Context: an optimization exercise on an open-source flow, tuned for a short achievable clock period and few clock cycles. The choices shown serve that exercise and are no tape-out recipe.
Function was checked by simulation only, so behaviour that the tests miss may differ from the original.
Not every run is shown, and edits may drop behaviour that the tests do not exercise.

==> design.v <==
module saturated_adder #(parameter WIDTH = 4) (
  input      [WIDTH-1:0] val_i,
  input                  taken,
  output reg [WIDTH-1:0] val_o
);
  always_comb begin
    if((val_i == {WIDTH{1'd1}} & taken) | (val_i == {WIDTH{1'd0}} & ~taken)) begin
      val_o = val_i;
    end else begin
      if(taken) begin
        val_o = val_i + 'd1;
      end else begin
        val_o = val_i - 'd1;
      end
    end
  end
endmodule
module bimodal #(
  parameter WIDTH      = 2,
  parameter INDEX_BITS = 4
) (
  input        clk, reset_n ,
  input        enable, stall,
  input  [7:0] pc_share_rd, pc_share_wr,
  input        taken        ,
  output       predict_taken
);
  reg [WIDTH-1:0] bht[2**INDEX_BITS];
  wire [INDEX_BITS-1:0] bht_addr_rd, bht_addr_wr;
  wire [WIDTH-1:0] counter_val_rd, counter_val_wr;
  wire [WIDTH-1:0] next_val_counter;
  assign bht_addr_rd = pc_share_rd[INDEX_BITS-1:0];
  assign bht_addr_wr = pc_share_wr[INDEX_BITS-1:0];
  assign counter_val_rd = bht[bht_addr_rd];
  assign counter_val_wr = bht[bht_addr_wr];
  assign predict_taken  = counter_val_rd[WIDTH-1];
  saturated_adder #(WIDTH) saturated_adder (
    .val_i(counter_val_wr  ),
    .taken(taken           ),
    .val_o(next_val_counter)
  );
  always @(posedge clk or negedge reset_n) begin
    if(~reset_n) begin
      for (int i = 0; i < 2**INDEX_BITS; i = i + 1) begin
        bht[i] <= {1'b1, {(WIDTH-1){1'b0}}};   
      end
    end else begin
      if(enable & ~stall) begin
        bht[bht_addr_wr] <= next_val_counter;
      end
    end
  end
endmodule
module btb #(
  parameter IDX_BITS = 4
) (
  input                   clk      ,
  input                   reset_n  ,
  input  [IDX_BITS-1:0]   addr_rd_i, addr_wr_i,
  input  [31:0]           pc_i     ,
  input  [29-IDX_BITS:0]  tag_i    ,
  input                   enable   ,
  output [31:0]           pc_o     ,
  output [29-IDX_BITS:0]  tag_o    ,
  output                  used_o
);
  localparam ENTRIES = 2**IDX_BITS;
  reg  [59-IDX_BITS:0] buffer[ENTRIES];
  reg  [ENTRIES-1:0]   valid          ;
  wire [29:0] pc          ;
  assign pc_o = {pc, 2'd0};
  always_ff @(posedge clk) begin
    if(enable) begin
      buffer[addr_wr_i] <= {tag_i, pc_i[31:2]};
    end
  end
  always_ff @(posedge clk or negedge reset_n) begin
    if(~reset_n) begin
      valid <= {ENTRIES{1'b0}};
    end else if(enable) begin
      valid[addr_wr_i] <= 1'b1;
    end
  end
  assign {tag_o, pc} = buffer[addr_rd_i];
  assign used_o      = valid[addr_rd_i];
endmodule
module branch_prediction (
  input         clk, reset_n,
  input  [31:0] PC_i        ,
  input  [31:0] PC_ID_i, PC_EX_i, br_PC,
  input  [31:0] inst_EX_i, inst_IF_i,
  input         branch_taken,
  input         stall       ,
  output [31:0] next_pc     ,
  output        br_flush
);
  localparam BTB_IDX_BITS = 4;
  wire [29-BTB_IDX_BITS:0] PC_tag    ;
  wire [BTB_IDX_BITS-1:0]  table_addr;
  wire [31:0] predicted_pc ;
  wire [29-BTB_IDX_BITS:0] predicted_tag;
  wire        hit          ;
  wire        used         ;
  wire        predict_taken;
  wire [31:0] expected_pc, predict_new_pc;
  wire        is_br_IF, is_br_EX, is_jump_IF, is_jump_EX;
  wire [29-BTB_IDX_BITS:0] PC_EX_i_tag  ;
  wire [BTB_IDX_BITS-1:0]  table_addr_EX;
  assign PC_tag     = PC_i[31:BTB_IDX_BITS+2];
  assign table_addr = PC_i[BTB_IDX_BITS+1:2];
  assign hit = (PC_tag == predicted_tag);
  assign PC_EX_i_tag   = PC_EX_i[31:BTB_IDX_BITS+2];
  assign table_addr_EX = PC_EX_i[BTB_IDX_BITS+1:2];
  assign is_br_IF   = (inst_IF_i[6:2] == 5'b11000);
  assign is_br_EX   = (inst_EX_i[6:2] == 5'b11000);
  assign is_jump_IF = (inst_IF_i[6:2] == 5'b11011 | inst_IF_i[6:2] == 5'b11001);
  assign is_jump_EX = (inst_EX_i[6:2] == 5'b11011 | inst_EX_i[6:2] == 5'b11001);
  assign br_flush = (is_br_EX | is_jump_EX) & (PC_ID_i != expected_pc);
  assign expected_pc    = branch_taken ? br_PC : PC_EX_i + 4;
  assign predict_new_pc = (((is_br_IF & predict_taken) | is_jump_IF) & hit & used) ? predicted_pc : PC_i + 4;
  assign next_pc = br_flush ? expected_pc : predict_new_pc;
  bimodal #(.INDEX_BITS(4), .WIDTH(2)) bimodal (
    .clk          (clk          ),
    .reset_n      (reset_n      ),
    .enable       (is_br_EX     ),
    .stall        (stall        ),
    .pc_share_rd  (PC_i[9:2]    ),
    .pc_share_wr  (PC_EX_i[9:2] ),
    .taken        (branch_taken ),
    .predict_taken(predict_taken)
  );
  btb #(.IDX_BITS(BTB_IDX_BITS)) btb (
    .clk      (clk                  ),
    .reset_n  (reset_n              ),
    .addr_rd_i(table_addr           ),
    .addr_wr_i(table_addr_EX        ),
    .pc_i     (br_PC                ),
    .tag_i    (PC_EX_i_tag          ),
    .enable   (is_br_EX | is_jump_EX),
    .pc_o     (predicted_pc         ),
    .tag_o    (predicted_tag        ),
    .used_o   (used                 )
  );
endmodule
module IF (
  input         clk, reset_n, enable,
  input  [31:0] alu_out_i ,
  input  [31:0] PC_ID_i, PC_EX_i,
  input  [31:0] inst_EX_i ,
  input         branch_taken,
  input  [31:0] imem_rdata_i,
  output [31:0] PC_o      ,
  output [31:0] instr_o   ,
  output        br_flush
);
  reg  [31:0] PC     ;
  wire [31:0] next_pc;
  branch_prediction branch_prediction (
    .clk       (clk       ),
    .reset_n   (reset_n   ),
    .PC_i      (PC        ),
    .PC_EX_i   (PC_EX_i   ),
    .PC_ID_i   (PC_ID_i   ),
    .br_PC     (alu_out_i ),
    .inst_IF_i (instr_o   ),
    .inst_EX_i (inst_EX_i ),
    .stall     (1'b0   ),
    .branch_taken(branch_taken),
    .next_pc   (next_pc   ),
    .br_flush  (br_flush  )
  );
  assign instr_o = imem_rdata_i;
  assign PC_o = PC;
  always_ff @( posedge clk or negedge reset_n ) begin
    if(~reset_n) begin
      PC <= 32'd0;
    end else begin
      if(enable) begin
        PC <= next_pc;
      end else begin
        PC <= PC;
      end
    end
  end
endmodule
module IF_ID_regs (
  input             clk, reset_n, enable, flush,
  input      [31:0] PC_i, inst_i,
  output reg [31:0] PC_o, inst_o
);
  always_ff @(posedge clk or negedge reset_n) begin
    if(~reset_n) begin
      PC_o   <= 32'd0;
      inst_o <= 32'd0;
    end else if(enable & flush) begin
      PC_o   <= 32'd0;
      inst_o <= 32'd0;
    end else if(enable) begin
      PC_o   <= PC_i;
      inst_o <= inst_i;
    end
  end
endmodule
module RegFile #(parameter SP_RESET = 32'd2048) (
  input         clk_i   ,  
  input         reset_n ,
  input  [ 4:0] rsW_i, rsR1_i, rsR2_i,  
  input  [31:0] dataW_i ,  
  input         regWEn_i,
  output [31:0] dataR1_o, dataR2_o   
);
  reg [31:0] RegArray[1:31];  
  always @(negedge clk_i or negedge reset_n) begin
    if(~reset_n) begin
      for (int i = 1; i <= 31; i = i + 1) begin
        RegArray[i] <= 32'b0;
      end
      RegArray[2] <= SP_RESET;
    end else if(regWEn_i & (|rsW_i)) begin
      RegArray[rsW_i] <= dataW_i;
    end
  end
  assign dataR1_o = |rsR1_i ? RegArray[rsR1_i] : 32'b0;
  assign dataR2_o = |rsR2_i ? RegArray[rsR2_i] : 32'b0;
endmodule
module immgen (
  input  [31:7] instr  ,
  input  [ 4:0] imm_sel,
  output reg [31:0] imm
);
  logic [31:11] signxt;
  always_comb begin
    if (instr[31])
      signxt = {21{1'b1}};
    else
      signxt = 0;
    if(imm_sel[0])                                                     
      imm = {signxt[31:11],instr[30:20]};
    else if (imm_sel[1])                                               
      imm = {signxt[31:11],instr[30:25],instr[11:7]};
    else if (imm_sel[2])                                               
      imm = {signxt[31:12],instr[7],instr[30:25],instr[11:8],1'b0};
    else if(imm_sel[3])                                                
      imm = {instr[31:12],12'h0};
    else if (imm_sel[4])                                               
      imm = {signxt[31:20],instr[19:12],instr[20],instr[30:21],1'b0};
    else
      imm = 32'd0;
  end
endmodule
/*verilator lint_off UNUSEDSIGNAL*/
module control_logic (
  input  [31:0] inst_i     ,
  output [ 4:0] imm_sel_o  ,
  output [ 3:0] alu_sel_o  ,
  output        regWEn_o, BrUn_o, b_sel_o, a_sel_o, memRW_o,
  output [ 1:0] wb_sel_o   ,
  output [ 2:0] ld_st_sel_o
);
  wire [4:0] opcode = inst_i[6:2]  ;
  wire [2:0] funct3 = inst_i[14:12];
  wire       funct7 = inst_i[30]   ;
  wire Rtype, Itype, Stype, Btype, Jtype, JItype, Utype, Ltype;  
  assign Rtype  = (opcode == 5'b01100);
  assign Itype  = ({opcode[4:3], opcode[1:0]} == 4'b0000);
  assign Stype  = (opcode == 5'b01000);
  assign Btype  = (opcode == 5'b11000);
  assign Utype  = ({opcode[4], opcode[2:0]} == 4'b0101);      
  assign Jtype  = (opcode == 5'b11011);                       
  assign JItype = (opcode == 5'b11001);                       
  assign Ltype  = ~(|opcode);                                 
  assign imm_sel_o = {Jtype, Utype, Btype, Stype, Itype | JItype};
  assign BrUn_o    = funct3[1];
  assign a_sel_o   = Btype | Jtype | Utype;
  assign b_sel_o   = ~Rtype;
  assign memRW_o   = Stype;
  assign regWEn_o  = ~Btype & ~Stype;
  assign wb_sel_o  = Ltype ? 2'b00 : (Jtype | JItype) ? 2'b10 : 2'b01;
  assign ld_st_sel_o = funct3;
  assign alu_sel_o = (Rtype) ? {funct7, funct3} :
    ((Itype & ~Ltype) ? ((funct3 == 3'b101) ? {funct7, funct3} : {1'b0, funct3}) :
      ((opcode == 5'b01101) ? 4'b1001 : 4'b0000));
endmodule
/*verilator lint_on UNUSEDSIGNAL*/
module ID (
  input         clk_i, reset_n,
  input  [31:0] inst_i     ,
  input  [ 4:0] rsW_i      ,
  input  [31:0] dataW_i    ,
  input         regWEn_WB_i,
  output        a_sel_o, b_sel_o,
  output [ 3:0] alu_sel_o  ,
  output        regWEn_o   ,
  output        BrUn_o     ,
  output        memRW_o    ,
  output [ 1:0] wb_sel_o   ,
  output [ 2:0] ld_st_sel_o,
  output [31:0] dataR1_o, dataR2_o,
  output [31:0] imm_o
);
  wire [4:0] imm_sel_w;
  RegFile RegFile_module (
    .clk_i   (clk_i        ),  
    .reset_n (reset_n      ),
    .rsW_i   (rsW_i        ),
    .rsR1_i  (inst_i[19:15]),
    .rsR2_i  (inst_i[24:20]),  
    .dataW_i (dataW_i      ),  
    .regWEn_i(regWEn_WB_i  ),
    .dataR1_o(dataR1_o     ),
    .dataR2_o(dataR2_o     )   
  );
  immgen immgen_module (
    .instr  (inst_i[31:7]),
    .imm_sel(imm_sel_w   ),
    .imm    (imm_o       )
  );
  control_logic control_logic_module (
    .inst_i     (inst_i     ),
    .imm_sel_o  (imm_sel_w  ),
    .alu_sel_o  (alu_sel_o  ),
    .regWEn_o   (regWEn_o   ),
    .BrUn_o     (BrUn_o     ),
    .a_sel_o    (a_sel_o    ),
    .b_sel_o    (b_sel_o    ),
    .memRW_o    (memRW_o    ),
    .wb_sel_o   (wb_sel_o   ),
    .ld_st_sel_o(ld_st_sel_o)
  );
endmodule
module ID_EX_regs (
  input             clk, reset_n, flush,
  input      [31:0] PC_i, inst_i,
  input      [31:0] dataR1_i, dataR2_i, imm_i,
  input             a_sel_i, b_sel_i,
  input             BrUn_i     ,
  input      [ 3:0] alu_sel_i  ,
  input             regWEn_i   ,
  input             memRW_i    ,
  input      [ 1:0] wb_sel_i   ,
  input      [ 2:0] ld_st_sel_i,
  output reg [31:0] PC_o, inst_o,
  output reg [31:0] dataR1_o, dataR2_o, imm_o,
  output reg        a_sel_o, b_sel_o,
  output reg        BrUn_o     ,
  output reg [ 3:0] alu_sel_o  ,
  output reg        regWEn_o   ,
  output reg        memRW_o    ,
  output reg [ 1:0] wb_sel_o   ,
  output reg [ 2:0] ld_st_sel_o
);
  always_ff @(posedge clk or negedge reset_n) begin
    if(~reset_n) begin
      PC_o        <= 32'd0;
      inst_o      <= 32'd0;
      dataR1_o    <= 32'd0;
      dataR2_o    <= 32'd0;
      imm_o       <= 32'd0;
      a_sel_o     <= 1'd0;
      b_sel_o     <= 1'd0;
      BrUn_o      <= 1'd0;
      alu_sel_o   <= 4'd0;
      regWEn_o    <= 1'd0;
      memRW_o     <= 1'd0;
      wb_sel_o    <= 2'd0;
      ld_st_sel_o <= 3'd0;
    end else if(flush) begin
      PC_o        <= 32'd0;
      inst_o      <= 32'd0;
      dataR1_o    <= 32'd0;
      dataR2_o    <= 32'd0;
      imm_o       <= 32'd0;
      a_sel_o     <= 1'd0;
      b_sel_o     <= 1'd0;
      BrUn_o      <= 1'd0;
      alu_sel_o   <= 4'd0;
      regWEn_o    <= 1'd0;
      memRW_o     <= 1'd0;
      wb_sel_o    <= 2'd0;
      ld_st_sel_o <= 3'd0;
    end else begin
      PC_o        <= PC_i;
      inst_o      <= inst_i;
      dataR1_o    <= dataR1_i;
      dataR2_o    <= dataR2_i;
      imm_o       <= imm_i;
      a_sel_o     <= a_sel_i;
      b_sel_o     <= b_sel_i;
      BrUn_o      <= BrUn_i;
      alu_sel_o   <= alu_sel_i;
      regWEn_o    <= regWEn_i;
      memRW_o     <= memRW_i;
      wb_sel_o    <= wb_sel_i;
      ld_st_sel_o <= ld_st_sel_i;
    end
  end
endmodule
/*verilator lint_off DECLFILENAME*/
module addsub (
  input  [31:0] inA         ,
  input  [31:0] inB         ,
  input         neg_sel     ,
  input         unsigned_sel,
  output [31:0] result      ,
  output        less_than   ,
  output        equal
);
  wire [32:0] extendedA, extendedB;
  assign extendedA = unsigned_sel ? {1'b0, inA} : {1'(inA[31]), inA};
  assign extendedB = unsigned_sel ? {1'b0, inB} : {1'(inB[31]), inB};
  wire [32:0] newB;
  assign newB = neg_sel ? (~extendedB + 1'b1) : extendedB;
  assign {less_than, result} = extendedA + newB;
  assign equal = (result == 32'd0);
endmodule
/*verilator lint_on DECLFILENAME*/
module alu (
  input      [31:0] inA ,
  input      [31:0] inB ,
  input      [ 3:0] sel ,
  output reg [31:0] data
);
  wire [31:0] addsub_result;
  wire        less_than    ;
  addsub addsubcomp (
    .inA         (inA            ),
    .inB         (inB            ),
    .neg_sel     (sel[3] | sel[1]),
    .unsigned_sel(sel[0]         ),
    .result      (addsub_result  ),
    .less_than   (less_than      ),
    .equal       (               )
  );
  wire [31:0] AxorB, AorB, AandB, AsllB, AsrlB, AsraB;
  assign AxorB = inA ^ inB;
  assign AorB  = inA | inB;
  assign AandB = inA & inB;
  assign AsllB = inA << inB[4:0];
  assign AsrlB = inA >> inB[4:0];
  assign AsraB = (inA >> inB[4:0]) | ~(32'hFFFFFFFF >> (inA[31] ? inB[4:0] : 0));
  always_comb begin
    case (sel)
      4'b0000 : data =  addsub_result;
      4'b1000 : data =  addsub_result;
      4'b0010 : data = {31'd0, less_than};
      4'b0011 : data = {31'd0, less_than};
      4'b0100 : data = AxorB;
      4'b0110 : data = AorB;
      4'b0111 : data = AandB;
      4'b0001 : data = AsllB;
      4'b0101 : data = AsrlB;
      4'b1001 : data = inB;
      4'b1101 : data = AsraB;
      default : data = 0;
    endcase
  end
endmodule
/*verilator lint_off DECLFILENAME*/
module brcomp (
  input  logic [31:0] rs1_data, rs2_data,
  input  logic        br_unsigned,
  output logic        br_less, br_equal
);
  addsub addsubcomp (
    .inA         (rs1_data   ),
    .inB         (rs2_data   ),
    .neg_sel     (1'b1       ),
    .unsigned_sel(br_unsigned),
    .result      (           ),
    .less_than   (br_less    ),
    .equal       (br_equal   )
  );
endmodule
module EX (
  input  [ 3:0] alu_sel_i          ,
  input  [31:0] PC_i               ,
  input  [31:0] imm_i              ,
  input         BrUn_i             ,
  input         A_sel, B_sel       ,
  input  [31:0] rs1_data, rs2_data ,
  input  [ 1:0] forward_sel_A_i, forward_sel_B_i,
  input         pc_plus_four_selA_i, pc_plus_four_selB_i,
  input  [31:0] pc_plus_four_MEM_i, pc_plus_four_WB_i,
  input  [31:0] alu_out_MEM_i, dataW_WB,
  input  [31:0] inst_EX_i          ,
  output [31:0] forwardB_o         ,
  output [31:0] alu_out_o          ,
  output [31:0] pc_plus_four_o     ,
  output        branch_taken
);
  assign pc_plus_four_o = PC_i + 32'd4;
  wire [31:0] inA, inB;
  wire [31:0] forwardA, forwardB;
  wire [31:0] pc_plus_fourA, pc_plus_fourB;
  assign pc_plus_fourA = pc_plus_four_selA_i ? pc_plus_four_WB_i : pc_plus_four_MEM_i;
  assign pc_plus_fourB = pc_plus_four_selB_i ? pc_plus_four_WB_i : pc_plus_four_MEM_i;
  wire BrEq, BrLT;
  assign forwardA = (forward_sel_A_i == 2'b11) ? pc_plus_fourA : (forward_sel_A_i == 2'b10) ? alu_out_MEM_i : (forward_sel_A_i == 2'b01) ? dataW_WB : rs1_data;
  assign forwardB = (forward_sel_B_i == 2'b11) ? pc_plus_fourB : (forward_sel_B_i == 2'b10) ? alu_out_MEM_i : (forward_sel_B_i == 2'b01) ? dataW_WB : rs2_data;
  assign inA = A_sel ? PC_i : forwardA;
  assign inB = B_sel ? imm_i : forwardB;
  wire [2:0] funct3 = inst_EX_i[14:12];
  wire       Btype, Jtype;
  assign Btype        = (inst_EX_i[6:2] == 5'b11000);
  assign Jtype        = (inst_EX_i[6:4] == 3'b110) & inst_EX_i[2];                       
  assign branch_taken = Jtype | (Btype & ((funct3 == 3'b000 & BrEq) | (funct3 == 3'b001 & ~BrEq) | ({funct3[2], funct3[0]} == 2'b10 & BrLT) | ({funct3[2], funct3[0]} == 2'b11 & ~BrLT)));
  alu alu_module (
    .inA (inA      ),
    .inB (inB      ),
    .sel (alu_sel_i),
    .data(alu_out_o)
  );
  brcomp brcomp_module (
    .rs1_data   (forwardA),
    .rs2_data   (forwardB),
    .br_unsigned(BrUn_i  ),
    .br_less    (BrLT    ),
    .br_equal   (BrEq    )
  );
  assign forwardB_o = forwardB;
endmodule
module EX_MEM_regs (
  input             clk, reset_n  ,
  input      [31:0] PC_i, inst_i  ,
  input      [31:0] alu_out_i, dataR2_i,
  input             regWEn_i      ,
  input             memRW_i       ,
  input      [ 1:0] wb_sel_i      ,
  input      [ 2:0] ld_st_sel_i   ,
  input      [31:0] pc_plus_four_i,
  output reg [31:0] PC_o, inst_o  ,
  output reg [31:0] alu_out_o, dataR2_o,
  output reg        regWEn_o      ,
  output reg        memRW_o       ,
  output reg [ 1:0] wb_sel_o      ,
  output reg [ 2:0] ld_st_sel_o   ,
  output reg [31:0] pc_plus_four_o
);
  always_ff @(posedge clk or negedge reset_n) begin
    if(~reset_n) begin
      PC_o           <= 32'd0;
      inst_o         <= 32'd0;
      alu_out_o      <= 32'd0;
      regWEn_o       <= 1'd0;
      memRW_o        <= 1'd0;
      wb_sel_o       <= 2'd0;
      ld_st_sel_o    <= 3'd0;
      dataR2_o       <= 32'd0;
      pc_plus_four_o <= 32'd0;
    end else begin
      PC_o           <= PC_i;
      inst_o         <= inst_i;
      alu_out_o      <= alu_out_i;
      regWEn_o       <= regWEn_i;
      memRW_o        <= memRW_i;
      wb_sel_o       <= wb_sel_i;
      ld_st_sel_o    <= ld_st_sel_i;
      dataR2_o       <= dataR2_i;
      pc_plus_four_o <= pc_plus_four_i;
    end
  end
endmodule
/*verilator lint_off UNUSEDSIGNAL*/
module lsu (
  input             clk         ,
  input             reset_n     ,
  input      [31:0] addr_i      ,
  input      [31:0] st_data_i   ,
  input             st_en_i     ,
  input      [ 2:0] ld_st_sel_i ,
  input      [31:0] dmem_rdata_i,
  output     [31:0] dmem_addr_o ,
  output reg [31:0] dmem_wdata_o,
  output reg [ 3:0] dmem_be_o   ,
  output            dmem_we_o   ,
  output reg [31:0] ld_data_o
);
  wire [31:0] data_o;
  assign data_o      = dmem_rdata_i;
  assign dmem_addr_o = addr_i;
  assign dmem_we_o   = st_en_i;
  reg [31:0] lane_data;
  always_comb begin
    case (addr_i[1:0])
      2'b01   : lane_data = {8'd0, data_o[31:8]};
      2'b10   : lane_data = {16'd0, data_o[31:16]};
      2'b11   : lane_data = {24'd0, data_o[31:24]};
      default : lane_data = data_o;
    endcase
  end
  always_comb begin
    casez(ld_st_sel_i)
      3'b000  : ld_data_o = {{24{lane_data[7]}}, lane_data[7:0]};  
      3'b001  : ld_data_o = {{16{lane_data[15]}}, lane_data[15:0]};  
      3'b010  : ld_data_o = lane_data;  
      3'b100  : ld_data_o = {24'd0, lane_data[7:0]};  
      3'b101  : ld_data_o = {16'd0, lane_data[15:0]};  
      default : ld_data_o = 32'd0;
    endcase
  end
  always_comb begin
    casez(ld_st_sel_i)
      3'b000  : begin dmem_wdata_o = {4{st_data_i[7:0]}};  dmem_be_o = 4'b0001 << addr_i[1:0]; end  
      3'b001  : begin dmem_wdata_o = {2{st_data_i[15:0]}}; dmem_be_o = addr_i[1] ? 4'b1100 : 4'b0011; end  
      3'b010  : begin dmem_wdata_o = st_data_i;            dmem_be_o = 4'b1111; end  
      default : begin dmem_wdata_o = 32'd0;                dmem_be_o = 4'b0000; end
    endcase
  end
endmodule
/*verilator lint_on UNUSEDSIGNAL*/
module MEM (
  input         clk           ,
  input         reset_n       ,
  input  [31:0] addr_i        ,
  input  [31:0] rs2_i         ,
  input         st_en_i       ,
  input  [ 2:0] ld_st_sel_i   ,
  input  [31:0] PC_i          ,
  input  [31:0] dmem_rdata_i  ,
  output [31:0] dmem_addr_o   ,
  output [31:0] dmem_wdata_o  ,
  output [ 3:0] dmem_be_o     ,
  output        dmem_we_o     ,
  output [31:0] ld_data_o
);
  lsu lsu_module (
    .clk         (clk         ),
    .reset_n     (reset_n     ),
    .addr_i      (addr_i      ),
    .st_data_i   (rs2_i       ),
    .st_en_i     (st_en_i     ),
    .ld_st_sel_i (ld_st_sel_i ),
    .dmem_rdata_i(dmem_rdata_i),
    .dmem_addr_o (dmem_addr_o ),
    .dmem_wdata_o(dmem_wdata_o),
    .dmem_be_o   (dmem_be_o   ),
    .dmem_we_o   (dmem_we_o   ),
    .ld_data_o   (ld_data_o   )
  );
endmodule
module MEM_WB_regs (
  input             clk, reset_n  ,
  input      [31:0] mem_i         ,
  input      [31:0] pc_plus_four_i, inst_i,
  input      [31:0] alu_out_i     ,
  input      [ 1:0] wb_sel_i      ,
  input             regWEn_i      ,
  output reg [31:0] mem_o         ,
  output reg [31:0] pc_plus_four_o, inst_o,
  output reg [31:0] alu_out_o     ,
  output reg [ 1:0] wb_sel_o      ,
  output reg        regWEn_o
);
  always_ff @(posedge clk or negedge reset_n) begin
    if(~reset_n) begin
      mem_o          <= 32'd0;
      regWEn_o       <= 1'd0;
      pc_plus_four_o <= 32'd0;
      alu_out_o      <= 32'd0;
      wb_sel_o       <= 2'd0;
      inst_o         <= 32'd0;
    end else begin
      mem_o          <= mem_i;
      regWEn_o       <= regWEn_i;
      pc_plus_four_o <= pc_plus_four_i;
      alu_out_o      <= alu_out_i;
      wb_sel_o       <= wb_sel_i;
      inst_o         <= inst_i;
    end
  end
endmodule
module WB (
  input  [31:0] pc_plus_four_i,
  input  [31:0] alu_i         ,
  input  [31:0] mem_i         ,
  input  [ 1:0] WB_sel_i         ,
  output [31:0] dataW_o
);
  assign dataW_o = (WB_sel_i == 2'b01) ? alu_i : (WB_sel_i == 2'b10) ? pc_plus_four_i : mem_i;
endmodule
module forwarding_unit (
  input      [31:0] inst_EX_i, inst_MEM_i, inst_WB_i,
  input             regWEn_MEM_i, regWEn_WB_i,
  output reg [ 1:0] forward_sel_A_o, forward_sel_B_o,
  output reg        pc_plus_four_selA, pc_plus_four_selB
);
  wire [4:0] rs1_EX, rs2_EX, rsW_MEM, rsW_WB;
  assign rs1_EX  = inst_EX_i[19:15];
  assign rs2_EX  = inst_EX_i[24:20];
  assign rsW_MEM = inst_MEM_i[11:7];
  assign rsW_WB  = inst_WB_i[11:7];
  wire [4:0] opcode_MEM, opcode_WB;
  assign opcode_MEM = inst_MEM_i[6:2];
  assign opcode_WB  = inst_WB_i[6:2];
  wire is_jump_MEM, is_jump_WB;
  assign is_jump_MEM = (opcode_MEM == 5'b11011) | (opcode_MEM == 5'b11001);
  assign is_jump_WB  = (opcode_WB == 5'b11011) | (opcode_WB == 5'b11001);
  always_comb begin
    forward_sel_A_o   = 2'b00;
    forward_sel_B_o   = 2'b00;
    pc_plus_four_selA = 1'b0;
    pc_plus_four_selB = 1'b0;
    if(regWEn_MEM_i & (rsW_MEM != 5'd0) & (rsW_MEM == rs1_EX)) begin
      if(is_jump_MEM) begin
        forward_sel_A_o   = 2'b11;
        pc_plus_four_selA = 1'b0;
      end else begin
        forward_sel_A_o = 2'b10;
      end
    end else if(regWEn_WB_i & (rsW_WB != 5'd0) & (rsW_WB == rs1_EX)) begin
      if(is_jump_WB) begin
        forward_sel_A_o   = 2'b11;
        pc_plus_four_selA = 1'b1;
      end else begin
        forward_sel_A_o = 2'b01;
      end
    end
    if(regWEn_MEM_i & (rsW_MEM != 5'd0) & (rsW_MEM == rs2_EX)) begin
      if(is_jump_MEM) begin
        forward_sel_B_o   = 2'b11;
        pc_plus_four_selB = 1'b0;
      end else begin
        forward_sel_B_o = 2'b10;
      end
    end else if(regWEn_WB_i & (rsW_WB != 5'd0) & (rsW_WB == rs2_EX)) begin
      if(is_jump_WB) begin
        forward_sel_B_o   = 2'b11;
        pc_plus_four_selB = 1'b1;
      end else begin
        forward_sel_B_o = 2'b01;
      end
    end
  end
endmodule
module hazard_detection (
  input      [31:0] inst_ID_i, inst_EX_i,
  output reg        ID_EX_flush ,
  output reg        pc_en, IF_ID_en
);
  wire [4:0] rs1_ID, rs2_ID, rsW_EX;
  wire [4:0] opcode_EX;
  wire       isload_EX;
  assign opcode_EX = inst_EX_i[6:2];
  assign isload_EX = ~(|opcode_EX);                                 
  assign rs1_ID    = inst_ID_i[19:15];
  assign rs2_ID    = inst_ID_i[24:20];
  assign rsW_EX    = inst_EX_i[11:7];
  always_comb begin
    if(isload_EX & (rsW_EX != 5'd0) & (rsW_EX == rs1_ID | rsW_EX == rs2_ID)) begin
      ID_EX_flush = 1'b1;
      IF_ID_en    = 1'b0;
      pc_en       = 1'b0;
    end else begin
      ID_EX_flush = 1'b0;
      IF_ID_en    = 1'b1;
      pc_en       = 1'b1;
    end
  end
endmodule
module pipelined (
  input         clk_i, rst_ni,
  output [31:0] imem_addr_o ,
  input  [31:0] imem_rdata_i,
  output [31:0] dmem_addr_o ,
  output [31:0] dmem_wdata_o,
  output [ 3:0] dmem_be_o   ,
  output        dmem_we_o   ,
  input  [31:0] dmem_rdata_i
);
assign imem_addr_o = PC_IF_o;
wire [31:0] PC_IF_o, inst_IF_o;
wire [31:0] PC_ID_i, inst_ID_i;
wire [31:0] dataR1_ID_o, dataR2_ID_o;
wire [31:0] imm_ID_o      ;
wire        a_sel_ID_o, b_sel_ID_o;
wire        BrUn_ID_o     ;
wire [ 3:0] alu_sel_ID_o  ;
wire        regWEn_ID_o   ;
wire        memRW_ID_o    ;
wire [ 1:0] wb_sel_ID_o   ;
wire [ 2:0] ld_st_sel_ID_o;
wire [31:0] PC_EX_i, inst_EX_i;
wire [31:0] dataR1_EX_i, dataR2_EX_i;
wire [31:0] imm_EX_i      ;
wire        a_sel_EX_i, b_sel_EX_i;
wire        BrUn_EX_i     ;
wire [ 3:0] alu_sel_EX_i  ;
wire        regWEn_EX_i   ;
wire        memRW_EX_i    ;
wire [ 1:0] wb_sel_EX_i   ;
wire [ 2:0] ld_st_sel_EX_i;
wire [31:0] alu_out_EX_o     ;
wire [31:0] pc_plus_four_EX_o;
wire [31:0] forwardB_EX_o;
wire [31:0] alu_out_MEM_i     ;
wire [31:0] PC_MEM_i, inst_MEM_i;
wire [31:0] dataR2_MEM_i      ;
wire        regWEn_MEM_i      ;
wire        memRW_MEM_i       ;
wire [ 1:0] wb_sel_MEM_i      ;
wire [ 2:0] ld_st_sel_MEM_i   ;
wire [31:0] pc_plus_four_MEM_i;
wire [31:0] mem_MEM_o;
wire [31:0] pc_plus_four_WB_i, inst_WB_i;
wire [31:0] alu_out_WB_i     ;
wire        regWEn_WB_i      ;
wire [31:0] mem_WB_i         ;
wire [ 1:0] wb_sel_WB_i      ;
wire [31:0] dataW_WB;
wire [1:0] forward_sel_A_w, forward_sel_B_w;
wire       pc_plus_four_selA_w, pc_plus_four_selB_w;
wire       pc_en, IF_ID_en, ID_EX_flush;
wire branch_taken;
wire br_flush    ;
IF IF (
  .clk         (clk_i       ),
  .reset_n     (rst_ni      ),
  .enable      (pc_en       ),
  .alu_out_i   (alu_out_EX_o),
  .PC_ID_i     (PC_ID_i     ),
  .PC_EX_i     (PC_EX_i     ),
  .inst_EX_i   (inst_EX_i   ),
  .branch_taken(branch_taken),
  .PC_o        (PC_IF_o     ),
  .imem_rdata_i(imem_rdata_i),
  .instr_o     (inst_IF_o   ),
  .br_flush    (br_flush    )
);
IF_ID_regs IF_ID_regs (
  .clk    (clk_i    ),
  .reset_n(rst_ni   ),
  .PC_i   (PC_IF_o  ),
  .PC_o   (PC_ID_i  ),
  .inst_i (inst_IF_o),
  .inst_o (inst_ID_i),
  .enable (IF_ID_en ),
  .flush  (br_flush )
);
ID ID (
  .clk_i      (clk_i          ),
  .reset_n    (rst_ni         ),
  .inst_i     (inst_ID_i      ),
  .dataW_i    (dataW_WB       ),
  .dataR1_o   (dataR1_ID_o    ),
  .dataR2_o   (dataR2_ID_o    ),
  .imm_o      (imm_ID_o       ),
  .regWEn_WB_i(regWEn_WB_i    ),
  .BrUn_o     (BrUn_ID_o      ),
  .a_sel_o    (a_sel_ID_o     ),
  .b_sel_o    (b_sel_ID_o     ),
  .alu_sel_o  (alu_sel_ID_o   ),
  .regWEn_o   (regWEn_ID_o    ),
  .memRW_o    (memRW_ID_o     ),
  .wb_sel_o   (wb_sel_ID_o    ),
  .ld_st_sel_o(ld_st_sel_ID_o ),
  .rsW_i      (inst_WB_i[11:7])
);
ID_EX_regs ID_EX_regs (
  .clk        (clk_i                 ),
  .reset_n    (rst_ni                ),
  .PC_i       (PC_ID_i               ),
  .inst_i     (inst_ID_i             ),
  .dataR1_i   (dataR1_ID_o           ),
  .dataR2_i   (dataR2_ID_o           ),
  .imm_i      (imm_ID_o              ),
  .a_sel_i    (a_sel_ID_o            ),
  .b_sel_i    (b_sel_ID_o            ),
  .BrUn_i     (BrUn_ID_o             ),
  .alu_sel_i  (alu_sel_ID_o          ),
  .regWEn_i   (regWEn_ID_o           ),
  .memRW_i    (memRW_ID_o            ),
  .wb_sel_i   (wb_sel_ID_o           ),
  .ld_st_sel_i(ld_st_sel_ID_o        ),
  .PC_o       (PC_EX_i               ),
  .inst_o     (inst_EX_i             ),
  .dataR1_o   (dataR1_EX_i           ),
  .dataR2_o   (dataR2_EX_i           ),
  .imm_o      (imm_EX_i              ),
  .a_sel_o    (a_sel_EX_i            ),
  .b_sel_o    (b_sel_EX_i            ),
  .BrUn_o     (BrUn_EX_i             ),
  .alu_sel_o  (alu_sel_EX_i          ),
  .regWEn_o   (regWEn_EX_i           ),
  .memRW_o    (memRW_EX_i            ),
  .wb_sel_o   (wb_sel_EX_i           ),
  .ld_st_sel_o(ld_st_sel_EX_i        ),
  .flush      (br_flush | ID_EX_flush)
);
EX EX (
  .alu_sel_i          (alu_sel_EX_i       ),
  .PC_i               (PC_EX_i            ),
  .rs1_data           (dataR1_EX_i        ),
  .rs2_data           (dataR2_EX_i        ),
  .imm_i              (imm_EX_i           ),
  .BrUn_i             (BrUn_EX_i          ),
  .A_sel              (a_sel_EX_i         ),
  .B_sel              (b_sel_EX_i         ),
  .inst_EX_i          (inst_EX_i          ),
  .forward_sel_A_i    (forward_sel_A_w    ),
  .forward_sel_B_i    (forward_sel_B_w    ),
  .pc_plus_four_selA_i(pc_plus_four_selA_w),
  .pc_plus_four_selB_i(pc_plus_four_selB_w),
  .pc_plus_four_MEM_i (pc_plus_four_MEM_i ),
  .pc_plus_four_WB_i  (pc_plus_four_WB_i  ),
  .forwardB_o         (forwardB_EX_o      ),
  .alu_out_o          (alu_out_EX_o       ),
  .alu_out_MEM_i      (alu_out_MEM_i      ),
  .dataW_WB           (dataW_WB           ),
  .branch_taken       (branch_taken       ),
  .pc_plus_four_o     (pc_plus_four_EX_o  )
);
EX_MEM_regs EX_MEM_regs (
  .clk           (clk_i             ),
  .reset_n       (rst_ni            ),
  .PC_i          (PC_EX_i           ),
  .inst_i        (inst_EX_i         ),
  .alu_out_i     (alu_out_EX_o      ),
  .dataR2_i      (forwardB_EX_o     ),
  .regWEn_i      (regWEn_EX_i       ),
  .memRW_i       (memRW_EX_i        ),
  .wb_sel_i      (wb_sel_EX_i       ),
  .ld_st_sel_i   (ld_st_sel_EX_i    ),
  .pc_plus_four_i(pc_plus_four_EX_o ),
  .alu_out_o     (alu_out_MEM_i     ),
  .dataR2_o      (dataR2_MEM_i      ),
  .regWEn_o      (regWEn_MEM_i      ),
  .memRW_o       (memRW_MEM_i       ),
  .wb_sel_o      (wb_sel_MEM_i      ),
  .ld_st_sel_o   (ld_st_sel_MEM_i   ),
  .PC_o          (PC_MEM_i          ),
  .inst_o        (inst_MEM_i        ),
  .pc_plus_four_o(pc_plus_four_MEM_i)
);
MEM MEM (
  .clk        (clk_i          ),
  .reset_n    (rst_ni         ),
  .addr_i     (alu_out_MEM_i  ),
  .rs2_i      (dataR2_MEM_i   ),
  .st_en_i    (memRW_MEM_i    ),
  .ld_st_sel_i(ld_st_sel_MEM_i),
  .PC_i       (PC_MEM_i       ),
  .dmem_rdata_i(dmem_rdata_i  ),
  .dmem_addr_o(dmem_addr_o    ),
  .dmem_wdata_o(dmem_wdata_o  ),
  .dmem_be_o  (dmem_be_o      ),
  .dmem_we_o  (dmem_we_o      ),
  .ld_data_o  (mem_MEM_o      )
);
MEM_WB_regs MEM_WB_regs (
  .clk           (clk_i             ),
  .reset_n       (rst_ni            ),
  .mem_i         (mem_MEM_o         ),
  .pc_plus_four_i(pc_plus_four_MEM_i),
  .inst_i        (inst_MEM_i        ),
  .alu_out_i     (alu_out_MEM_i     ),
  .wb_sel_i      (wb_sel_MEM_i      ),
  .regWEn_i      (regWEn_MEM_i      ),
  .mem_o         (mem_WB_i          ),
  .pc_plus_four_o(pc_plus_four_WB_i ),
  .alu_out_o     (alu_out_WB_i      ),
  .wb_sel_o      (wb_sel_WB_i       ),
  .regWEn_o      (regWEn_WB_i       ),
  .inst_o        (inst_WB_i         )
);
WB WB (
  .pc_plus_four_i(pc_plus_four_WB_i),
  .alu_i         (alu_out_WB_i     ),
  .mem_i         (mem_WB_i         ),
  .WB_sel_i      (wb_sel_WB_i      ),
  .dataW_o       (dataW_WB         )
);
forwarding_unit forwarding_unit (
  .inst_EX_i        (inst_EX_i          ),
  .inst_MEM_i       (inst_MEM_i         ),
  .inst_WB_i        (inst_WB_i          ),
  .regWEn_MEM_i     (regWEn_MEM_i       ),
  .regWEn_WB_i      (regWEn_WB_i        ),
  .forward_sel_A_o  (forward_sel_A_w    ),
  .forward_sel_B_o  (forward_sel_B_w    ),
  .pc_plus_four_selA(pc_plus_four_selA_w),
  .pc_plus_four_selB(pc_plus_four_selB_w)
);
hazard_detection hazard_detection (
  .inst_ID_i  (inst_ID_i  ),
  .inst_EX_i  (inst_EX_i  ),
  .ID_EX_flush(ID_EX_flush),
  .pc_en      (pc_en      ),
  .IF_ID_en   (IF_ID_en   )
);
endmodule
==> run.sh <==
#!/bin/bash
# synth_recipe.tcl (not shown) runs the flow's synth.tcl, then flattens the netlist and writes it again
# the make line also repeats each setting of config.mk as NAME=value (left out here)
make -C /OpenROAD-flow-scripts/flow DESIGN_CONFIG=/design/flow/config.mk WORK_HOME=/design/flow/orfs CLKGATE_MAP_FILE= SYNTH_SCRIPT=/design/flow/synth_recipe.tcl finish
==> config.mk <==
export PLATFORM = sky130hd
export DESIGN_NAME = pipelined
export DESIGN_NICKNAME = pipelined
export VERILOG_FILES = /design/flow/design.v
export SDC_FILE = /design/flow/constraint.sdc
export NUM_CORES = 4
export LEC_CHECK = 0
export CAP_MARGIN = 20
export CELL_PAD_IN_SITES_DETAIL_PLACEMENT = 1
export CELL_PAD_IN_SITES_GLOBAL_PLACEMENT = 2
export CORE_MARGIN = 2
export CORE_UTILIZATION = 30
export PLACE_DENSITY = 0.45
export SLEW_MARGIN = 20
==> constraint.sdc <==
create_clock -name core_clock -period 12.0 [get_ports {clk_i}]
set_input_delay 2.4000 -clock core_clock [delete_from_list [all_inputs] [get_ports {clk_i}]]
set_output_delay 2.4000 -clock core_clock [all_outputs]
set_load 0.01 [all_outputs]
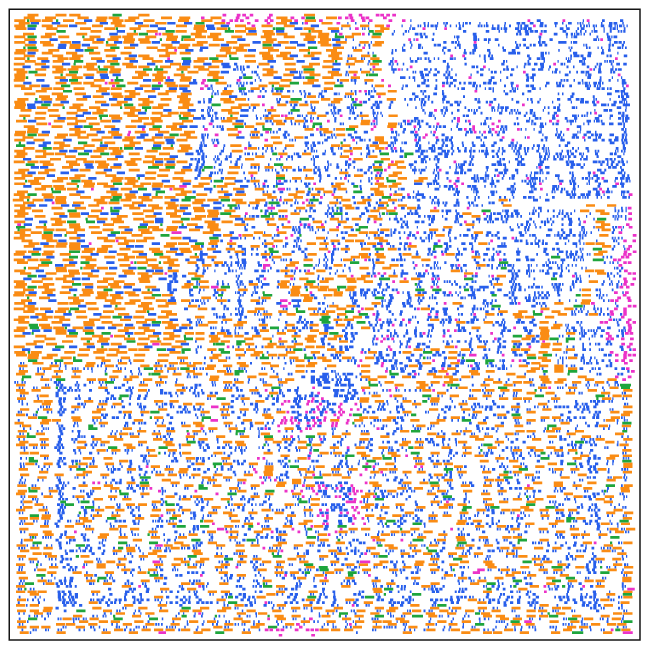
*Cells colored by class, run 1*
Scale: 1 px per um.
color	class	cells	share of their area
blue	combinational and other logic	7,313	39%
orange	flops	2,411	50%
magenta	other buffers and delay cells	632	4.2%
green	clock drivers and dummy loads	547	7.5%
total core area: 0.389 mm2
final standard cell utilization of the core: 0.352
proportion of cell area occupied by registers: 0.474
number of placement rows: 229
Layout Cell Area excl Fill: 0.137 mm2

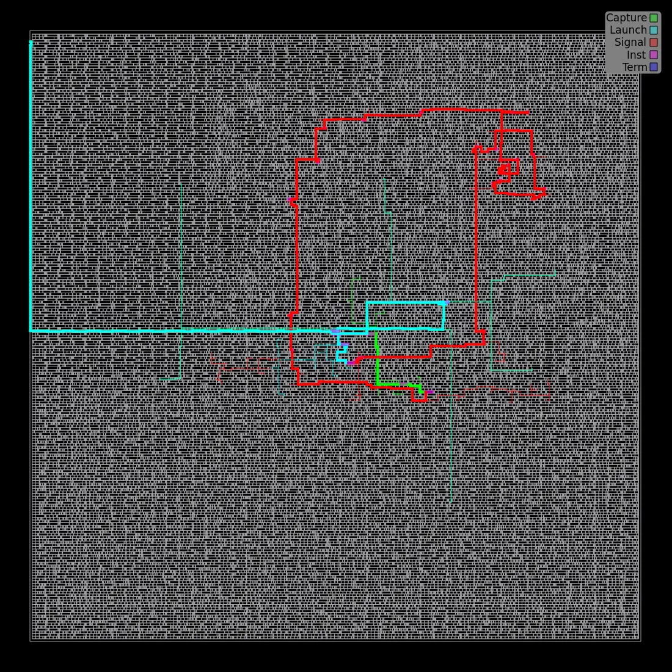
*Critical path on the layout, run 1*
time the final worst path needs with I/O delays and setup: 11,010 ps
post-layout worst setup margin: 992 ps
final-layout setup total negative slack: 0 ps
number of standard cells in the layout, taps in and fillers out: 16,100

==> impl_metrics.yaml, run 1 <==
run_status:
  outcome: "no timing/DRC/antenna violations"
final_layout:
  flow.area_growth_from_synthesis_pct: 16.7
  largest_registers_in_the_final_layout: "ID.RegFile_module.RegArray: 992 flops, IF.branch_prediction.btb.buffer: 896 flops"
  nClkBuffers: 415
  inverters_excl_clock: 181
  largest_register_ffs: 992
  final-nonclk-buf-share: 0.0400
  n_sequential_cell: 2411
  top_register: "ID.RegFile_module.RegArray"
  finalNetCount: 10900
  nonClockBufferCount: 632
  multiInputGateArea_mm2: 0.0495
  n_fill_cell: 42100
  drive_above_1_share: 0.143
sta:
  endpoints_failing_hold: 0
  timing.final.setup_violations: 0
  max_slew_margin: 0.0474
  tightest_slew_ps: 1390
  fmaxAchievable_ghz: 0.0908
  grt_setup_unrepaired: "no"
  number_of_pins_exceeding_their_max_slew_limit_in_the_final_report: 0
  holdWs_ps: 350
clock_network:
  ctsLongestPathBuffers: 4
  clock_insertion_delay_worst_skew_ps: 960
  numCtsBuffers: 301
  ctsHoldBuffers: 0
  cell_at_the_root_of_the_clock_tree: "clkbuf_16"
  htree_num_levels: 5
  post_cts.repair.setup_buffers: 0
  cts_repair_resize_count: 0
routing:
  routed_vias_inst: 6.16
  route.final.wire_length_um: 689000
  drt-wirelength-per-cell_um: 42.7
  via_count: 99300
  drt_pass1_iterations: 6
  drt-initial-drc-count: 11600
  route.detailed.drc: 0
yosys:
  post_synth_most_frequent_cells: "nand2_1 (1,505), o21ai_0 (1,297), dfrtn_1 (991)"
  synthTopCellsByArea: "edfxtp_1 (23%), dfrtn_1 (21%), dfrtp_1 (11%)"
  post_synthesis_net_count: 10800
  mappedNetlistArea_mm2: 0.117
  seq_area_frac_synth: 0.553
  post_synth_inst_count: 10600
  synth.avg_cell_area_um2: 11.1
  synth.largest_area_cell: "edfxtp_1"
  synth_warnings: 16
  synth-async-reset-ratio: 0.628
worst_hold_path:
  timing.hold.worst.class: "reg -> reg"
run:
  timing.max_cap.violations: 0
worst_setup_path:
  cp-end-kind: "register"
  timing_worst_setup_path_type: "reg -> reg"
  path_max_fanout: 64
  critPathSlowestCell: "or4_1"
  critical-path-top-delay-family: "simple AND/OR/NAND/NOR gates"
  worstPathArrival_ps: 11780
  biggest_cell_delay_along_the_critical_path_ps: 760
  critical_path.n_buffers_inverters: 4
die:
  count_of_inserted_tapcells: 5197
  die-area_mm2: 0.396
global_route:
  via_count_of_the_first_global_routing_pass: 99700
place:
  dp_hpwl_um: 455000
  pre_cts_slack_ps: 1140
Testbench counts for the RTL of run 1, summed over its fixed seeds: cycles 258,478.
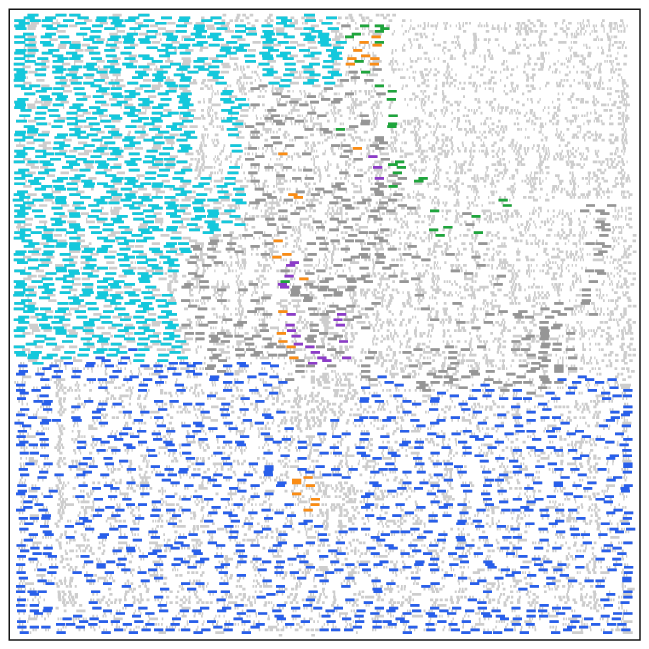
*Sequential cells grouped by signal name, run 1*
Scale: 1 px per um.
color	netlist name	flops
cyan	IF.branch_prediction.btb.buffer	896
blue	ID.RegFile_module.RegArray	992
orange	IF_ID_regs.inst_o	30
green	EX_MEM_regs.alu_out_o	32
purple	ID_EX_regs.inst_o	23
sequential standard cell area: 0.0649 mm2

[run 1: routing by layer]
layer / up-vias / track usage / wire, um
li1: 40200 / - / -
met1: 53600 / 0.503 / 322000
met2: 4404 / 0.497 / 290000
met3: 1109 / 0.0525 / 46700
met4: 18 / 0.129 / 30400
met5: - / 0 / 116
[run 1: final timing paths]
path / from / end / slack, ps / cells after the start
setup / recovery: MEM_WB_regs.inst_o[7]$_DFF_PN0_ / ID_EX_regs.dataR2_o[29]$_DFF_PN0_ / 990 / 33
hold / removal: ID_EX_regs.regWEn_o$_DFF_PN0_ / EX_MEM_regs.regWEn_o$_DFF_PN0_ / 350 / 0
setup reg to reg: MEM_WB_regs.inst_o[7]$_DFF_PN0_ / ID_EX_regs.dataR2_o[29]$_DFF_PN0_ / 990 / 33
hold reg to reg: ID_EX_regs.regWEn_o$_DFF_PN0_ / EX_MEM_regs.regWEn_o$_DFF_PN0_ / 350 / 0
max in group asynchronous: rst_ni / ID.RegFile_module.RegArray[24][6]$_DFFE_NN0P_ / 3230 / 3
min in group asynchronous: rst_ni / IF_ID_regs.inst_o[20]$_DFFE_PN0P_ / 2110 / 2
[run 1: cells by family after synthesis]
family / Yosys count
and+or+nand+nor: 2880
buffers and inverters: 1064
muxes: 611
DFF: 2411
adders and majority gates: 142
AOI/OAI and AO/OA: 3286
xor gates and xnor gates: 213
[run 1: placed cells by master (no fill, tap or decap), types with 70 or more instances in the layout]
master / instances
nor3_1: 211
ha_1: 139
dfrtp_1: 496
dfrtn_1: 991
nor2_1: 341
nand4_1: 180
nand3_1: 173
inv_1: 170
edfxtp_1: 896
clkdlybuf4s50_1: 163
a21oi_1: 306
nand2_1: 1480
a221oi_1: 366
xnor2_1: 143
o21ai_0: 1294
a22o_1: 325
mux4_2: 288
xor2_1: 70
mux2i_1: 231
mux2_2: 90
buf_4: 446
a22oi_1: 377
clkbuf_16: 310
### Met1 routing, run 1

Scale: 1 px per um. Supply wires on this layer in gray. Cells faint in the background.
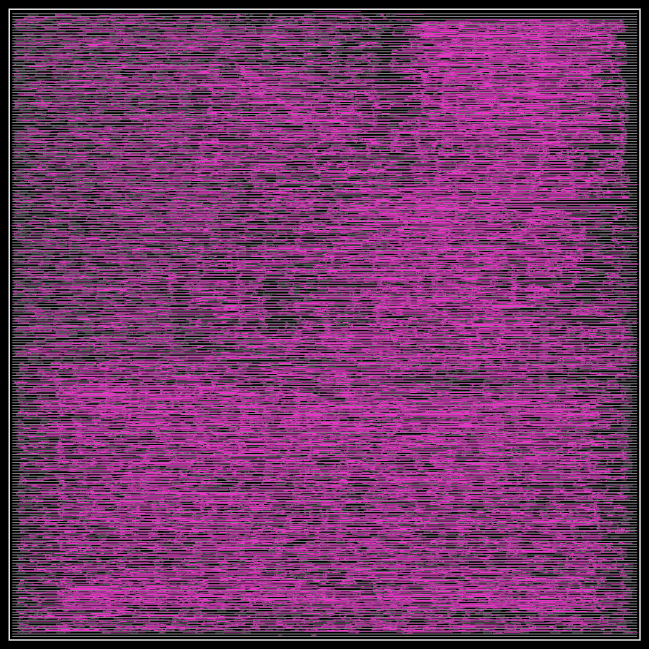

--- run 2 (changed files replaced; the others as in run 1) ---
==> design.v <==
module pipelined (
  input         clk_i, rst_ni,
  output [31:0] imem_addr_o ,
  input  [31:0] imem_rdata_i,
  output [31:0] dmem_addr_o ,
  output [31:0] dmem_wdata_o,
  output [ 3:0] dmem_be_o   ,
  output        dmem_we_o   ,
  input  [31:0] dmem_rdata_i
);
  localparam int NB = 32;    
  localparam int NR = 4;     
  logic [31:0] pc_q;
  logic        d_valid;
  logic [31:0] d_pc, d_inst;
  logic        d_pt;                  
  logic        d_hit;                 
  logic [31:0] d_ptgt;                
  logic        e_valid;
  logic [31:0] e_a, e_b, e_s;         
  logic        e_fa, e_fb, e_fs;      
  logic [ 4:0] e_rd;
  logic        e_we, e_load, e_store, e_br, e_jal, e_jalr, e_call, e_ret;
  logic [ 2:0] e_f3;
  logic        e_sub, e_sra, e_ltu;
  logic        e_r_add, e_r_lt, e_r_xor, e_r_or, e_r_and, e_r_sll, e_r_sr, e_r_link;
  logic        e_pt;
  logic [31:0] e_alt;                 
  logic [31:0] e_exp;                 
  logic [31:0] e_link, e_bt, e_pc;
  logic        m_valid, m_we, m_load, m_store;
  logic [ 4:0] m_rd;
  logic [ 2:0] m_f3;
  logic [31:0] m_res;
  logic [31:0] m_wdata;
  logic [ 3:0] m_be;
  logic        m_redir;               
  logic [31:0] m_tgt;
  logic        u_valid, u_taken, u_cond, u_call, u_ret;
  logic [31:0] u_pc, u_tgt, u_link;
  logic [31:0][31:0] rf;
  logic [NB-1:0]            bt_v, bt_cond, bt_ret;
  logic [NB-1:0][10:0]      bt_tag, bt_tgt;
  logic [NB-1:0][3:0]       bt_h;
  logic [NB-1:0][15:0][1:0] bt_c;
  logic [4:0]               bt_ptr;    
  logic [NR-1:0][10:0]      ras;
  logic          pc_ok;
  logic [NB-1:0] hit, take;
  logic          p_taken, p_ret;
  logic [10:0]   p_btgt, p_tgt;
  logic [31:0]   pc_plus4, p_next;
  assign imem_addr_o = pc_q;
  assign pc_ok       = (pc_q[31:13] == 19'd0) & (pc_q[1:0] == 2'd0);
  always_comb begin
    p_btgt = '0;
    for (int e = 0; e < NB; e++) begin
      hit[e]  = bt_v[e] & (bt_tag[e] == pc_q[12:2]) & pc_ok;
      take[e] = hit[e] & (~bt_cond[e] | bt_c[e][bt_h[e]][1]);
      p_btgt  = p_btgt | ({11{hit[e]}} & bt_tgt[e]);
    end
  end
  assign p_taken  = |take;
  assign p_ret    = |(hit & bt_ret);
  assign p_tgt    = p_ret ? ras[0] : p_btgt;
  assign pc_plus4 = pc_q + 32'd4;
  assign p_next   = p_taken ? {19'd0, p_tgt, 2'd0} : pc_plus4;
  wire [4:0] op  = d_inst[6:2];
  wire [2:0] f3  = d_inst[14:12];
  wire       f7b = d_inst[30];
  wire [4:0] rd  = d_inst[11:7];
  wire [4:0] rs1 = d_inst[19:15];
  wire [4:0] rs2 = d_inst[24:20];
  wire is_lui   = (op == 5'b01101);
  wire is_auipc = (op == 5'b00101);
  wire is_jal   = (op == 5'b11011);
  wire is_jalr  = (op == 5'b11001);
  wire is_br    = (op == 5'b11000);
  wire is_load  = (op == 5'b00000);
  wire is_store = (op == 5'b01000);
  wire is_opimm = (op == 5'b00100);
  wire is_op    = (op == 5'b01100);
  wire writes   = is_lui | is_auipc | is_jal | is_jalr | is_load | is_opimm | is_op;
  wire d_we     = writes & (rd != 5'd0);
  wire uses_rs1 = is_jalr | is_br | is_load | is_store | is_opimm | is_op;
  wire uses_rs2 = is_br | is_store | is_op;
  wire use_imm  = ~(is_op | is_br);
  wire [31:0] imm_i = {{20{d_inst[31]}}, d_inst[31:20]};
  wire [31:0] imm_s = {{20{d_inst[31]}}, d_inst[31:25], d_inst[11:7]};
  wire [31:0] imm_b = {{19{d_inst[31]}}, d_inst[31], d_inst[7], d_inst[30:25], d_inst[11:8], 1'b0};
  wire [31:0] imm_u = {d_inst[31:12], 12'd0};
  wire [31:0] imm_j = {{11{d_inst[31]}}, d_inst[31], d_inst[19:12], d_inst[20], d_inst[30:21], 1'b0};
  logic [31:0] imm;
  always_comb begin
    if (is_store)              imm = imm_s;
    else if (is_lui | is_auipc) imm = imm_u;
    else                       imm = imm_i;
  end
  wire [31:0] d_bt   = d_pc + (is_jal ? imm_j : imm_b);
  wire [31:0] d_link = d_pc + 32'd4;
  wire [31:0] d_exp  = d_ptgt - imm_i;
  logic [31:0] ld_data, wb_res;
  wire         w_en = m_we;
  wire [31:0]  w_sel = 32'd1 << m_rd;
  wire [31:0] rf1 = (rs1 == 5'd0) ? 32'd0 : rf[rs1];
  wire [31:0] rf2 = (rs2 == 5'd0) ? 32'd0 : rf[rs2];
  wire [31:0] rv1 = (w_en & (m_rd == rs1)) ? wb_res : rf1;
  wire [31:0] rv2 = (w_en & (m_rd == rs2)) ? wb_res : rf2;
  wire ex_w   = e_valid & e_we;
  wire fwd1   = ex_w & (e_rd == rs1);
  wire fwd2   = ex_w & (e_rd == rs2);
  wire stall  = d_valid & e_valid & e_load & e_we &
                ((uses_rs1 & (e_rd == rs1)) | (uses_rs2 & (e_rd == rs2)));
  wire id_redirect = d_valid & ~stall & ~d_hit & (is_jal | (is_br & d_inst[31]));
  wire d_call = (is_jal | is_jalr) & (rd == 5'd1);
  wire d_ret  = is_jalr & (rd == 5'd0) & (rs1 == 5'd1);
  wire [31:0] A = e_fa ? m_res : e_a;
  wire [31:0] B = e_fb ? m_res : e_b;
  wire [31:0] S = e_fs ? m_res : e_s;
  wire [31:0] sum = A + (e_sub ? ~B : B) + {31'd0, e_sub};
  wire        eq  = (A == B);
  wire        lt  = ({A[31] ^ ~e_ltu, A[30:0]} < {B[31] ^ ~e_ltu, B[30:0]});
  wire [31:0] sll = A << B[4:0];
  wire [31:0] sr  = (A >> B[4:0]) | ({32{e_sra & A[31]}} & ~(32'hFFFFFFFF >> B[4:0]));
  wire [31:0] res = ({32{e_r_add }} & sum)
                  | ({32{e_r_lt  }} & {31'd0, lt})
                  | ({32{e_r_xor }} & (A ^ B))
                  | ({32{e_r_or  }} & (A | B))
                  | ({32{e_r_and }} & (A & B))
                  | ({32{e_r_sll }} & sll)
                  | ({32{e_r_sr  }} & sr)
                  | ({32{e_r_link}} & e_link);
  wire taken       = e_f3[2] ? (lt ^ e_f3[0]) : (eq ^ e_f3[0]);
  wire ex_redirect = e_valid & e_br & (taken ^ e_pt);
  wire jalr_miss   = e_valid & e_jalr & (~e_pt | (A != e_exp));
  wire ex_flush    = ex_redirect | jalr_miss;
  logic [3:0]  be;
  logic [31:0] wdata;
  always_comb begin
    case (e_f3[1:0])
      2'b00:   begin wdata = {4{S[7:0]}};  be = 4'b0001 << sum[1:0]; end
      2'b01:   begin wdata = {2{S[15:0]}}; be = sum[1] ? 4'b1100 : 4'b0011; end
      default: begin wdata = S;            be = 4'b1111; end
    endcase
  end
  assign dmem_addr_o  = m_res;
  assign dmem_wdata_o = m_wdata;
  assign dmem_be_o    = m_be;
  assign dmem_we_o    = m_store;
  wire [31:0] lane = dmem_rdata_i >> {m_res[1:0], 3'b000};
  always_comb begin
    case (m_f3)
      3'b000:  ld_data = {{24{lane[7]}}, lane[7:0]};
      3'b001:  ld_data = {{16{lane[15]}}, lane[15:0]};
      3'b100:  ld_data = {24'd0, lane[7:0]};
      3'b101:  ld_data = {16'd0, lane[15:0]};
      default: ld_data = lane;
    endcase
  end
  assign wb_res = m_load ? ld_data : m_res;
  logic [31:0] npc;
  always_comb begin
    if (m_redir)          npc = m_tgt;
    else if (ex_redirect) npc = e_alt;
    else if (id_redirect) npc = d_bt;
    else if (stall)       npc = pc_q;
    else                  npc = p_next;
  end
  always_ff @(posedge clk_i or negedge rst_ni) begin
    if (~rst_ni) pc_q <= 32'd0;
    else         pc_q <= npc;
  end
  wire kill_d = m_redir | ex_flush | id_redirect;
  wire kill_e = m_redir | ex_flush | stall;
  always_ff @(posedge clk_i or negedge rst_ni) begin
    if (~rst_ni) begin
      d_valid <= 1'b0;
      e_valid <= 1'b0;
      m_valid <= 1'b0;
      m_we    <= 1'b0;
      m_store <= 1'b0;
      m_redir <= 1'b0;
      u_valid <= 1'b0;
    end else begin
      if (kill_d)      d_valid <= 1'b0;
      else if (~stall) d_valid <= 1'b1;
      e_valid <= d_valid & ~kill_e;
      m_valid <= e_valid;
      m_we    <= e_valid & e_we;
      m_store <= e_valid & e_store;
      m_redir <= jalr_miss;
      u_valid <= e_valid & (e_br | e_jal | e_jalr);
    end
  end
  always_ff @(posedge clk_i) begin
    if (~stall) begin
      d_pc   <= pc_q;
      d_inst <= imem_rdata_i;
      d_pt   <= p_taken;
      d_hit  <= |hit;
      d_ptgt <= {19'd0, p_tgt, 2'd0};
    end
    e_a      <= is_lui ? 32'd0 : is_auipc ? d_pc : rv1;
    e_b      <= use_imm ? imm : rv2;
    e_s      <= rv2;
    e_fa     <= fwd1 & uses_rs1;
    e_fb     <= fwd2 & ~use_imm;
    e_fs     <= fwd2;
    e_rd     <= rd;
    e_we     <= d_we;
    e_load   <= is_load;
    e_store  <= is_store;
    e_br     <= is_br;
    e_jal    <= is_jal;
    e_jalr   <= is_jalr;
    e_call   <= d_call;
    e_ret    <= d_ret;
    e_f3     <= f3;
    e_sub    <= is_op & (f3 == 3'b000) & f7b;
    e_sra    <= f7b;
    e_ltu    <= (is_op | is_opimm) ? f3[0] : f3[1];
    e_r_add  <= ((is_op | is_opimm) & (f3 == 3'b000)) | is_load | is_store | is_lui | is_auipc;
    e_r_lt   <= (is_op | is_opimm) & (f3[2:1] == 2'b01);
    e_r_xor  <= (is_op | is_opimm) & (f3 == 3'b100);
    e_r_or   <= (is_op | is_opimm) & (f3 == 3'b110);
    e_r_and  <= (is_op | is_opimm) & (f3 == 3'b111);
    e_r_sll  <= (is_op | is_opimm) & (f3 == 3'b001);
    e_r_sr   <= (is_op | is_opimm) & (f3 == 3'b101);
    e_r_link <= is_jal | is_jalr;
    e_pt     <= d_pt | id_redirect;
    e_alt    <= (d_pt | id_redirect) ? d_link : d_bt;
    e_exp    <= d_exp;
    e_link   <= d_link;
    e_bt     <= d_bt;
    e_pc     <= d_pc;
    m_rd     <= e_rd;
    m_load   <= e_load;
    m_f3     <= e_f3;
    m_res    <= res;
    m_wdata  <= wdata;
    m_be     <= be;
    m_tgt    <= sum;
    u_taken  <= e_br ? taken : 1'b1;
    u_cond   <= e_br;
    u_call   <= e_call;
    u_ret    <= e_ret;
    u_pc     <= e_pc;
    u_tgt    <= e_jalr ? sum : e_bt;
    u_link   <= e_link;
  end
  always_ff @(posedge clk_i or negedge rst_ni) begin
    if (~rst_ni) begin
      for (int i = 0; i < 32; i++) rf[i] <= (i == 2) ? 32'h800 : 32'd0;
    end else begin
      for (int i = 1; i < 32; i++)
        if (w_en & w_sel[i]) rf[i] <= wb_res;
    end
  end
  wire          u_pc_ok  = (u_pc[31:13] == 19'd0);
  wire          u_tgt_ok = (u_tgt[31:13] == 19'd0) & (u_tgt[1:0] == 2'd0);
  logic [NB-1:0] um;
  always_comb
    for (int e = 0; e < NB; e++)
      um[e] = bt_v[e] & (bt_tag[e] == u_pc[12:2]) & u_pc_ok;
  wire u_any   = |um;
  wire u_alloc = u_valid & ~u_any & u_taken & u_pc_ok & u_tgt_ok;
  always_ff @(posedge clk_i or negedge rst_ni) begin
    if (~rst_ni) begin
      bt_v   <= '0;
      bt_ptr <= '0;
      ras    <= '0;
    end else begin
      if (u_alloc) begin
        bt_v[bt_ptr] <= 1'b1;
        bt_ptr       <= bt_ptr + 1'b1;
      end
      for (int e = 0; e < NB; e++)
        if (u_valid & um[e] & u_taken & ~u_tgt_ok) bt_v[e] <= 1'b0;
      if (u_valid) begin
        if (u_ret & u_call)  ras[0] <= u_link[12:2];
        else if (u_call)     ras    <= {ras[NR-2:0], u_link[12:2]};
        else if (u_ret)      ras    <= {11'd0, ras[NR-1:1]};
      end
    end
  end
  always_ff @(posedge clk_i) begin
    for (int e = 0; e < NB; e++) begin
      if (u_alloc & (bt_ptr == e)) begin
        bt_tag[e]  <= u_pc[12:2];
        bt_tgt[e]  <= u_tgt[12:2];
        bt_cond[e] <= u_cond;
        bt_ret[e]  <= u_ret;
        bt_h[e]    <= 4'd1;
        bt_c[e]    <= {16{2'b10}};
      end else if (u_valid & um[e]) begin
        if (u_taken & u_tgt_ok) bt_tgt[e] <= u_tgt[12:2];
        if (u_cond) begin
          bt_h[e] <= {bt_h[e][2:0], u_taken};
          if (u_taken & (bt_c[e][bt_h[e]] != 2'b11))  bt_c[e][bt_h[e]] <= bt_c[e][bt_h[e]] + 2'b01;
          if (~u_taken & (bt_c[e][bt_h[e]] != 2'b00)) bt_c[e][bt_h[e]] <= bt_c[e][bt_h[e]] - 2'b01;
        end
      end
    end
  end
endmodule
==> config.mk <==
export PLATFORM = sky130hd
export DESIGN_NAME = pipelined
export DESIGN_NICKNAME = pipelined
export VERILOG_FILES = /design/flow/design.v
export SDC_FILE = /design/flow/constraint.sdc
export NUM_CORES = 4
export LEC_CHECK = 0
export ABC_CLOCK_PERIOD_IN_PS = 4000
export CAP_MARGIN = 20
export CELL_PAD_IN_SITES_DETAIL_PLACEMENT = 1
export CELL_PAD_IN_SITES_GLOBAL_PLACEMENT = 2
export CORE_MARGIN = 2
export CORE_UTILIZATION = 30
export PLACE_DENSITY = 0.45
export SETUP_SLACK_MARGIN = 5
export SLEW_MARGIN = 20
export TNS_END_PERCENT = 100
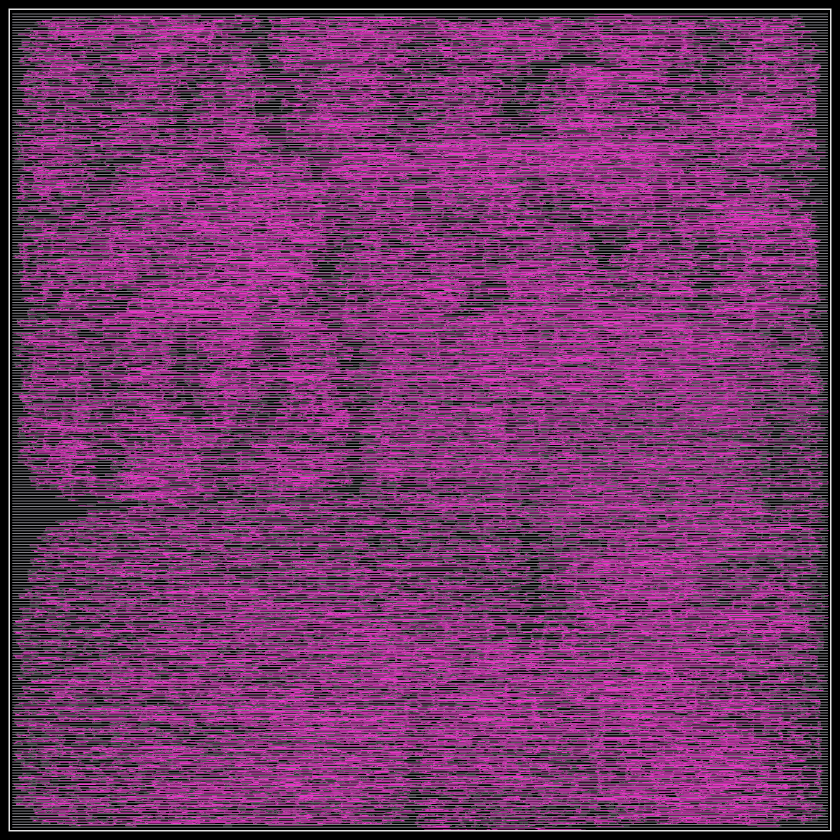
*Met1 routing, run 2*
Scale: 1 px per um. Supply wires on this layer in gray. Cells faint in the background.
longest straight run	270 um
nets with wire on the layer	20,964
share of all routed wire	49%
main direction	horizontal
count of vias placed by the detailed router: 180,000
final wirelength: 1,060,000 um
met1 layer usage reported by global route: 0.465

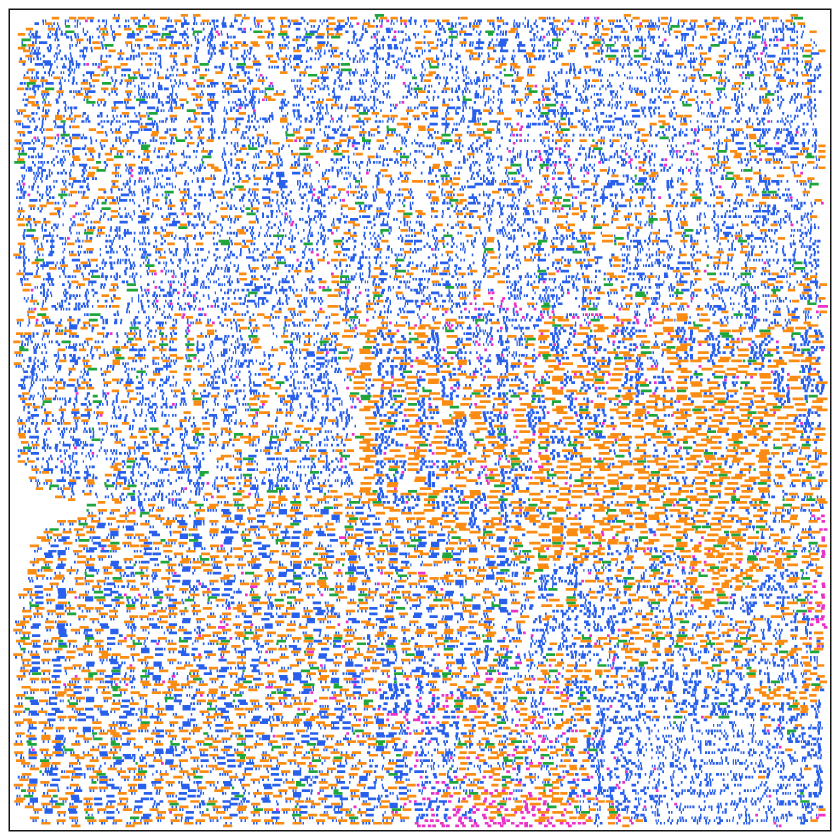
*Cells colored by class, run 2*
Scale: 1 px per um.
color	class	cells	share of their area
magenta	other buffers and delay cells	800	3.0%
blue	combinational and other logic	16,675	51%
orange	flops	3,558	39%
green	clock drivers and dummy loads	837	7.0%
proportion of cell area occupied by registers: 0.374
total core area: 0.663 mm2
final standard cell utilization of the core: 0.344
Layout Cell Area excl Fill: 0.228 mm2

==> run 2 against run 1 <==
Against the previous run: still clean; fmax is 70% higher; design area grew 67%; global-route usage is 3.4 points lower; critical path depth decreased by 13; critical endpoint is now e_alt[31]$_DFF_P_; highest routed layer unchanged.
==> impl_metrics.yaml, run 2 <==
run_status:
  outcome: "no timing/DRC/antenna violations"
sta:
  clock_tree_skew_after_final_layout_ps: 96.3
  timing.final.setup_violations: 0
  max_slew_margin: 0.136
  final.min_clock_period_ps: 6480
  tightest_slew_ps: 1260
  grt_setup_unrepaired: "no"
  fmaxAchievable_ghz: 0.154
  post_layout_worst_setup_margin_ps: 5520
  setup-tns-final_ps: 0
  layout_worst_path_cycle_share: 0.540
  number_of_pins_exceeding_their_max_slew_limit_in_the_final_report: 0
  endpoints_failing_hold: 0
routing:
  routed_vias_inst: 5.85
  drt-wirelength-per-cell_um: 34.5
  postRouteAntennaNets: 0
  route.detailed.drc: 0
  drt_pass1_iterations: 6
  drt-initial-drc-count: 16900
clock_network:
  ctsHoldBuffers: 0
  cts_tree: "done"
  clk_pin_slew_ps: 60
  clock-sinks: 3558
  post_cts.repair.setup_buffers: 0
  cell_at_the_root_of_the_clock_tree: "clkbuf_16"
  clock_insertion_delay_worst_skew_ps: 1100
  cts_repair_resize_count: 0
  numCtsBuffers: 449
  ctsLongestPathBuffers: 4
  htree_num_levels: 5
final_layout:
  number_of_standard_cells_in_the_layout_taps_in_and_fillers_out: 30800
  n_fill_cell: 74900
  inverters_excl_clock: 387
  sequential_standard_cell_area_mm2: 0.0853
  number_of_antenna_repair_diodes: 29
  final-nonclk-buf-share: 0.0290
  multi_input_area_share: 0.476
  drive_above_1_share: 0.122
  multiInputGateArea_mm2: 0.109
  flow.area_growth_from_synthesis_pct: 14.3
  nonClockBufferCount: 800
  comb.multi_input.count: 16300
  largest_registers_in_the_final_layout: "bt_c: 1024 flops, rf: 992 flops"
  clockNetworkAreaShare: 0.0665
  nClkBuffers: 640
  layout.cells.largest_class: "multi-input combinational cells"
  top_register: "bt_c"
  finalNetCount: 22000
  n_sequential_cell: 3558
  final_common_cell: "nand2_1"
  largest_register_ffs: 1024
  mostFrequentLayoutCells: "nand2_1 (3,277), o21ai_0 (2,743), nor2_1 (1,676)"
worst_setup_path:
  path_max_fanout: 41
  biggest_cell_delay_along_the_critical_path_ps: 780
  timing.critical_path.mode_cell: "nand2_1"
  cp-end-kind: "register"
  critPathSlowestCell: "o41ai_1"
  critical_path.n_buffers_inverters: 3
  startpoint_type_of_the_worst_setup_path: "register"
  critical-path-top-delay-family: "compound AO/OA/AOI/OAI gates"
  worst-endpoint-required_ps: 12970
  path_cells: "buf_4 > and3_1 > nand2_1 > inv_1 > nand2_1 > inv_1 > nor2_1 > a21o_1 > ha_1 > a21oi_1 > nor2b_1 > nor4_1 > nand2_1 > o2111ai_1 > a21oi_1 > o41ai_1 > o21ai_0 > nor2_1 > xor2_1 > mux2_2"
  timing_worst_setup_path_type: "reg -> reg"
  worstPathArrival_ps: 7450
place:
  dp_hpwl_um: 761000
  pre_cts_slack_ps: 5730
  dpl.cell_count: 29900
  globalplace.congestion: 0.897
  io_buffer_count: 164
die:
  die-area_mm2: 0.673
  initial_utilization: 0.301
  count_of_inserted_tapcells: 8879
  rows: 299
  boundaryPins: 167
  die_width_um: 820
  die_h_um: 820
yosys:
  synth_warnings: 1
  synth.largest_area_cell: "dfxtp_1"
  mappedNetlistArea_mm2: 0.200
  post_synthesis_net_count: 22200
  seq_area_frac_synth: 0.427
  post_synth_most_frequent_cells: "nand2_1 (3,310), o21ai_0 (2,752), nor2_1 (1,693)"
  netlist.area_leader.share: 0.161
  synth-async-reset-ratio: 0.312
  synth_edf_count: 843
  post_synth_inst_count: 21700
  synth.avg_cell_area_um2: 9.19
  synth_seq_cells: 3558
  synthTopCellsByArea: "dfxtp_1 (16%), dfrtp_1 (14%), edfxtp_1 (13%)"
  dominantRegCellSynth: "dfxtp_1"
  netlist-cell-type-count: 103
  post-synth-top-count-cell: "nand2_1"
global_route:
  groute.usage.overall: 0.306
  antenna_violations_before_repair: 90
  grt_max_degree: 142
  via_count_of_the_first_global_routing_pass: 181000
  grt_first_pass_wirelength_um: 1480000
  globalRouteOverflowTotal: 0
worst_hold_path:
  timing.hold.worst.class: "reg -> reg"
run:
  timing.max_cap.violations: 0
Testbench counts for the RTL of run 2, summed over its fixed seeds: cycles 237,999.
[run 2: cell types whose count changed after synthesis, moves of 563 or more]
| cell | delta |
|---|---|
| a21oi_1 | +896 |
| dfrtn_1 | -991 |
| dfrtp_1 | +603 |
| dfxtp_1 | +1604 |
| mux4_2 | +564 |
| nand2_1 | +1805 |
| nand3_1 | +563 |
| nor2_1 | +1282 |
| o21ai_0 | +1455 |
| xnor2_1 | +727 |
[run 2: path summary, 6_finish.rpt]
path / start / end / slack [ps] / cells past startpoint
hold reg to reg: e_pc[10]$_DFF_P_ / u_pc[10]$_DFF_P_ / 320 / 0
min in group asynchronous: rst_ni / rf[106]$_DFFE_PN0P_ / 1300 / 1
hold / removal: e_pc[10]$_DFF_P_ / u_pc[10]$_DFF_P_ / 320 / 0
setup reg to reg: d_inst[5]$_DFFE_PN_ / e_alt[31]$_DFF_P_ / 5520 / 20
setup / recovery: d_inst[5]$_DFFE_PN_ / e_alt[31]$_DFF_P_ / 5520 / 20
max in group asynchronous: rst_ni / rf[546]$_DFFE_PN0P_ / 8400 / 3
[run 2: layer usage]
| metal | global-route usage | routed length [um] | share of wire |
|---|---|---|---|
| met5 | 0.00297 | 374 | 0.00035 |
| met4 | 0.0591 | 22500 | 0.021 |
| met3 | 0.0413 | 59700 | 0.056 |
| met2 | 0.462 | 459000 | 0.43 |
| met1 | 0.465 | 521000 | 0.49 |
[run 2: kinds of logic after synthesis]
logic type,count (synthesis),synth area share
simple gates,7509,0.167
compound gates,6132,0.183
flops,3558,0.427
buf+inv,1895,0.0371
mux,1277,0.119
xor+xnor,943,0.0413
fa+ha+maj,427,0.0268
[run 2: metrics by stage]
stage / util / instance area [um2] / hold WS [ps]
final: 0.344 / 228000 / 323
after global routing: 0.344 / 228000 / 330
after CTS: 0.344 / 228000 / 326
after detailed placement: 0.321 / 213000 / 313
after global placement: 0.321 / 213000 / 310
after floorplan: - / 200000 / 310
### Critical path on the layout, run 2

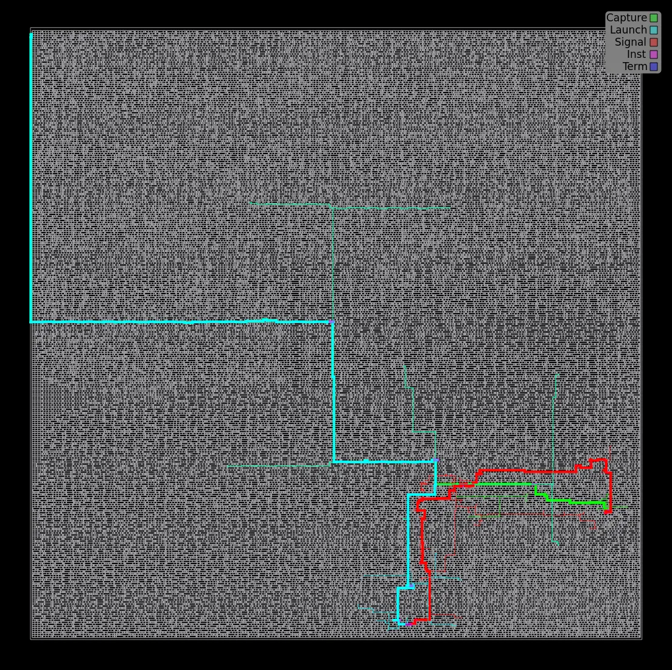

==> run 3, diff against run 2 <==
--- a/design.v
+++ b/design.v
@@ -17,2 +17,4 @@
   logic        d_hit;                 
+  logic        d_jb;                  
+  logic        stall_q;               
   logic [31:0] d_ptgt;                
@@ -20,3 +22,2 @@
   logic [31:0] e_a, e_b, e_s;         
-  logic        e_fa, e_fb, e_fs;      
   logic [ 4:0] e_rd;
@@ -42,2 +43,3 @@
   logic [NB-1:0]            bt_v, bt_cond, bt_ret;
+  logic [NB-1:0]            bt_p;     
   logic [NB-1:0][10:0]      bt_tag, bt_tgt;
@@ -58,3 +60,3 @@
       hit[e]  = bt_v[e] & (bt_tag[e] == pc_q[12:2]) & pc_ok;
-      take[e] = hit[e] & (~bt_cond[e] | bt_c[e][bt_h[e]][1]);
+      take[e] = hit[e] & bt_p[e];
       p_btgt  = p_btgt | ({11{hit[e]}} & bt_tgt[e]);
@@ -111,10 +113,17 @@
   wire fwd2   = ex_w & (e_rd == rs2);
-  wire stall  = d_valid & e_valid & e_load & e_we &
-                ((uses_rs1 & (e_rd == rs1)) | (uses_rs2 & (e_rd == rs2)));
-  wire id_redirect = d_valid & ~stall & ~d_hit & (is_jal | (is_br & d_inst[31]));
+  wire stall  = stall_q & d_valid & e_valid;
+  wire [4:0] f_op       = imem_rdata_i[6:2];
+  wire       f_uses_rs1 = (f_op == 5'b11001) | (f_op == 5'b11000) | (f_op == 5'b00000) |
+                          (f_op == 5'b01000) | (f_op == 5'b00100) | (f_op == 5'b01100);
+  wire       f_uses_rs2 = (f_op == 5'b11000) | (f_op == 5'b01000) | (f_op == 5'b01100);
+  wire       f_jb       = (f_op == 5'b11011) | ((f_op == 5'b11000) & imem_rdata_i[31]);
+  wire       stall_n    = ~stall & d_valid & is_load & d_we &
+                          ((f_uses_rs1 & (imem_rdata_i[19:15] == rd)) |
+                           (f_uses_rs2 & (imem_rdata_i[24:20] == rd)));
+  wire id_redirect = d_valid & ~stall & ~d_hit & d_jb;
   wire d_call = (is_jal | is_jalr) & (rd == 5'd1);
   wire d_ret  = is_jalr & (rd == 5'd0) & (rs1 == 5'd1);
-  wire [31:0] A = e_fa ? m_res : e_a;
-  wire [31:0] B = e_fb ? m_res : e_b;
-  wire [31:0] S = e_fs ? m_res : e_s;
+  wire [31:0] A = e_a;
+  wire [31:0] B = e_b;
+  wire [31:0] S = e_s;
   wire [31:0] sum = A + (e_sub ? ~B : B) + {31'd0, e_sub};
@@ -162,4 +171,4 @@
   always_comb begin
-    if (m_redir)          npc = m_tgt;
-    else if (ex_redirect) npc = e_alt;
+    if (ex_redirect)      npc = e_alt;
+    else if (m_redir)     npc = m_tgt;
     else if (id_redirect) npc = d_bt;
@@ -183,3 +192,5 @@
       u_valid <= 1'b0;
+      stall_q <= 1'b0;
     end else begin
+      stall_q <= stall_n;
       if (kill_d)      d_valid <= 1'b0;
@@ -200,10 +211,8 @@
       d_hit  <= |hit;
+      d_jb   <= f_jb;
       d_ptgt <= {19'd0, p_tgt, 2'd0};
     end
-    e_a      <= is_lui ? 32'd0 : is_auipc ? d_pc : rv1;
-    e_b      <= use_imm ? imm : rv2;
-    e_s      <= rv2;
-    e_fa     <= fwd1 & uses_rs1;
-    e_fb     <= fwd2 & ~use_imm;
-    e_fs     <= fwd2;
+    e_a      <= (fwd1 & uses_rs1) ? res : is_lui ? 32'd0 : is_auipc ? d_pc : rv1;
+    e_b      <= use_imm ? imm : fwd2 ? res : rv2;
+    e_s      <= fwd2 ? res : rv2;
     e_rd     <= rd;
@@ -264,4 +273,36 @@
       um[e] = bt_v[e] & (bt_tag[e] == u_pc[12:2]) & u_pc_ok;
-  wire u_any   = |um;
-  wire u_alloc = u_valid & ~u_any & u_taken & u_pc_ok & u_tgt_ok;
+  logic          w_valid, w_taken, w_cond, w_ret, w_tgt_ok;
+  logic [10:0]   w_pc, w_tgt;
+  logic [NB-1:0] w_m;
+  wire           w_alloc = w_valid & ~(|w_m) & w_taken & w_tgt_ok;
+  wire [NB-1:0]  w_new   = w_alloc ? ({{(NB-1){1'b0}}, 1'b1} << bt_ptr) : '0;
+  wire           u_same  = w_alloc & (w_pc == u_pc[12:2]) & u_pc_ok;
+  always_ff @(posedge clk_i or negedge rst_ni) begin
+    if (~rst_ni) w_valid <= 1'b0;
+    else         w_valid <= u_valid & u_pc_ok;
+  end
+  always_ff @(posedge clk_i) begin
+    w_taken  <= u_taken;
+    w_cond   <= u_cond;
+    w_ret    <= u_ret;
+    w_tgt_ok <= u_tgt_ok;
+    w_pc     <= u_pc[12:2];
+    w_tgt    <= u_tgt[12:2];
+    w_m      <= u_same ? w_new : (um & ~w_new);
+  end
+  logic [NB-1:0][15:0][1:0] c_next;
+  logic [NB-1:0]            p_next_e;
+  always_comb
+    for (int e = 0; e < NB; e++) begin
+      p_next_e[e] = 1'b0;
+      for (int k = 0; k < 16; k++) begin
+        c_next[e][k] = bt_c[e][k];
+        if (bt_h[e] == k) begin
+          if (w_taken & (bt_c[e][k] != 2'b11))  c_next[e][k] = bt_c[e][k] + 2'b01;
+          if (~w_taken & (bt_c[e][k] != 2'b00)) c_next[e][k] = bt_c[e][k] - 2'b01;
+        end
+      end
+      for (int k = 0; k < 16; k++)
+        if ({bt_h[e][2:0], w_taken} == k) p_next_e[e] = c_next[e][k][1];
+    end
   always_ff @(posedge clk_i or negedge rst_ni) begin
@@ -272,3 +313,3 @@
     end else begin
-      if (u_alloc) begin
+      if (w_alloc) begin
         bt_v[bt_ptr] <= 1'b1;
@@ -277,3 +318,3 @@
       for (int e = 0; e < NB; e++)
-        if (u_valid & um[e] & u_taken & ~u_tgt_ok) bt_v[e] <= 1'b0;
+        if (w_valid & w_m[e] & w_taken & ~w_tgt_ok) bt_v[e] <= 1'b0;
       if (u_valid) begin
@@ -287,15 +328,16 @@
     for (int e = 0; e < NB; e++) begin
-      if (u_alloc & (bt_ptr == e)) begin
-        bt_tag[e]  <= u_pc[12:2];
-        bt_tgt[e]  <= u_tgt[12:2];
-        bt_cond[e] <= u_cond;
-        bt_ret[e]  <= u_ret;
+      if (w_new[e]) begin
+        bt_tag[e]  <= w_pc;
+        bt_tgt[e]  <= w_tgt;
+        bt_cond[e] <= w_cond;
+        bt_ret[e]  <= w_ret;
         bt_h[e]    <= 4'd1;
         bt_c[e]    <= {16{2'b10}};
-      end else if (u_valid & um[e]) begin
-        if (u_taken & u_tgt_ok) bt_tgt[e] <= u_tgt[12:2];
-        if (u_cond) begin
-          bt_h[e] <= {bt_h[e][2:0], u_taken};
-          if (u_taken & (bt_c[e][bt_h[e]] != 2'b11))  bt_c[e][bt_h[e]] <= bt_c[e][bt_h[e]] + 2'b01;
-          if (~u_taken & (bt_c[e][bt_h[e]] != 2'b00)) bt_c[e][bt_h[e]] <= bt_c[e][bt_h[e]] - 2'b01;
+        bt_p[e]    <= 1'b1;
+      end else if (w_valid & w_m[e]) begin
+        if (w_taken & w_tgt_ok) bt_tgt[e] <= w_tgt;
+        if (w_cond) begin
+          bt_h[e] <= {bt_h[e][2:0], w_taken};
+          bt_p[e] <= p_next_e[e];
+          bt_c[e] <= c_next[e];
         end
==> flow/run.sh (new file) <==
#!/bin/bash
# The standard layout (standard.sh: the standard flow's synthesis and ORFS flow) with a larger
# setup repair margin, so that repair_timing works towards a shorter period than the
# 12 ns constraint needs. The SDC and everything else are unchanged.
set -euo pipefail
bash standard.sh SETUP_SLACK_MARGIN=7.5 finish > standard_flow.log 2>&1
==> standard.sh (new file) <==
#!/bin/bash
# synth_recipe.tcl (not shown) runs the flow's synth.tcl, then flattens the netlist and writes it again
# the make line also repeats each setting of config.mk as NAME=value (left out here)
make -C /OpenROAD-flow-scripts/flow DESIGN_CONFIG=/design/flow/config.mk WORK_HOME=/design/flow/orfs CLKGATE_MAP_FILE= SYNTH_SCRIPT=/design/flow/synth_recipe.tcl "${@:-finish}"
--- a/config.mk
+++ b/config.mk
@@ -14,3 +14,2 @@
 export PLACE_DENSITY = 0.45
-export SETUP_SLACK_MARGIN = 5
 export SLEW_MARGIN = 20
removed: run.sh
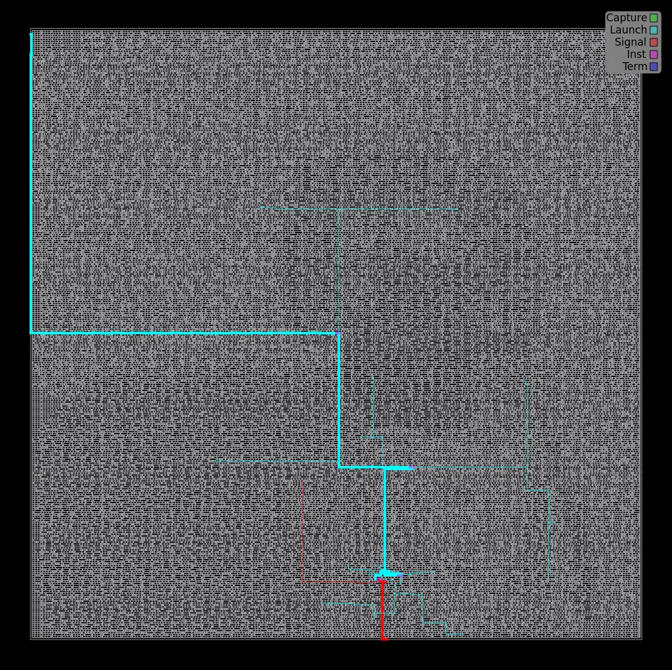
*Critical path on the layout, run 3*
post-layout worst setup margin: 7450 ps
final standard cell utilization of the core: 0.343

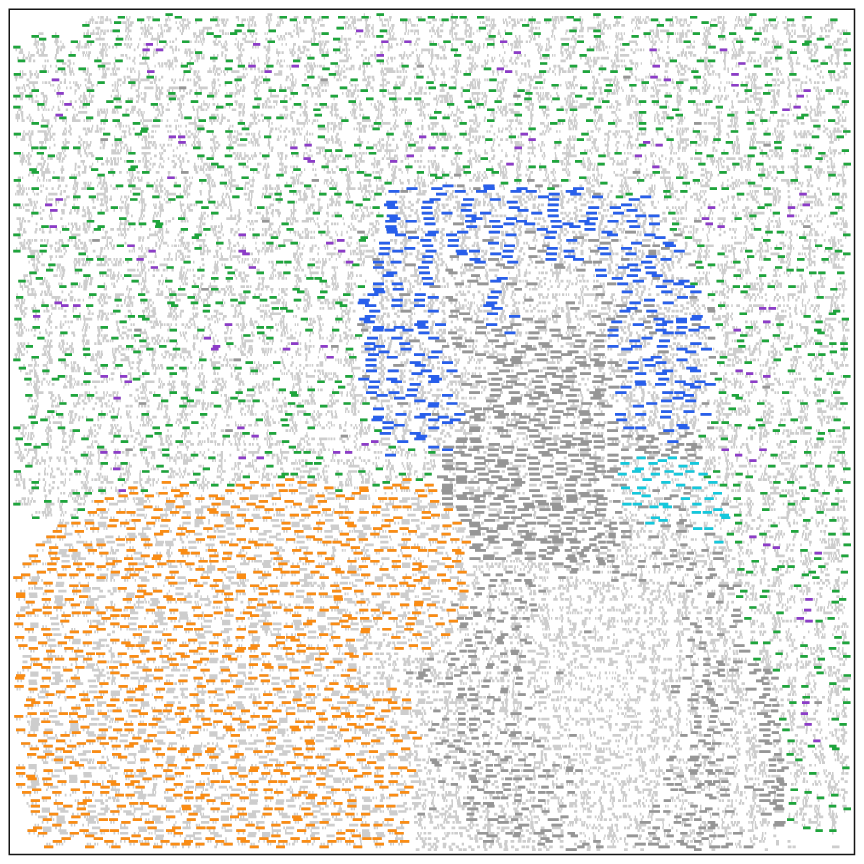
*Sequential cells grouped by signal name, run 3*
Scale: 1 px per um.
color	netlist name	flops
cyan	ras	44
orange	rf	992
blue	bt_tag	352
green	bt_c	1,024
purple	bt_h	128
not colored	1,076
proportion of cell area occupied by registers: 0.358

==> run 3 against run 2 <==
Against the previous run: wire length down 18%; first-iteration DRC count down 32%; clock skew down 6.4 ps; global-route usage down 6.8 points; die area up 5.8%; non-clock buffer count down 66; synthesized area up 5.9%; sequential share of layout area down 1.6 points; critical endpoint is now dmem_addr_o[31]; largest cell class unchanged.
==> impl_metrics.yaml, run 3 <==
sta:
  number_of_pins_exceeding_their_max_slew_limit_in_the_final_report: 0
  max_slew_margin: 0.196
  fmaxAchievable_ghz: 0.220
  tightest_slew_ps: 1200
  timing.final.setup_violations: 0
  endpoints_failing_hold: 0
  setup-tns-final_ps: 0
  layout_worst_path_cycle_share: 0.380
  clock_tree_skew_after_final_layout_ps: 89.9
  final.min_clock_period_ps: 4550
  grt_setup_unrepaired: "yes"
yosys:
  synth.largest_area_cell: "dfxtp_1"
  main_combinational_cell_family_by_area_after_synthesis: "compound AO/OA/AOI/OAI gates"
  xor_xnor_portion_of_the_synthesized_cell_area: 0.0583
  post_synth_most_frequent_cells: "nand2_1 (2,829), nor2_1 (1,724), o21ai_0 (1,713)"
  post_synthesis_net_count: 23800
  post-synth-top-count-cell: "nand2_1"
  post_synth_inst_count: 22600
  dominantRegCellSynth: "dfxtp_1"
  synth.avg_cell_area_um2: 9.38
  synth_seq_cells: 3616
  netlist-cell-type-count: 111
  synth_simple_gate_area_share: 0.150
  fraction_of_the_mapped_netlist_area_in_adder_cells: 0.0715
  synth_edf_count: 812
  mux_contribution_to_synthesized_area: 0.107
  synthTopCellsByArea: "dfxtp_1 (16%), dfrtp_1 (13%), edfxtp_1 (12%)"
  synth_warnings: 1
  synth_compound_area_frac: 0.151
  seq_area_frac_synth: 0.407
  synth-async-reset-ratio: 0.308
  netlist.area_leader.share: 0.160
  mappedNetlistArea_mm2: 0.212
worst_setup_path:
  critical_path.n_buffers_inverters: 1
  worstPathArrival_ps: 2150
  biggest_cell_delay_along_the_critical_path_ps: 670
  critical-path-top-delay-family: "flip-flops"
  timing_worst_setup_path_type: "reg -> out"
  path_max_fanout: 3
  worst-endpoint-required_ps: 9600
  cp-end-kind: "output port"
  critPathSlowestCell: "dfxtp_1"
  path_cells: "dlygate4sd2_1"
  regToRegSetupSlack_ps: 7560
  startpoint_type_of_the_worst_setup_path: "register"
  r2r.worst_path.cells: 12
  r2r_end: "pc_q[11]$_DFFE_PN0P_"
  regToRegStartpoint: "pc_q[9]$_DFFE_PN0P_"
clock_network:
  htree_num_levels: 5
  cell_at_the_root_of_the_clock_tree: "clkbuf_16"
  cts_tree: "done"
  ctsHoldBuffers: 0
  clk_pin_slew_ps: 60
  clock_insertion_delay_worst_skew_ps: 1100
  numCtsBuffers: 466
  clock-sinks: 3616
  ctsLongestPathBuffers: 4
routing:
  drt_pass1_iterations: 5
  route.detailed.drc: 0
  via_count: 171000
  postRouteAntennaNets: 0
  route.final.wire_length_um: 869000
  drt-initial-drc-count: 11500
  drt-wirelength-per-cell_um: 27.1
  routed_vias_inst: 5.36
die:
  core_area_mm2: 0.703
  die_width_um: 844
  die-area_mm2: 0.712
  rows: 308
  boundaryPins: 167
  initial_utilization: 0.301
  die_h_um: 844
run:
  timing.max_cap.violations: 0
final_layout:
  mostFrequentLayoutCells: "nand2_1 (2,793), nor2_1 (1,709), o21ai_0 (1,708)"
  number_of_standard_cells_in_the_layout_taps_in_and_fillers_out: 32000
  top_register: "bt_c"
  drive_above_1_share: 0.114
  final_common_cell: "nand2_1"
  largest_registers_in_the_final_layout: "bt_c: 1024 flops, rf: 992 flops"
  largest_register_ffs: 1024
  flow.area_growth_from_synthesis_pct: 14.1
  stdcell_area_mm2: 0.241
  finalNetCount: 23600
place:
  dp_hpwl_um: 570000
  dpl.cell_count: 31100
  placement.cell_area_mm2: 0.224
  io_buffer_count: 164
  globalplace.congestion: 0.830
global_route:
  groute.usage.overall: 0.237
  grt_max_degree: 143
  antenna_violations_before_repair: 71
  grt_first_pass_wirelength_um: 1270000
  globalRouteOverflowTotal: 0
  via_count_of_the_first_global_routing_pass: 176000
worst_hold_path:
  hold_path_startpoint: "u_tgt[7]$_DFF_P_"
  timing.hold.worst_path_depth: 0
  timing.hold.worst_endpoint: "w_tgt[5]$_DFF_P_"
  timing.hold.worst.class: "reg -> reg"
run_status:
  outcome: "no timing/DRC/antenna violations"
Testbench counts for the RTL of run 3, summed over its fixed seeds: cycles 238,037.
-- run 3: cell count changes after synthesis, moves of 330 or more --
cell | before | now
nand3_1 | 746 | 416
xnor2_1 | 870 | 1322
ha_1 | 425 | 1206
nand2_1 | 3310 | 2829
o21ai_0 | 2752 | 1713
inv_1 | 361 | 1425
-- run 3: cell type report --
| cell class | instances | area (um2) |
|---|---|---|
| timing repair buffer | 734 | 6770 |
| inverter | 1438 | 5430 |
| multi-input combinational | 16000 | 116000 |
| clock buffer | 684 | 13700 |
| clock inverter | 175 | 1820 |
| tap | 9300 | 11600 |
| antenna | 21 | 52.6 |
| sequential | 3616 | 86300 |
| fill | 79300 | 462000 |
-- run 3: stage by stage --
stage	setup WS (ps)	util	hold slack, ps
2_1_floorplan	7570	-	310
3_3_place_gp	5550	0.318	310
3_5_place_dp	5560	0.318	313
4_1_cts	7380	0.342	318
5_1_grt	7340	0.343	321
6_report	7450	0.343	319
-- run 3: what timing repair did --
action | in CTS | in global routing
pin swaps | 7 | 14
setup buffers | 51 | 12
gates resized for setup | 332 | 99
endpoints found under the setup margin | 337 | 148
gates cloned | 6 | 2
-- run 3: routing by layer --
layer	wire [um]	track usage	up-vias
met4	21500	0.0514	12
met3	37200	0.0292	906
met5	83	0	-
li1	-	-	79900
met2	389000	0.380	3043
met1	421000	0.343	87600
-- run 3: worst max path at each step --
| stage | slack (ps) | end | cells after the start | startpoint |
|---|---|---|---|---|
| after global routing | 7340 | e_a[14]$_DFF_P_ | 9 | d_inst[15]$_DFFE_PN_ |
| after floorplan | 7570 | e_a[28]$_DFF_P_ | 17 | e_b[1]$_DFF_P_ |
| after CTS | 7380 | e_a[22]$_DFF_P_ | 10 | dmem_rdata_i[31] |
| after global placement | 5550 | e_b[26]$_DFF_P_ | 13 | dmem_rdata_i[31] |
| after detailed placement | 5560 | e_b[26]$_DFF_P_ | 13 | dmem_rdata_i[31] |
| final | 7450 | dmem_addr_o[31] | 1 | m_res[31]$_DFF_P_ |
### Met1 routing, run 3

Scale: 1 px per um. Supply wires on this layer in gray. Cells faint in the background.
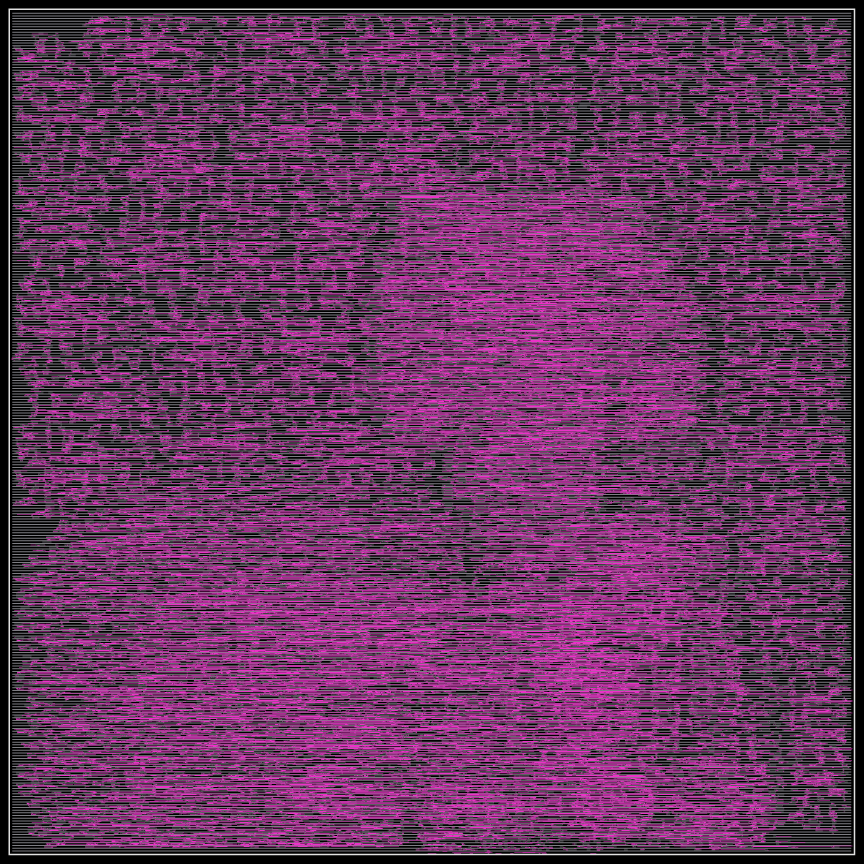

==> run 4, diff against run 3 <==
--- a/design.v
+++ b/design.v
@@ -13,4 +13,7 @@
   logic [31:0] pc_q;
+  logic [31:0] pc_o;                  
+  logic [31:0] pc_c;                  
   logic        d_valid;
   logic [31:0] d_pc, d_inst;
+  logic [31:0] d_rs1oh, d_rs2oh;      
   logic        d_pt;                  
@@ -19,2 +22,3 @@
   logic        stall_q;               
+  logic [31:0] d_bimm;                
   logic [31:0] d_ptgt;                
@@ -22,2 +26,3 @@
   logic [31:0] e_a, e_b, e_s;         
+  logic        e_sl;                  
   logic [ 4:0] e_rd;
@@ -35,2 +40,3 @@
   logic [31:0] m_res;
+  logic [31:0] m_addr;                
   logic [31:0] m_wdata;
@@ -47,3 +53,3 @@
   logic [NB-1:0][15:0][1:0] bt_c;
-  logic [4:0]               bt_ptr;    
+  logic [NB-1:0]            bt_poh;    
   logic [NR-1:0][10:0]      ras;
@@ -51,13 +57,13 @@
   logic [NB-1:0] hit, take;
-  logic          p_taken, p_ret;
-  logic [10:0]   p_btgt, p_tgt;
+  logic          p_taken;
+  logic [10:0]   p_tgt;
   logic [31:0]   pc_plus4, p_next;
-  assign imem_addr_o = pc_q;
-  assign pc_ok       = (pc_q[31:13] == 19'd0) & (pc_q[1:0] == 2'd0);
+  assign imem_addr_o = pc_o;
+  assign pc_ok       = (pc_c[31:13] == 19'd0) & (pc_c[1:0] == 2'd0);
   always_comb begin
-    p_btgt = '0;
+    p_tgt = '0;
     for (int e = 0; e < NB; e++) begin
-      hit[e]  = bt_v[e] & (bt_tag[e] == pc_q[12:2]) & pc_ok;
+      hit[e]  = bt_v[e] & (bt_tag[e] == pc_c[12:2]) & pc_ok;
       take[e] = hit[e] & bt_p[e];
-      p_btgt  = p_btgt | ({11{hit[e]}} & bt_tgt[e]);
+      p_tgt   = p_tgt | ({11{take[e]}} & (bt_ret[e] ? ras[0] : bt_tgt[e]));
     end
@@ -65,6 +71,6 @@
   assign p_taken  = |take;
-  assign p_ret    = |(hit & bt_ret);
-  assign p_tgt    = p_ret ? ras[0] : p_btgt;
   assign pc_plus4 = pc_q + 32'd4;
-  assign p_next   = p_taken ? {19'd0, p_tgt, 2'd0} : pc_plus4;
+  assign p_next   = {{19{~p_taken}} & pc_plus4[31:13],
+                     p_tgt | ({11{~p_taken}} & pc_plus4[12:2]),
+                     pc_plus4[1:0]};
   wire [4:0] op  = d_inst[6:2];
@@ -91,5 +97,3 @@
   wire [31:0] imm_s = {{20{d_inst[31]}}, d_inst[31:25], d_inst[11:7]};
-  wire [31:0] imm_b = {{19{d_inst[31]}}, d_inst[31], d_inst[7], d_inst[30:25], d_inst[11:8], 1'b0};
   wire [31:0] imm_u = {d_inst[31:12], 12'd0};
-  wire [31:0] imm_j = {{11{d_inst[31]}}, d_inst[31], d_inst[19:12], d_inst[20], d_inst[30:21], 1'b0};
   logic [31:0] imm;
@@ -100,3 +104,3 @@
   end
-  wire [31:0] d_bt   = d_pc + (is_jal ? imm_j : imm_b);
+  wire [31:0] d_bt   = d_pc + d_bimm;
   wire [31:0] d_link = d_pc + 32'd4;
@@ -106,4 +110,11 @@
   wire [31:0]  w_sel = 32'd1 << m_rd;
-  wire [31:0] rf1 = (rs1 == 5'd0) ? 32'd0 : rf[rs1];
-  wire [31:0] rf2 = (rs2 == 5'd0) ? 32'd0 : rf[rs2];
+  logic [31:0] rf1, rf2;
+  always_comb begin
+    rf1 = 32'd0;
+    rf2 = 32'd0;
+    for (int i = 1; i < 32; i++) begin
+      rf1 = rf1 | ({32{d_rs1oh[i]}} & rf[i]);
+      rf2 = rf2 | ({32{d_rs2oh[i]}} & rf[i]);
+    end
+  end
   wire [31:0] rv1 = (w_en & (m_rd == rs1)) ? wb_res : rf1;
@@ -117,4 +128,7 @@
                           (f_op == 5'b01000) | (f_op == 5'b00100) | (f_op == 5'b01100);
-  wire       f_uses_rs2 = (f_op == 5'b11000) | (f_op == 5'b01000) | (f_op == 5'b01100);
+  wire       f_uses_rs2 = (f_op == 5'b11000) | (f_op == 5'b01100);
   wire       f_jb       = (f_op == 5'b11011) | ((f_op == 5'b11000) & imem_rdata_i[31]);
+  wire [31:0] f_bimm    = (f_op == 5'b11011) ?
+      {{11{imem_rdata_i[31]}}, imem_rdata_i[31], imem_rdata_i[19:12], imem_rdata_i[20], imem_rdata_i[30:21], 1'b0} :
+      {{19{imem_rdata_i[31]}}, imem_rdata_i[31], imem_rdata_i[7], imem_rdata_i[30:25], imem_rdata_i[11:8], 1'b0};
   wire       stall_n    = ~stall & d_valid & is_load & d_we &
@@ -127,3 +141,3 @@
   wire [31:0] B = e_b;
-  wire [31:0] S = e_s;
+  wire [31:0] S = e_sl ? wb_res : e_s;
   wire [31:0] sum = A + (e_sub ? ~B : B) + {31'd0, e_sub};
@@ -154,3 +168,3 @@
   end
-  assign dmem_addr_o  = m_res;
+  assign dmem_addr_o  = m_addr;
   assign dmem_wdata_o = m_wdata;
@@ -177,6 +191,27 @@
   end
+  logic [31:0] npc_o, npc_c;
+  always_comb begin
+    if (m_redir)          npc_o = m_tgt;
+    else if (ex_redirect) npc_o = e_alt;
+    else if (id_redirect) npc_o = d_bt;
+    else if (stall)       npc_o = pc_o;
+    else                  npc_o = p_next;
+  end
+  always_comb begin
+    if (stall & ~ex_redirect & ~m_redir) npc_c = pc_c;
+    else if (ex_redirect)                npc_c = e_alt;
+    else if (m_redir)                    npc_c = m_tgt;
+    else if (id_redirect)                npc_c = d_bt;
+    else                                 npc_c = p_next;
+  end
   always_ff @(posedge clk_i or negedge rst_ni) begin
-    if (~rst_ni) pc_q <= 32'd0;
-    else         pc_q <= npc;
+    if (~rst_ni) begin
+      pc_q <= 32'd0;
+      pc_c <= 32'd0;
+    end else begin
+      pc_q <= npc;
+      pc_c <= npc_c;
+    end
   end
+  always_ff @(posedge clk_i) pc_o <= rst_ni ? npc_o : 32'd0;
   wire kill_d = m_redir | ex_flush | id_redirect;
@@ -189,3 +224,2 @@
       m_we    <= 1'b0;
-      m_store <= 1'b0;
       m_redir <= 1'b0;
@@ -200,3 +234,2 @@
       m_we    <= e_valid & e_we;
-      m_store <= e_valid & e_store;
       m_redir <= jalr_miss;
@@ -209,2 +242,4 @@
       d_inst <= imem_rdata_i;
+      d_rs1oh <= (32'd1 << imem_rdata_i[19:15]) & ~32'd1;
+      d_rs2oh <= (32'd1 << imem_rdata_i[24:20]) & ~32'd1;
       d_pt   <= p_taken;
@@ -212,2 +247,3 @@
       d_jb   <= f_jb;
+      d_bimm <= f_bimm;
       d_ptgt <= {19'd0, p_tgt, 2'd0};
@@ -217,2 +253,3 @@
     e_s      <= fwd2 ? res : rv2;
+    e_sl     <= fwd2 & e_load;
     e_rd     <= rd;
@@ -247,6 +284,8 @@
     m_f3     <= e_f3;
+    m_store  <= rst_ni & e_valid & e_store;    
     m_res    <= res;
+    m_addr   <= sum;
     m_wdata  <= wdata;
     m_be     <= be;
-    m_tgt    <= sum;
+    if (e_jalr) m_tgt <= sum;
     u_taken  <= e_br ? taken : 1'b1;
@@ -276,4 +315,5 @@
   logic [NB-1:0] w_m;
-  wire           w_alloc = w_valid & ~(|w_m) & w_taken & w_tgt_ok;
-  wire [NB-1:0]  w_new   = w_alloc ? ({{(NB-1){1'b0}}, 1'b1} << bt_ptr) : '0;
+  logic          w_any;                 
+  wire           w_alloc = w_valid & ~w_any & w_taken & w_tgt_ok;
+  wire [NB-1:0]  w_new   = w_alloc ? bt_poh : '0;
   wire           u_same  = w_alloc & (w_pc == u_pc[12:2]) & u_pc_ok;
@@ -291,2 +331,3 @@
     w_m      <= u_same ? w_new : (um & ~w_new);
+    w_any    <= u_same | (|(um & ~w_new));
   end
@@ -310,9 +351,7 @@
       bt_v   <= '0;
-      bt_ptr <= '0;
+      bt_poh <= {{(NB-1){1'b0}}, 1'b1};
       ras    <= '0;
     end else begin
-      if (w_alloc) begin
-        bt_v[bt_ptr] <= 1'b1;
-        bt_ptr       <= bt_ptr + 1'b1;
-      end
+      if (w_alloc) bt_poh <= {bt_poh[NB-2:0], bt_poh[NB-1]};
+      bt_v <= bt_v | w_new;
       for (int e = 0; e < NB; e++)
==> flow/run.sh (replaced) <==
#!/bin/bash
# The standard layout (standard.sh: the standard flow's synthesis and ORFS flow) with two changes
# to how the layout is made; the SDC and everything else are unchanged:
# - a larger setup repair margin, so that repair_timing works towards a shorter
#   period than the 12 ns constraint needs;
# - every input and output port is still buffered, but with buf_4 instead of the
#   slow delay buffer that buffer_ports picks by default.
set -euo pipefail
export BUFFER_PORTS_ARGS="-buffer_cell sky130_fd_sc_hd__buf_4"
bash standard.sh SETUP_SLACK_MARGIN=8 finish > standard_flow.log 2>&1
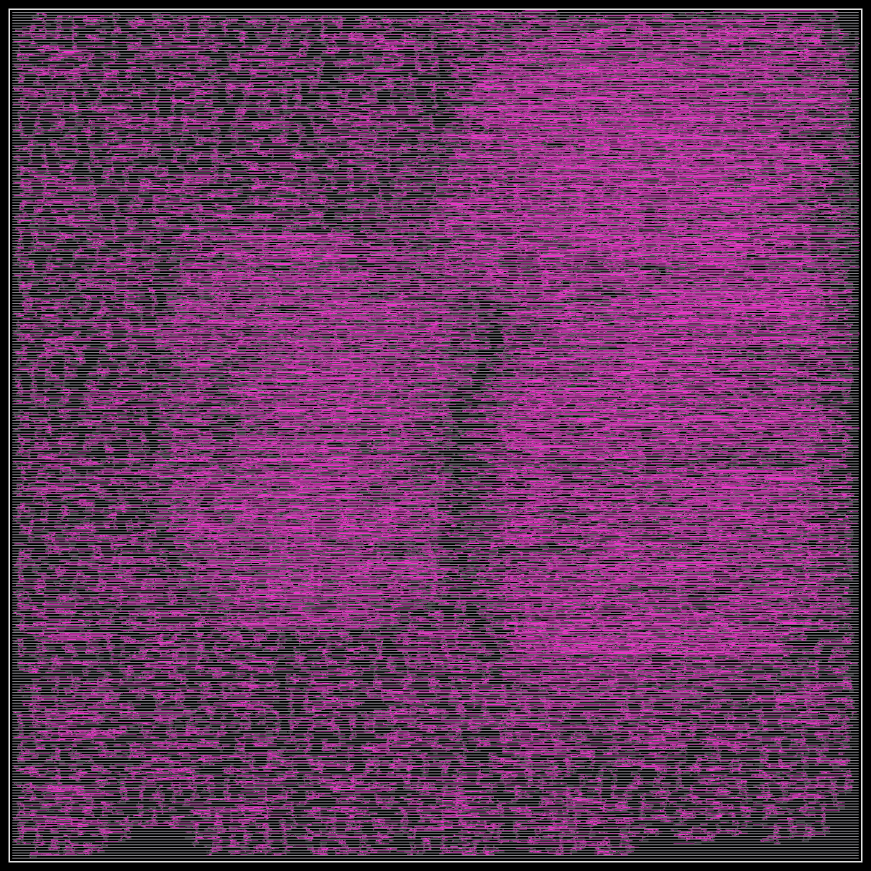
*Met1 routing, run 4*
Scale: 1 px per um. Supply wires on this layer in gray. Cells faint in the background.
longest straight run	177 um
main direction	horizontal
final wirelength: 1,050,000 um
met1 layer usage reported by global route: 0.376
count of vias placed by the detailed router: 190,000

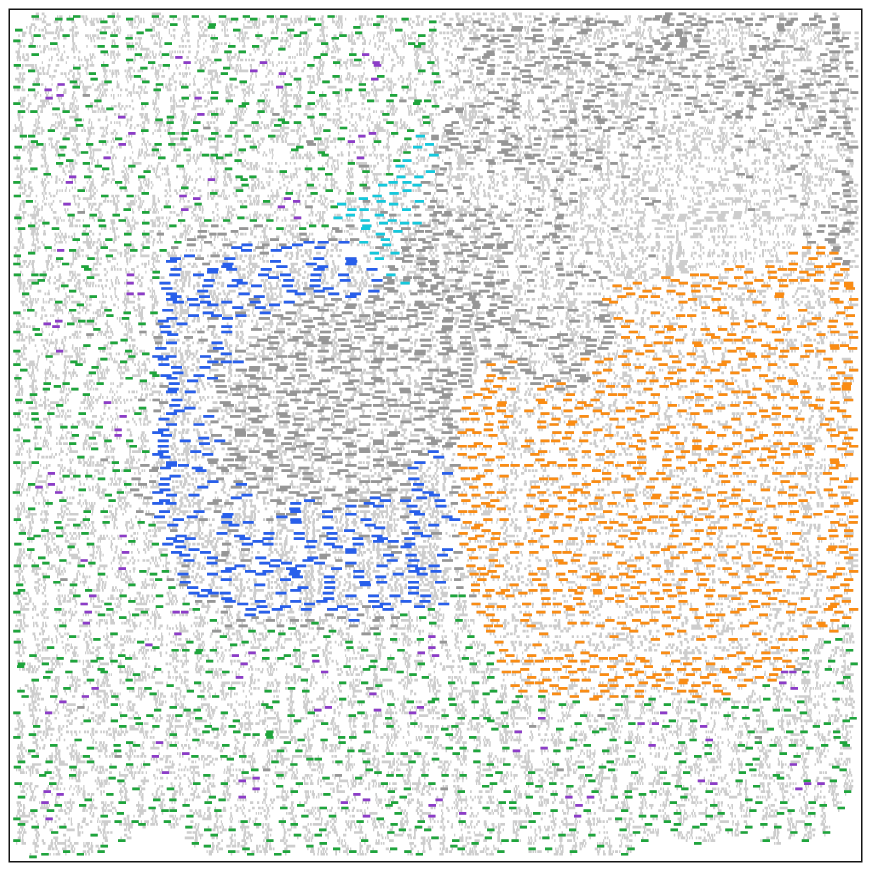
*Sequential cells grouped by signal name, run 4*
Scale: 1 px per um.
color	netlist name	flops
blue	bt_tag	352
purple	bt_h	128
green	bt_c	1,024
cyan	ras	44
orange	rf	992
not colored	1,276
final standard cell utilization of the core: 0.354
proportion of cell area occupied by registers: 0.363

==> run 4 against run 3 <==
Against the previous run: still clean on timing, DRC and antenna; clock skew rose by 3.5 ps; sequential share of layout area rose by 0.50 points; hold slack got worse by 64 ps; sequential cell count rose by 200; first-iteration DRC count rose by 34%; wire length rose by 21%; die area rose by 1.8%; synthesized area rose by 1.8%; global-route usage rose by 4.2 points; utilization rose by 1.1 points.
==> impl_metrics.yaml, run 4 <==
run_status:
  outcome: "no timing/DRC/antenna violations"
sta:
  endpoints_failing_hold: 0
  tightest_slew_ps: 1280
  setup-tns-final_ps: 0
  fmaxAchievable_ghz: 0.233
  clock_tree_skew_after_final_layout_ps: 93.4
  post_layout_worst_setup_margin_ps: 7720
  number_of_pins_exceeding_their_max_slew_limit_in_the_final_report: 0
  max_slew_margin: 0.147
  timing.final.setup_violations: 0
  layout_worst_path_cycle_share: 0.357
  final.min_clock_period_ps: 4280
  grt_setup_unrepaired: "yes"
global_route:
  grt_first_pass_wirelength_um: 1480000
  grt_max_degree: 128
  groute.usage.overall: 0.279
  antenna_violations_before_repair: 72
  via_count_of_the_first_global_routing_pass: 191000
  globalRouteOverflowTotal: 0
yosys:
  post_synthesis_net_count: 24900
  netlist-cell-type-count: 105
  synth.largest_area_cell: "dfxtp_1"
  synth_seq_cells: 3816
  post_synth_most_frequent_cells: "nand2_1 (2,658), o21ai_0 (1,767), dfxtp_1 (1,726)"
  mappedNetlistArea_mm2: 0.215
  main_combinational_cell_family_by_area_after_synthesis: "compound AO/OA/AOI/OAI gates"
  dominantRegCellSynth: "dfxtp_1"
  fraction_of_the_mapped_netlist_area_in_adder_cells: 0.0698
  xor_xnor_portion_of_the_synthesized_cell_area: 0.0562
  synth_warnings: 1
  mux_contribution_to_synthesized_area: 0.0479
  post_synth_inst_count: 23700
  synth_simple_gate_area_share: 0.160
  synth-async-reset-ratio: 0.307
  post-synth-top-count-cell: "nand2_1"
  synthTopCellsByArea: "dfxtp_1 (16%), dfrtp_1 (14%), edfxtp_1 (13%)"
  synth_compound_area_frac: 0.187
  seq_area_frac_synth: 0.425
  synth.avg_cell_area_um2: 9.09
  synth_edf_count: 919
  netlist.area_leader.share: 0.161
worst_setup_path:
  path_cells: "buf_12 > xnor2_2 > nand4_1 > nor4_4 > a2111oi_4 > buf_4 > nand4_1 > nor4_4 > buf_12 > buf_6 > o21ai_4 > buf_12 > o221ai_4 > a221o_1 > a21boi_1"
  timing_worst_setup_path_type: "reg -> reg"
  biggest_cell_delay_along_the_critical_path_ps: 1000
  critical-path-top-delay-family: "simple AND/OR/NAND/NOR gates"
  critical_path.n_buffers_inverters: 5
  timing.critical_path.mode_cell: "buf_12"
  path_max_fanout: 4
  cp-end-kind: "register"
  worst-endpoint-required_ps: 13020
  critPathSlowestCell: "nor4_4"
  startpoint_type_of_the_worst_setup_path: "register"
  worstPathArrival_ps: 5300
worst_hold_path:
  timing.hold.worst.class: "reg -> reg"
final_layout:
  drive_above_1_share: 0.123
  top_register: "bt_c"
  final_common_cell: "nand2_1"
  largest_registers_in_the_final_layout: "bt_c: 1024 flops, rf: 992 flops"
  finalNetCount: 25000
  n_fill_cell: 80800
  multiInputGateArea_mm2: 0.116
  sequential_standard_cell_area_mm2: 0.0919
  stdcell_area_mm2: 0.254
  mostFrequentLayoutCells: "nand2_1 (2,618), o21ai_0 (1,749), nor2_1 (1,629)"
  flow.area_growth_from_synthesis_pct: 17.8
  largest_register_ffs: 1024
place:
  pre_cts_slack_ps: 5140
  globalplace.congestion: 0.894
  placement.cell_area_mm2: 0.228
  dp_hpwl_um: 682000
  io_buffer_count: 164
run:
  timing.max_cap.violations: 0
clock_network:
  clk_pin_slew_ps: 60
  cts_tree: "done"
  ctsLongestPathBuffers: 4
  numCtsBuffers: 522
  htree_num_levels: 6
  clock_insertion_delay_worst_skew_ps: 1140
  cell_at_the_root_of_the_clock_tree: "clkbuf_16"
  clock-sinks: 3816
die:
  boundaryPins: 167
  die-area_mm2: 0.724
  initial_utilization: 0.301
  die_h_um: 851
  core_area_mm2: 0.716
  rows: 311
  die_width_um: 851
routing:
  route.detailed.drc: 0
  postRouteAntennaNets: 0
  routed_vias_inst: 5.63
  drt-initial-drc-count: 15400
  drt-wirelength-per-cell_um: 31.1
  drt_pass1_iterations: 8
Testbench counts for the RTL of run 4, summed over its fixed seeds: cycles 237,169.
[run 4: changes by cell type after synthesis, moves of 227 or more]
cell and delta:
nor3_1 +346, xnor2_1 -253, mux4_2 -583, a221oi_1 +227, a22oi_1 +238, xor2_1 +228
[run 4: metrics by stage]
step	hold slack, ps	instances
finish	255	33700
global placement	311	32400
floorplan	310	23700
global route	293	33700
detailed placement	313	32400
CTS	279	33600
[run 4: final timing paths]
| kind | start | to | slack, ps | depth (start not counted) |
|---|---|---|---|---|
| max | pc_c[10]$_DFFE_PN0N_ | pc_q[17]$_DFFE_PN0P_ | 7720 | 15 |
| min | e_pc[6]$_DFF_P_ | u_pc[6]$_DFF_P_ | 250 | 0 |
| max reg2reg | pc_c[10]$_DFFE_PN0N_ | pc_q[17]$_DFFE_PN0P_ | 7720 | 15 |
| min reg2reg | e_pc[6]$_DFF_P_ | u_pc[6]$_DFF_P_ | 250 | 0 |
| max in group asynchronous | rst_ni | w_valid$_DFF_PN0_ | 8420 | 3 |
| min in group asynchronous | rst_ni | rf[58]$_DFFE_PN0P_ | 1190 | 1 |
[run 4: layout make-up]
class / count / area share
clock buffer: 773 / 0.0612
inverter: 1376 / 0.0207
timing repair buffer: 1097 / 0.0433
multi-input combinational: 16900 / 0.458
clock inverter: 156 / 0.00668
tap: 9546 / 0.0471
sequential: 3816 / 0.363
antenna: 41 / 0.000405
[run 4: per-layer routing]
layer / up-vias / part of all wire / track usage
met5: - / 0.00014 / 0
met1: 97300 / 0.45 / 0.376
li1: 85500 / - / -
met2: 5251 / 0.45 / 0.455
met3: 1641 / 0.053 / 0.0363
met4: 18 / 0.046 / 0.108
[run 4: kinds of logic after synthesis]
logic type               after synthesis
XOR/XNOR                            1382
AND/OR/NAND/NOR                     7343
buffers and inverters               2966
multiplexers                         898
flip-flops                          3816
adder cells (fa/ha/maj)             1199
AO/OA/AOI/OAI                       6068
[run 4: repair_timing]
item                       in CTS  in global routing
setup buffers                 193                 93
cloned                         20                 11
hold buffers                    0                  0
setup endpoints to repair     936                299
pin swaps                      99                111
gates resized for setup       777                292
### Cells colored by class, run 4

Scale: 1 px per um.
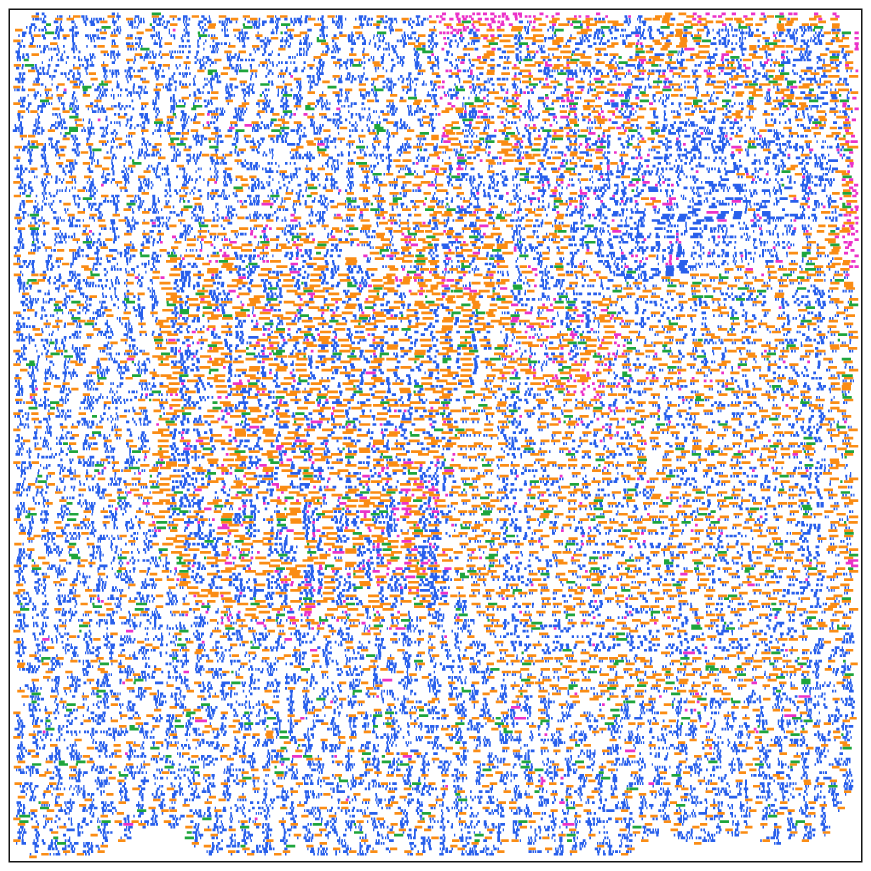

==> run 5, diff against run 4 <==
--- a/design.v
+++ b/design.v
@@ -72,3 +72,4 @@
   assign pc_plus4 = pc_q + 32'd4;
-  assign p_next   = {{19{~p_taken}} & pc_plus4[31:13],
+  assign p_next   = {pc_plus4[31:14],
+                     pc_plus4[13] & ~p_taken,
                      p_tgt | ({11{~p_taken}} & pc_plus4[12:2]),
@@ -183,35 +184,17 @@
   assign wb_res = m_load ? ld_data : m_res;
-  logic [31:0] npc;
-  always_comb begin
-    if (ex_redirect)      npc = e_alt;
-    else if (m_redir)     npc = m_tgt;
-    else if (id_redirect) npc = d_bt;
-    else if (stall)       npc = pc_q;
-    else                  npc = p_next;
-  end
-  logic [31:0] npc_o, npc_c;
-  always_comb begin
-    if (m_redir)          npc_o = m_tgt;
-    else if (ex_redirect) npc_o = e_alt;
-    else if (id_redirect) npc_o = d_bt;
-    else if (stall)       npc_o = pc_o;
-    else                  npc_o = p_next;
-  end
-  always_comb begin
-    if (stall & ~ex_redirect & ~m_redir) npc_c = pc_c;
-    else if (ex_redirect)                npc_c = e_alt;
-    else if (m_redir)                    npc_c = m_tgt;
-    else if (id_redirect)                npc_c = d_bt;
-    else                                 npc_c = p_next;
-  end
+  wire s_m  = m_redir;
+  wire s_id = id_redirect & ~m_redir;
+  wire s_st = stall & ~m_redir;
+  wire s_p  = ~(m_redir | id_redirect | stall);
+  wire [31:0] npc_move = ({32{s_m}} & m_tgt) | ({32{s_id}} & d_bt) | ({32{s_p}} & p_next);
+  wire [31:0] npc   = ex_redirect ? e_alt : (npc_move | ({32{s_st}} & pc_q));
+  wire [31:0] npc_c = ex_redirect ? e_alt : (npc_move | ({32{s_st}} & pc_c));
   always_ff @(posedge clk_i or negedge rst_ni) begin
-    if (~rst_ni) begin
-      pc_q <= 32'd0;
-      pc_c <= 32'd0;
-    end else begin
-      pc_q <= npc;
-      pc_c <= npc_c;
-    end
+    if (~rst_ni) pc_q <= 32'd0;
+    else         pc_q <= npc;
+  end
+  always_ff @(posedge clk_i) begin
+    pc_c <= rst_ni ? npc_c : 32'd0;
+    pc_o <= rst_ni ? npc   : 32'd0;
   end
-  always_ff @(posedge clk_i) pc_o <= rst_ni ? npc_o : 32'd0;
   wire kill_d = m_redir | ex_flush | id_redirect;
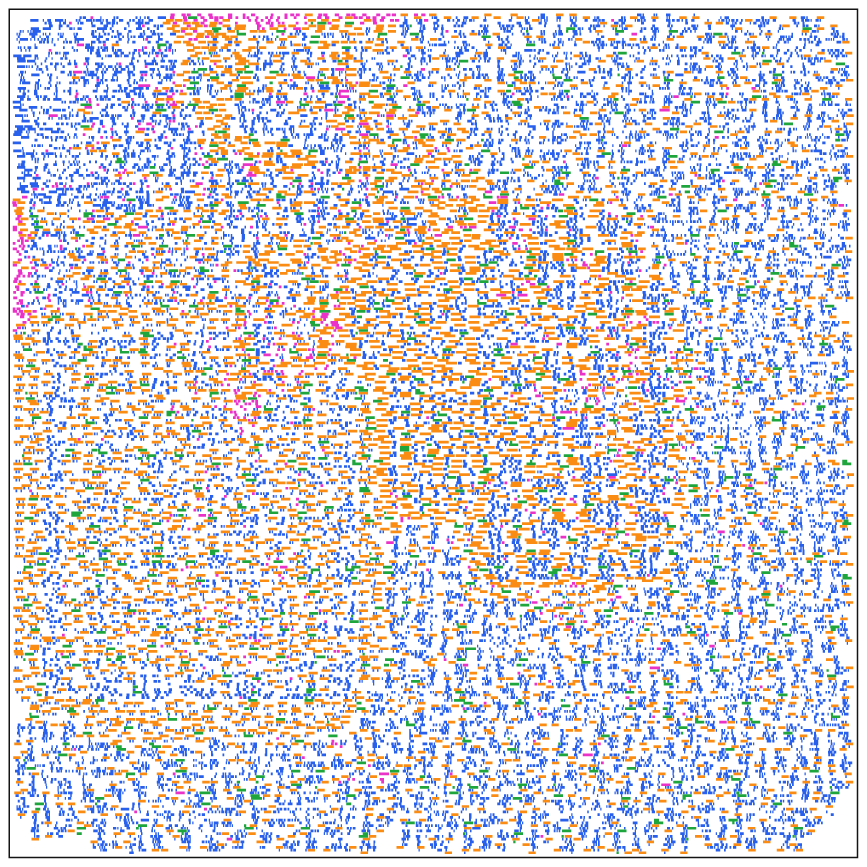
*Cells colored by class, run 5*
Scale: 1 px per um.
color	class	cells	share of their area
orange	flops	3,816	39%
green	clock drivers and dummy loads	928	7.3%
blue	combinational and other logic	18,071	50%
magenta	other buffers and delay cells	924	3.6%

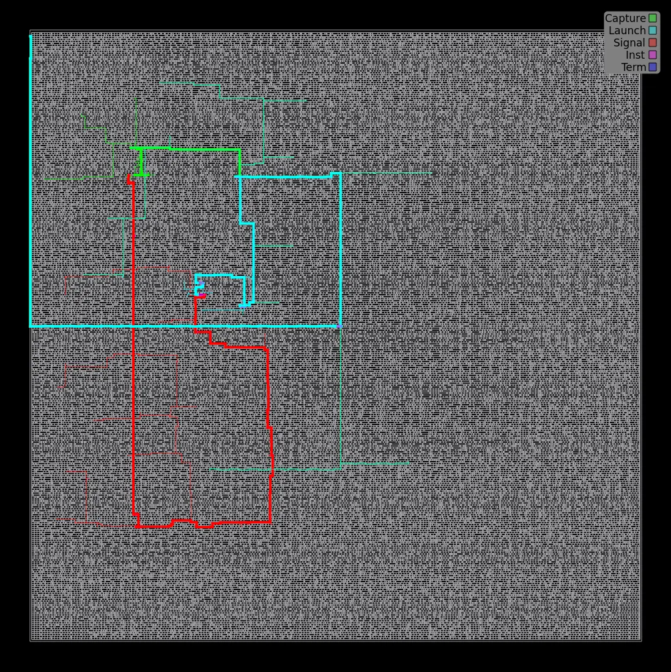
*Critical path on the layout, run 5*
post-layout worst setup margin: 7820 ps
final standard cell utilization of the core: 0.349
time the final worst path needs with I/O delays and setup: 4180 ps
number of standard cells in the layout, taps in and fillers out: 33,300

==> run 5 against run 4 <==
Against the previous run: design area is 2.5% lower; die area down 0.99%; via count decreased by 2.2%; still clean; count of clock-buffer cells in the layout decreased by 17; first-iteration DRC count fell by 6.8%; critical endpoint is now e_a[1]$_DFF_P_; register-to-register slack better by 110 ps; clock skew fell by 27 ps; synthesized cell count is 0.98% lower.
==> impl_metrics.yaml, run 5 <==
run_status:
  outcome: "no timing/DRC/antenna violations"
final_layout:
  proportion_of_cell_area_occupied_by_registers: 0.371
  nonClockBufferCount: 924
  drive_above_1_share: 0.109
  n_fill_cell: 80100
  flow.area_growth_from_synthesis_pct: 16.0
  largest_registers_in_the_final_layout: "bt_c: 1024 flops, rf: 992 flops"
  n_sequential_cell: 3816
  largest_register_ffs: 1024
  sequential_standard_cell_area_mm2: 0.0917
  stdcell_area_mm2: 0.247
  final_common_cell: "nand2_1"
  top_register: "bt_c"
  finalNetCount: 24600
  number_of_antenna_repair_diodes: 57
  inverters_excl_clock: 1393
  nClkBuffers: 756
  multi_input_area_share: 0.456
  layout.cells.largest_class: "multi-input combinational cells"
  multiInputGateArea_mm2: 0.113
  mostFrequentLayoutCells: "nand2_1 (2,685), o21ai_0 (1,791), nor2_1 (1,617)"
  comb.multi_input.count: 16700
  final-nonclk-buf-share: 0.0346
  clockNetworkAreaShare: 0.0691
yosys:
  post_synthesis_net_count: 24700
  synth_edf_count: 919
  dominantRegCellSynth: "dfxtp_1"
  synthTopCellsByArea: "dfxtp_1 (17%), dfrtp_1 (13%), edfxtp_1 (13%)"
  synth_warnings: 1
  netlist.area_leader.share: 0.165
  post_synth_most_frequent_cells: "nand2_1 (2,725), o21ai_0 (1,844), dfxtp_1 (1,758)"
  seq_area_frac_synth: 0.428
  post_synth_inst_count: 23400
  synth.largest_area_cell: "dfxtp_1"
  synth.avg_cell_area_um2: 9.09
  netlist-cell-type-count: 104
  synth-async-reset-ratio: 0.298
  post-synth-top-count-cell: "nand2_1"
  synth_seq_cells: 3816
  mappedNetlistArea_mm2: 0.213
routing:
  drt_pass1_iterations: 10
  postRouteAntennaNets: 0
  routed_vias_inst: 5.57
  route.detailed.drc: 0
  drt-wirelength-per-cell_um: 30.3
  route.final.wire_length_um: 1010000
  drt-initial-drc-count: 14400
  via_count: 185000
place:
  dp_hpwl_um: 652000
  globalplace.congestion: 0.843
  io_buffer_count: 164
  dpl.cell_count: 32100
  placement.cell_area_mm2: 0.226
  pre_cts_slack_ps: 6140
sta:
  holdWs_ps: 323
  grt_setup_unrepaired: "yes"
  clock_tree_skew_after_final_layout_ps: 66.2
  max_slew_margin: 0.126
  layout_worst_path_cycle_share: 0.348
  setup-tns-final_ps: 0
  number_of_pins_exceeding_their_max_slew_limit_in_the_final_report: 0
  timing.final.setup_violations: 0
  fmaxAchievable_ghz: 0.240
  endpoints_failing_hold: 0
  tightest_slew_ps: 1300
clock_network:
  clock_insertion_delay_worst_skew_ps: 1130
  numCtsBuffers: 518
  cts_tree: "done"
  cell_at_the_root_of_the_clock_tree: "clkbuf_16"
  ctsLongestPathBuffers: 4
  htree_num_levels: 6
  clock-sinks: 3816
  ctsHoldBuffers: 0
  clk_pin_slew_ps: 60
global_route:
  globalRouteOverflowTotal: 0
  groute.usage.overall: 0.271
  grt_max_degree: 153
  antenna_violations_before_repair: 58
  via_count_of_the_first_global_routing_pass: 187000
  grt_first_pass_wirelength_um: 1430000
worst_setup_path:
  cp-end-kind: "register"
  timing_worst_setup_path_type: "reg -> reg"
  worstPathArrival_ps: 5150
  critPathSlowestCell: "nor3_2"
  path_max_fanout: 17
  timing.critical_path.mode_cell: "buf_4"
  critical_path.n_buffers_inverters: 2
  critical-path-top-delay-family: "simple AND/OR/NAND/NOR gates"
  startpoint_type_of_the_worst_setup_path: "register"
  biggest_cell_delay_along_the_critical_path_ps: 1000
  path_cells: "buf_4 > buf_4 > a22o_1 > a221oi_1 > nand4_1 > nor3_2 > mux2i_1 > a211oi_1 > a21oi_1"
  worst-endpoint-required_ps: 12980
  r2r_end: "e_a[1]$_DFF_P_"
  r2r.worst_path.cells: 9
  regToRegSetupSlack_ps: 7820
  regToRegStartpoint: "d_rs1oh[14]$_SDFFCE_PP0N_"
worst_hold_path:
  timing.hold.worst.class: "reg -> reg"
  timing.hold.worst_path_depth: 0
  hold_path_startpoint: "e_pc[22]$_DFF_P_"
  timing.hold.worst_endpoint: "u_pc[22]$_DFF_P_"
die:
  die_h_um: 847
  rows: 309
  count_of_inserted_tapcells: 9485
  boundaryPins: 167
  die-area_mm2: 0.717
  initial_utilization: 0.301
  core_area_mm2: 0.708
  die_width_um: 847
run:
  timing.max_cap.violations: 0
Testbench counts for the RTL of run 5, summed over its fixed seeds: cycles 237,169.
run 5: changes by cell type in the layout (fill, tap and decap cells not counted), moves of 46 or more:
| cell | before | now |
|---|---|---|
| a221oi_1 | 432 | 531 |
| a22o_1 | 291 | 381 |
| a22oi_1 | 457 | 283 |
| buf_12 | 91 | 33 |
| buf_4 | 783 | 709 |
| nand2_1 | 2618 | 2685 |
| nand3_1 | 434 | 388 |
| nand4_1 | 397 | 505 |
| nor3_1 | 666 | 585 |
| o22ai_1 | 79 | 150 |
| xnor2_1 | 1042 | 1256 |
| xor2_1 | 269 | 124 |
run 5: repair_timing:
| item | CTS | global route |
|---|---|---|
| gates cloned | 8 | 14 |
| setup buffers | 65 | 73 |
| endpoints found under the setup margin | 583 | 283 |
| resized for setup | 504 | 170 |
| pin swaps | 25 | 31 |
run 5: logic make-up after synthesis:
kind of cell / Yosys count / synth area share
multiplexers: 898 / 0.0480
buffers and inverters: 2953 / 0.0533
XOR/XNOR: 1400 / 0.0576
adder cells (fa/ha/maj): 1199 / 0.0705
AO/OA/AOI/OAI: 6037 / 0.187
AND/OR/NAND/NOR: 7138 / 0.155
flip-flops: 3816 / 0.428
run 5: worst max-delay path by stage:
| stage | startpoint | endpoint | slack [ps] | depth (start not counted) |
|---|---|---|---|---|
| after floorplan | e_valid$_DFF_PN0_ | pc_q[8]$_DFF_PN0_ | 7850 | 7 |
| after global placement | e_sub$_DFF_P_ | e_s[30]$_DFF_P_ | 6190 | 14 |
| after detailed placement | e_sub$_DFF_P_ | e_s[28]$_DFF_P_ | 6140 | 14 |
| after CTS | pc_o[4]$_SDFF_PN0_ | imem_addr_o[4] | 7850 | 1 |
| after global routing | pc_o[4]$_SDFF_PN0_ | imem_addr_o[4] | 7890 | 1 |
| final | d_rs1oh[14]$_SDFFCE_PP0N_ | e_a[1]$_DFF_P_ | 7820 | 9 |
run 5: metal layers:
metal | track usage | vias to the layer above | share of wire
met4 | 0.109 | 26 | 0.047
met5 | 0 | - | 0.00018
met3 | 0.0346 | 1606 | 0.050
met1 | 0.362 | 94600 | 0.44
met2 | 0.444 | 4937 | 0.46
li1 | - | 84200 | -
### Met1 routing, run 5

Scale: 1 px per um. Supply wires on this layer in gray. Cells faint in the background.
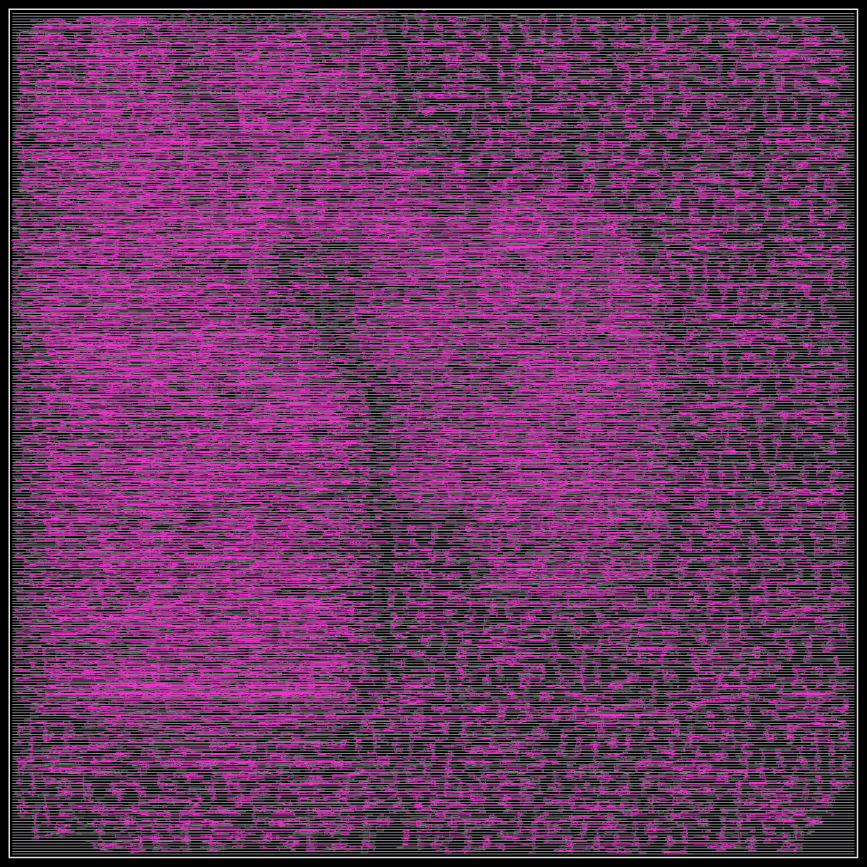

==> run 6, diff against run 5 <==
--- a/design.v
+++ b/design.v
@@ -33,2 +33,3 @@
   logic        e_pt;
+  logic        e_beq, e_blt, e_binv;  
   logic [31:0] e_alt;                 
@@ -138,2 +139,6 @@
   wire id_redirect = d_valid & ~stall & ~d_hit & d_jb;
+  wire        f_ret   = (imem_rdata_i[6:0] == 7'b1100111) & (imem_rdata_i[11:7] == 5'd0) &
+                        (imem_rdata_i[19:15] == 5'd1) & (imem_rdata_i[31:20] == 12'd0);
+  wire        f_sret  = ~(|hit) & f_ret;
+  wire [31:0] p_next2 = f_sret ? {19'd0, ras[0], 2'd0} : p_next;
   wire d_call = (is_jal | is_jalr) & (rd == 5'd1);
@@ -157,3 +162,3 @@
   wire taken       = e_f3[2] ? (lt ^ e_f3[0]) : (eq ^ e_f3[0]);
-  wire ex_redirect = e_valid & e_br & (taken ^ e_pt);
+  wire ex_redirect = e_valid & ((e_beq & (eq ^ e_binv)) | (e_blt & (lt ^ e_binv)));
   wire jalr_miss   = e_valid & e_jalr & (~e_pt | (A != e_exp));
@@ -188,3 +193,3 @@
   wire s_p  = ~(m_redir | id_redirect | stall);
-  wire [31:0] npc_move = ({32{s_m}} & m_tgt) | ({32{s_id}} & d_bt) | ({32{s_p}} & p_next);
+  wire [31:0] npc_move = ({32{s_m}} & m_tgt) | ({32{s_id}} & d_bt) | ({32{s_p}} & p_next2);
   wire [31:0] npc   = ex_redirect ? e_alt : (npc_move | ({32{s_st}} & pc_q));
@@ -227,3 +232,3 @@
       d_rs2oh <= (32'd1 << imem_rdata_i[24:20]) & ~32'd1;
-      d_pt   <= p_taken;
+      d_pt   <= p_taken | f_sret;
       d_hit  <= |hit;
@@ -231,3 +236,3 @@
       d_bimm <= f_bimm;
-      d_ptgt <= {19'd0, p_tgt, 2'd0};
+      d_ptgt <= {19'd0, f_sret ? ras[0] : p_tgt, 2'd0};
     end
@@ -259,2 +264,5 @@
     e_pt     <= d_pt | id_redirect;
+    e_beq    <= is_br & ~f3[2];
+    e_blt    <= is_br & f3[2];
+    e_binv   <= f3[0] ^ (d_pt | id_redirect);
     e_alt    <= (d_pt | id_redirect) ? d_link : d_bt;
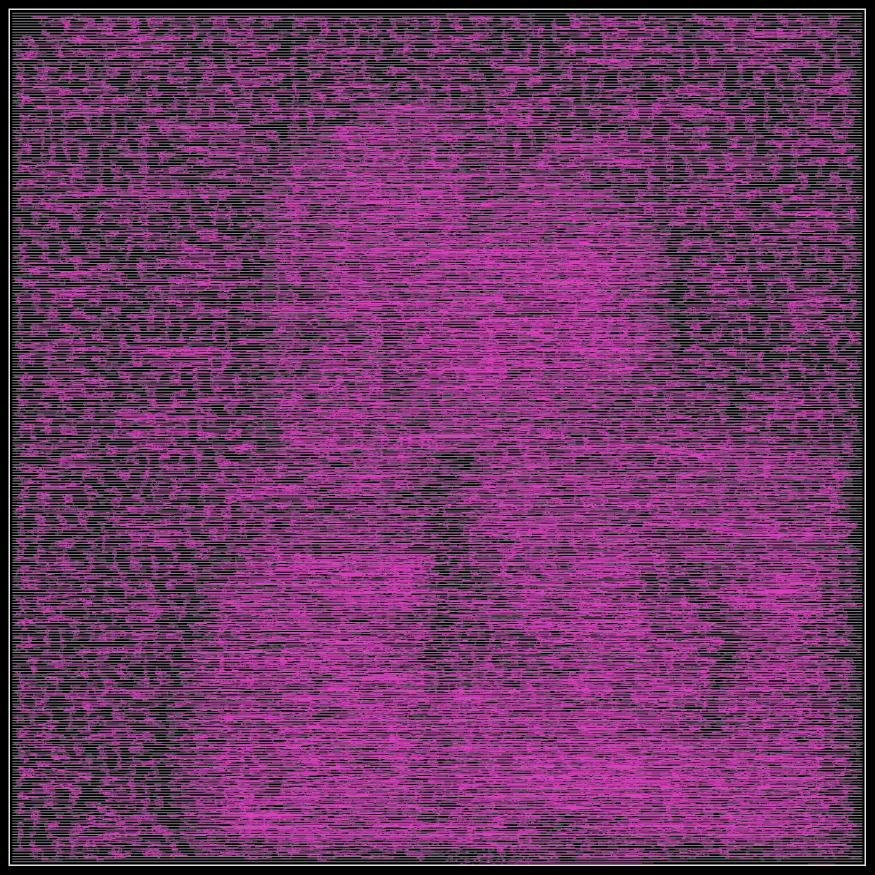
*Met1 routing, run 6*
Scale: 1 px per um. Supply wires on this layer in gray. Cells faint in the background.
longest straight run	229 um
main direction	horizontal
nets with wire on the layer	23,628
final wirelength: 1,110,000 um
met1 layer usage reported by global route: 0.405
count of vias placed by the detailed router: 195,000

==> run 6 against run 5 <==
Against the previous run: sequential cell count is 3 higher; worst setup slack worse by 50 ps; register-to-register slack better by 40 ps; non-clock buffer count is 1 higher; synthesized area is 1.8% higher; via count is 5.3% higher.
==> impl_metrics.yaml, run 6 <==
final_layout:
  final_common_cell: "nand2_1"
  flow.area_growth_from_synthesis_pct: 15.6
  finalNetCount: 25200
  largest_registers_in_the_final_layout: "bt_c: 1024 flops, rf: 992 flops"
  n_fill_cell: 81900
  largest_register_ffs: 1024
  mostFrequentLayoutCells: "nand2_1 (2,654), o21ai_0 (1,825), nor2_1 (1,805)"
place:
  dp_hpwl_um: 752000
  globalplace.congestion: 0.981
  io_buffer_count: 166
  pre_cts_slack_ps: 6000
clock_network:
  cell_at_the_root_of_the_clock_tree: "clkbuf_16"
  clock_insertion_delay_worst_skew_ps: 1140
  clk_pin_slew_ps: 60
  cts_tree: "done"
  htree_num_levels: 5
  numCtsBuffers: 485
routing:
  drt_pass1_iterations: 9
  routedLengthMet1_um: 500000
  routed_vias_inst: 5.75
  met2RoutedLength_um: 479000
  route.top_layer_used: "met5"
  postRouteAntennaNets: 0
  drt-initial-drc-count: 18600
  route.detailed.drc: 0
worst_setup_path:
  regToRegStartpoint: "pc_c[8]$_SDFF_PN0_"
  startpoint_type_of_the_worst_setup_path: "register"
  critical_path.n_buffers_inverters: 1
  worst-endpoint-required_ps: 9600
  r2r_end: "d_ptgt[11]$_DFFE_PN_"
  path_max_fanout: 1
  worstPathArrival_ps: 1830
  regToRegSetupSlack_ps: 7860
  cp-end-kind: "output port"
  timing_worst_setup_path_type: "reg -> out"
  path_cells: "buf_6"
  biggest_cell_delay_along_the_critical_path_ps: 520
  critPathSlowestCell: "dfxtp_4"
sta:
  timing.final.setup_violations: 0
  number_of_pins_exceeding_their_max_slew_limit_in_the_final_report: 0
  endpoints_failing_hold: 0
  holdWs_ps: 279
  final.min_clock_period_ps: 4230
  clock_tree_skew_after_final_layout_ps: 82.2
  fmaxAchievable_ghz: 0.237
  max_slew_margin: 0.0670
  layout_worst_path_cycle_share: 0.352
  setup-tns-final_ps: 0
  grt_setup_unrepaired: "yes"
  post_layout_worst_setup_margin_ps: 7770
yosys:
  synth-async-reset-ratio: 0.298
  netlist-cell-type-count: 100
  dominantRegCellSynth: "dfxtp_1"
  post-synth-top-count-cell: "nand2_1"
  post_synth_inst_count: 24100
  netlist.area_leader.share: 0.162
  synth_edf_count: 919
  seq_area_frac_synth: 0.421
  post_synth_most_frequent_cells: "nand2_1 (2,712), o21ai_0 (1,862), nor2_1 (1,810)"
  post_synthesis_net_count: 25300
  synth_seq_cells: 3819
  synth.largest_area_cell: "dfxtp_1"
  mappedNetlistArea_mm2: 0.217
  synth.avg_cell_area_um2: 9.01
  synthTopCellsByArea: "dfxtp_1 (16%), dfrtp_1 (13%), edfxtp_1 (13%)"
  synth_warnings: 1
die:
  die-area_mm2: 0.730
  core_area_mm2: 0.721
  die_h_um: 855
  die_width_um: 855
  boundaryPins: 167
  initial_utilization: 0.301
global_route:
  groute.usage.overall: 0.293
  grt_max_degree: 146
  grt_first_pass_wirelength_um: 1550000
  antenna_violations_before_repair: 110
  via_count_of_the_first_global_routing_pass: 194000
  globalRouteOverflowTotal: 0
  groute.layer.met2.usage: 0.451
  grt_most_used_layer: "met2"
worst_hold_path:
  timing.hold.worst_path_depth: 0
  timing.hold.worst.class: "reg -> reg"
  hold_path_startpoint: "e_pc[10]$_DFF_P_"
  timing.hold.worst_endpoint: "u_pc[10]$_DFF_P_"
run:
  timing.max_cap.violations: 0
run_status:
  outcome: "no timing/DRC/antenna violations"
Testbench counts for the RTL of run 6, summed over its fixed seeds: cycles 236,680.
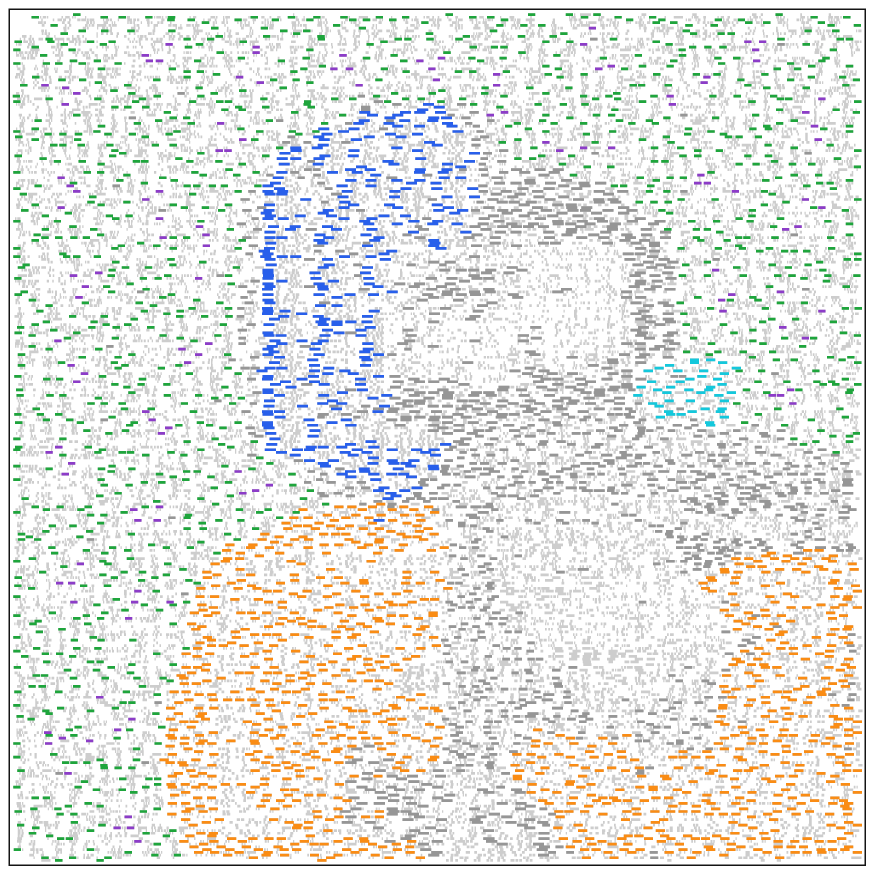
*Sequential cells grouped by signal name, run 6*
Scale: 1 px per um.
color	netlist name	flops
purple	bt_h	128
green	bt_c	1,024
cyan	ras	44
orange	rf	992
blue	bt_tag	352

==> run 6: cell types whose count changed after synthesis, sizes merged, moves of 51 or more <==
| cell | before | now |
|---|---|---|
| a22o | 381 | 307 |
| buf | 290 | 341 |
| a211oi | 395 | 323 |
| o22ai | 168 | 291 |
| nor2 | 1632 | 1810 |
| a22oi | 283 | 486 |
| a21oi | 1198 | 1112 |
| mux2i | 618 | 702 |
==> run 6: worst max-delay path by stage <==
stage / cells after the start / startpoint / endpoint / slack (ps)
2_1_floorplan: 8 / imem_rdata_i[22] / pc_c[19]$_SDFF_PN0_ / 7300
3_3_place_gp: 8 / imem_rdata_i[21] / pc_c[8]$_SDFF_PN0_ / 6000
3_5_place_dp: 8 / imem_rdata_i[21] / pc_c[8]$_SDFF_PN0_ / 6000
4_1_cts: 1 / pc_o[2]$_SDFF_PN0_ / imem_addr_o[2] / 7650
5_1_grt: 1 / pc_o[2]$_SDFF_PN0_ / imem_addr_o[2] / 7740
6_report: 1 / pc_o[2]$_SDFF_PN0_ / imem_addr_o[2] / 7770
==> run 6: cell type report <==
class                      count  area (um2)  share of cell area
antenna                       61         153            0.000609
clock buffer                 733       14200              0.0567
clock inverter               186        2040             0.00815
inverter                    1443        5450              0.0217
multi-input combinational  17200      117000               0.465
sequential                  3819       91900               0.366
tap                         9577       12000              0.0478
timing repair buffer         925        8410              0.0335
timing repair inverter         1        5.00           0.0000200
==> run 6: through the flow <==
| step | instances | cell area [um2] |
|---|---|---|
| after global routing | 33900 | 251000 |
| after global placement | 32800 | 230000 |
| after detailed placement | 32800 | 230000 |
| final | 34000 | 251000 |
| after CTS | 33800 | 249000 |
| after floorplan | 24100 | 218000 |
==> run 6: cells by family after synthesis <==
family | count (synthesis) | synth area share
AO/OA/AOI/OAI | 6181 | 0.188
XOR/XNOR | 1374 | 0.0554
adder cells (fa/ha/maj) | 1199 | 0.0692
buffers and inverters | 3044 | 0.0543
flip-flops | 3819 | 0.421
multiplexers | 970 | 0.0514
AND/OR/NAND/NOR | 7490 | 0.161
==> run 6: timing repair <==
| action | 4_1_cts | 5_1_grt |
|---|---|---|
| hold endpoints to repair | 0 | 0 |
| cloned | 11 | 4 |
| gates resized for setup | 546 | 138 |
| hold buffers | 0 | 0 |
| setup endpoints to repair | 698 | 270 |
| pin swaps | 25 | 23 |
| buffers inserted | 61 | 71 |
### Cells colored by class, run 6

Scale: 1 px per um.
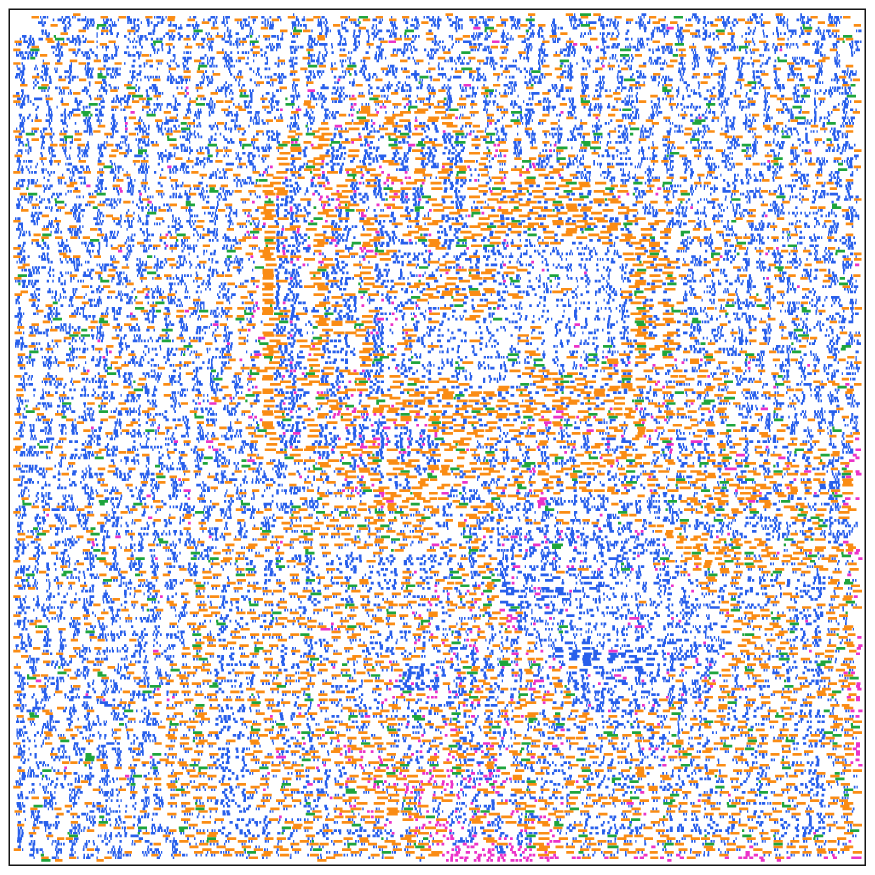

==> run 7, diff against run 6 <==
--- a/design.v
+++ b/design.v
@@ -111,3 +111,6 @@
   wire         w_en = m_we;
-  wire [31:0]  w_sel = 32'd1 << m_rd;
+  logic        x_we;
+  logic [4:0]  x_rd;
+  logic [31:0] x_res;
+  wire  [31:0] x_sel = 32'd1 << x_rd;
   logic [31:0] rf1, rf2;
@@ -121,4 +124,6 @@
   end
-  wire [31:0] rv1 = (w_en & (m_rd == rs1)) ? wb_res : rf1;
-  wire [31:0] rv2 = (w_en & (m_rd == rs2)) ? wb_res : rf2;
+  wire [31:0] rf1x = (x_we & (x_rd == rs1)) ? x_res : rf1;
+  wire [31:0] rf2x = (x_we & (x_rd == rs2)) ? x_res : rf2;
+  wire [31:0] rv1  = (w_en & (m_rd == rs1)) ? wb_res : rf1x;
+  wire [31:0] rv2  = (w_en & (m_rd == rs2)) ? wb_res : rf2x;
   wire ex_w   = e_valid & e_we;
@@ -238,4 +243,8 @@
     end
-    e_a      <= (fwd1 & uses_rs1) ? res : is_lui ? 32'd0 : is_auipc ? d_pc : rv1;
-    e_b      <= use_imm ? imm : fwd2 ? res : rv2;
+    e_a      <= (fwd1 & uses_rs1) ? res :
+                (w_en & (m_rd == rs1) & ~is_lui & ~is_auipc) ? wb_res :
+                is_lui ? 32'd0 : is_auipc ? d_pc : rf1x;
+    e_b      <= (fwd2 & ~use_imm) ? res :
+                (w_en & (m_rd == rs2) & ~use_imm) ? wb_res :
+                use_imm ? imm : rf2x;
     e_s      <= fwd2 ? res : rv2;
@@ -290,2 +299,10 @@
   always_ff @(posedge clk_i or negedge rst_ni) begin
+    if (~rst_ni) x_we <= 1'b0;
+    else         x_we <= w_en;
+  end
+  always_ff @(posedge clk_i) begin
+    x_rd  <= m_rd;
+    x_res <= wb_res;
+  end
+  always_ff @(posedge clk_i or negedge rst_ni) begin
     if (~rst_ni) begin
@@ -294,3 +311,3 @@
       for (int i = 1; i < 32; i++)
-        if (w_en & w_sel[i]) rf[i] <= wb_res;
+        if (x_we & x_sel[i]) rf[i] <= x_res;
     end
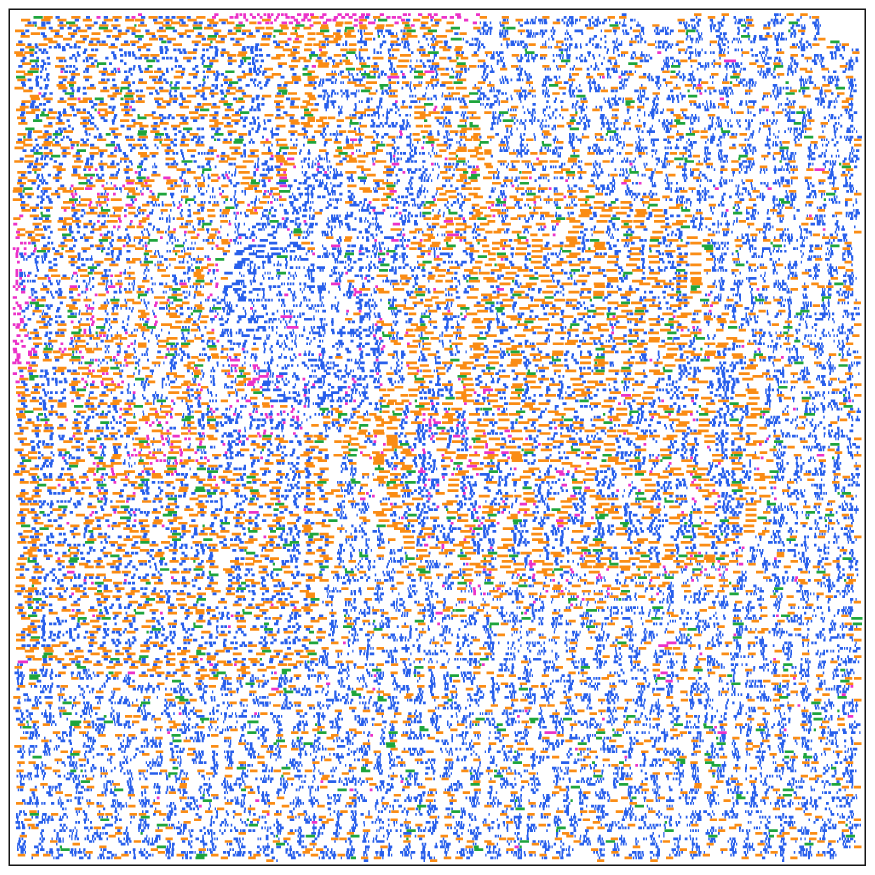
*Cells colored by class, run 7*
Scale: 1 px per um.
color	class	cells	share of their area
orange	flops	3,857	39%
green	clock drivers and dummy loads	942	7.2%
magenta	other buffers and delay cells	877	3.4%
blue	combinational and other logic	17,241	51%
Layout Cell Area excl Fill: 0.251 mm2
number of placement rows: 312
proportion of cell area occupied by registers: 0.369
final standard cell utilization of the core: 0.348

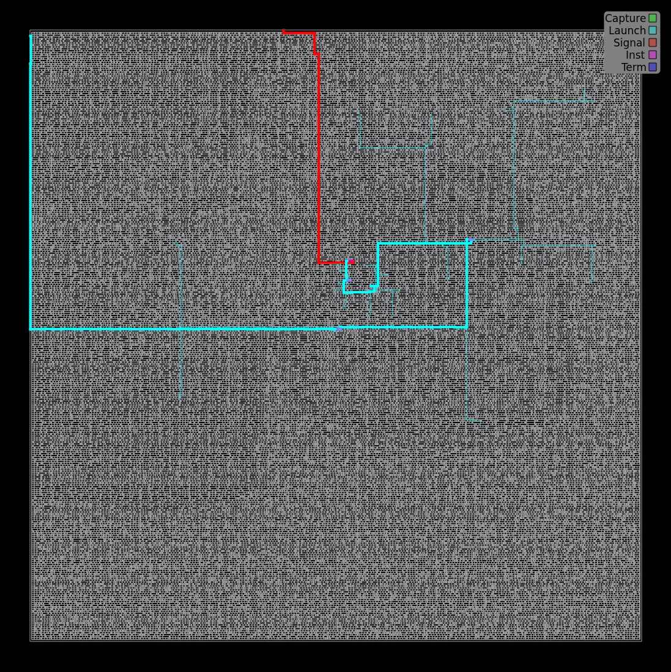
*Critical path on the layout, run 7*
time the final worst path needs with I/O delays and setup: 4110 ps
post-layout worst setup margin: 7890 ps
number of standard cells in the layout, taps in and fillers out: 32,500

==> run 7 against run 6 <==
Against the previous run: still clean on timing, DRC and antenna; utilization barely moved; synthesized area barely moved; via count fell by 5.4%; non-clock buffer count fell by 48; fmax rose by 2.9%; worst setup slack improved by 120 ps; clock skew fell by 3.1 ps; largest cell class unchanged.
==> impl_metrics.yaml, run 7 <==
run_status:
  outcome: "no timing/DRC/antenna violations"
run:
  timing.max_cap.violations: 0
die:
  die_width_um: 855
  initial_utilization: 0.301
  die_h_um: 855
  core_area_mm2: 0.721
  die-area_mm2: 0.730
  boundaryPins: 167
clock_network:
  ctsHoldBuffers: 0
  numCtsBuffers: 521
  clock-sinks: 3857
  clock_insertion_delay_worst_skew_ps: 1120
  cell_at_the_root_of_the_clock_tree: "clkbuf_16"
  htree_num_levels: 6
  cts_tree: "done"
  ctsLongestPathBuffers: 4
worst_setup_path:
  startpoint_type_of_the_worst_setup_path: "register"
  biggest_cell_delay_along_the_critical_path_ps: 470
  timing_worst_setup_path_type: "reg -> out"
  worstPathArrival_ps: 1710
  r2r.worst_path.cells: 15
  regToRegSetupSlack_ps: 7990
  critPathSlowestCell: "dfxtp_4"
  cp-end-kind: "output port"
  r2r_end: "e_b[31]$_DFF_P_"
  critical_path.n_buffers_inverters: 1
  regToRegStartpoint: "e_sub$_DFF_P_"
  path_cells: "buf_6"
  worst-endpoint-required_ps: 9600
  critical-path-top-delay-family: "flip-flops"
  path_max_fanout: 1
yosys:
  synthTopCellsByArea: "dfxtp_1 (17%), dfrtp_1 (13%), edfxtp_1 (13%)"
  synth.avg_cell_area_um2: 9.61
  post_synthesis_net_count: 23900
  post-synth-top-count-cell: "dfxtp_1"
  mappedNetlistArea_mm2: 0.217
  netlist-cell-type-count: 104
  post_synth_most_frequent_cells: "dfxtp_1 (1,798), nand2_1 (1,729), nor2_1 (1,716)"
  synth_seq_cells: 3857
  netlist.area_leader.share: 0.166
  dominantRegCellSynth: "dfxtp_1"
  seq_area_frac_synth: 0.424
  post_synth_inst_count: 22600
  synth_warnings: 1
  synth.largest_area_cell: "dfxtp_1"
  synth-async-reset-ratio: 0.296
  synth_edf_count: 919
sta:
  tightest_slew_ps: 1250
  clock_tree_skew_after_final_layout_ps: 79.2
  holdWs_ps: 309
  timing.final.setup_violations: 0
  max_slew_margin: 0.163
  endpoints_failing_hold: 0
  fmaxAchievable_ghz: 0.243
  setup-tns-final_ps: 0
  number_of_pins_exceeding_their_max_slew_limit_in_the_final_report: 0
  layout_worst_path_cycle_share: 0.342
final_layout:
  largest_registers_in_the_final_layout: "bt_c: 1024 flops, rf: 992 flops"
  final_common_cell: "nand2_1"
  finalNetCount: 23800
  drive_above_1_share: 0.151
  top_register: "bt_c"
  largest_register_ffs: 1024
  mostFrequentLayoutCells: "nand2_1 (1,697), nor2_1 (1,695), dfxtp_1 (1,634)"
  flow.area_growth_from_synthesis_pct: 15.5
routing:
  postRouteAntennaNets: 0
  drt-wirelength-per-cell_um: 32.4
  route.detailed.drc: 0
  via_count: 185000
  drt_pass1_iterations: 7
  routed_vias_inst: 5.68
  route.final.wire_length_um: 1050000
  drt-initial-drc-count: 15700
global_route:
  via_count_of_the_first_global_routing_pass: 187000
  antenna_violations_before_repair: 76
  grt_max_degree: 164
  groute.usage.overall: 0.278
  grt_first_pass_wirelength_um: 1480000
  globalRouteOverflowTotal: 0
worst_hold_path:
  hold_path_startpoint: "e_pc[12]$_DFF_P_"
  timing.hold.worst_endpoint: "u_pc[12]$_DFF_P_"
  timing.hold.worst.class: "reg -> reg"
  timing.hold.worst_path_depth: 0
place:
  io_buffer_count: 166
  globalplace.congestion: 0.902
  dpl.cell_count: 31500
  pre_cts_slack_ps: 6100
  dp_hpwl_um: 707000
Testbench counts for the RTL of run 7, summed over its fixed seeds: cycles 236,680.
## run 7: what timing repair did
item / 4_1_cts / 5_1_grt
resized for setup: 439 / 112
buffers inserted: 62 / 24
pin swaps: 19 / 23
setup endpoints to repair: 494 / 204
cloned: 8 / 4
## run 7: cell type report
type                       instances  area [um2]
tap                             9577       12000
sequential                      3857       92600
clock buffer                     777       15400
multi-input combinational      15800      116000
antenna                           35        87.6
fill                           80300      471000
clock inverter                   165        1780
inverter                        1411        5330
timing repair buffer             877        8110
## run 7: layer usage
layer  share of wire  global-route usage  routed length, um
met1            0.44               0.373             467000
met2            0.46               0.453             480000
met3           0.054              0.0396              57000
met4           0.046               0.108              48900
met5         0.00013                   0                138
## run 7: worst max path at each step
stage,startpoint,to,cells past startpoint
3_3_place_gp,imem_rdata_i[15],pc_q[4]$_DFF_PN0_,8
5_1_grt,pc_o[4]$_SDFF_PN0_,imem_addr_o[4],1
2_1_floorplan,imem_rdata_i[22],pc_c[11]$_SDFF_PN0_,10
6_report,pc_o[4]$_SDFF_PN0_,imem_addr_o[4],1
4_1_cts,pc_o[4]$_SDFF_PN0_,imem_addr_o[4],1
3_5_place_dp,imem_rdata_i[15],pc_q[4]$_DFF_PN0_,8
## run 7: stage by stage
| step | area, um2 |
|---|---|
| after floorplan | 217000 |
| after global placement | 230000 |
| after detailed placement | 230000 |
| after CTS | 250000 |
| after global routing | 251000 |
| final | 251000 |
## run 7: cells by family after synthesis
kind of cell	Yosys count	share of synthesized area
compound gates	5083	0.162
xor+xnor	1403	0.0566
fa+ha+maj	1199	0.0692
buf+inv	2905	0.0521
flops	3857	0.424
mux	1882	0.0990
simple gates	6261	0.137
### Met1 routing, run 7

Scale: 1 px per um. Supply wires on this layer in gray. Cells faint in the background.
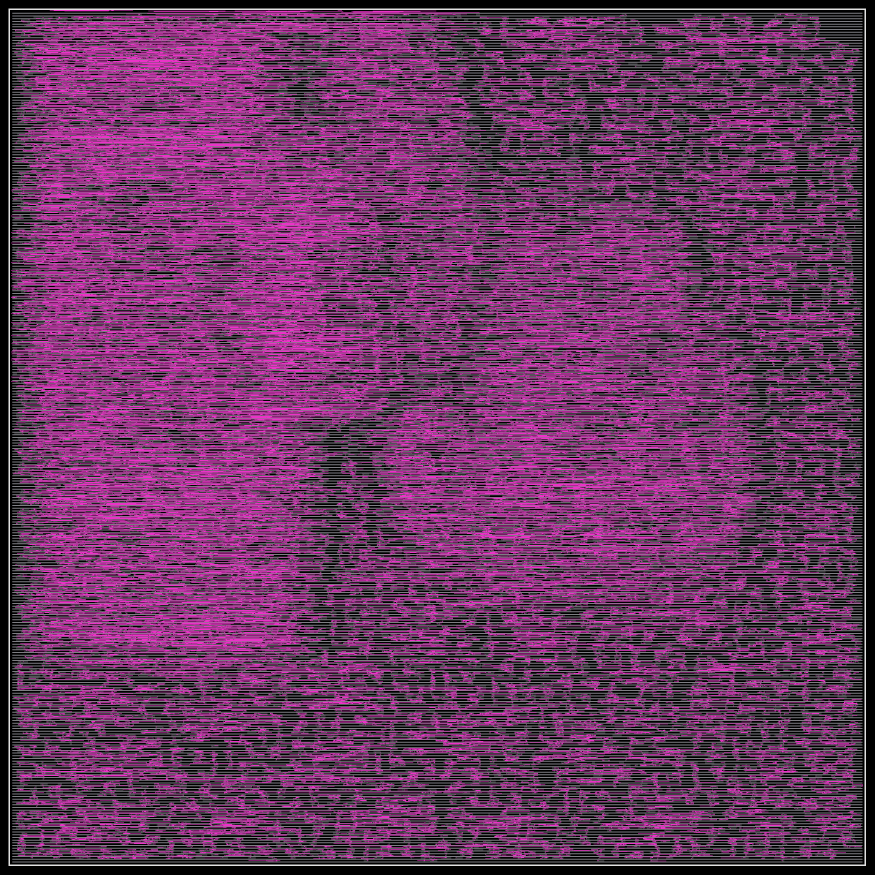

==> run 8, diff against run 7 <==
--- a/design.v
+++ b/design.v
@@ -10,3 +10,3 @@
 );
-  localparam int NB = 32;    
+  localparam int NB = 16;    
   localparam int NR = 4;     
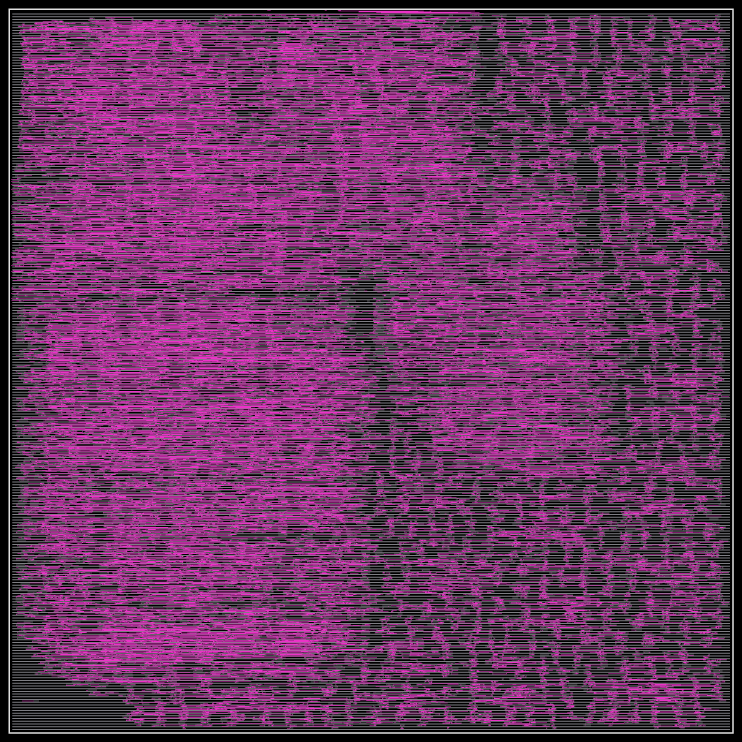
*Met1 routing, run 8*
Scale: 1 px per um. Supply wires on this layer in gray. Cells faint in the background.
longest straight run	170 um
nets with wire on the layer	15,130
wire length on this layer	341 mm

==> run 8 against run 7 <==
Against the previous run: cell count decreased by 31%; largest cell class unchanged; clock skew increased by 37 ps; critical path depth increased by 10.
==> impl_metrics.yaml, run 8 <==
clock_network:
  clk_pin_slew_ps: 60
  cts_repair_resize_count: 245
  post_cts.repair.setup_buffers: 41
  cell_at_the_root_of_the_clock_tree: "clkbuf_16"
  htree_num_levels: 5
  ctsLongestPathBuffers: 4
  clock-sinks: 2849
  numCtsBuffers: 365
  clock_insertion_delay_worst_skew_ps: 1050
  cts_tree: "done"
  ctsHoldBuffers: 0
worst_hold_path:
  timing.hold.worst_path_depth: 0
  timing.hold.worst_endpoint: "u_pc[4]$_DFF_P_"
  timing.hold.worst.class: "reg -> reg"
  hold_path_startpoint: "e_pc[4]$_DFF_P_"
worst_setup_path:
  biggest_cell_delay_along_the_critical_path_ps: 590
  critical_path.n_buffers_inverters: 4
  critical-path-top-delay-family: "simple AND/OR/NAND/NOR gates"
  regToRegStartpoint: "d_inst[20]$_DFFE_PN_"
  r2r.worst_path.cells: 9
  timing_startpoint_of_the_critical_path: "imem_rdata_i[30]"
  r2r_end: "e_b[25]$_DFF_P_"
  worst-endpoint-required_ps: 12880
  path_cells: "buf_6 > or4_4 > or4_4 > nor4_4 > buf_6 > buf_12 > buf_8 > mux2_4 > nand2_4 > o2111ai_4 > o221a_1"
  path_max_fanout: 5
  timing.critical_path.depth: 11
  startpoint_type_of_the_worst_setup_path: "input pin"
  cp-end-kind: "register"
  timing_worst_setup_path_type: "in -> reg"
  regToRegSetupSlack_ps: 7940
  worstPathArrival_ps: 5010
  critPathSlowestCell: "or4_4"
final_layout:
  stdcell_area_mm2: 0.179
  largest_register_ffs: 992
  mostFrequentLayoutCells: "nand2_1 (1,215), mux2_2 (1,184), dfxtp_1 (1,106)"
  largest_registers_in_the_final_layout: "rf: 992 flops, bt_c: 512 flops"
  flow.area_growth_from_synthesis_pct: 15.4
  final_common_cell: "nand2_1"
  drive_above_1_share: 0.187
  finalNetCount: 16200
  top_register: "rf"
yosys:
  post_synth_inst_count: 15500
  synthTopCellsByArea: "dfrtp_1 (18%), dfxtp_1 (15%), edfxtp_1 (11%)"
  netlist.area_leader.share: 0.179
  post_synthesis_net_count: 16200
  synth_compound_area_frac: 0.165
  synth_edf_count: 551
  synth.avg_cell_area_um2: 9.99
  mappedNetlistArea_mm2: 0.155
  synth_warnings: 1
  mux_contribution_to_synthesized_area: 0.122
  synth_simple_gate_area_share: 0.123
  dominantRegCellSynth: "dfxtp_1"
  synth-async-reset-ratio: 0.389
  synth.largest_area_cell: "dfrtp_1"
  netlist-cell-type-count: 113
  xor_xnor_portion_of_the_synthesized_cell_area: 0.0466
  seq_area_frac_synth: 0.440
  post_synth_most_frequent_cells: "nand2_1 (1,237), dfxtp_1 (1,190), mux2_2 (1,190)"
  post-synth-top-count-cell: "nand2_1"
  main_combinational_cell_family_by_area_after_synthesis: "compound AO/OA/AOI/OAI gates"
  synth_seq_cells: 2849
  fraction_of_the_mapped_netlist_area_in_adder_cells: 0.0556
sta:
  fmaxAchievable_ghz: 0.242
  grt_setup_unrepaired: "yes"
  endpoints_failing_hold: 0
  number_of_pins_exceeding_their_max_slew_limit_in_the_final_report: 0
  tightest_slew_ps: 1220
  max_slew_margin: 0.185
  clock_tree_skew_after_final_layout_ps: 116
  timing.final.setup_violations: 0
  layout_worst_path_cycle_share: 0.344
  final.min_clock_period_ps: 4130
  setup-tns-final_ps: 0
  holdWs_ps: 312
routing:
  route.detailed.drc: 0
  drt-wirelength-per-cell_um: 34.6
  drt-initial-drc-count: 11800
  drt_pass1_iterations: 9
  route.final.wire_length_um: 779000
  postRouteAntennaNets: 0
  via_count: 132000
  routed_vias_inst: 5.86
place:
  placement.cell_area_mm2: 0.164
  globalplace.congestion: 0.888
  io_buffer_count: 166
  dp_hpwl_um: 505000
  pre_cts_slack_ps: 6220
die:
  boundaryPins: 167
  die_width_um: 722
  die_h_um: 722
  core_area_mm2: 0.513
  initial_utilization: 0.301
  rows: 263
  die-area_mm2: 0.522
run:
  timing.max_cap.violations: 0
global_route:
  globalRouteOverflowTotal: 0
  groute.usage.overall: 0.289
  antenna_violations_before_repair: 55
  grt_first_pass_wirelength_um: 1090000
  grt_max_degree: 163
  via_count_of_the_first_global_routing_pass: 137000
run_status:
  outcome: "no timing/DRC/antenna violations"
Testbench counts for the RTL of run 8, summed over its fixed seeds: cycles 237,447.
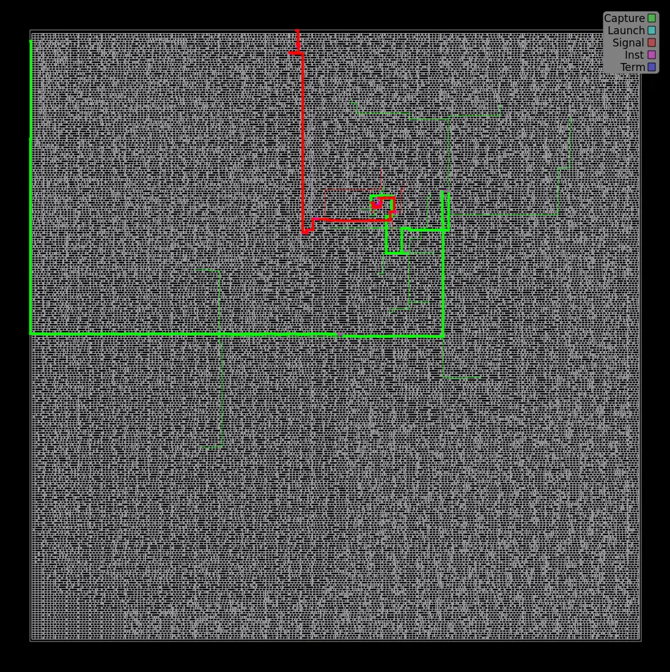
*Critical path on the layout, run 8*
number of standard cells in the layout, taps in and fillers out: 22,500
final standard cell utilization of the core: 0.348
post-layout worst setup margin: 7870 ps

[run 8: cell count changes after synthesis, sizes merged, moves of 323 or more]
cell | before | now
xnor2 | 1296 | 722
nor3 | 567 | 244
dfxtp | 1798 | 1190
a21oi | 1195 | 671
edfxtp | 919 | 551
nand2 | 1729 | 1237
nor2 | 1716 | 1079
inv | 1397 | 759
ha | 1197 | 685
[run 8: how the worst max path moves through the flow]
stage / end / slack (ps)
floorplan: pc_q[10]$_DFF_PN0_ / 7130
CTS: pc_c[7]$_SDFF_PN0_ / 7970
global route: pc_o[7]$_SDFF_PN0_ / 7850
detailed placement: pc_q[25]$_DFF_PN0_ / 6220
global placement: pc_q[25]$_DFF_PN0_ / 6210
finish: pc_o[7]$_SDFF_PN0_ / 7870
[run 8: layout make-up]
type / count / area [um2]
fill: 56200 / 335000
multi-input combinational: 10800 / 80900
sequential: 2849 / 68300
clock buffer: 552 / 10800
tap: 6757 / 8450
timing repair buffer: 679 / 5730
inverter: 763 / 2890
clock inverter: 119 / 1580
antenna: 19 / 47.5
[run 8: stage by stage]
stage,utilization,std cells
6_report,0.348,22500
5_1_grt,0.348,22500
4_1_cts,0.347,22500
3_5_place_dp,0.320,21700
3_3_place_gp,0.320,21700
2_1_floorplan,-,15500
[run 8: worst register-to-register path: stages (launching register included)]
cell	delay (ps)
edfxtp_1	1000
xor2_1	230
a221oi_1	70
nand4_1	120
buf_4	560
inv_2	280
buf_4	320
nor2_4	550
a21oi_1	380
o22a_2	390
[run 8: logic make-up (layout without fill, tap and decap cells)]
family | Yosys count | count (layout)
AOI/OAI and AO/OA | 3615 | 3615
xor gates and xnor gates | 822 | 822
adders and majority gates | 687 | 687
buffers and inverters | 1880 | 2113
DFF | 2849 | 2849
muxes | 1621 | 1621
other | 0 | 19
and+or+nand+nor | 4010 | 4012
[run 8: layer usage]
metal  track usage  part of all wire  up-vias
met5             0          0.000071        -
met4         0.124             0.052        8
met3        0.0341             0.051     1409
met2         0.472              0.46     4377
met1         0.386              0.44    69400
li1              -                 -    56700
### Sequential cells grouped by signal name, run 8

Scale: 1 px per um.
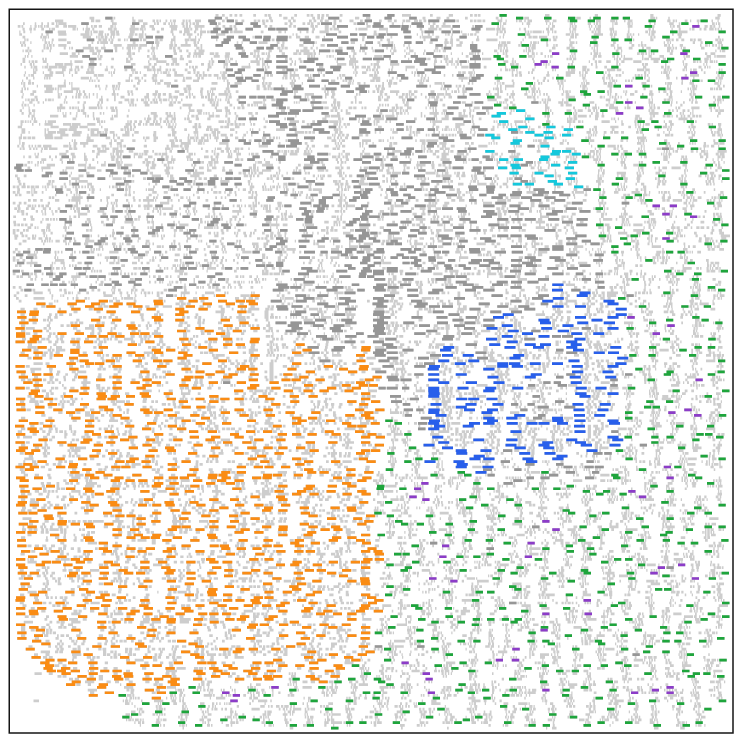

==> run 9, diff against run 8 <==
--- a/design.v
+++ b/design.v
@@ -10,3 +10,3 @@
 );
-  localparam int NB = 16;    
+  localparam int NB = 32;    
   localparam int NR = 4;     
@@ -52,4 +52,4 @@
   logic [NB-1:0][10:0]      bt_tag, bt_tgt;
-  logic [NB-1:0][3:0]       bt_h;
-  logic [NB-1:0][15:0][1:0] bt_c;
+  logic [NB-1:0][4:0]       bt_h;
+  logic [NB-1:0][31:0][1:0] bt_c;
   logic [NB-1:0]            bt_poh;    
@@ -145,5 +145,4 @@
   wire        f_ret   = (imem_rdata_i[6:0] == 7'b1100111) & (imem_rdata_i[11:7] == 5'd0) &
-                        (imem_rdata_i[19:15] == 5'd1) & (imem_rdata_i[31:20] == 12'd0);
-  wire        f_sret  = ~(|hit) & f_ret;
-  wire [31:0] p_next2 = f_sret ? {19'd0, ras[0], 2'd0} : p_next;
+                        (imem_rdata_i[19:15] == 5'd1);
+  wire [31:0] p_next2 = f_ret ? {19'd0, ras[0], 2'd0} : p_next;
   wire d_call = (is_jal | is_jalr) & (rd == 5'd1);
@@ -237,3 +236,3 @@
       d_rs2oh <= (32'd1 << imem_rdata_i[24:20]) & ~32'd1;
-      d_pt   <= p_taken | f_sret;
+      d_pt   <= p_taken | f_ret;
       d_hit  <= |hit;
@@ -241,3 +240,3 @@
       d_bimm <= f_bimm;
-      d_ptgt <= {19'd0, f_sret ? ras[0] : p_tgt, 2'd0};
+      d_ptgt <= {19'd0, f_ret ? ras[0] : p_tgt, 2'd0};
     end
@@ -341,3 +340,3 @@
   end
-  logic [NB-1:0][15:0][1:0] c_next;
+  logic [NB-1:0][31:0][1:0] c_next;
   logic [NB-1:0]            p_next_e;
@@ -346,3 +345,3 @@
       p_next_e[e] = 1'b0;
-      for (int k = 0; k < 16; k++) begin
+      for (int k = 0; k < 32; k++) begin
         c_next[e][k] = bt_c[e][k];
@@ -353,4 +352,4 @@
       end
-      for (int k = 0; k < 16; k++)
-        if ({bt_h[e][2:0], w_taken} == k) p_next_e[e] = c_next[e][k][1];
+      for (int k = 0; k < 32; k++)
+        if ({bt_h[e][3:0], w_taken} == k) p_next_e[e] = c_next[e][k][1];
     end
@@ -380,4 +379,4 @@
         bt_ret[e]  <= w_ret;
-        bt_h[e]    <= 4'd1;
-        bt_c[e]    <= {16{2'b10}};
+        bt_h[e]    <= 5'd1;
+        bt_c[e]    <= {32{2'b10}};
         bt_p[e]    <= 1'b1;
@@ -386,3 +385,3 @@
         if (w_cond) begin
-          bt_h[e] <= {bt_h[e][2:0], w_taken};
+          bt_h[e] <= {bt_h[e][3:0], w_taken};
           bt_p[e] <= p_next_e[e];
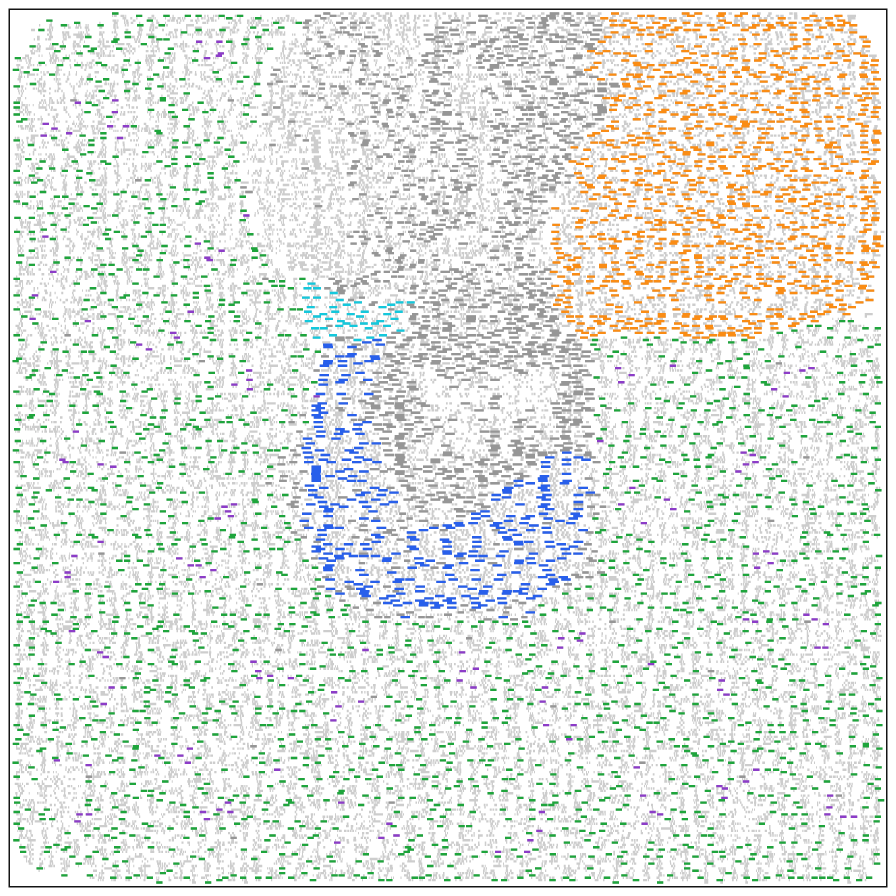
*Sequential cells grouped by signal name, run 9*
color	netlist name	flops
purple	bt_h	160
orange	rf	992
blue	bt_tag	352
cyan	ras	44
green	bt_c	2,048
not colored	1,317

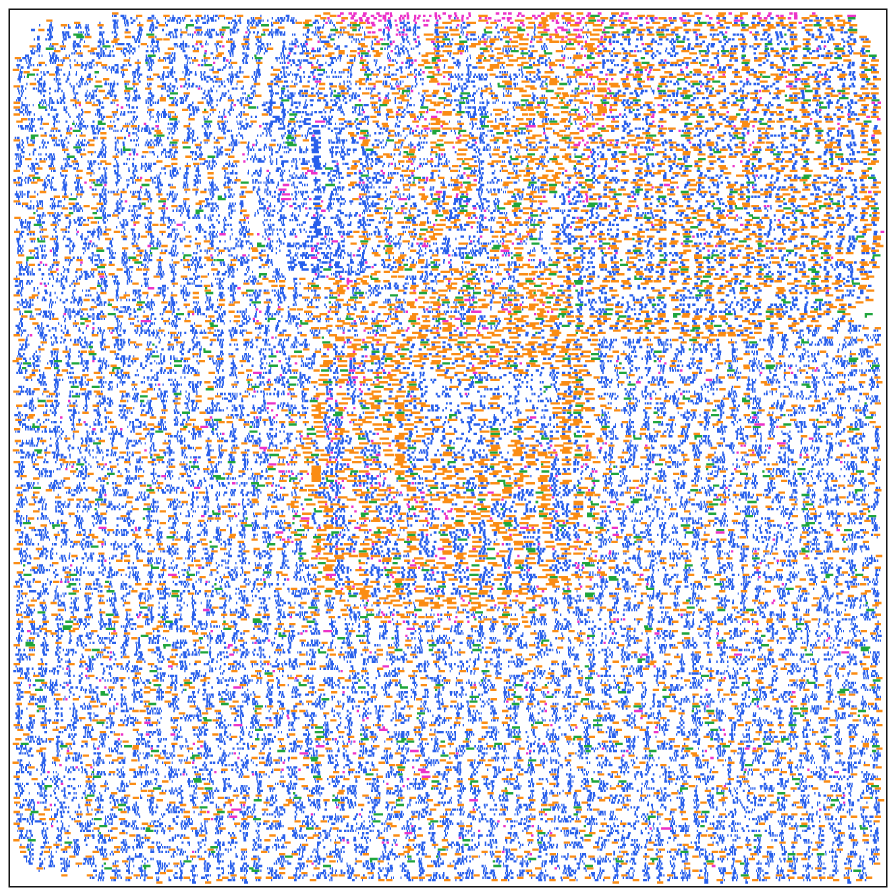
*Cells colored by class, run 9*
color	class	cells	share of their area
magenta	other buffers and delay cells	1,156	3.3%
orange	flops	4,913	34%
blue	combinational and other logic	27,737	56%
green	clock drivers and dummy loads	1,204	6.8%
final standard cell utilization of the core: 0.344
Layout Cell Area excl Fill: 0.351 mm2
number of placement rows: 371
total core area: 1.02 mm2

==> run 9 against run 8 <==
Against the previous run: still clean; count of clock-buffer cells in the layout increased by 428; utilization fell by 0.40 points; sequential cell count increased by 2064; sequential share of layout area shrank 5.8 points; critical path type is now reg -> out; highest routed layer unchanged.
==> impl_metrics.yaml, run 9 <==
run_status:
  outcome: "no timing/DRC/antenna violations"
worst_setup_path:
  critical-path-top-delay-family: "flip-flops"
  critical_path_endpoint: "imem_addr_o[5]"
  biggest_cell_delay_along_the_critical_path_ps: 550
  timing.critical_path.depth: 1
  cp-end-kind: "output port"
  timing_startpoint_of_the_critical_path: "pc_o[5]$_SDFF_PN0_"
  regToRegSetupSlack_ps: 7840
  critical_path.n_buffers_inverters: 1
  startpoint_type_of_the_worst_setup_path: "register"
  timing_worst_setup_path_type: "reg -> out"
  path_max_fanout: 1
  r2r_end: "e_a[28]$_DFF_P_"
  r2r.worst_path.cells: 9
  critPathSlowestCell: "dfxtp_4"
  worstPathArrival_ps: 1940
  regToRegStartpoint: "d_inst[15]$_DFFE_PN_"
  worst-endpoint-required_ps: 9600
  path_cells: "buf_6"
routing:
  postRouteAntennaNets: 0
  via_count: 273000
  route.final.wire_length_um: 1410000
  routed_vias_inst: 5.61
  drt_pass1_iterations: 9
  route.detailed.drc: 0
  drt-wirelength-per-cell_um: 28.9
  drt-initial-drc-count: 19600
final_layout:
  flow.area_growth_from_synthesis_pct: 14.4
  largest_registers_in_the_final_layout: "bt_c: 2048 flops, rf: 992 flops"
  top_register: "bt_c"
  finalNetCount: 36800
  drive_above_1_share: 0.117
  n_fill_cell: 116000
  largest_register_ffs: 2048
  final_common_cell: "nor2_1"
  mostFrequentLayoutCells: "nor2_1 (3,129), nand2_1 (2,878), dfxtp_1 (2,666)"
yosys:
  main_combinational_cell_family_by_area_after_synthesis: "compound AO/OA/AOI/OAI gates"
  mux_contribution_to_synthesized_area: 0.0782
  netlist.area_leader.share: 0.186
  xor_xnor_portion_of_the_synthesized_cell_area: 0.0555
  post-synth-top-count-cell: "nor2_1"
  synthTopCellsByArea: "dfxtp_1 (19%), dfrtp_1 (9.3%), ha_1 (9.1%)"
  post_synthesis_net_count: 37200
  post_synth_inst_count: 34900
  synth_edf_count: 919
  fraction_of_the_mapped_netlist_area_in_adder_cells: 0.0908
  netlist-cell-type-count: 98
  synth.largest_area_cell: "dfxtp_1"
  post_synth_most_frequent_cells: "nor2_1 (3,159), nand2_1 (2,928), dfxtp_1 (2,854)"
  mappedNetlistArea_mm2: 0.306
  synth-async-reset-ratio: 0.232
  synth.avg_cell_area_um2: 8.77
  synth_simple_gate_area_share: 0.159
  synth_warnings: 1
  dominantRegCellSynth: "dfxtp_1"
  synth_compound_area_frac: 0.185
  seq_area_frac_synth: 0.370
  synth_seq_cells: 4913
die:
  die_h_um: 1010
  initial_utilization: 0.301
  die-area_mm2: 1.03
  boundaryPins: 167
  die_width_um: 1010
sta:
  timing.final.setup_violations: 0
  setup-tns-final_ps: 0
  number_of_pins_exceeding_their_max_slew_limit_in_the_final_report: 0
  layout_worst_path_cycle_share: 0.361
  final.min_clock_period_ps: 4340
  clock_tree_skew_after_final_layout_ps: 128
  fmaxAchievable_ghz: 0.231
  tightest_slew_ps: 1310
  grt_setup_unrepaired: "yes"
  endpoints_failing_hold: 0
  max_slew_margin: 0.119
clock_network:
  cts_tree: "done"
  htree_num_levels: 6
  cell_at_the_root_of_the_clock_tree: "clkbuf_16"
  ctsHoldBuffers: 0
  clock-sinks: 4913
  ctsLongestPathBuffers: 5
  clock_insertion_delay_worst_skew_ps: 1190
  clk_pin_slew_ps: 60
  numCtsBuffers: 673
worst_hold_path:
  timing.hold.worst.class: "reg -> reg"
global_route:
  grt_max_degree: 162
  via_count_of_the_first_global_routing_pass: 278000
  grt_first_pass_wirelength_um: 2020000
  antenna_violations_before_repair: 86
  globalRouteOverflowTotal: 0
  groute.usage.overall: 0.261
place:
  globalplace.congestion: 0.880
  io_buffer_count: 166
  placement.cell_area_mm2: 0.323
  dp_hpwl_um: 926000
run:
  timing.max_cap.violations: 0
Testbench counts for the RTL of run 9, summed over its fixed seeds: cycles 236,218.
## run 9: routing by layer
metal | up-vias | wire length [um] | global-route usage
met2 | 6828 | 631000 | 0.421
met5 | - | 163 | 0
met4 | 26 | 46000 | 0.0745
li1 | 125000 | - | -
met3 | 1968 | 79500 | 0.0407
met1 | 140000 | 651000 | 0.361
## run 9: per-stage QoR
stage                     instances  setup slack (ps)  hold slack (ps)
after global placement        47300              5830              310
after CTS                     48500              7590              310
final                         48700              7660              316
after floorplan               34900              7420              310
after detailed placement      47300              5860              313
after global routing          48600              7630              320
## run 9: logic make-up (layout without fill, tap and decap cells)
family / Yosys count / count (layout)
buffers and inverters: 4850 / 4918
and+or+nand+nor: 10400 / 10400
xor gates and xnor gates: 1941 / 1941
adders and majority gates: 2223 / 2223
DFF: 4913 / 4913
AOI/OAI and AO/OA: 8398 / 8398
muxes: 2170 / 2170
other: 0 / 70
## run 9: worst min path at each step
stage	from	endpoint	slack, ps	cells after the start
after floorplan	e_call$_DFF_P_	u_call$_DFF_P_	310	0
after detailed placement	e_pc[12]$_DFF_P_	u_pc[12]$_DFF_P_	310	0
after CTS	e_pc[31]$_DFF_P_	u_pc[31]$_DFF_P_	310	0
after global placement	e_pc[17]$_DFF_P_	u_pc[17]$_DFF_P_	310	0
after global routing	e_pc[8]$_DFF_P_	u_pc[8]$_DFF_P_	320	0
final	e_pc[31]$_DFF_P_	u_pc[31]$_DFF_P_	320	0
## run 9: cell type report
type	count	area (um2)	share of cell area
timing repair buffer	1156	10900	0.0310
antenna	70	175	0.000500
tap	13600	17000	0.0486
multi-input combinational	25200	176000	0.503
sequential	4913	114000	0.324
clock buffer	980	19700	0.0563
clock inverter	224	2920	0.00834
inverter	2558	9660	0.0276
## run 9: repair_timing
action | 4_1_cts | 5_1_grt
endpoints found under the setup margin | 1458 | 342
buffers inserted | 34 | 80
cloned | 10 | 14
gates resized for setup | 540 | 197
pin swaps | 19 | 31
### Met1 routing, run 9

Supply wires on this layer in gray. Cells faint in the background.
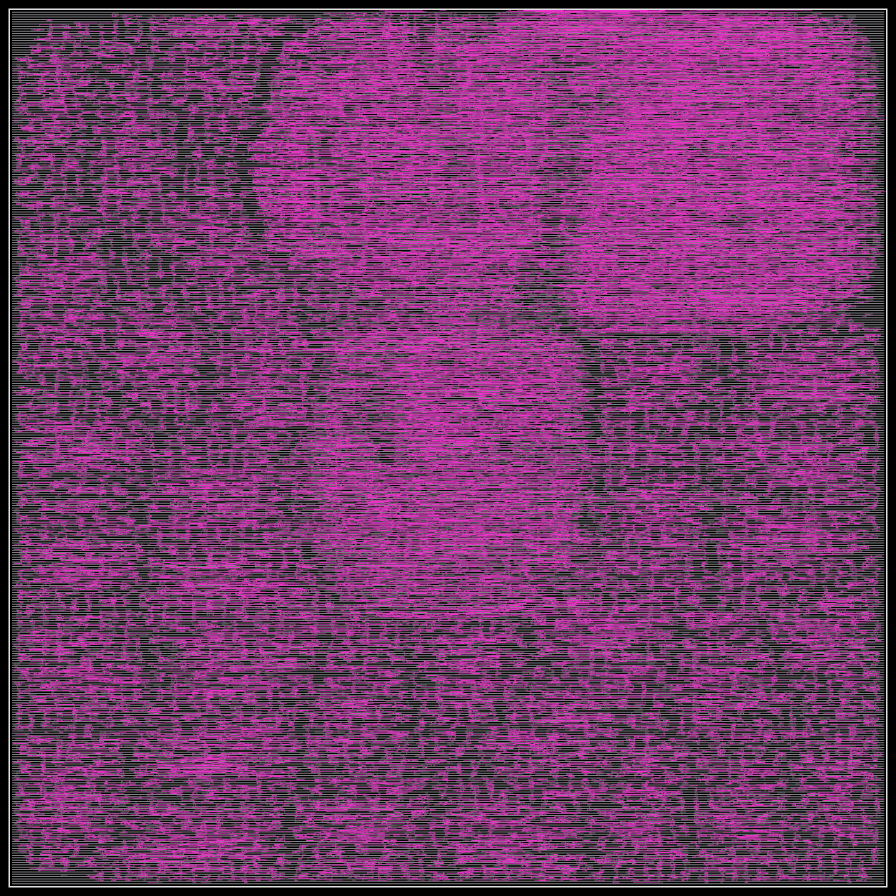

==> run 10, diff against run 9 <==
--- a/design.v
+++ b/design.v
@@ -124,9 +124,9 @@
   end
-  wire [31:0] rf1x = (x_we & (x_rd == rs1)) ? x_res : rf1;
-  wire [31:0] rf2x = (x_we & (x_rd == rs2)) ? x_res : rf2;
-  wire [31:0] rv1  = (w_en & (m_rd == rs1)) ? wb_res : rf1x;
-  wire [31:0] rv2  = (w_en & (m_rd == rs2)) ? wb_res : rf2x;
-  wire ex_w   = e_valid & e_we;
-  wire fwd1   = ex_w & (e_rd == rs1);
-  wire fwd2   = ex_w & (e_rd == rs2);
+  logic        s_e1, s_e2, s_m1, s_m2, s_x1, s_x2;
+  wire  [31:0] rf1x = s_x1 ? x_res : rf1;
+  wire  [31:0] rf2x = s_x2 ? x_res : rf2;
+  wire  [31:0] rv1  = s_m1 ? wb_res : rf1x;
+  wire  [31:0] rv2  = s_m2 ? wb_res : rf2x;
+  wire         fwd1 = s_e1;
+  wire         fwd2 = s_e2;
   wire stall  = stall_q & d_valid & e_valid;
@@ -140,2 +140,4 @@
       {{19{imem_rdata_i[31]}}, imem_rdata_i[31], imem_rdata_i[7], imem_rdata_i[30:25], imem_rdata_i[11:8], 1'b0};
+  wire [4:0] n_rs1      = stall ? rs1 : imem_rdata_i[19:15];
+  wire [4:0] n_rs2      = stall ? rs2 : imem_rdata_i[24:20];
   wire       stall_n    = ~stall & d_valid & is_load & d_we &
@@ -219,4 +221,16 @@
       stall_q <= 1'b0;
+      s_e1    <= 1'b0;
+      s_e2    <= 1'b0;
+      s_m1    <= 1'b0;
+      s_m2    <= 1'b0;
+      s_x1    <= 1'b0;
+      s_x2    <= 1'b0;
     end else begin
       stall_q <= stall_n;
+      s_e1    <= d_valid & ~stall & d_we & (rd == n_rs1);
+      s_e2    <= d_valid & ~stall & d_we & (rd == n_rs2);
+      s_m1    <= e_valid & e_we & (e_rd == n_rs1);
+      s_m2    <= e_valid & e_we & (e_rd == n_rs2);
+      s_x1    <= m_we & (m_rd == n_rs1);
+      s_x2    <= m_we & (m_rd == n_rs2);
       if (kill_d)      d_valid <= 1'b0;
@@ -243,6 +257,6 @@
     e_a      <= (fwd1 & uses_rs1) ? res :
-                (w_en & (m_rd == rs1) & ~is_lui & ~is_auipc) ? wb_res :
+                (s_m1 & ~is_lui & ~is_auipc) ? wb_res :
                 is_lui ? 32'd0 : is_auipc ? d_pc : rf1x;
     e_b      <= (fwd2 & ~use_imm) ? res :
-                (w_en & (m_rd == rs2) & ~use_imm) ? wb_res :
+                (s_m2 & ~use_imm) ? wb_res :
                 use_imm ? imm : rf2x;
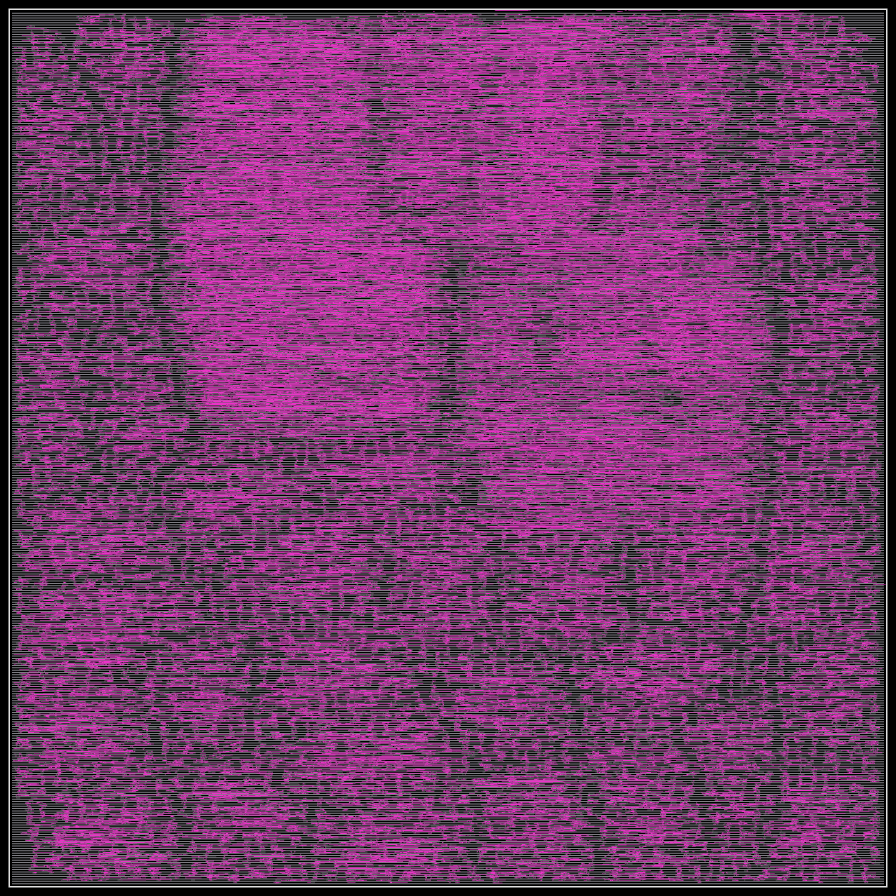
*Met1 routing, run 10*
Supply wires on this layer in gray. Cells faint in the background.
wire length on this layer	643 mm
longest straight run	234 um
nets with wire on the layer	34,338
count of vias placed by the detailed router: 274,000
met1 layer usage reported by global route: 0.355
final wirelength: 1,410,000 um

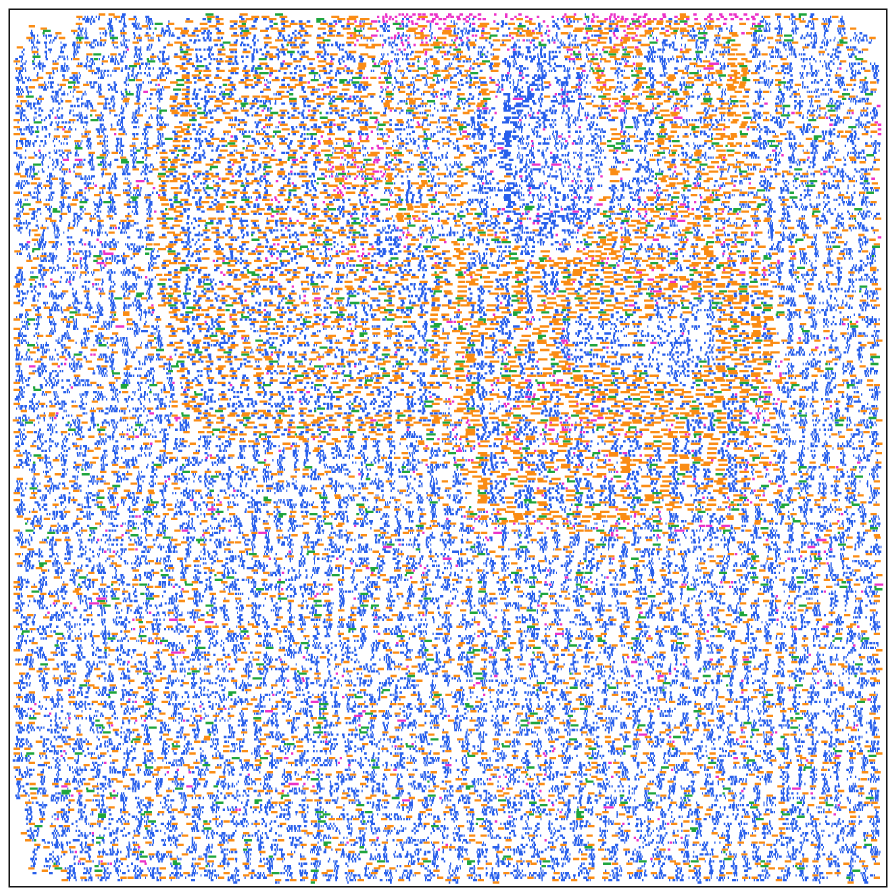
*Cells colored by class, run 10*
color	class	cells	share of their area
green	clock drivers and dummy loads	1,222	6.7%
orange	flops	4,919	34%
magenta	other buffers and delay cells	1,201	3.3%
blue	combinational and other logic	27,738	56%

==> run 10 against run 9 <==
Against the previous run: still clean; critical path depth is the same; synthesized cell count about the same; first-iteration DRC count is 1.5% higher; sequential share of layout area hardly changed; register-to-register slack improved by 70 ps; die area grew 0.23%; cell count about the same; via count increased by 0.33%; synthesized area increased by 0.23%.
==> impl_metrics.yaml, run 10 <==
run_status:
  outcome: "no timing/DRC/antenna violations"
yosys:
  post_synth_inst_count: 34900
  synth_simple_gate_area_share: 0.159
  post-synth-top-count-cell: "nor2_1"
  synth_compound_area_frac: 0.186
  mux_contribution_to_synthesized_area: 0.0780
  seq_area_frac_synth: 0.369
  post_synthesis_net_count: 37200
  mappedNetlistArea_mm2: 0.307
  netlist.area_leader.share: 0.186
  post_synth_most_frequent_cells: "nor2_1 (3,217), dfxtp_1 (2,854), nand2_1 (2,663)"
  dominantRegCellSynth: "dfxtp_1"
  synthTopCellsByArea: "dfxtp_1 (19%), dfrtp_1 (9.3%), ha_1 (9.1%)"
  synth_seq_cells: 4919
  synth-async-reset-ratio: 0.233
  synth_warnings: 1
  netlist-cell-type-count: 117
  synth.largest_area_cell: "dfxtp_1"
  fraction_of_the_mapped_netlist_area_in_adder_cells: 0.0906
  synth_edf_count: 919
  synth.avg_cell_area_um2: 8.79
  xor_xnor_portion_of_the_synthesized_cell_area: 0.0552
  main_combinational_cell_family_by_area_after_synthesis: "compound AO/OA/AOI/OAI gates"
final_layout:
  finalNetCount: 36800
  final_common_cell: "nor2_1"
  largest_register_ffs: 2048
  top_register: "bt_c"
  drive_above_1_share: 0.116
  n_fill_cell: 117000
  largest_registers_in_the_final_layout: "bt_c: 2048 flops, rf: 992 flops"
  flow.area_growth_from_synthesis_pct: 14.3
  mostFrequentLayoutCells: "nor2_1 (3,184), dfxtp_1 (2,681), nand2_1 (2,613)"
clock_network:
  cell_at_the_root_of_the_clock_tree: "clkbuf_16"
  numCtsBuffers: 669
  clock_insertion_delay_worst_skew_ps: 1190
  clock-sinks: 4919
  ctsLongestPathBuffers: 5
  clk_pin_slew_ps: 60
  htree_num_levels: 6
  cts_tree: "done"
  ctsHoldBuffers: 0
global_route:
  grtUsageMet3: 0.0409
  grt_first_pass_wirelength_um: 2040000
  via_count_of_the_first_global_routing_pass: 281000
  antenna_violations_before_repair: 94
  groute.layer.met2.usage: 0.430
  grt_most_used_layer: "met2"
  grt_max_degree: 153
  groute.usage.overall: 0.263
  globalRouteOverflowTotal: 0
routing:
  routed_vias_inst: 5.62
  drt-wirelength-per-cell_um: 29.0
  drt_pass1_iterations: 6
  postRouteAntennaNets: 0
  drt-initial-drc-count: 19900
  route.detailed.drc: 0
worst_setup_path:
  worst-endpoint-required_ps: 9600
  startpoint_type_of_the_worst_setup_path: "register"
  biggest_cell_delay_along_the_critical_path_ps: 460
  cp-end-kind: "output port"
  critPathSlowestCell: "dfxtp_4"
  path_max_fanout: 1
  critical_path.n_buffers_inverters: 1
  timing_worst_setup_path_type: "reg -> out"
  critical-path-top-delay-family: "flip-flops"
  worstPathArrival_ps: 1780
  path_cells: "buf_6"
sta:
  final.min_clock_period_ps: 4180
  clock_tree_skew_after_final_layout_ps: 135
  layout_worst_path_cycle_share: 0.348
  grt_setup_unrepaired: "yes"
  fmaxAchievable_ghz: 0.239
  endpoints_failing_hold: 0
  number_of_pins_exceeding_their_max_slew_limit_in_the_final_report: 0
  setup-tns-final_ps: 0
  post_layout_worst_setup_margin_ps: 7820
  max_slew_margin: 0.0721
  tightest_slew_ps: 1390
  timing.final.setup_violations: 0
run:
  timing.max_cap.violations: 0
place:
  dp_hpwl_um: 924000
  io_buffer_count: 166
  pre_cts_slack_ps: 5860
  globalplace.congestion: 0.893
die:
  die_h_um: 1020
  die-area_mm2: 1.03
  core_area_mm2: 1.02
  boundaryPins: 167
  initial_utilization: 0.301
  die_width_um: 1020
  rows: 371
worst_hold_path:
  timing.hold.worst.class: "reg -> reg"
Testbench counts for the RTL of run 10, summed over its fixed seeds: cycles 236,218.
[run 10: changes by cell type after synthesis, sizes merged, moves of 58 or more]
cell,delta
nor2,+60
a2111oi,-68
nand3,+89
nor4,+91
a22oi,+198
a211oi,+128
nand2,-264
o211ai,-124
a21oi,+81
a222oi,-65
o21ai,-95
mux2,-58
[run 10: final timing paths]
| check | depth (start not counted) | to | slack [ps] | from |
|---|---|---|---|---|
| hold / removal | 0 | u_pc[22]$_DFF_P_ | 300 | e_pc[22]$_DFF_P_ |
| min in group asynchronous | 1 | bt_v[4]$_DFF_PN0_ | 1120 | rst_ni |
| setup / recovery | 1 | imem_addr_o[11] | 7820 | pc_o[11]$_SDFF_PN0_ |
| hold reg to reg | 0 | u_pc[22]$_DFF_P_ | 300 | e_pc[22]$_DFF_P_ |
| max in group asynchronous | 3 | rf[853]$_DFFE_PN0P_ | 8590 | rst_ni |
| setup reg to reg | 9 | e_a[6]$_DFF_P_ | 7910 | d_rs1oh[20]$_SDFFCE_PN0N_ |
[run 10: timing repair]
| item | CTS | global route |
|---|---|---|
| setup endpoints to repair | 683 | 309 |
| gates resized for setup | 539 | 143 |
| pin swaps | 28 | 22 |
| cloned | 16 | 8 |
| buffers inserted | 72 | 48 |
[run 10: per-layer routing]
layer	wire length (um)	up-vias
met3	76300	2157
li1	-	125000
met2	643000	6724
met1	643000	140000
met5	247	-
met4	50300	36
[run 10: layout make-up]
cell class | count | area (um2) | share of cell area
clock inverter | 228 | 2650 | 0.00755
inverter | 2577 | 9740 | 0.0278
sequential | 4919 | 114000 | 0.325
timing repair buffer | 1201 | 11100 | 0.0316
clock buffer | 994 | 19600 | 0.0560
antenna | 34 | 85.1 | 0.000242
tap | 13600 | 17000 | 0.0485
multi-input combinational | 25200 | 177000 | 0.504
[run 10: metrics by stage]
stage,util,area (um2),std cells,hold WS (ps)
global route,0.344,351000,48700,318
global placement,0.318,324000,47300,310
floorplan,-,307000,34900,310
detailed placement,0.318,324000,47300,313
CTS,0.343,350000,48600,297
finish,0.344,351000,48700,296
### Critical path on the layout, run 10

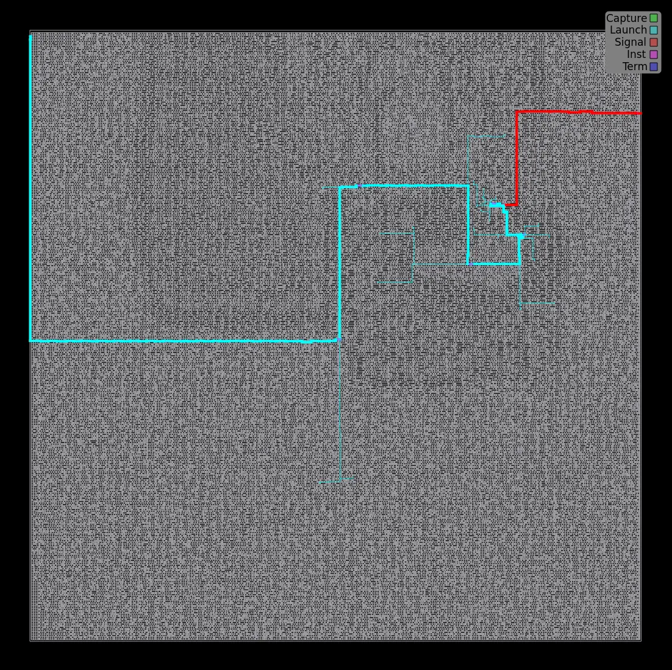

==> run 11, diff against run 10 <==
--- a/design.v
+++ b/design.v
@@ -248,4 +248,2 @@
       d_inst <= imem_rdata_i;
-      d_rs1oh <= (32'd1 << imem_rdata_i[19:15]) & ~32'd1;
-      d_rs2oh <= (32'd1 << imem_rdata_i[24:20]) & ~32'd1;
       d_pt   <= p_taken | f_ret;
@@ -256,2 +254,4 @@
     end
+    d_rs1oh  <= (32'd1 << n_rs1) & ~32'd1;
+    d_rs2oh  <= (32'd1 << n_rs2) & ~32'd1;
     e_a      <= (fwd1 & uses_rs1) ? res :
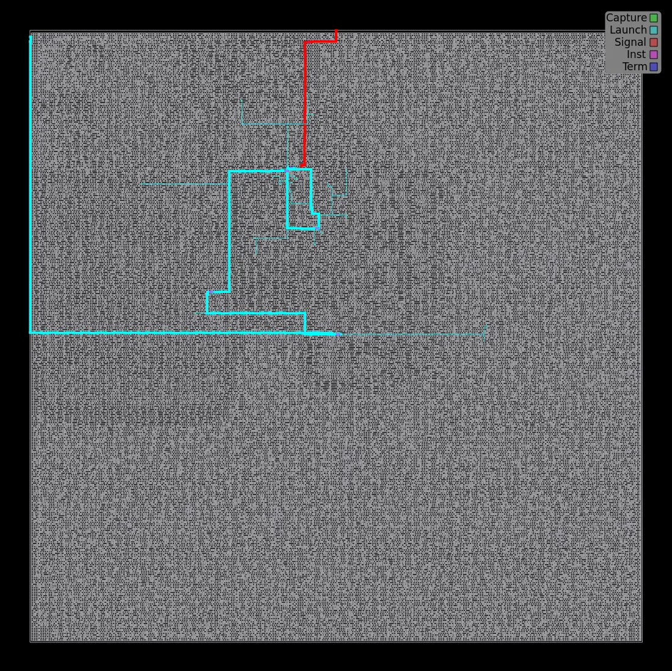
*Critical path on the layout, run 11*
post-layout worst setup margin: 7870 ps
time the final worst path needs with I/O delays and setup: 4130 ps
number of standard cells in the layout, taps in and fillers out: 49,200

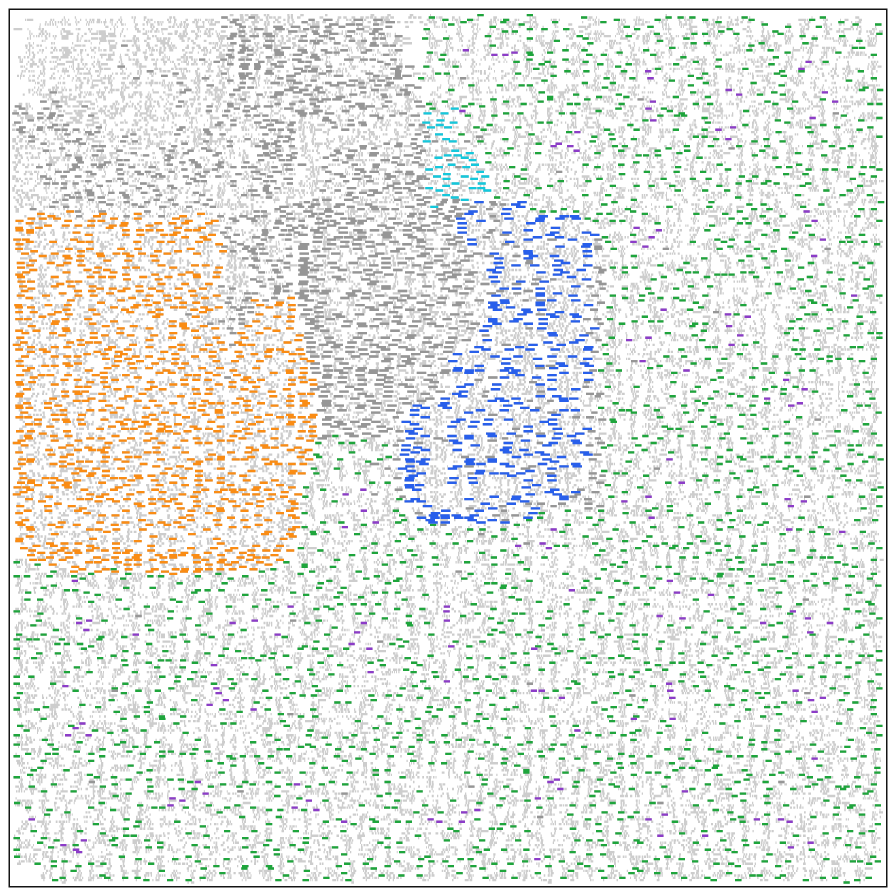
*Sequential cells grouped by signal name, run 11*
color	netlist name	flops	where
blue	bt_tag	352	center
orange	rf	992	west
purple	bt_h	160	widely spread
green	bt_c	2,048	widely spread
cyan	ras	44	north
not colored	1,323
final standard cell utilization of the core: 0.344
proportion of cell area occupied by registers: 0.320

==> run 11 against run 10 <==
Against the previous run: sequential share of layout area down 0.42 points; first-iteration DRC count down 5.1%; critical path depth did not move; via count rose by 1.1%; synthesized area up 0.69%; synthesized cell count up 1.2%; utilization rose by 0.053 points; critical path type unchanged.
==> impl_metrics.yaml, run 11 <==
place:
  io_buffer_count: 166
  pre_cts_slack_ps: 5800
  dp_hpwl_um: 924000
  dpl.cell_count: 47800
  globalplace.congestion: 0.862
  placement.cell_area_mm2: 0.327
clock_network:
  cts_tree: "done"
  clk_pin_slew_ps: 70
  numCtsBuffers: 678
  clock_insertion_delay_worst_skew_ps: 1180
  ctsLongestPathBuffers: 5
  cell_at_the_root_of_the_clock_tree: "clkbuf_16"
  clock-sinks: 4919
  htree_num_levels: 6
yosys:
  synth_warnings: 1
  netlist.area_leader.share: 0.189
  post_synth_inst_count: 35400
  synth.avg_cell_area_um2: 8.74
  post_synth_most_frequent_cells: "nor2_1 (3,274), dfxtp_1 (2,916), nand2_1 (2,652)"
  netlist-cell-type-count: 101
  synth-async-reset-ratio: 0.233
  synthTopCellsByArea: "dfxtp_1 (19%), dfrtp_1 (9.3%), ha_1 (9.0%)"
  post-synth-top-count-cell: "nor2_1"
  seq_area_frac_synth: 0.365
  synth.largest_area_cell: "dfxtp_1"
  synth_seq_cells: 4919
  dominantRegCellSynth: "dfxtp_1"
  mappedNetlistArea_mm2: 0.309
  post_synthesis_net_count: 37700
  synth_edf_count: 857
final_layout:
  flow.area_growth_from_synthesis_pct: 14.4
  n_fill_cell: 117000
  mostFrequentLayoutCells: "nor2_1 (3,229), dfxtp_1 (2,674), nand2_1 (2,601)"
  finalNetCount: 37200
  drive_above_1_share: 0.120
  largest_register_ffs: 2048
  top_register: "bt_c"
  stdcell_area_mm2: 0.354
  sequential_standard_cell_area_mm2: 0.113
  multiInputGateArea_mm2: 0.180
  largest_registers_in_the_final_layout: "bt_c: 2048 flops, rf: 992 flops"
  final_common_cell: "nor2_1"
worst_setup_path:
  worstPathArrival_ps: 1730
  critical-path-top-delay-family: "flip-flops"
  cp-end-kind: "output port"
  worst-endpoint-required_ps: 9600
  critical_path.n_buffers_inverters: 1
  startpoint_type_of_the_worst_setup_path: "register"
  timing_worst_setup_path_type: "reg -> out"
  critPathSlowestCell: "dfxtp_4"
  path_max_fanout: 1
  biggest_cell_delay_along_the_critical_path_ps: 410
  path_cells: "buf_6"
routing:
  via_count: 277000
  drt_pass1_iterations: 8
  postRouteAntennaNets: 0
  routedLengthMet1_um: 643000
  drt-wirelength-per-cell_um: 28.7
  route.top_layer_used: "met5"
  met2RoutedLength_um: 642000
  route.final.wire_length_um: 1410000
  routed_vias_inst: 5.63
  route.detailed.drc: 0
  drt-initial-drc-count: 18900
  wl_met3_um: 64700
global_route:
  grt_max_degree: 161
  groute.usage.overall: 0.261
  via_count_of_the_first_global_routing_pass: 284000
  globalRouteOverflowTotal: 0
  antenna_violations_before_repair: 84
  grt_first_pass_wirelength_um: 2040000
sta:
  endpoints_failing_hold: 0
  fmaxAchievable_ghz: 0.242
  number_of_pins_exceeding_their_max_slew_limit_in_the_final_report: 0
  tightest_slew_ps: 1300
  max_slew_margin: 0.127
  grt_setup_unrepaired: "yes"
  timing.final.setup_violations: 0
  layout_worst_path_cycle_share: 0.344
  clock_tree_skew_after_final_layout_ps: 94.8
  setup-tns-final_ps: 0
  holdWs_ps: 300
die:
  boundaryPins: 167
  core_area_mm2: 1.03
  die_width_um: 1020
  initial_utilization: 0.301
  die_h_um: 1020
  die-area_mm2: 1.04
  rows: 372
worst_hold_path:
  timing.hold.worst.class: "reg -> reg"
run_status:
  outcome: "no timing/DRC/antenna violations"
run:
  timing.max_cap.violations: 0
Testbench counts for the RTL of run 11, summed over its fixed seeds: cycles 236,218.
[run 11: cell types whose count changed in the layout (fill, tap and decap cells not counted), sizes merged, moves of 27 or more]
cell	previous run	this run
inv	2570	2530
dfxtp	2854	2916
nor2	3220	3274
mux2i	1011	1142
a221oi	628	661
a2111oi	175	146
nand4	464	582
nor2b	464	491
mux2	1093	1168
nand3	984	1078
o21ai	1627	1495
a21oi	2006	2051
o211ai	456	488
edfxtp	919	857
[run 11: worst reg2reg max path: cells and delay by family (launching register included)]
family / cells / cell delay, ps
compound gates: 5 / 2080
simple gates: 4 / 610
buf+inv: 1 / 510
flops: 1 / 640
[run 11: what timing repair did]
action	in CTS	in global routing
buffers inserted	72	29
cloned	9	11
hold buffers	0	0
pin swaps	7	18
endpoints found under the setup margin	2577	303
gates resized for setup	490	138
[run 11: logic make-up (layout without fill, tap and decap cells)]
family | Yosys count | count (layout) | synth area share
AND/OR/NAND/NOR | 10600 | 10600 | 0.163
AO/OA/AOI/OAI | 8455 | 8455 | 0.184
flip-flops | 4919 | 4919 | 0.365
buffers and inverters | 4849 | 4972 | 0.0604
multiplexers | 2371 | 2371 | 0.0840
adder cells (fa/ha/maj) | 2223 | 2223 | 0.0900
XOR/XNOR | 1904 | 1904 | 0.0539
other | 0 | 29 | 0
[run 11: final cells by class]
cell class	count	share of cell area
multi-input combinational	25600	0.508
sequential	4919	0.320
clock buffer	1015	0.0571
tap	13700	0.0483
timing repair buffer	1202	0.0313
inverter	2527	0.0270
clock inverter	227	0.00727
antenna	29	0.000205
timing repair inverter	1	0.0000142
[run 11: worst paths after layout]
path / slack [ps] / depth (start not counted) / to / from
min reg2reg: 300 / 0 / u_pc[5]$_DFF_P_ / e_pc[5]$_DFF_P_
max in group asynchronous: 8420 / 3 / rf[73]$_DFFE_PN0P_ / rst_ni
min in group asynchronous: 1160 / 1 / rf[301]$_DFFE_PN0P_ / rst_ni
max: 7870 / 1 / imem_addr_o[2] / pc_o[2]$_SDFF_PN0_
min: 300 / 0 / u_pc[5]$_DFF_P_ / e_pc[5]$_DFF_P_
max reg2reg: 7920 / 10 / e_b[4]$_DFF_P_ / d_rs2oh[29]$_SDFF_PN0_
[run 11: metal layers]
metal / track usage / vias up
met5: 0 / -
met4: 0.0954 / 20
met3: 0.0340 / 2219
met2: 0.428 / 6444
met1: 0.351 / 142000
li1: - / 127000
### Met1 routing, run 11

Supply wires on this layer in gray. Cells faint in the background.
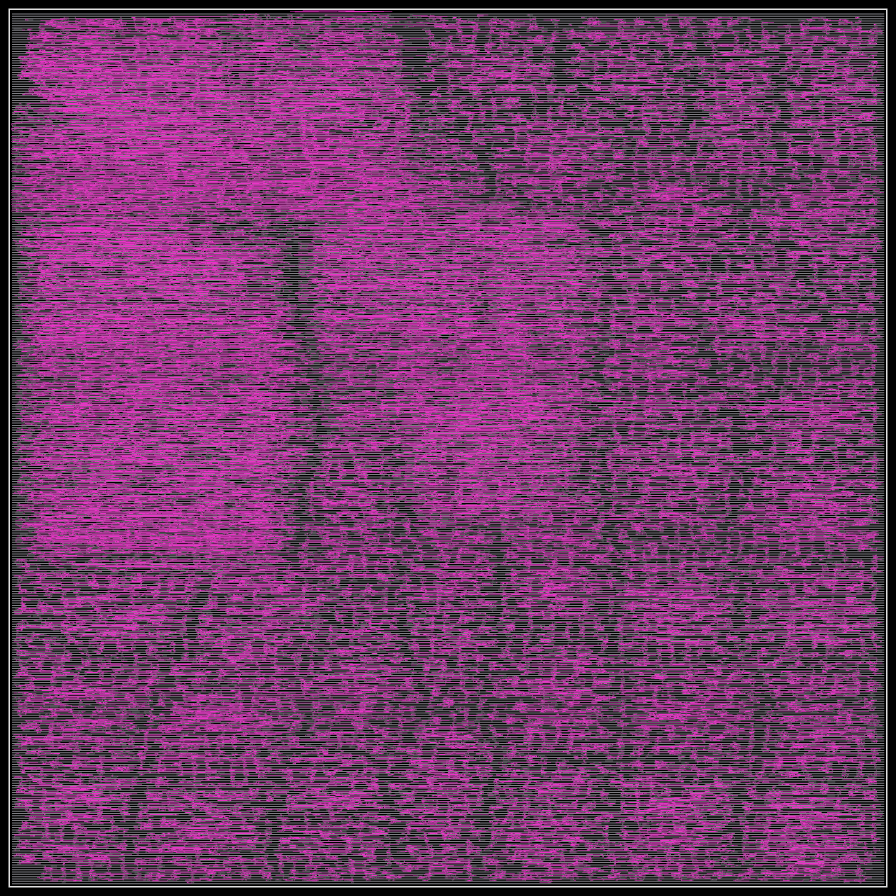

==> run 12, diff against run 11 <==
--- a/design.v
+++ b/design.v
@@ -52,4 +52,4 @@
   logic [NB-1:0][10:0]      bt_tag, bt_tgt;
-  logic [NB-1:0][4:0]       bt_h;
-  logic [NB-1:0][31:0][1:0] bt_c;
+  logic [NB-1:0][3:0]       bt_h;
+  logic [NB-1:0][15:0][1:0] bt_c;
   logic [NB-1:0]            bt_poh;    
@@ -354,3 +354,3 @@
   end
-  logic [NB-1:0][31:0][1:0] c_next;
+  logic [NB-1:0][15:0][1:0] c_next;
   logic [NB-1:0]            p_next_e;
@@ -359,3 +359,3 @@
       p_next_e[e] = 1'b0;
-      for (int k = 0; k < 32; k++) begin
+      for (int k = 0; k < 16; k++) begin
         c_next[e][k] = bt_c[e][k];
@@ -366,4 +366,4 @@
       end
-      for (int k = 0; k < 32; k++)
-        if ({bt_h[e][3:0], w_taken} == k) p_next_e[e] = c_next[e][k][1];
+      for (int k = 0; k < 16; k++)
+        if ({bt_h[e][2:0], w_taken} == k) p_next_e[e] = c_next[e][k][1];
     end
@@ -393,4 +393,4 @@
         bt_ret[e]  <= w_ret;
-        bt_h[e]    <= 5'd1;
-        bt_c[e]    <= {32{2'b10}};
+        bt_h[e]    <= 4'd1;
+        bt_c[e]    <= {16{2'b10}};
         bt_p[e]    <= 1'b1;
@@ -399,3 +399,3 @@
         if (w_cond) begin
-          bt_h[e] <= {bt_h[e][3:0], w_taken};
+          bt_h[e] <= {bt_h[e][2:0], w_taken};
           bt_p[e] <= p_next_e[e];
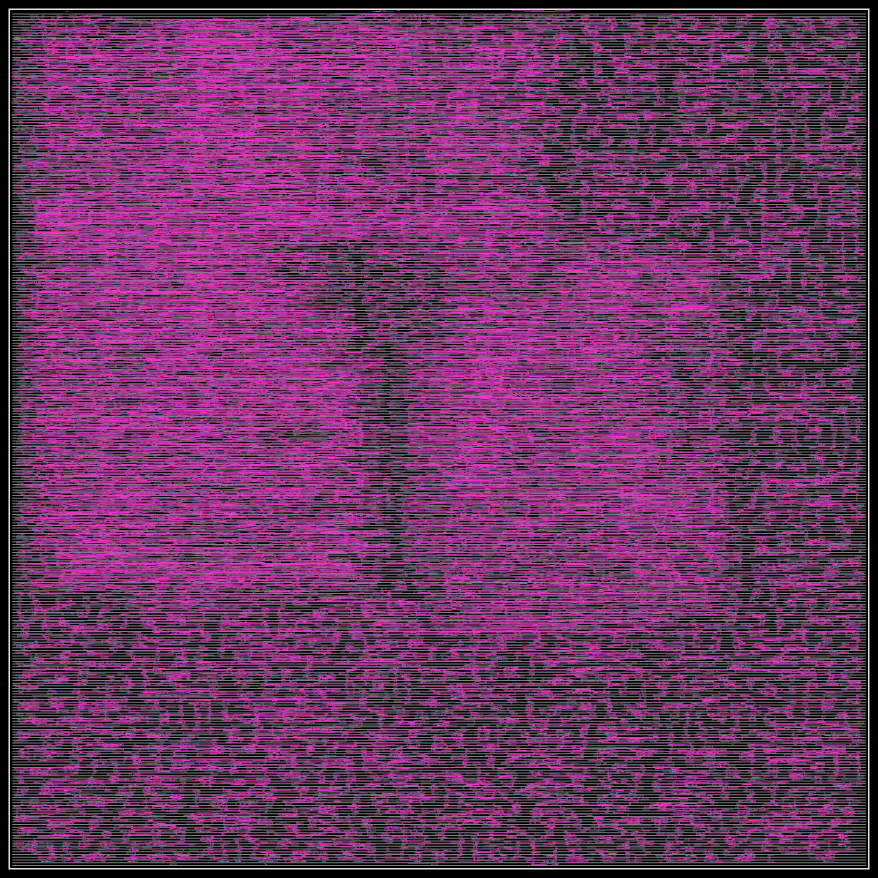
*Met1 routing, run 12*
Scale: 1 px per um. Supply wires on this layer in gray. Cells faint in the background.
share of all routed wire	45%
longest straight run	158 um
main direction	horizontal
wire length on this layer	480 mm
met1 layer usage reported by global route: 0.385
count of vias placed by the detailed router: 187,000
final wirelength: 1,060,000 um

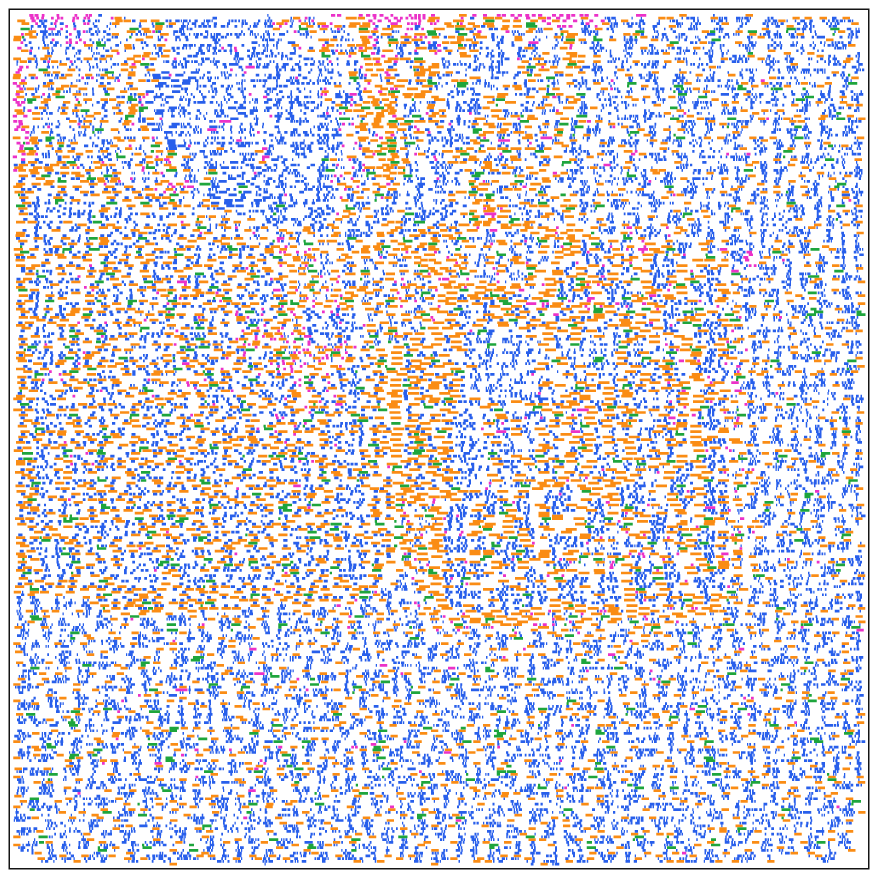
*Cells colored by class, run 12*
Scale: 1 px per um.
color	class	cells	share of their area
magenta	other buffers and delay cells	810	3.1%
green	clock drivers and dummy loads	949	7.2%
blue	combinational and other logic	17,473	51%
orange	flops	3,863	38%

==> run 12 against run 11 <==
Against the previous run: non-clock buffer count down 392; largest cell class unchanged; die area down 29%; sequential share of layout area up 4.6 points; cell count down 33%; global-route usage up 1.6 points; still clean on timing, DRC and antenna; critical path type unchanged.
==> impl_metrics.yaml, run 12 <==
run_status:
  outcome: "no timing/DRC/antenna violations"
sta:
  fmaxAchievable_ghz: 0.247
  final.min_clock_period_ps: 4060
  max_slew_margin: 0.109
  tightest_slew_ps: 1340
  layout_worst_path_cycle_share: 0.338
  clock_tree_skew_after_final_layout_ps: 92.1
  setup-tns-final_ps: 0
  post_layout_worst_setup_margin_ps: 7940
  grt_setup_unrepaired: "yes"
  endpoints_failing_hold: 0
  number_of_pins_exceeding_their_max_slew_limit_in_the_final_report: 0
  timing.final.setup_violations: 0
clock_network:
  htree_num_levels: 6
  clk_pin_slew_ps: 60
  clock-sinks: 3863
  ctsLongestPathBuffers: 4
  numCtsBuffers: 523
  clock_insertion_delay_worst_skew_ps: 1160
  cts_tree: "done"
  ctsHoldBuffers: 0
  cell_at_the_root_of_the_clock_tree: "clkbuf_16"
yosys:
  post_synth_inst_count: 22800
  dominantRegCellSynth: "dfxtp_1"
  post_synth_most_frequent_cells: "dfxtp_1 (1,860), nor2_1 (1,640), nand2_1 (1,630)"
  mux_contribution_to_synthesized_area: 0.0998
  post-synth-top-count-cell: "dfxtp_1"
  synthTopCellsByArea: "dfxtp_1 (17%), dfrtp_1 (13%), edfxtp_1 (12%)"
  synth_edf_count: 857
  synth.largest_area_cell: "dfxtp_1"
  seq_area_frac_synth: 0.419
  fraction_of_the_mapped_netlist_area_in_adder_cells: 0.0686
  main_combinational_cell_family_by_area_after_synthesis: "compound AO/OA/AOI/OAI gates"
  mappedNetlistArea_mm2: 0.219
  synth_warnings: 1
  post_synthesis_net_count: 24100
  synth.avg_cell_area_um2: 9.58
  netlist.area_leader.share: 0.170
  netlist-cell-type-count: 107
  xor_xnor_portion_of_the_synthesized_cell_area: 0.0553
  synth-async-reset-ratio: 0.297
  synth_seq_cells: 3863
  synth_simple_gate_area_share: 0.142
  synth_compound_area_frac: 0.163
routing:
  route.top_layer_used: "met5"
  drt_pass1_iterations: 6
  met2RoutedLength_um: 468000
  routedLengthMet1_um: 480000
  routed_vias_inst: 5.72
  wl_met3_um: 64700
  route.detailed.drc: 0
  drt-initial-drc-count: 16200
  postRouteAntennaNets: 0
  drt-wirelength-per-cell_um: 32.4
worst_setup_path:
  critical_path.n_buffers_inverters: 1
  cp-end-kind: "output port"
  critPathSlowestCell: "dfxtp_4"
  timing_startpoint_of_the_critical_path: "pc_o[4]$_SDFF_PN0_"
  worst-endpoint-required_ps: 9600
  startpoint_type_of_the_worst_setup_path: "register"
  timing_worst_setup_path_type: "reg -> out"
  worstPathArrival_ps: 1660
  critical-path-top-delay-family: "flip-flops"
  regToRegSetupSlack_ps: 7950
  path_cells: "buf_6"
  regToRegStartpoint: "pc_c[11]$_SDFF_PN0_"
  path_max_fanout: 1
  biggest_cell_delay_along_the_critical_path_ps: 430
place:
  globalplace.congestion: 0.927
  dp_hpwl_um: 705000
  io_buffer_count: 166
  pre_cts_slack_ps: 6400
die:
  die_width_um: 858
  boundaryPins: 167
  rows: 313
  die_h_um: 858
  core_area_mm2: 0.727
  initial_utilization: 0.301
  die-area_mm2: 0.736
final_layout:
  largest_registers_in_the_final_layout: "bt_c: 1024 flops, rf: 992 flops"
  drive_above_1_share: 0.155
  n_fill_cell: 81100
  flow.area_growth_from_synthesis_pct: 15.1
  mostFrequentLayoutCells: "nor2_1 (1,616), dfxtp_1 (1,615), nand2_1 (1,600)"
  final_common_cell: "nor2_1"
  largest_register_ffs: 1024
  multiInputGateArea_mm2: 0.117
  finalNetCount: 23900
  sequential_standard_cell_area_mm2: 0.0922
  top_register: "bt_c"
worst_hold_path:
  timing.hold.worst.class: "reg -> reg"
  hold_path_startpoint: "e_pc[3]$_DFF_P_"
global_route:
  grt_first_pass_wirelength_um: 1490000
  globalRouteOverflowTotal: 0
  antenna_violations_before_repair: 79
  via_count_of_the_first_global_routing_pass: 188000
  groute.usage.overall: 0.277
  grt_max_degree: 149
run:
  timing.max_cap.violations: 0
Testbench counts for the RTL of run 12, summed over its fixed seeds: cycles 236,680.
## run 12: cell types whose count changed after synthesis, moves of 729 or more
cell	delta
nand2_1	-1022
a21oi_1	-800
inv_1	-1090
nor2_1	-1634
o21ai_0	-729
ha_1	-1024
dfxtp_1	-1056
## run 12: final cells by class
class,instances,area share
clock inverter,191,0.00811
timing repair buffer,810,0.0295
tap,9607,0.0477
clock buffer,758,0.0609
inverter,1426,0.0214
antenna,26,0.000258
multi-input combinational,16000,0.466
sequential,3863,0.366
## run 12: metal layers
layer,vias to the layer above,global-route usage
li1,83000,-
met1,96800,0.385
met2,5827,0.436
met3,1690,0.0397
met4,24,0.102
met5,-,0.000710
## run 12: kinds of logic (layout without fill, tap and decap cells)
family                     after synthesis  after routing
other                                    0             26
and+or+nand+nor                       6378           6379
DFF                                   3863           3863
muxes                                 1904           1904
xor gates and xnor gates              1381           1381
buffers and inverters                 2924           3185
AOI/OAI and AO/OA                     5184           5184
adders and majority gates             1199           1199
## run 12: final timing paths
| path | endpoint | cells past startpoint |
|---|---|---|
| max in group asynchronous | ras[7]$_DFFE_PN0P_ | 3 |
| worst min register to register | u_pc[3]$_DFF_P_ | 0 |
| worst min-delay path | u_pc[3]$_DFF_P_ | 0 |
| worst max-delay path | imem_addr_o[4] | 1 |
| min in group asynchronous | pc_q[0]$_DFF_PN0_ | 1 |
| worst max register to register | d_pt$_DFFE_PN_ | 10 |
## run 12: timing repair
item	in CTS	in global routing
setup endpoints to repair	927	300
gates resized for setup	404	127
pin swaps	7	17
cloned	6	4
setup buffers	24	27
## run 12: metrics by stage
step / util / instances / area [um2] / hold WS, ps
floorplan: - / 22800 / 219000 / 310
detailed placement: 0.319 / 31700 / 232000 / 313
global placement: 0.319 / 31700 / 232000 / 310
global route: 0.346 / 32700 / 252000 / 322
finish: 0.346 / 32700 / 252000 / 299
CTS: 0.345 / 32700 / 251000 / 303

==> gallery <==
Critical path on the layout.
shot_01.png
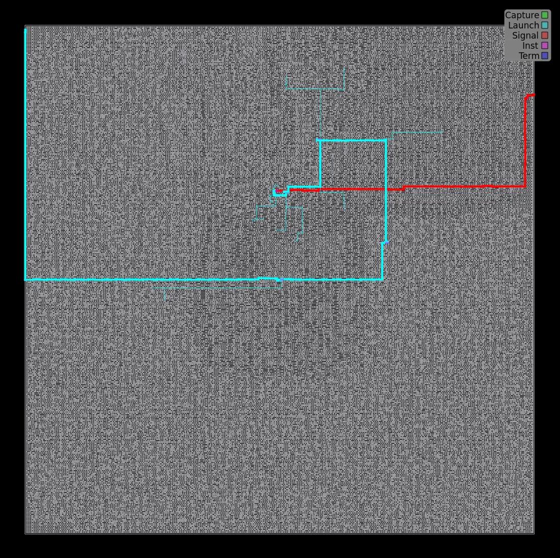
shot_02.png
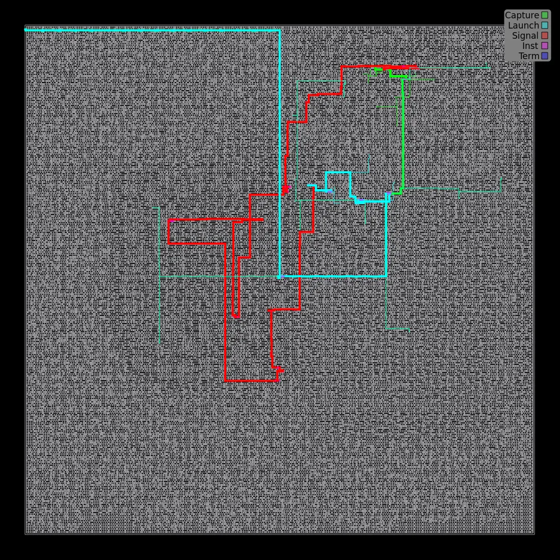
The one with the most cells is shot_01.png.
run 9 -> shot_01.png
run 4 -> shot_02.png


==> gallery <==
Cells colored by class.
(a)
Scale: 1 px per um.
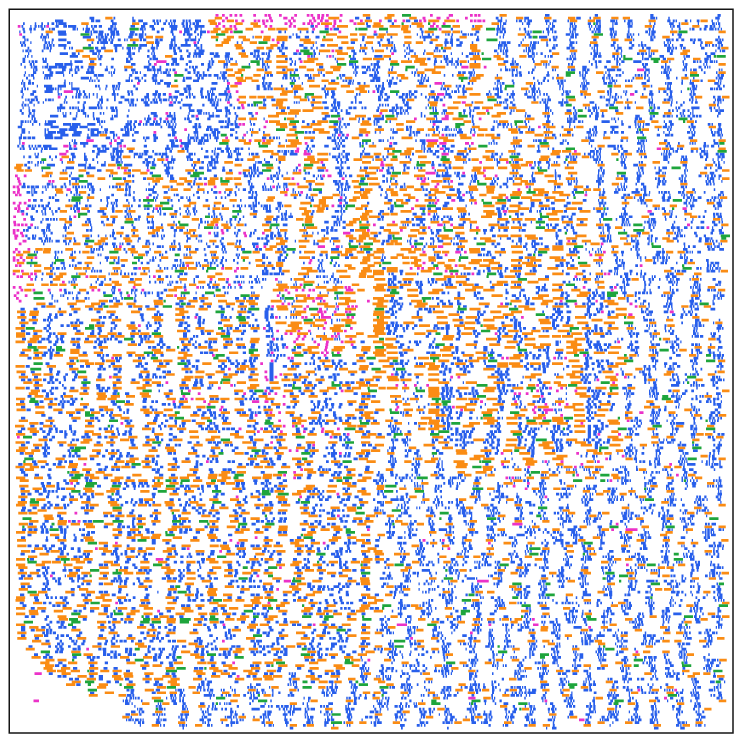
(b)
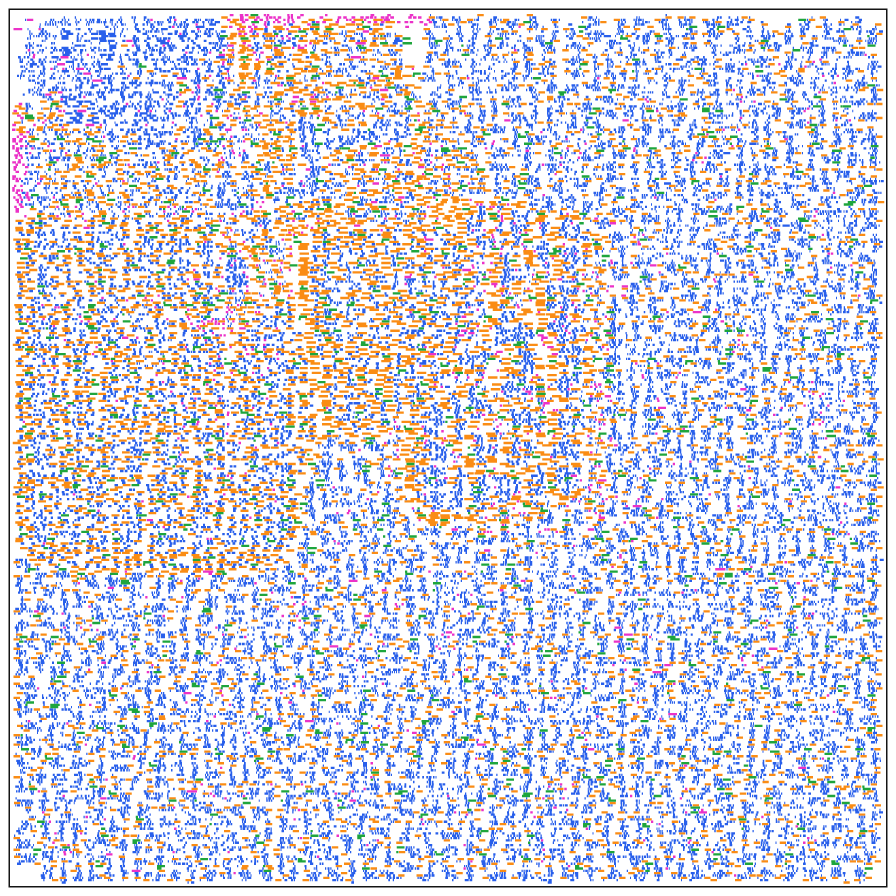
(c)
Scale: 1 px per um.
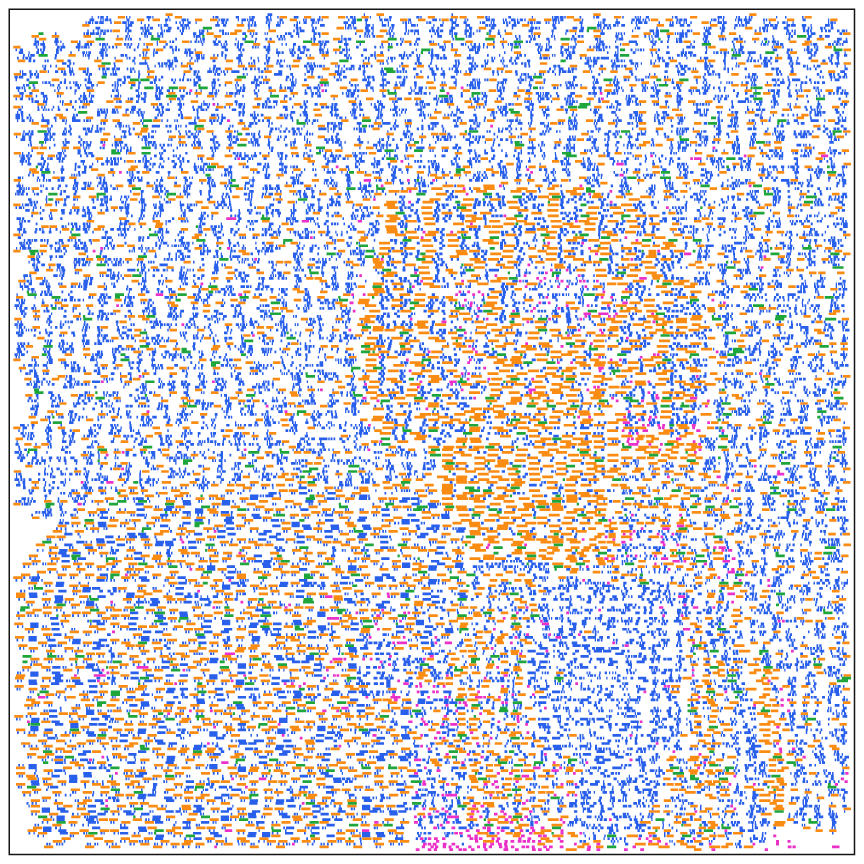
| picture | from |
|---|---|
| (a) | run 8 |
| (b) | run 11 |
| (c) | run 3 |

[re-timing with driven ports]
In the flow no input, the clock included, has a driving cell. The finished layouts below were timed again as built, in two steps. Step 1, drivers: a clkbuf_16 drives clk_i and a buf_2 each remaining input, both assumed. Step 2 times the ports against the registers' clock, not the clock port: input delays grow and output delays shrink by t, the midpoint of the rising clock arrivals with the driver on. a / b / c = no drivers / after step 1 / after step 2; a / b = the first two.
run	t (ns)	setup WS [ns]	worst hold slack (ns)	worst setup path at the end	worst register clock-pin slew, ns
run 2	1.179	5.517 / 5.517 / 5.517	0.323 / 0.323 / 0.323	register to register	0.08 / 0.08
run 3	1.178	7.446 / 7.319 / 6.505	0.319 / 0.319 / 0.319	input to register	0.07 / 0.07
run 4	1.257	7.717 / 7.625 / 6.879	0.255 / 0.255 / 0.255	input to register	0.07 / 0.07
run 5	1.251	7.825 / 7.818 / 6.716	0.323 / 0.323 / 0.323	input to register	0.07 / 0.07
run 6	1.232	7.774 / 7.642 / 6.831	0.279 / 0.279 / 0.279	input to register	0.08 / 0.08
run 7	1.223	7.892 / 7.750 / 6.894	0.309 / 0.309 / 0.309	input to register	0.07 / 0.07
run 8	1.115	7.867 / 7.921 / 6.841	0.312 / 0.312 / 0.312	input to register	0.07 / 0.07
run 9	1.281	7.663 / 7.512 / 6.591	0.316 / 0.316 / 0.316	input to register	0.07 / 0.07
run 10	1.278	7.821 / 7.677 / 6.885	0.296 / 0.296 / 0.296	input to register	0.07 / 0.07
run 11	1.298	7.873 / 7.715 / 6.768	0.300 / 0.300 / 0.300	input to register	0.07 / 0.07
run 12	1.255	7.943 / 7.802 / 6.845	0.299 / 0.299 / 0.299	input to register	0.08 / 0.08
After both steps setup and hold are still met in every run listed. The setup slack of run 5, which loses most, moves by -0.007 ns with the drivers and by -1.109 ns with both steps.
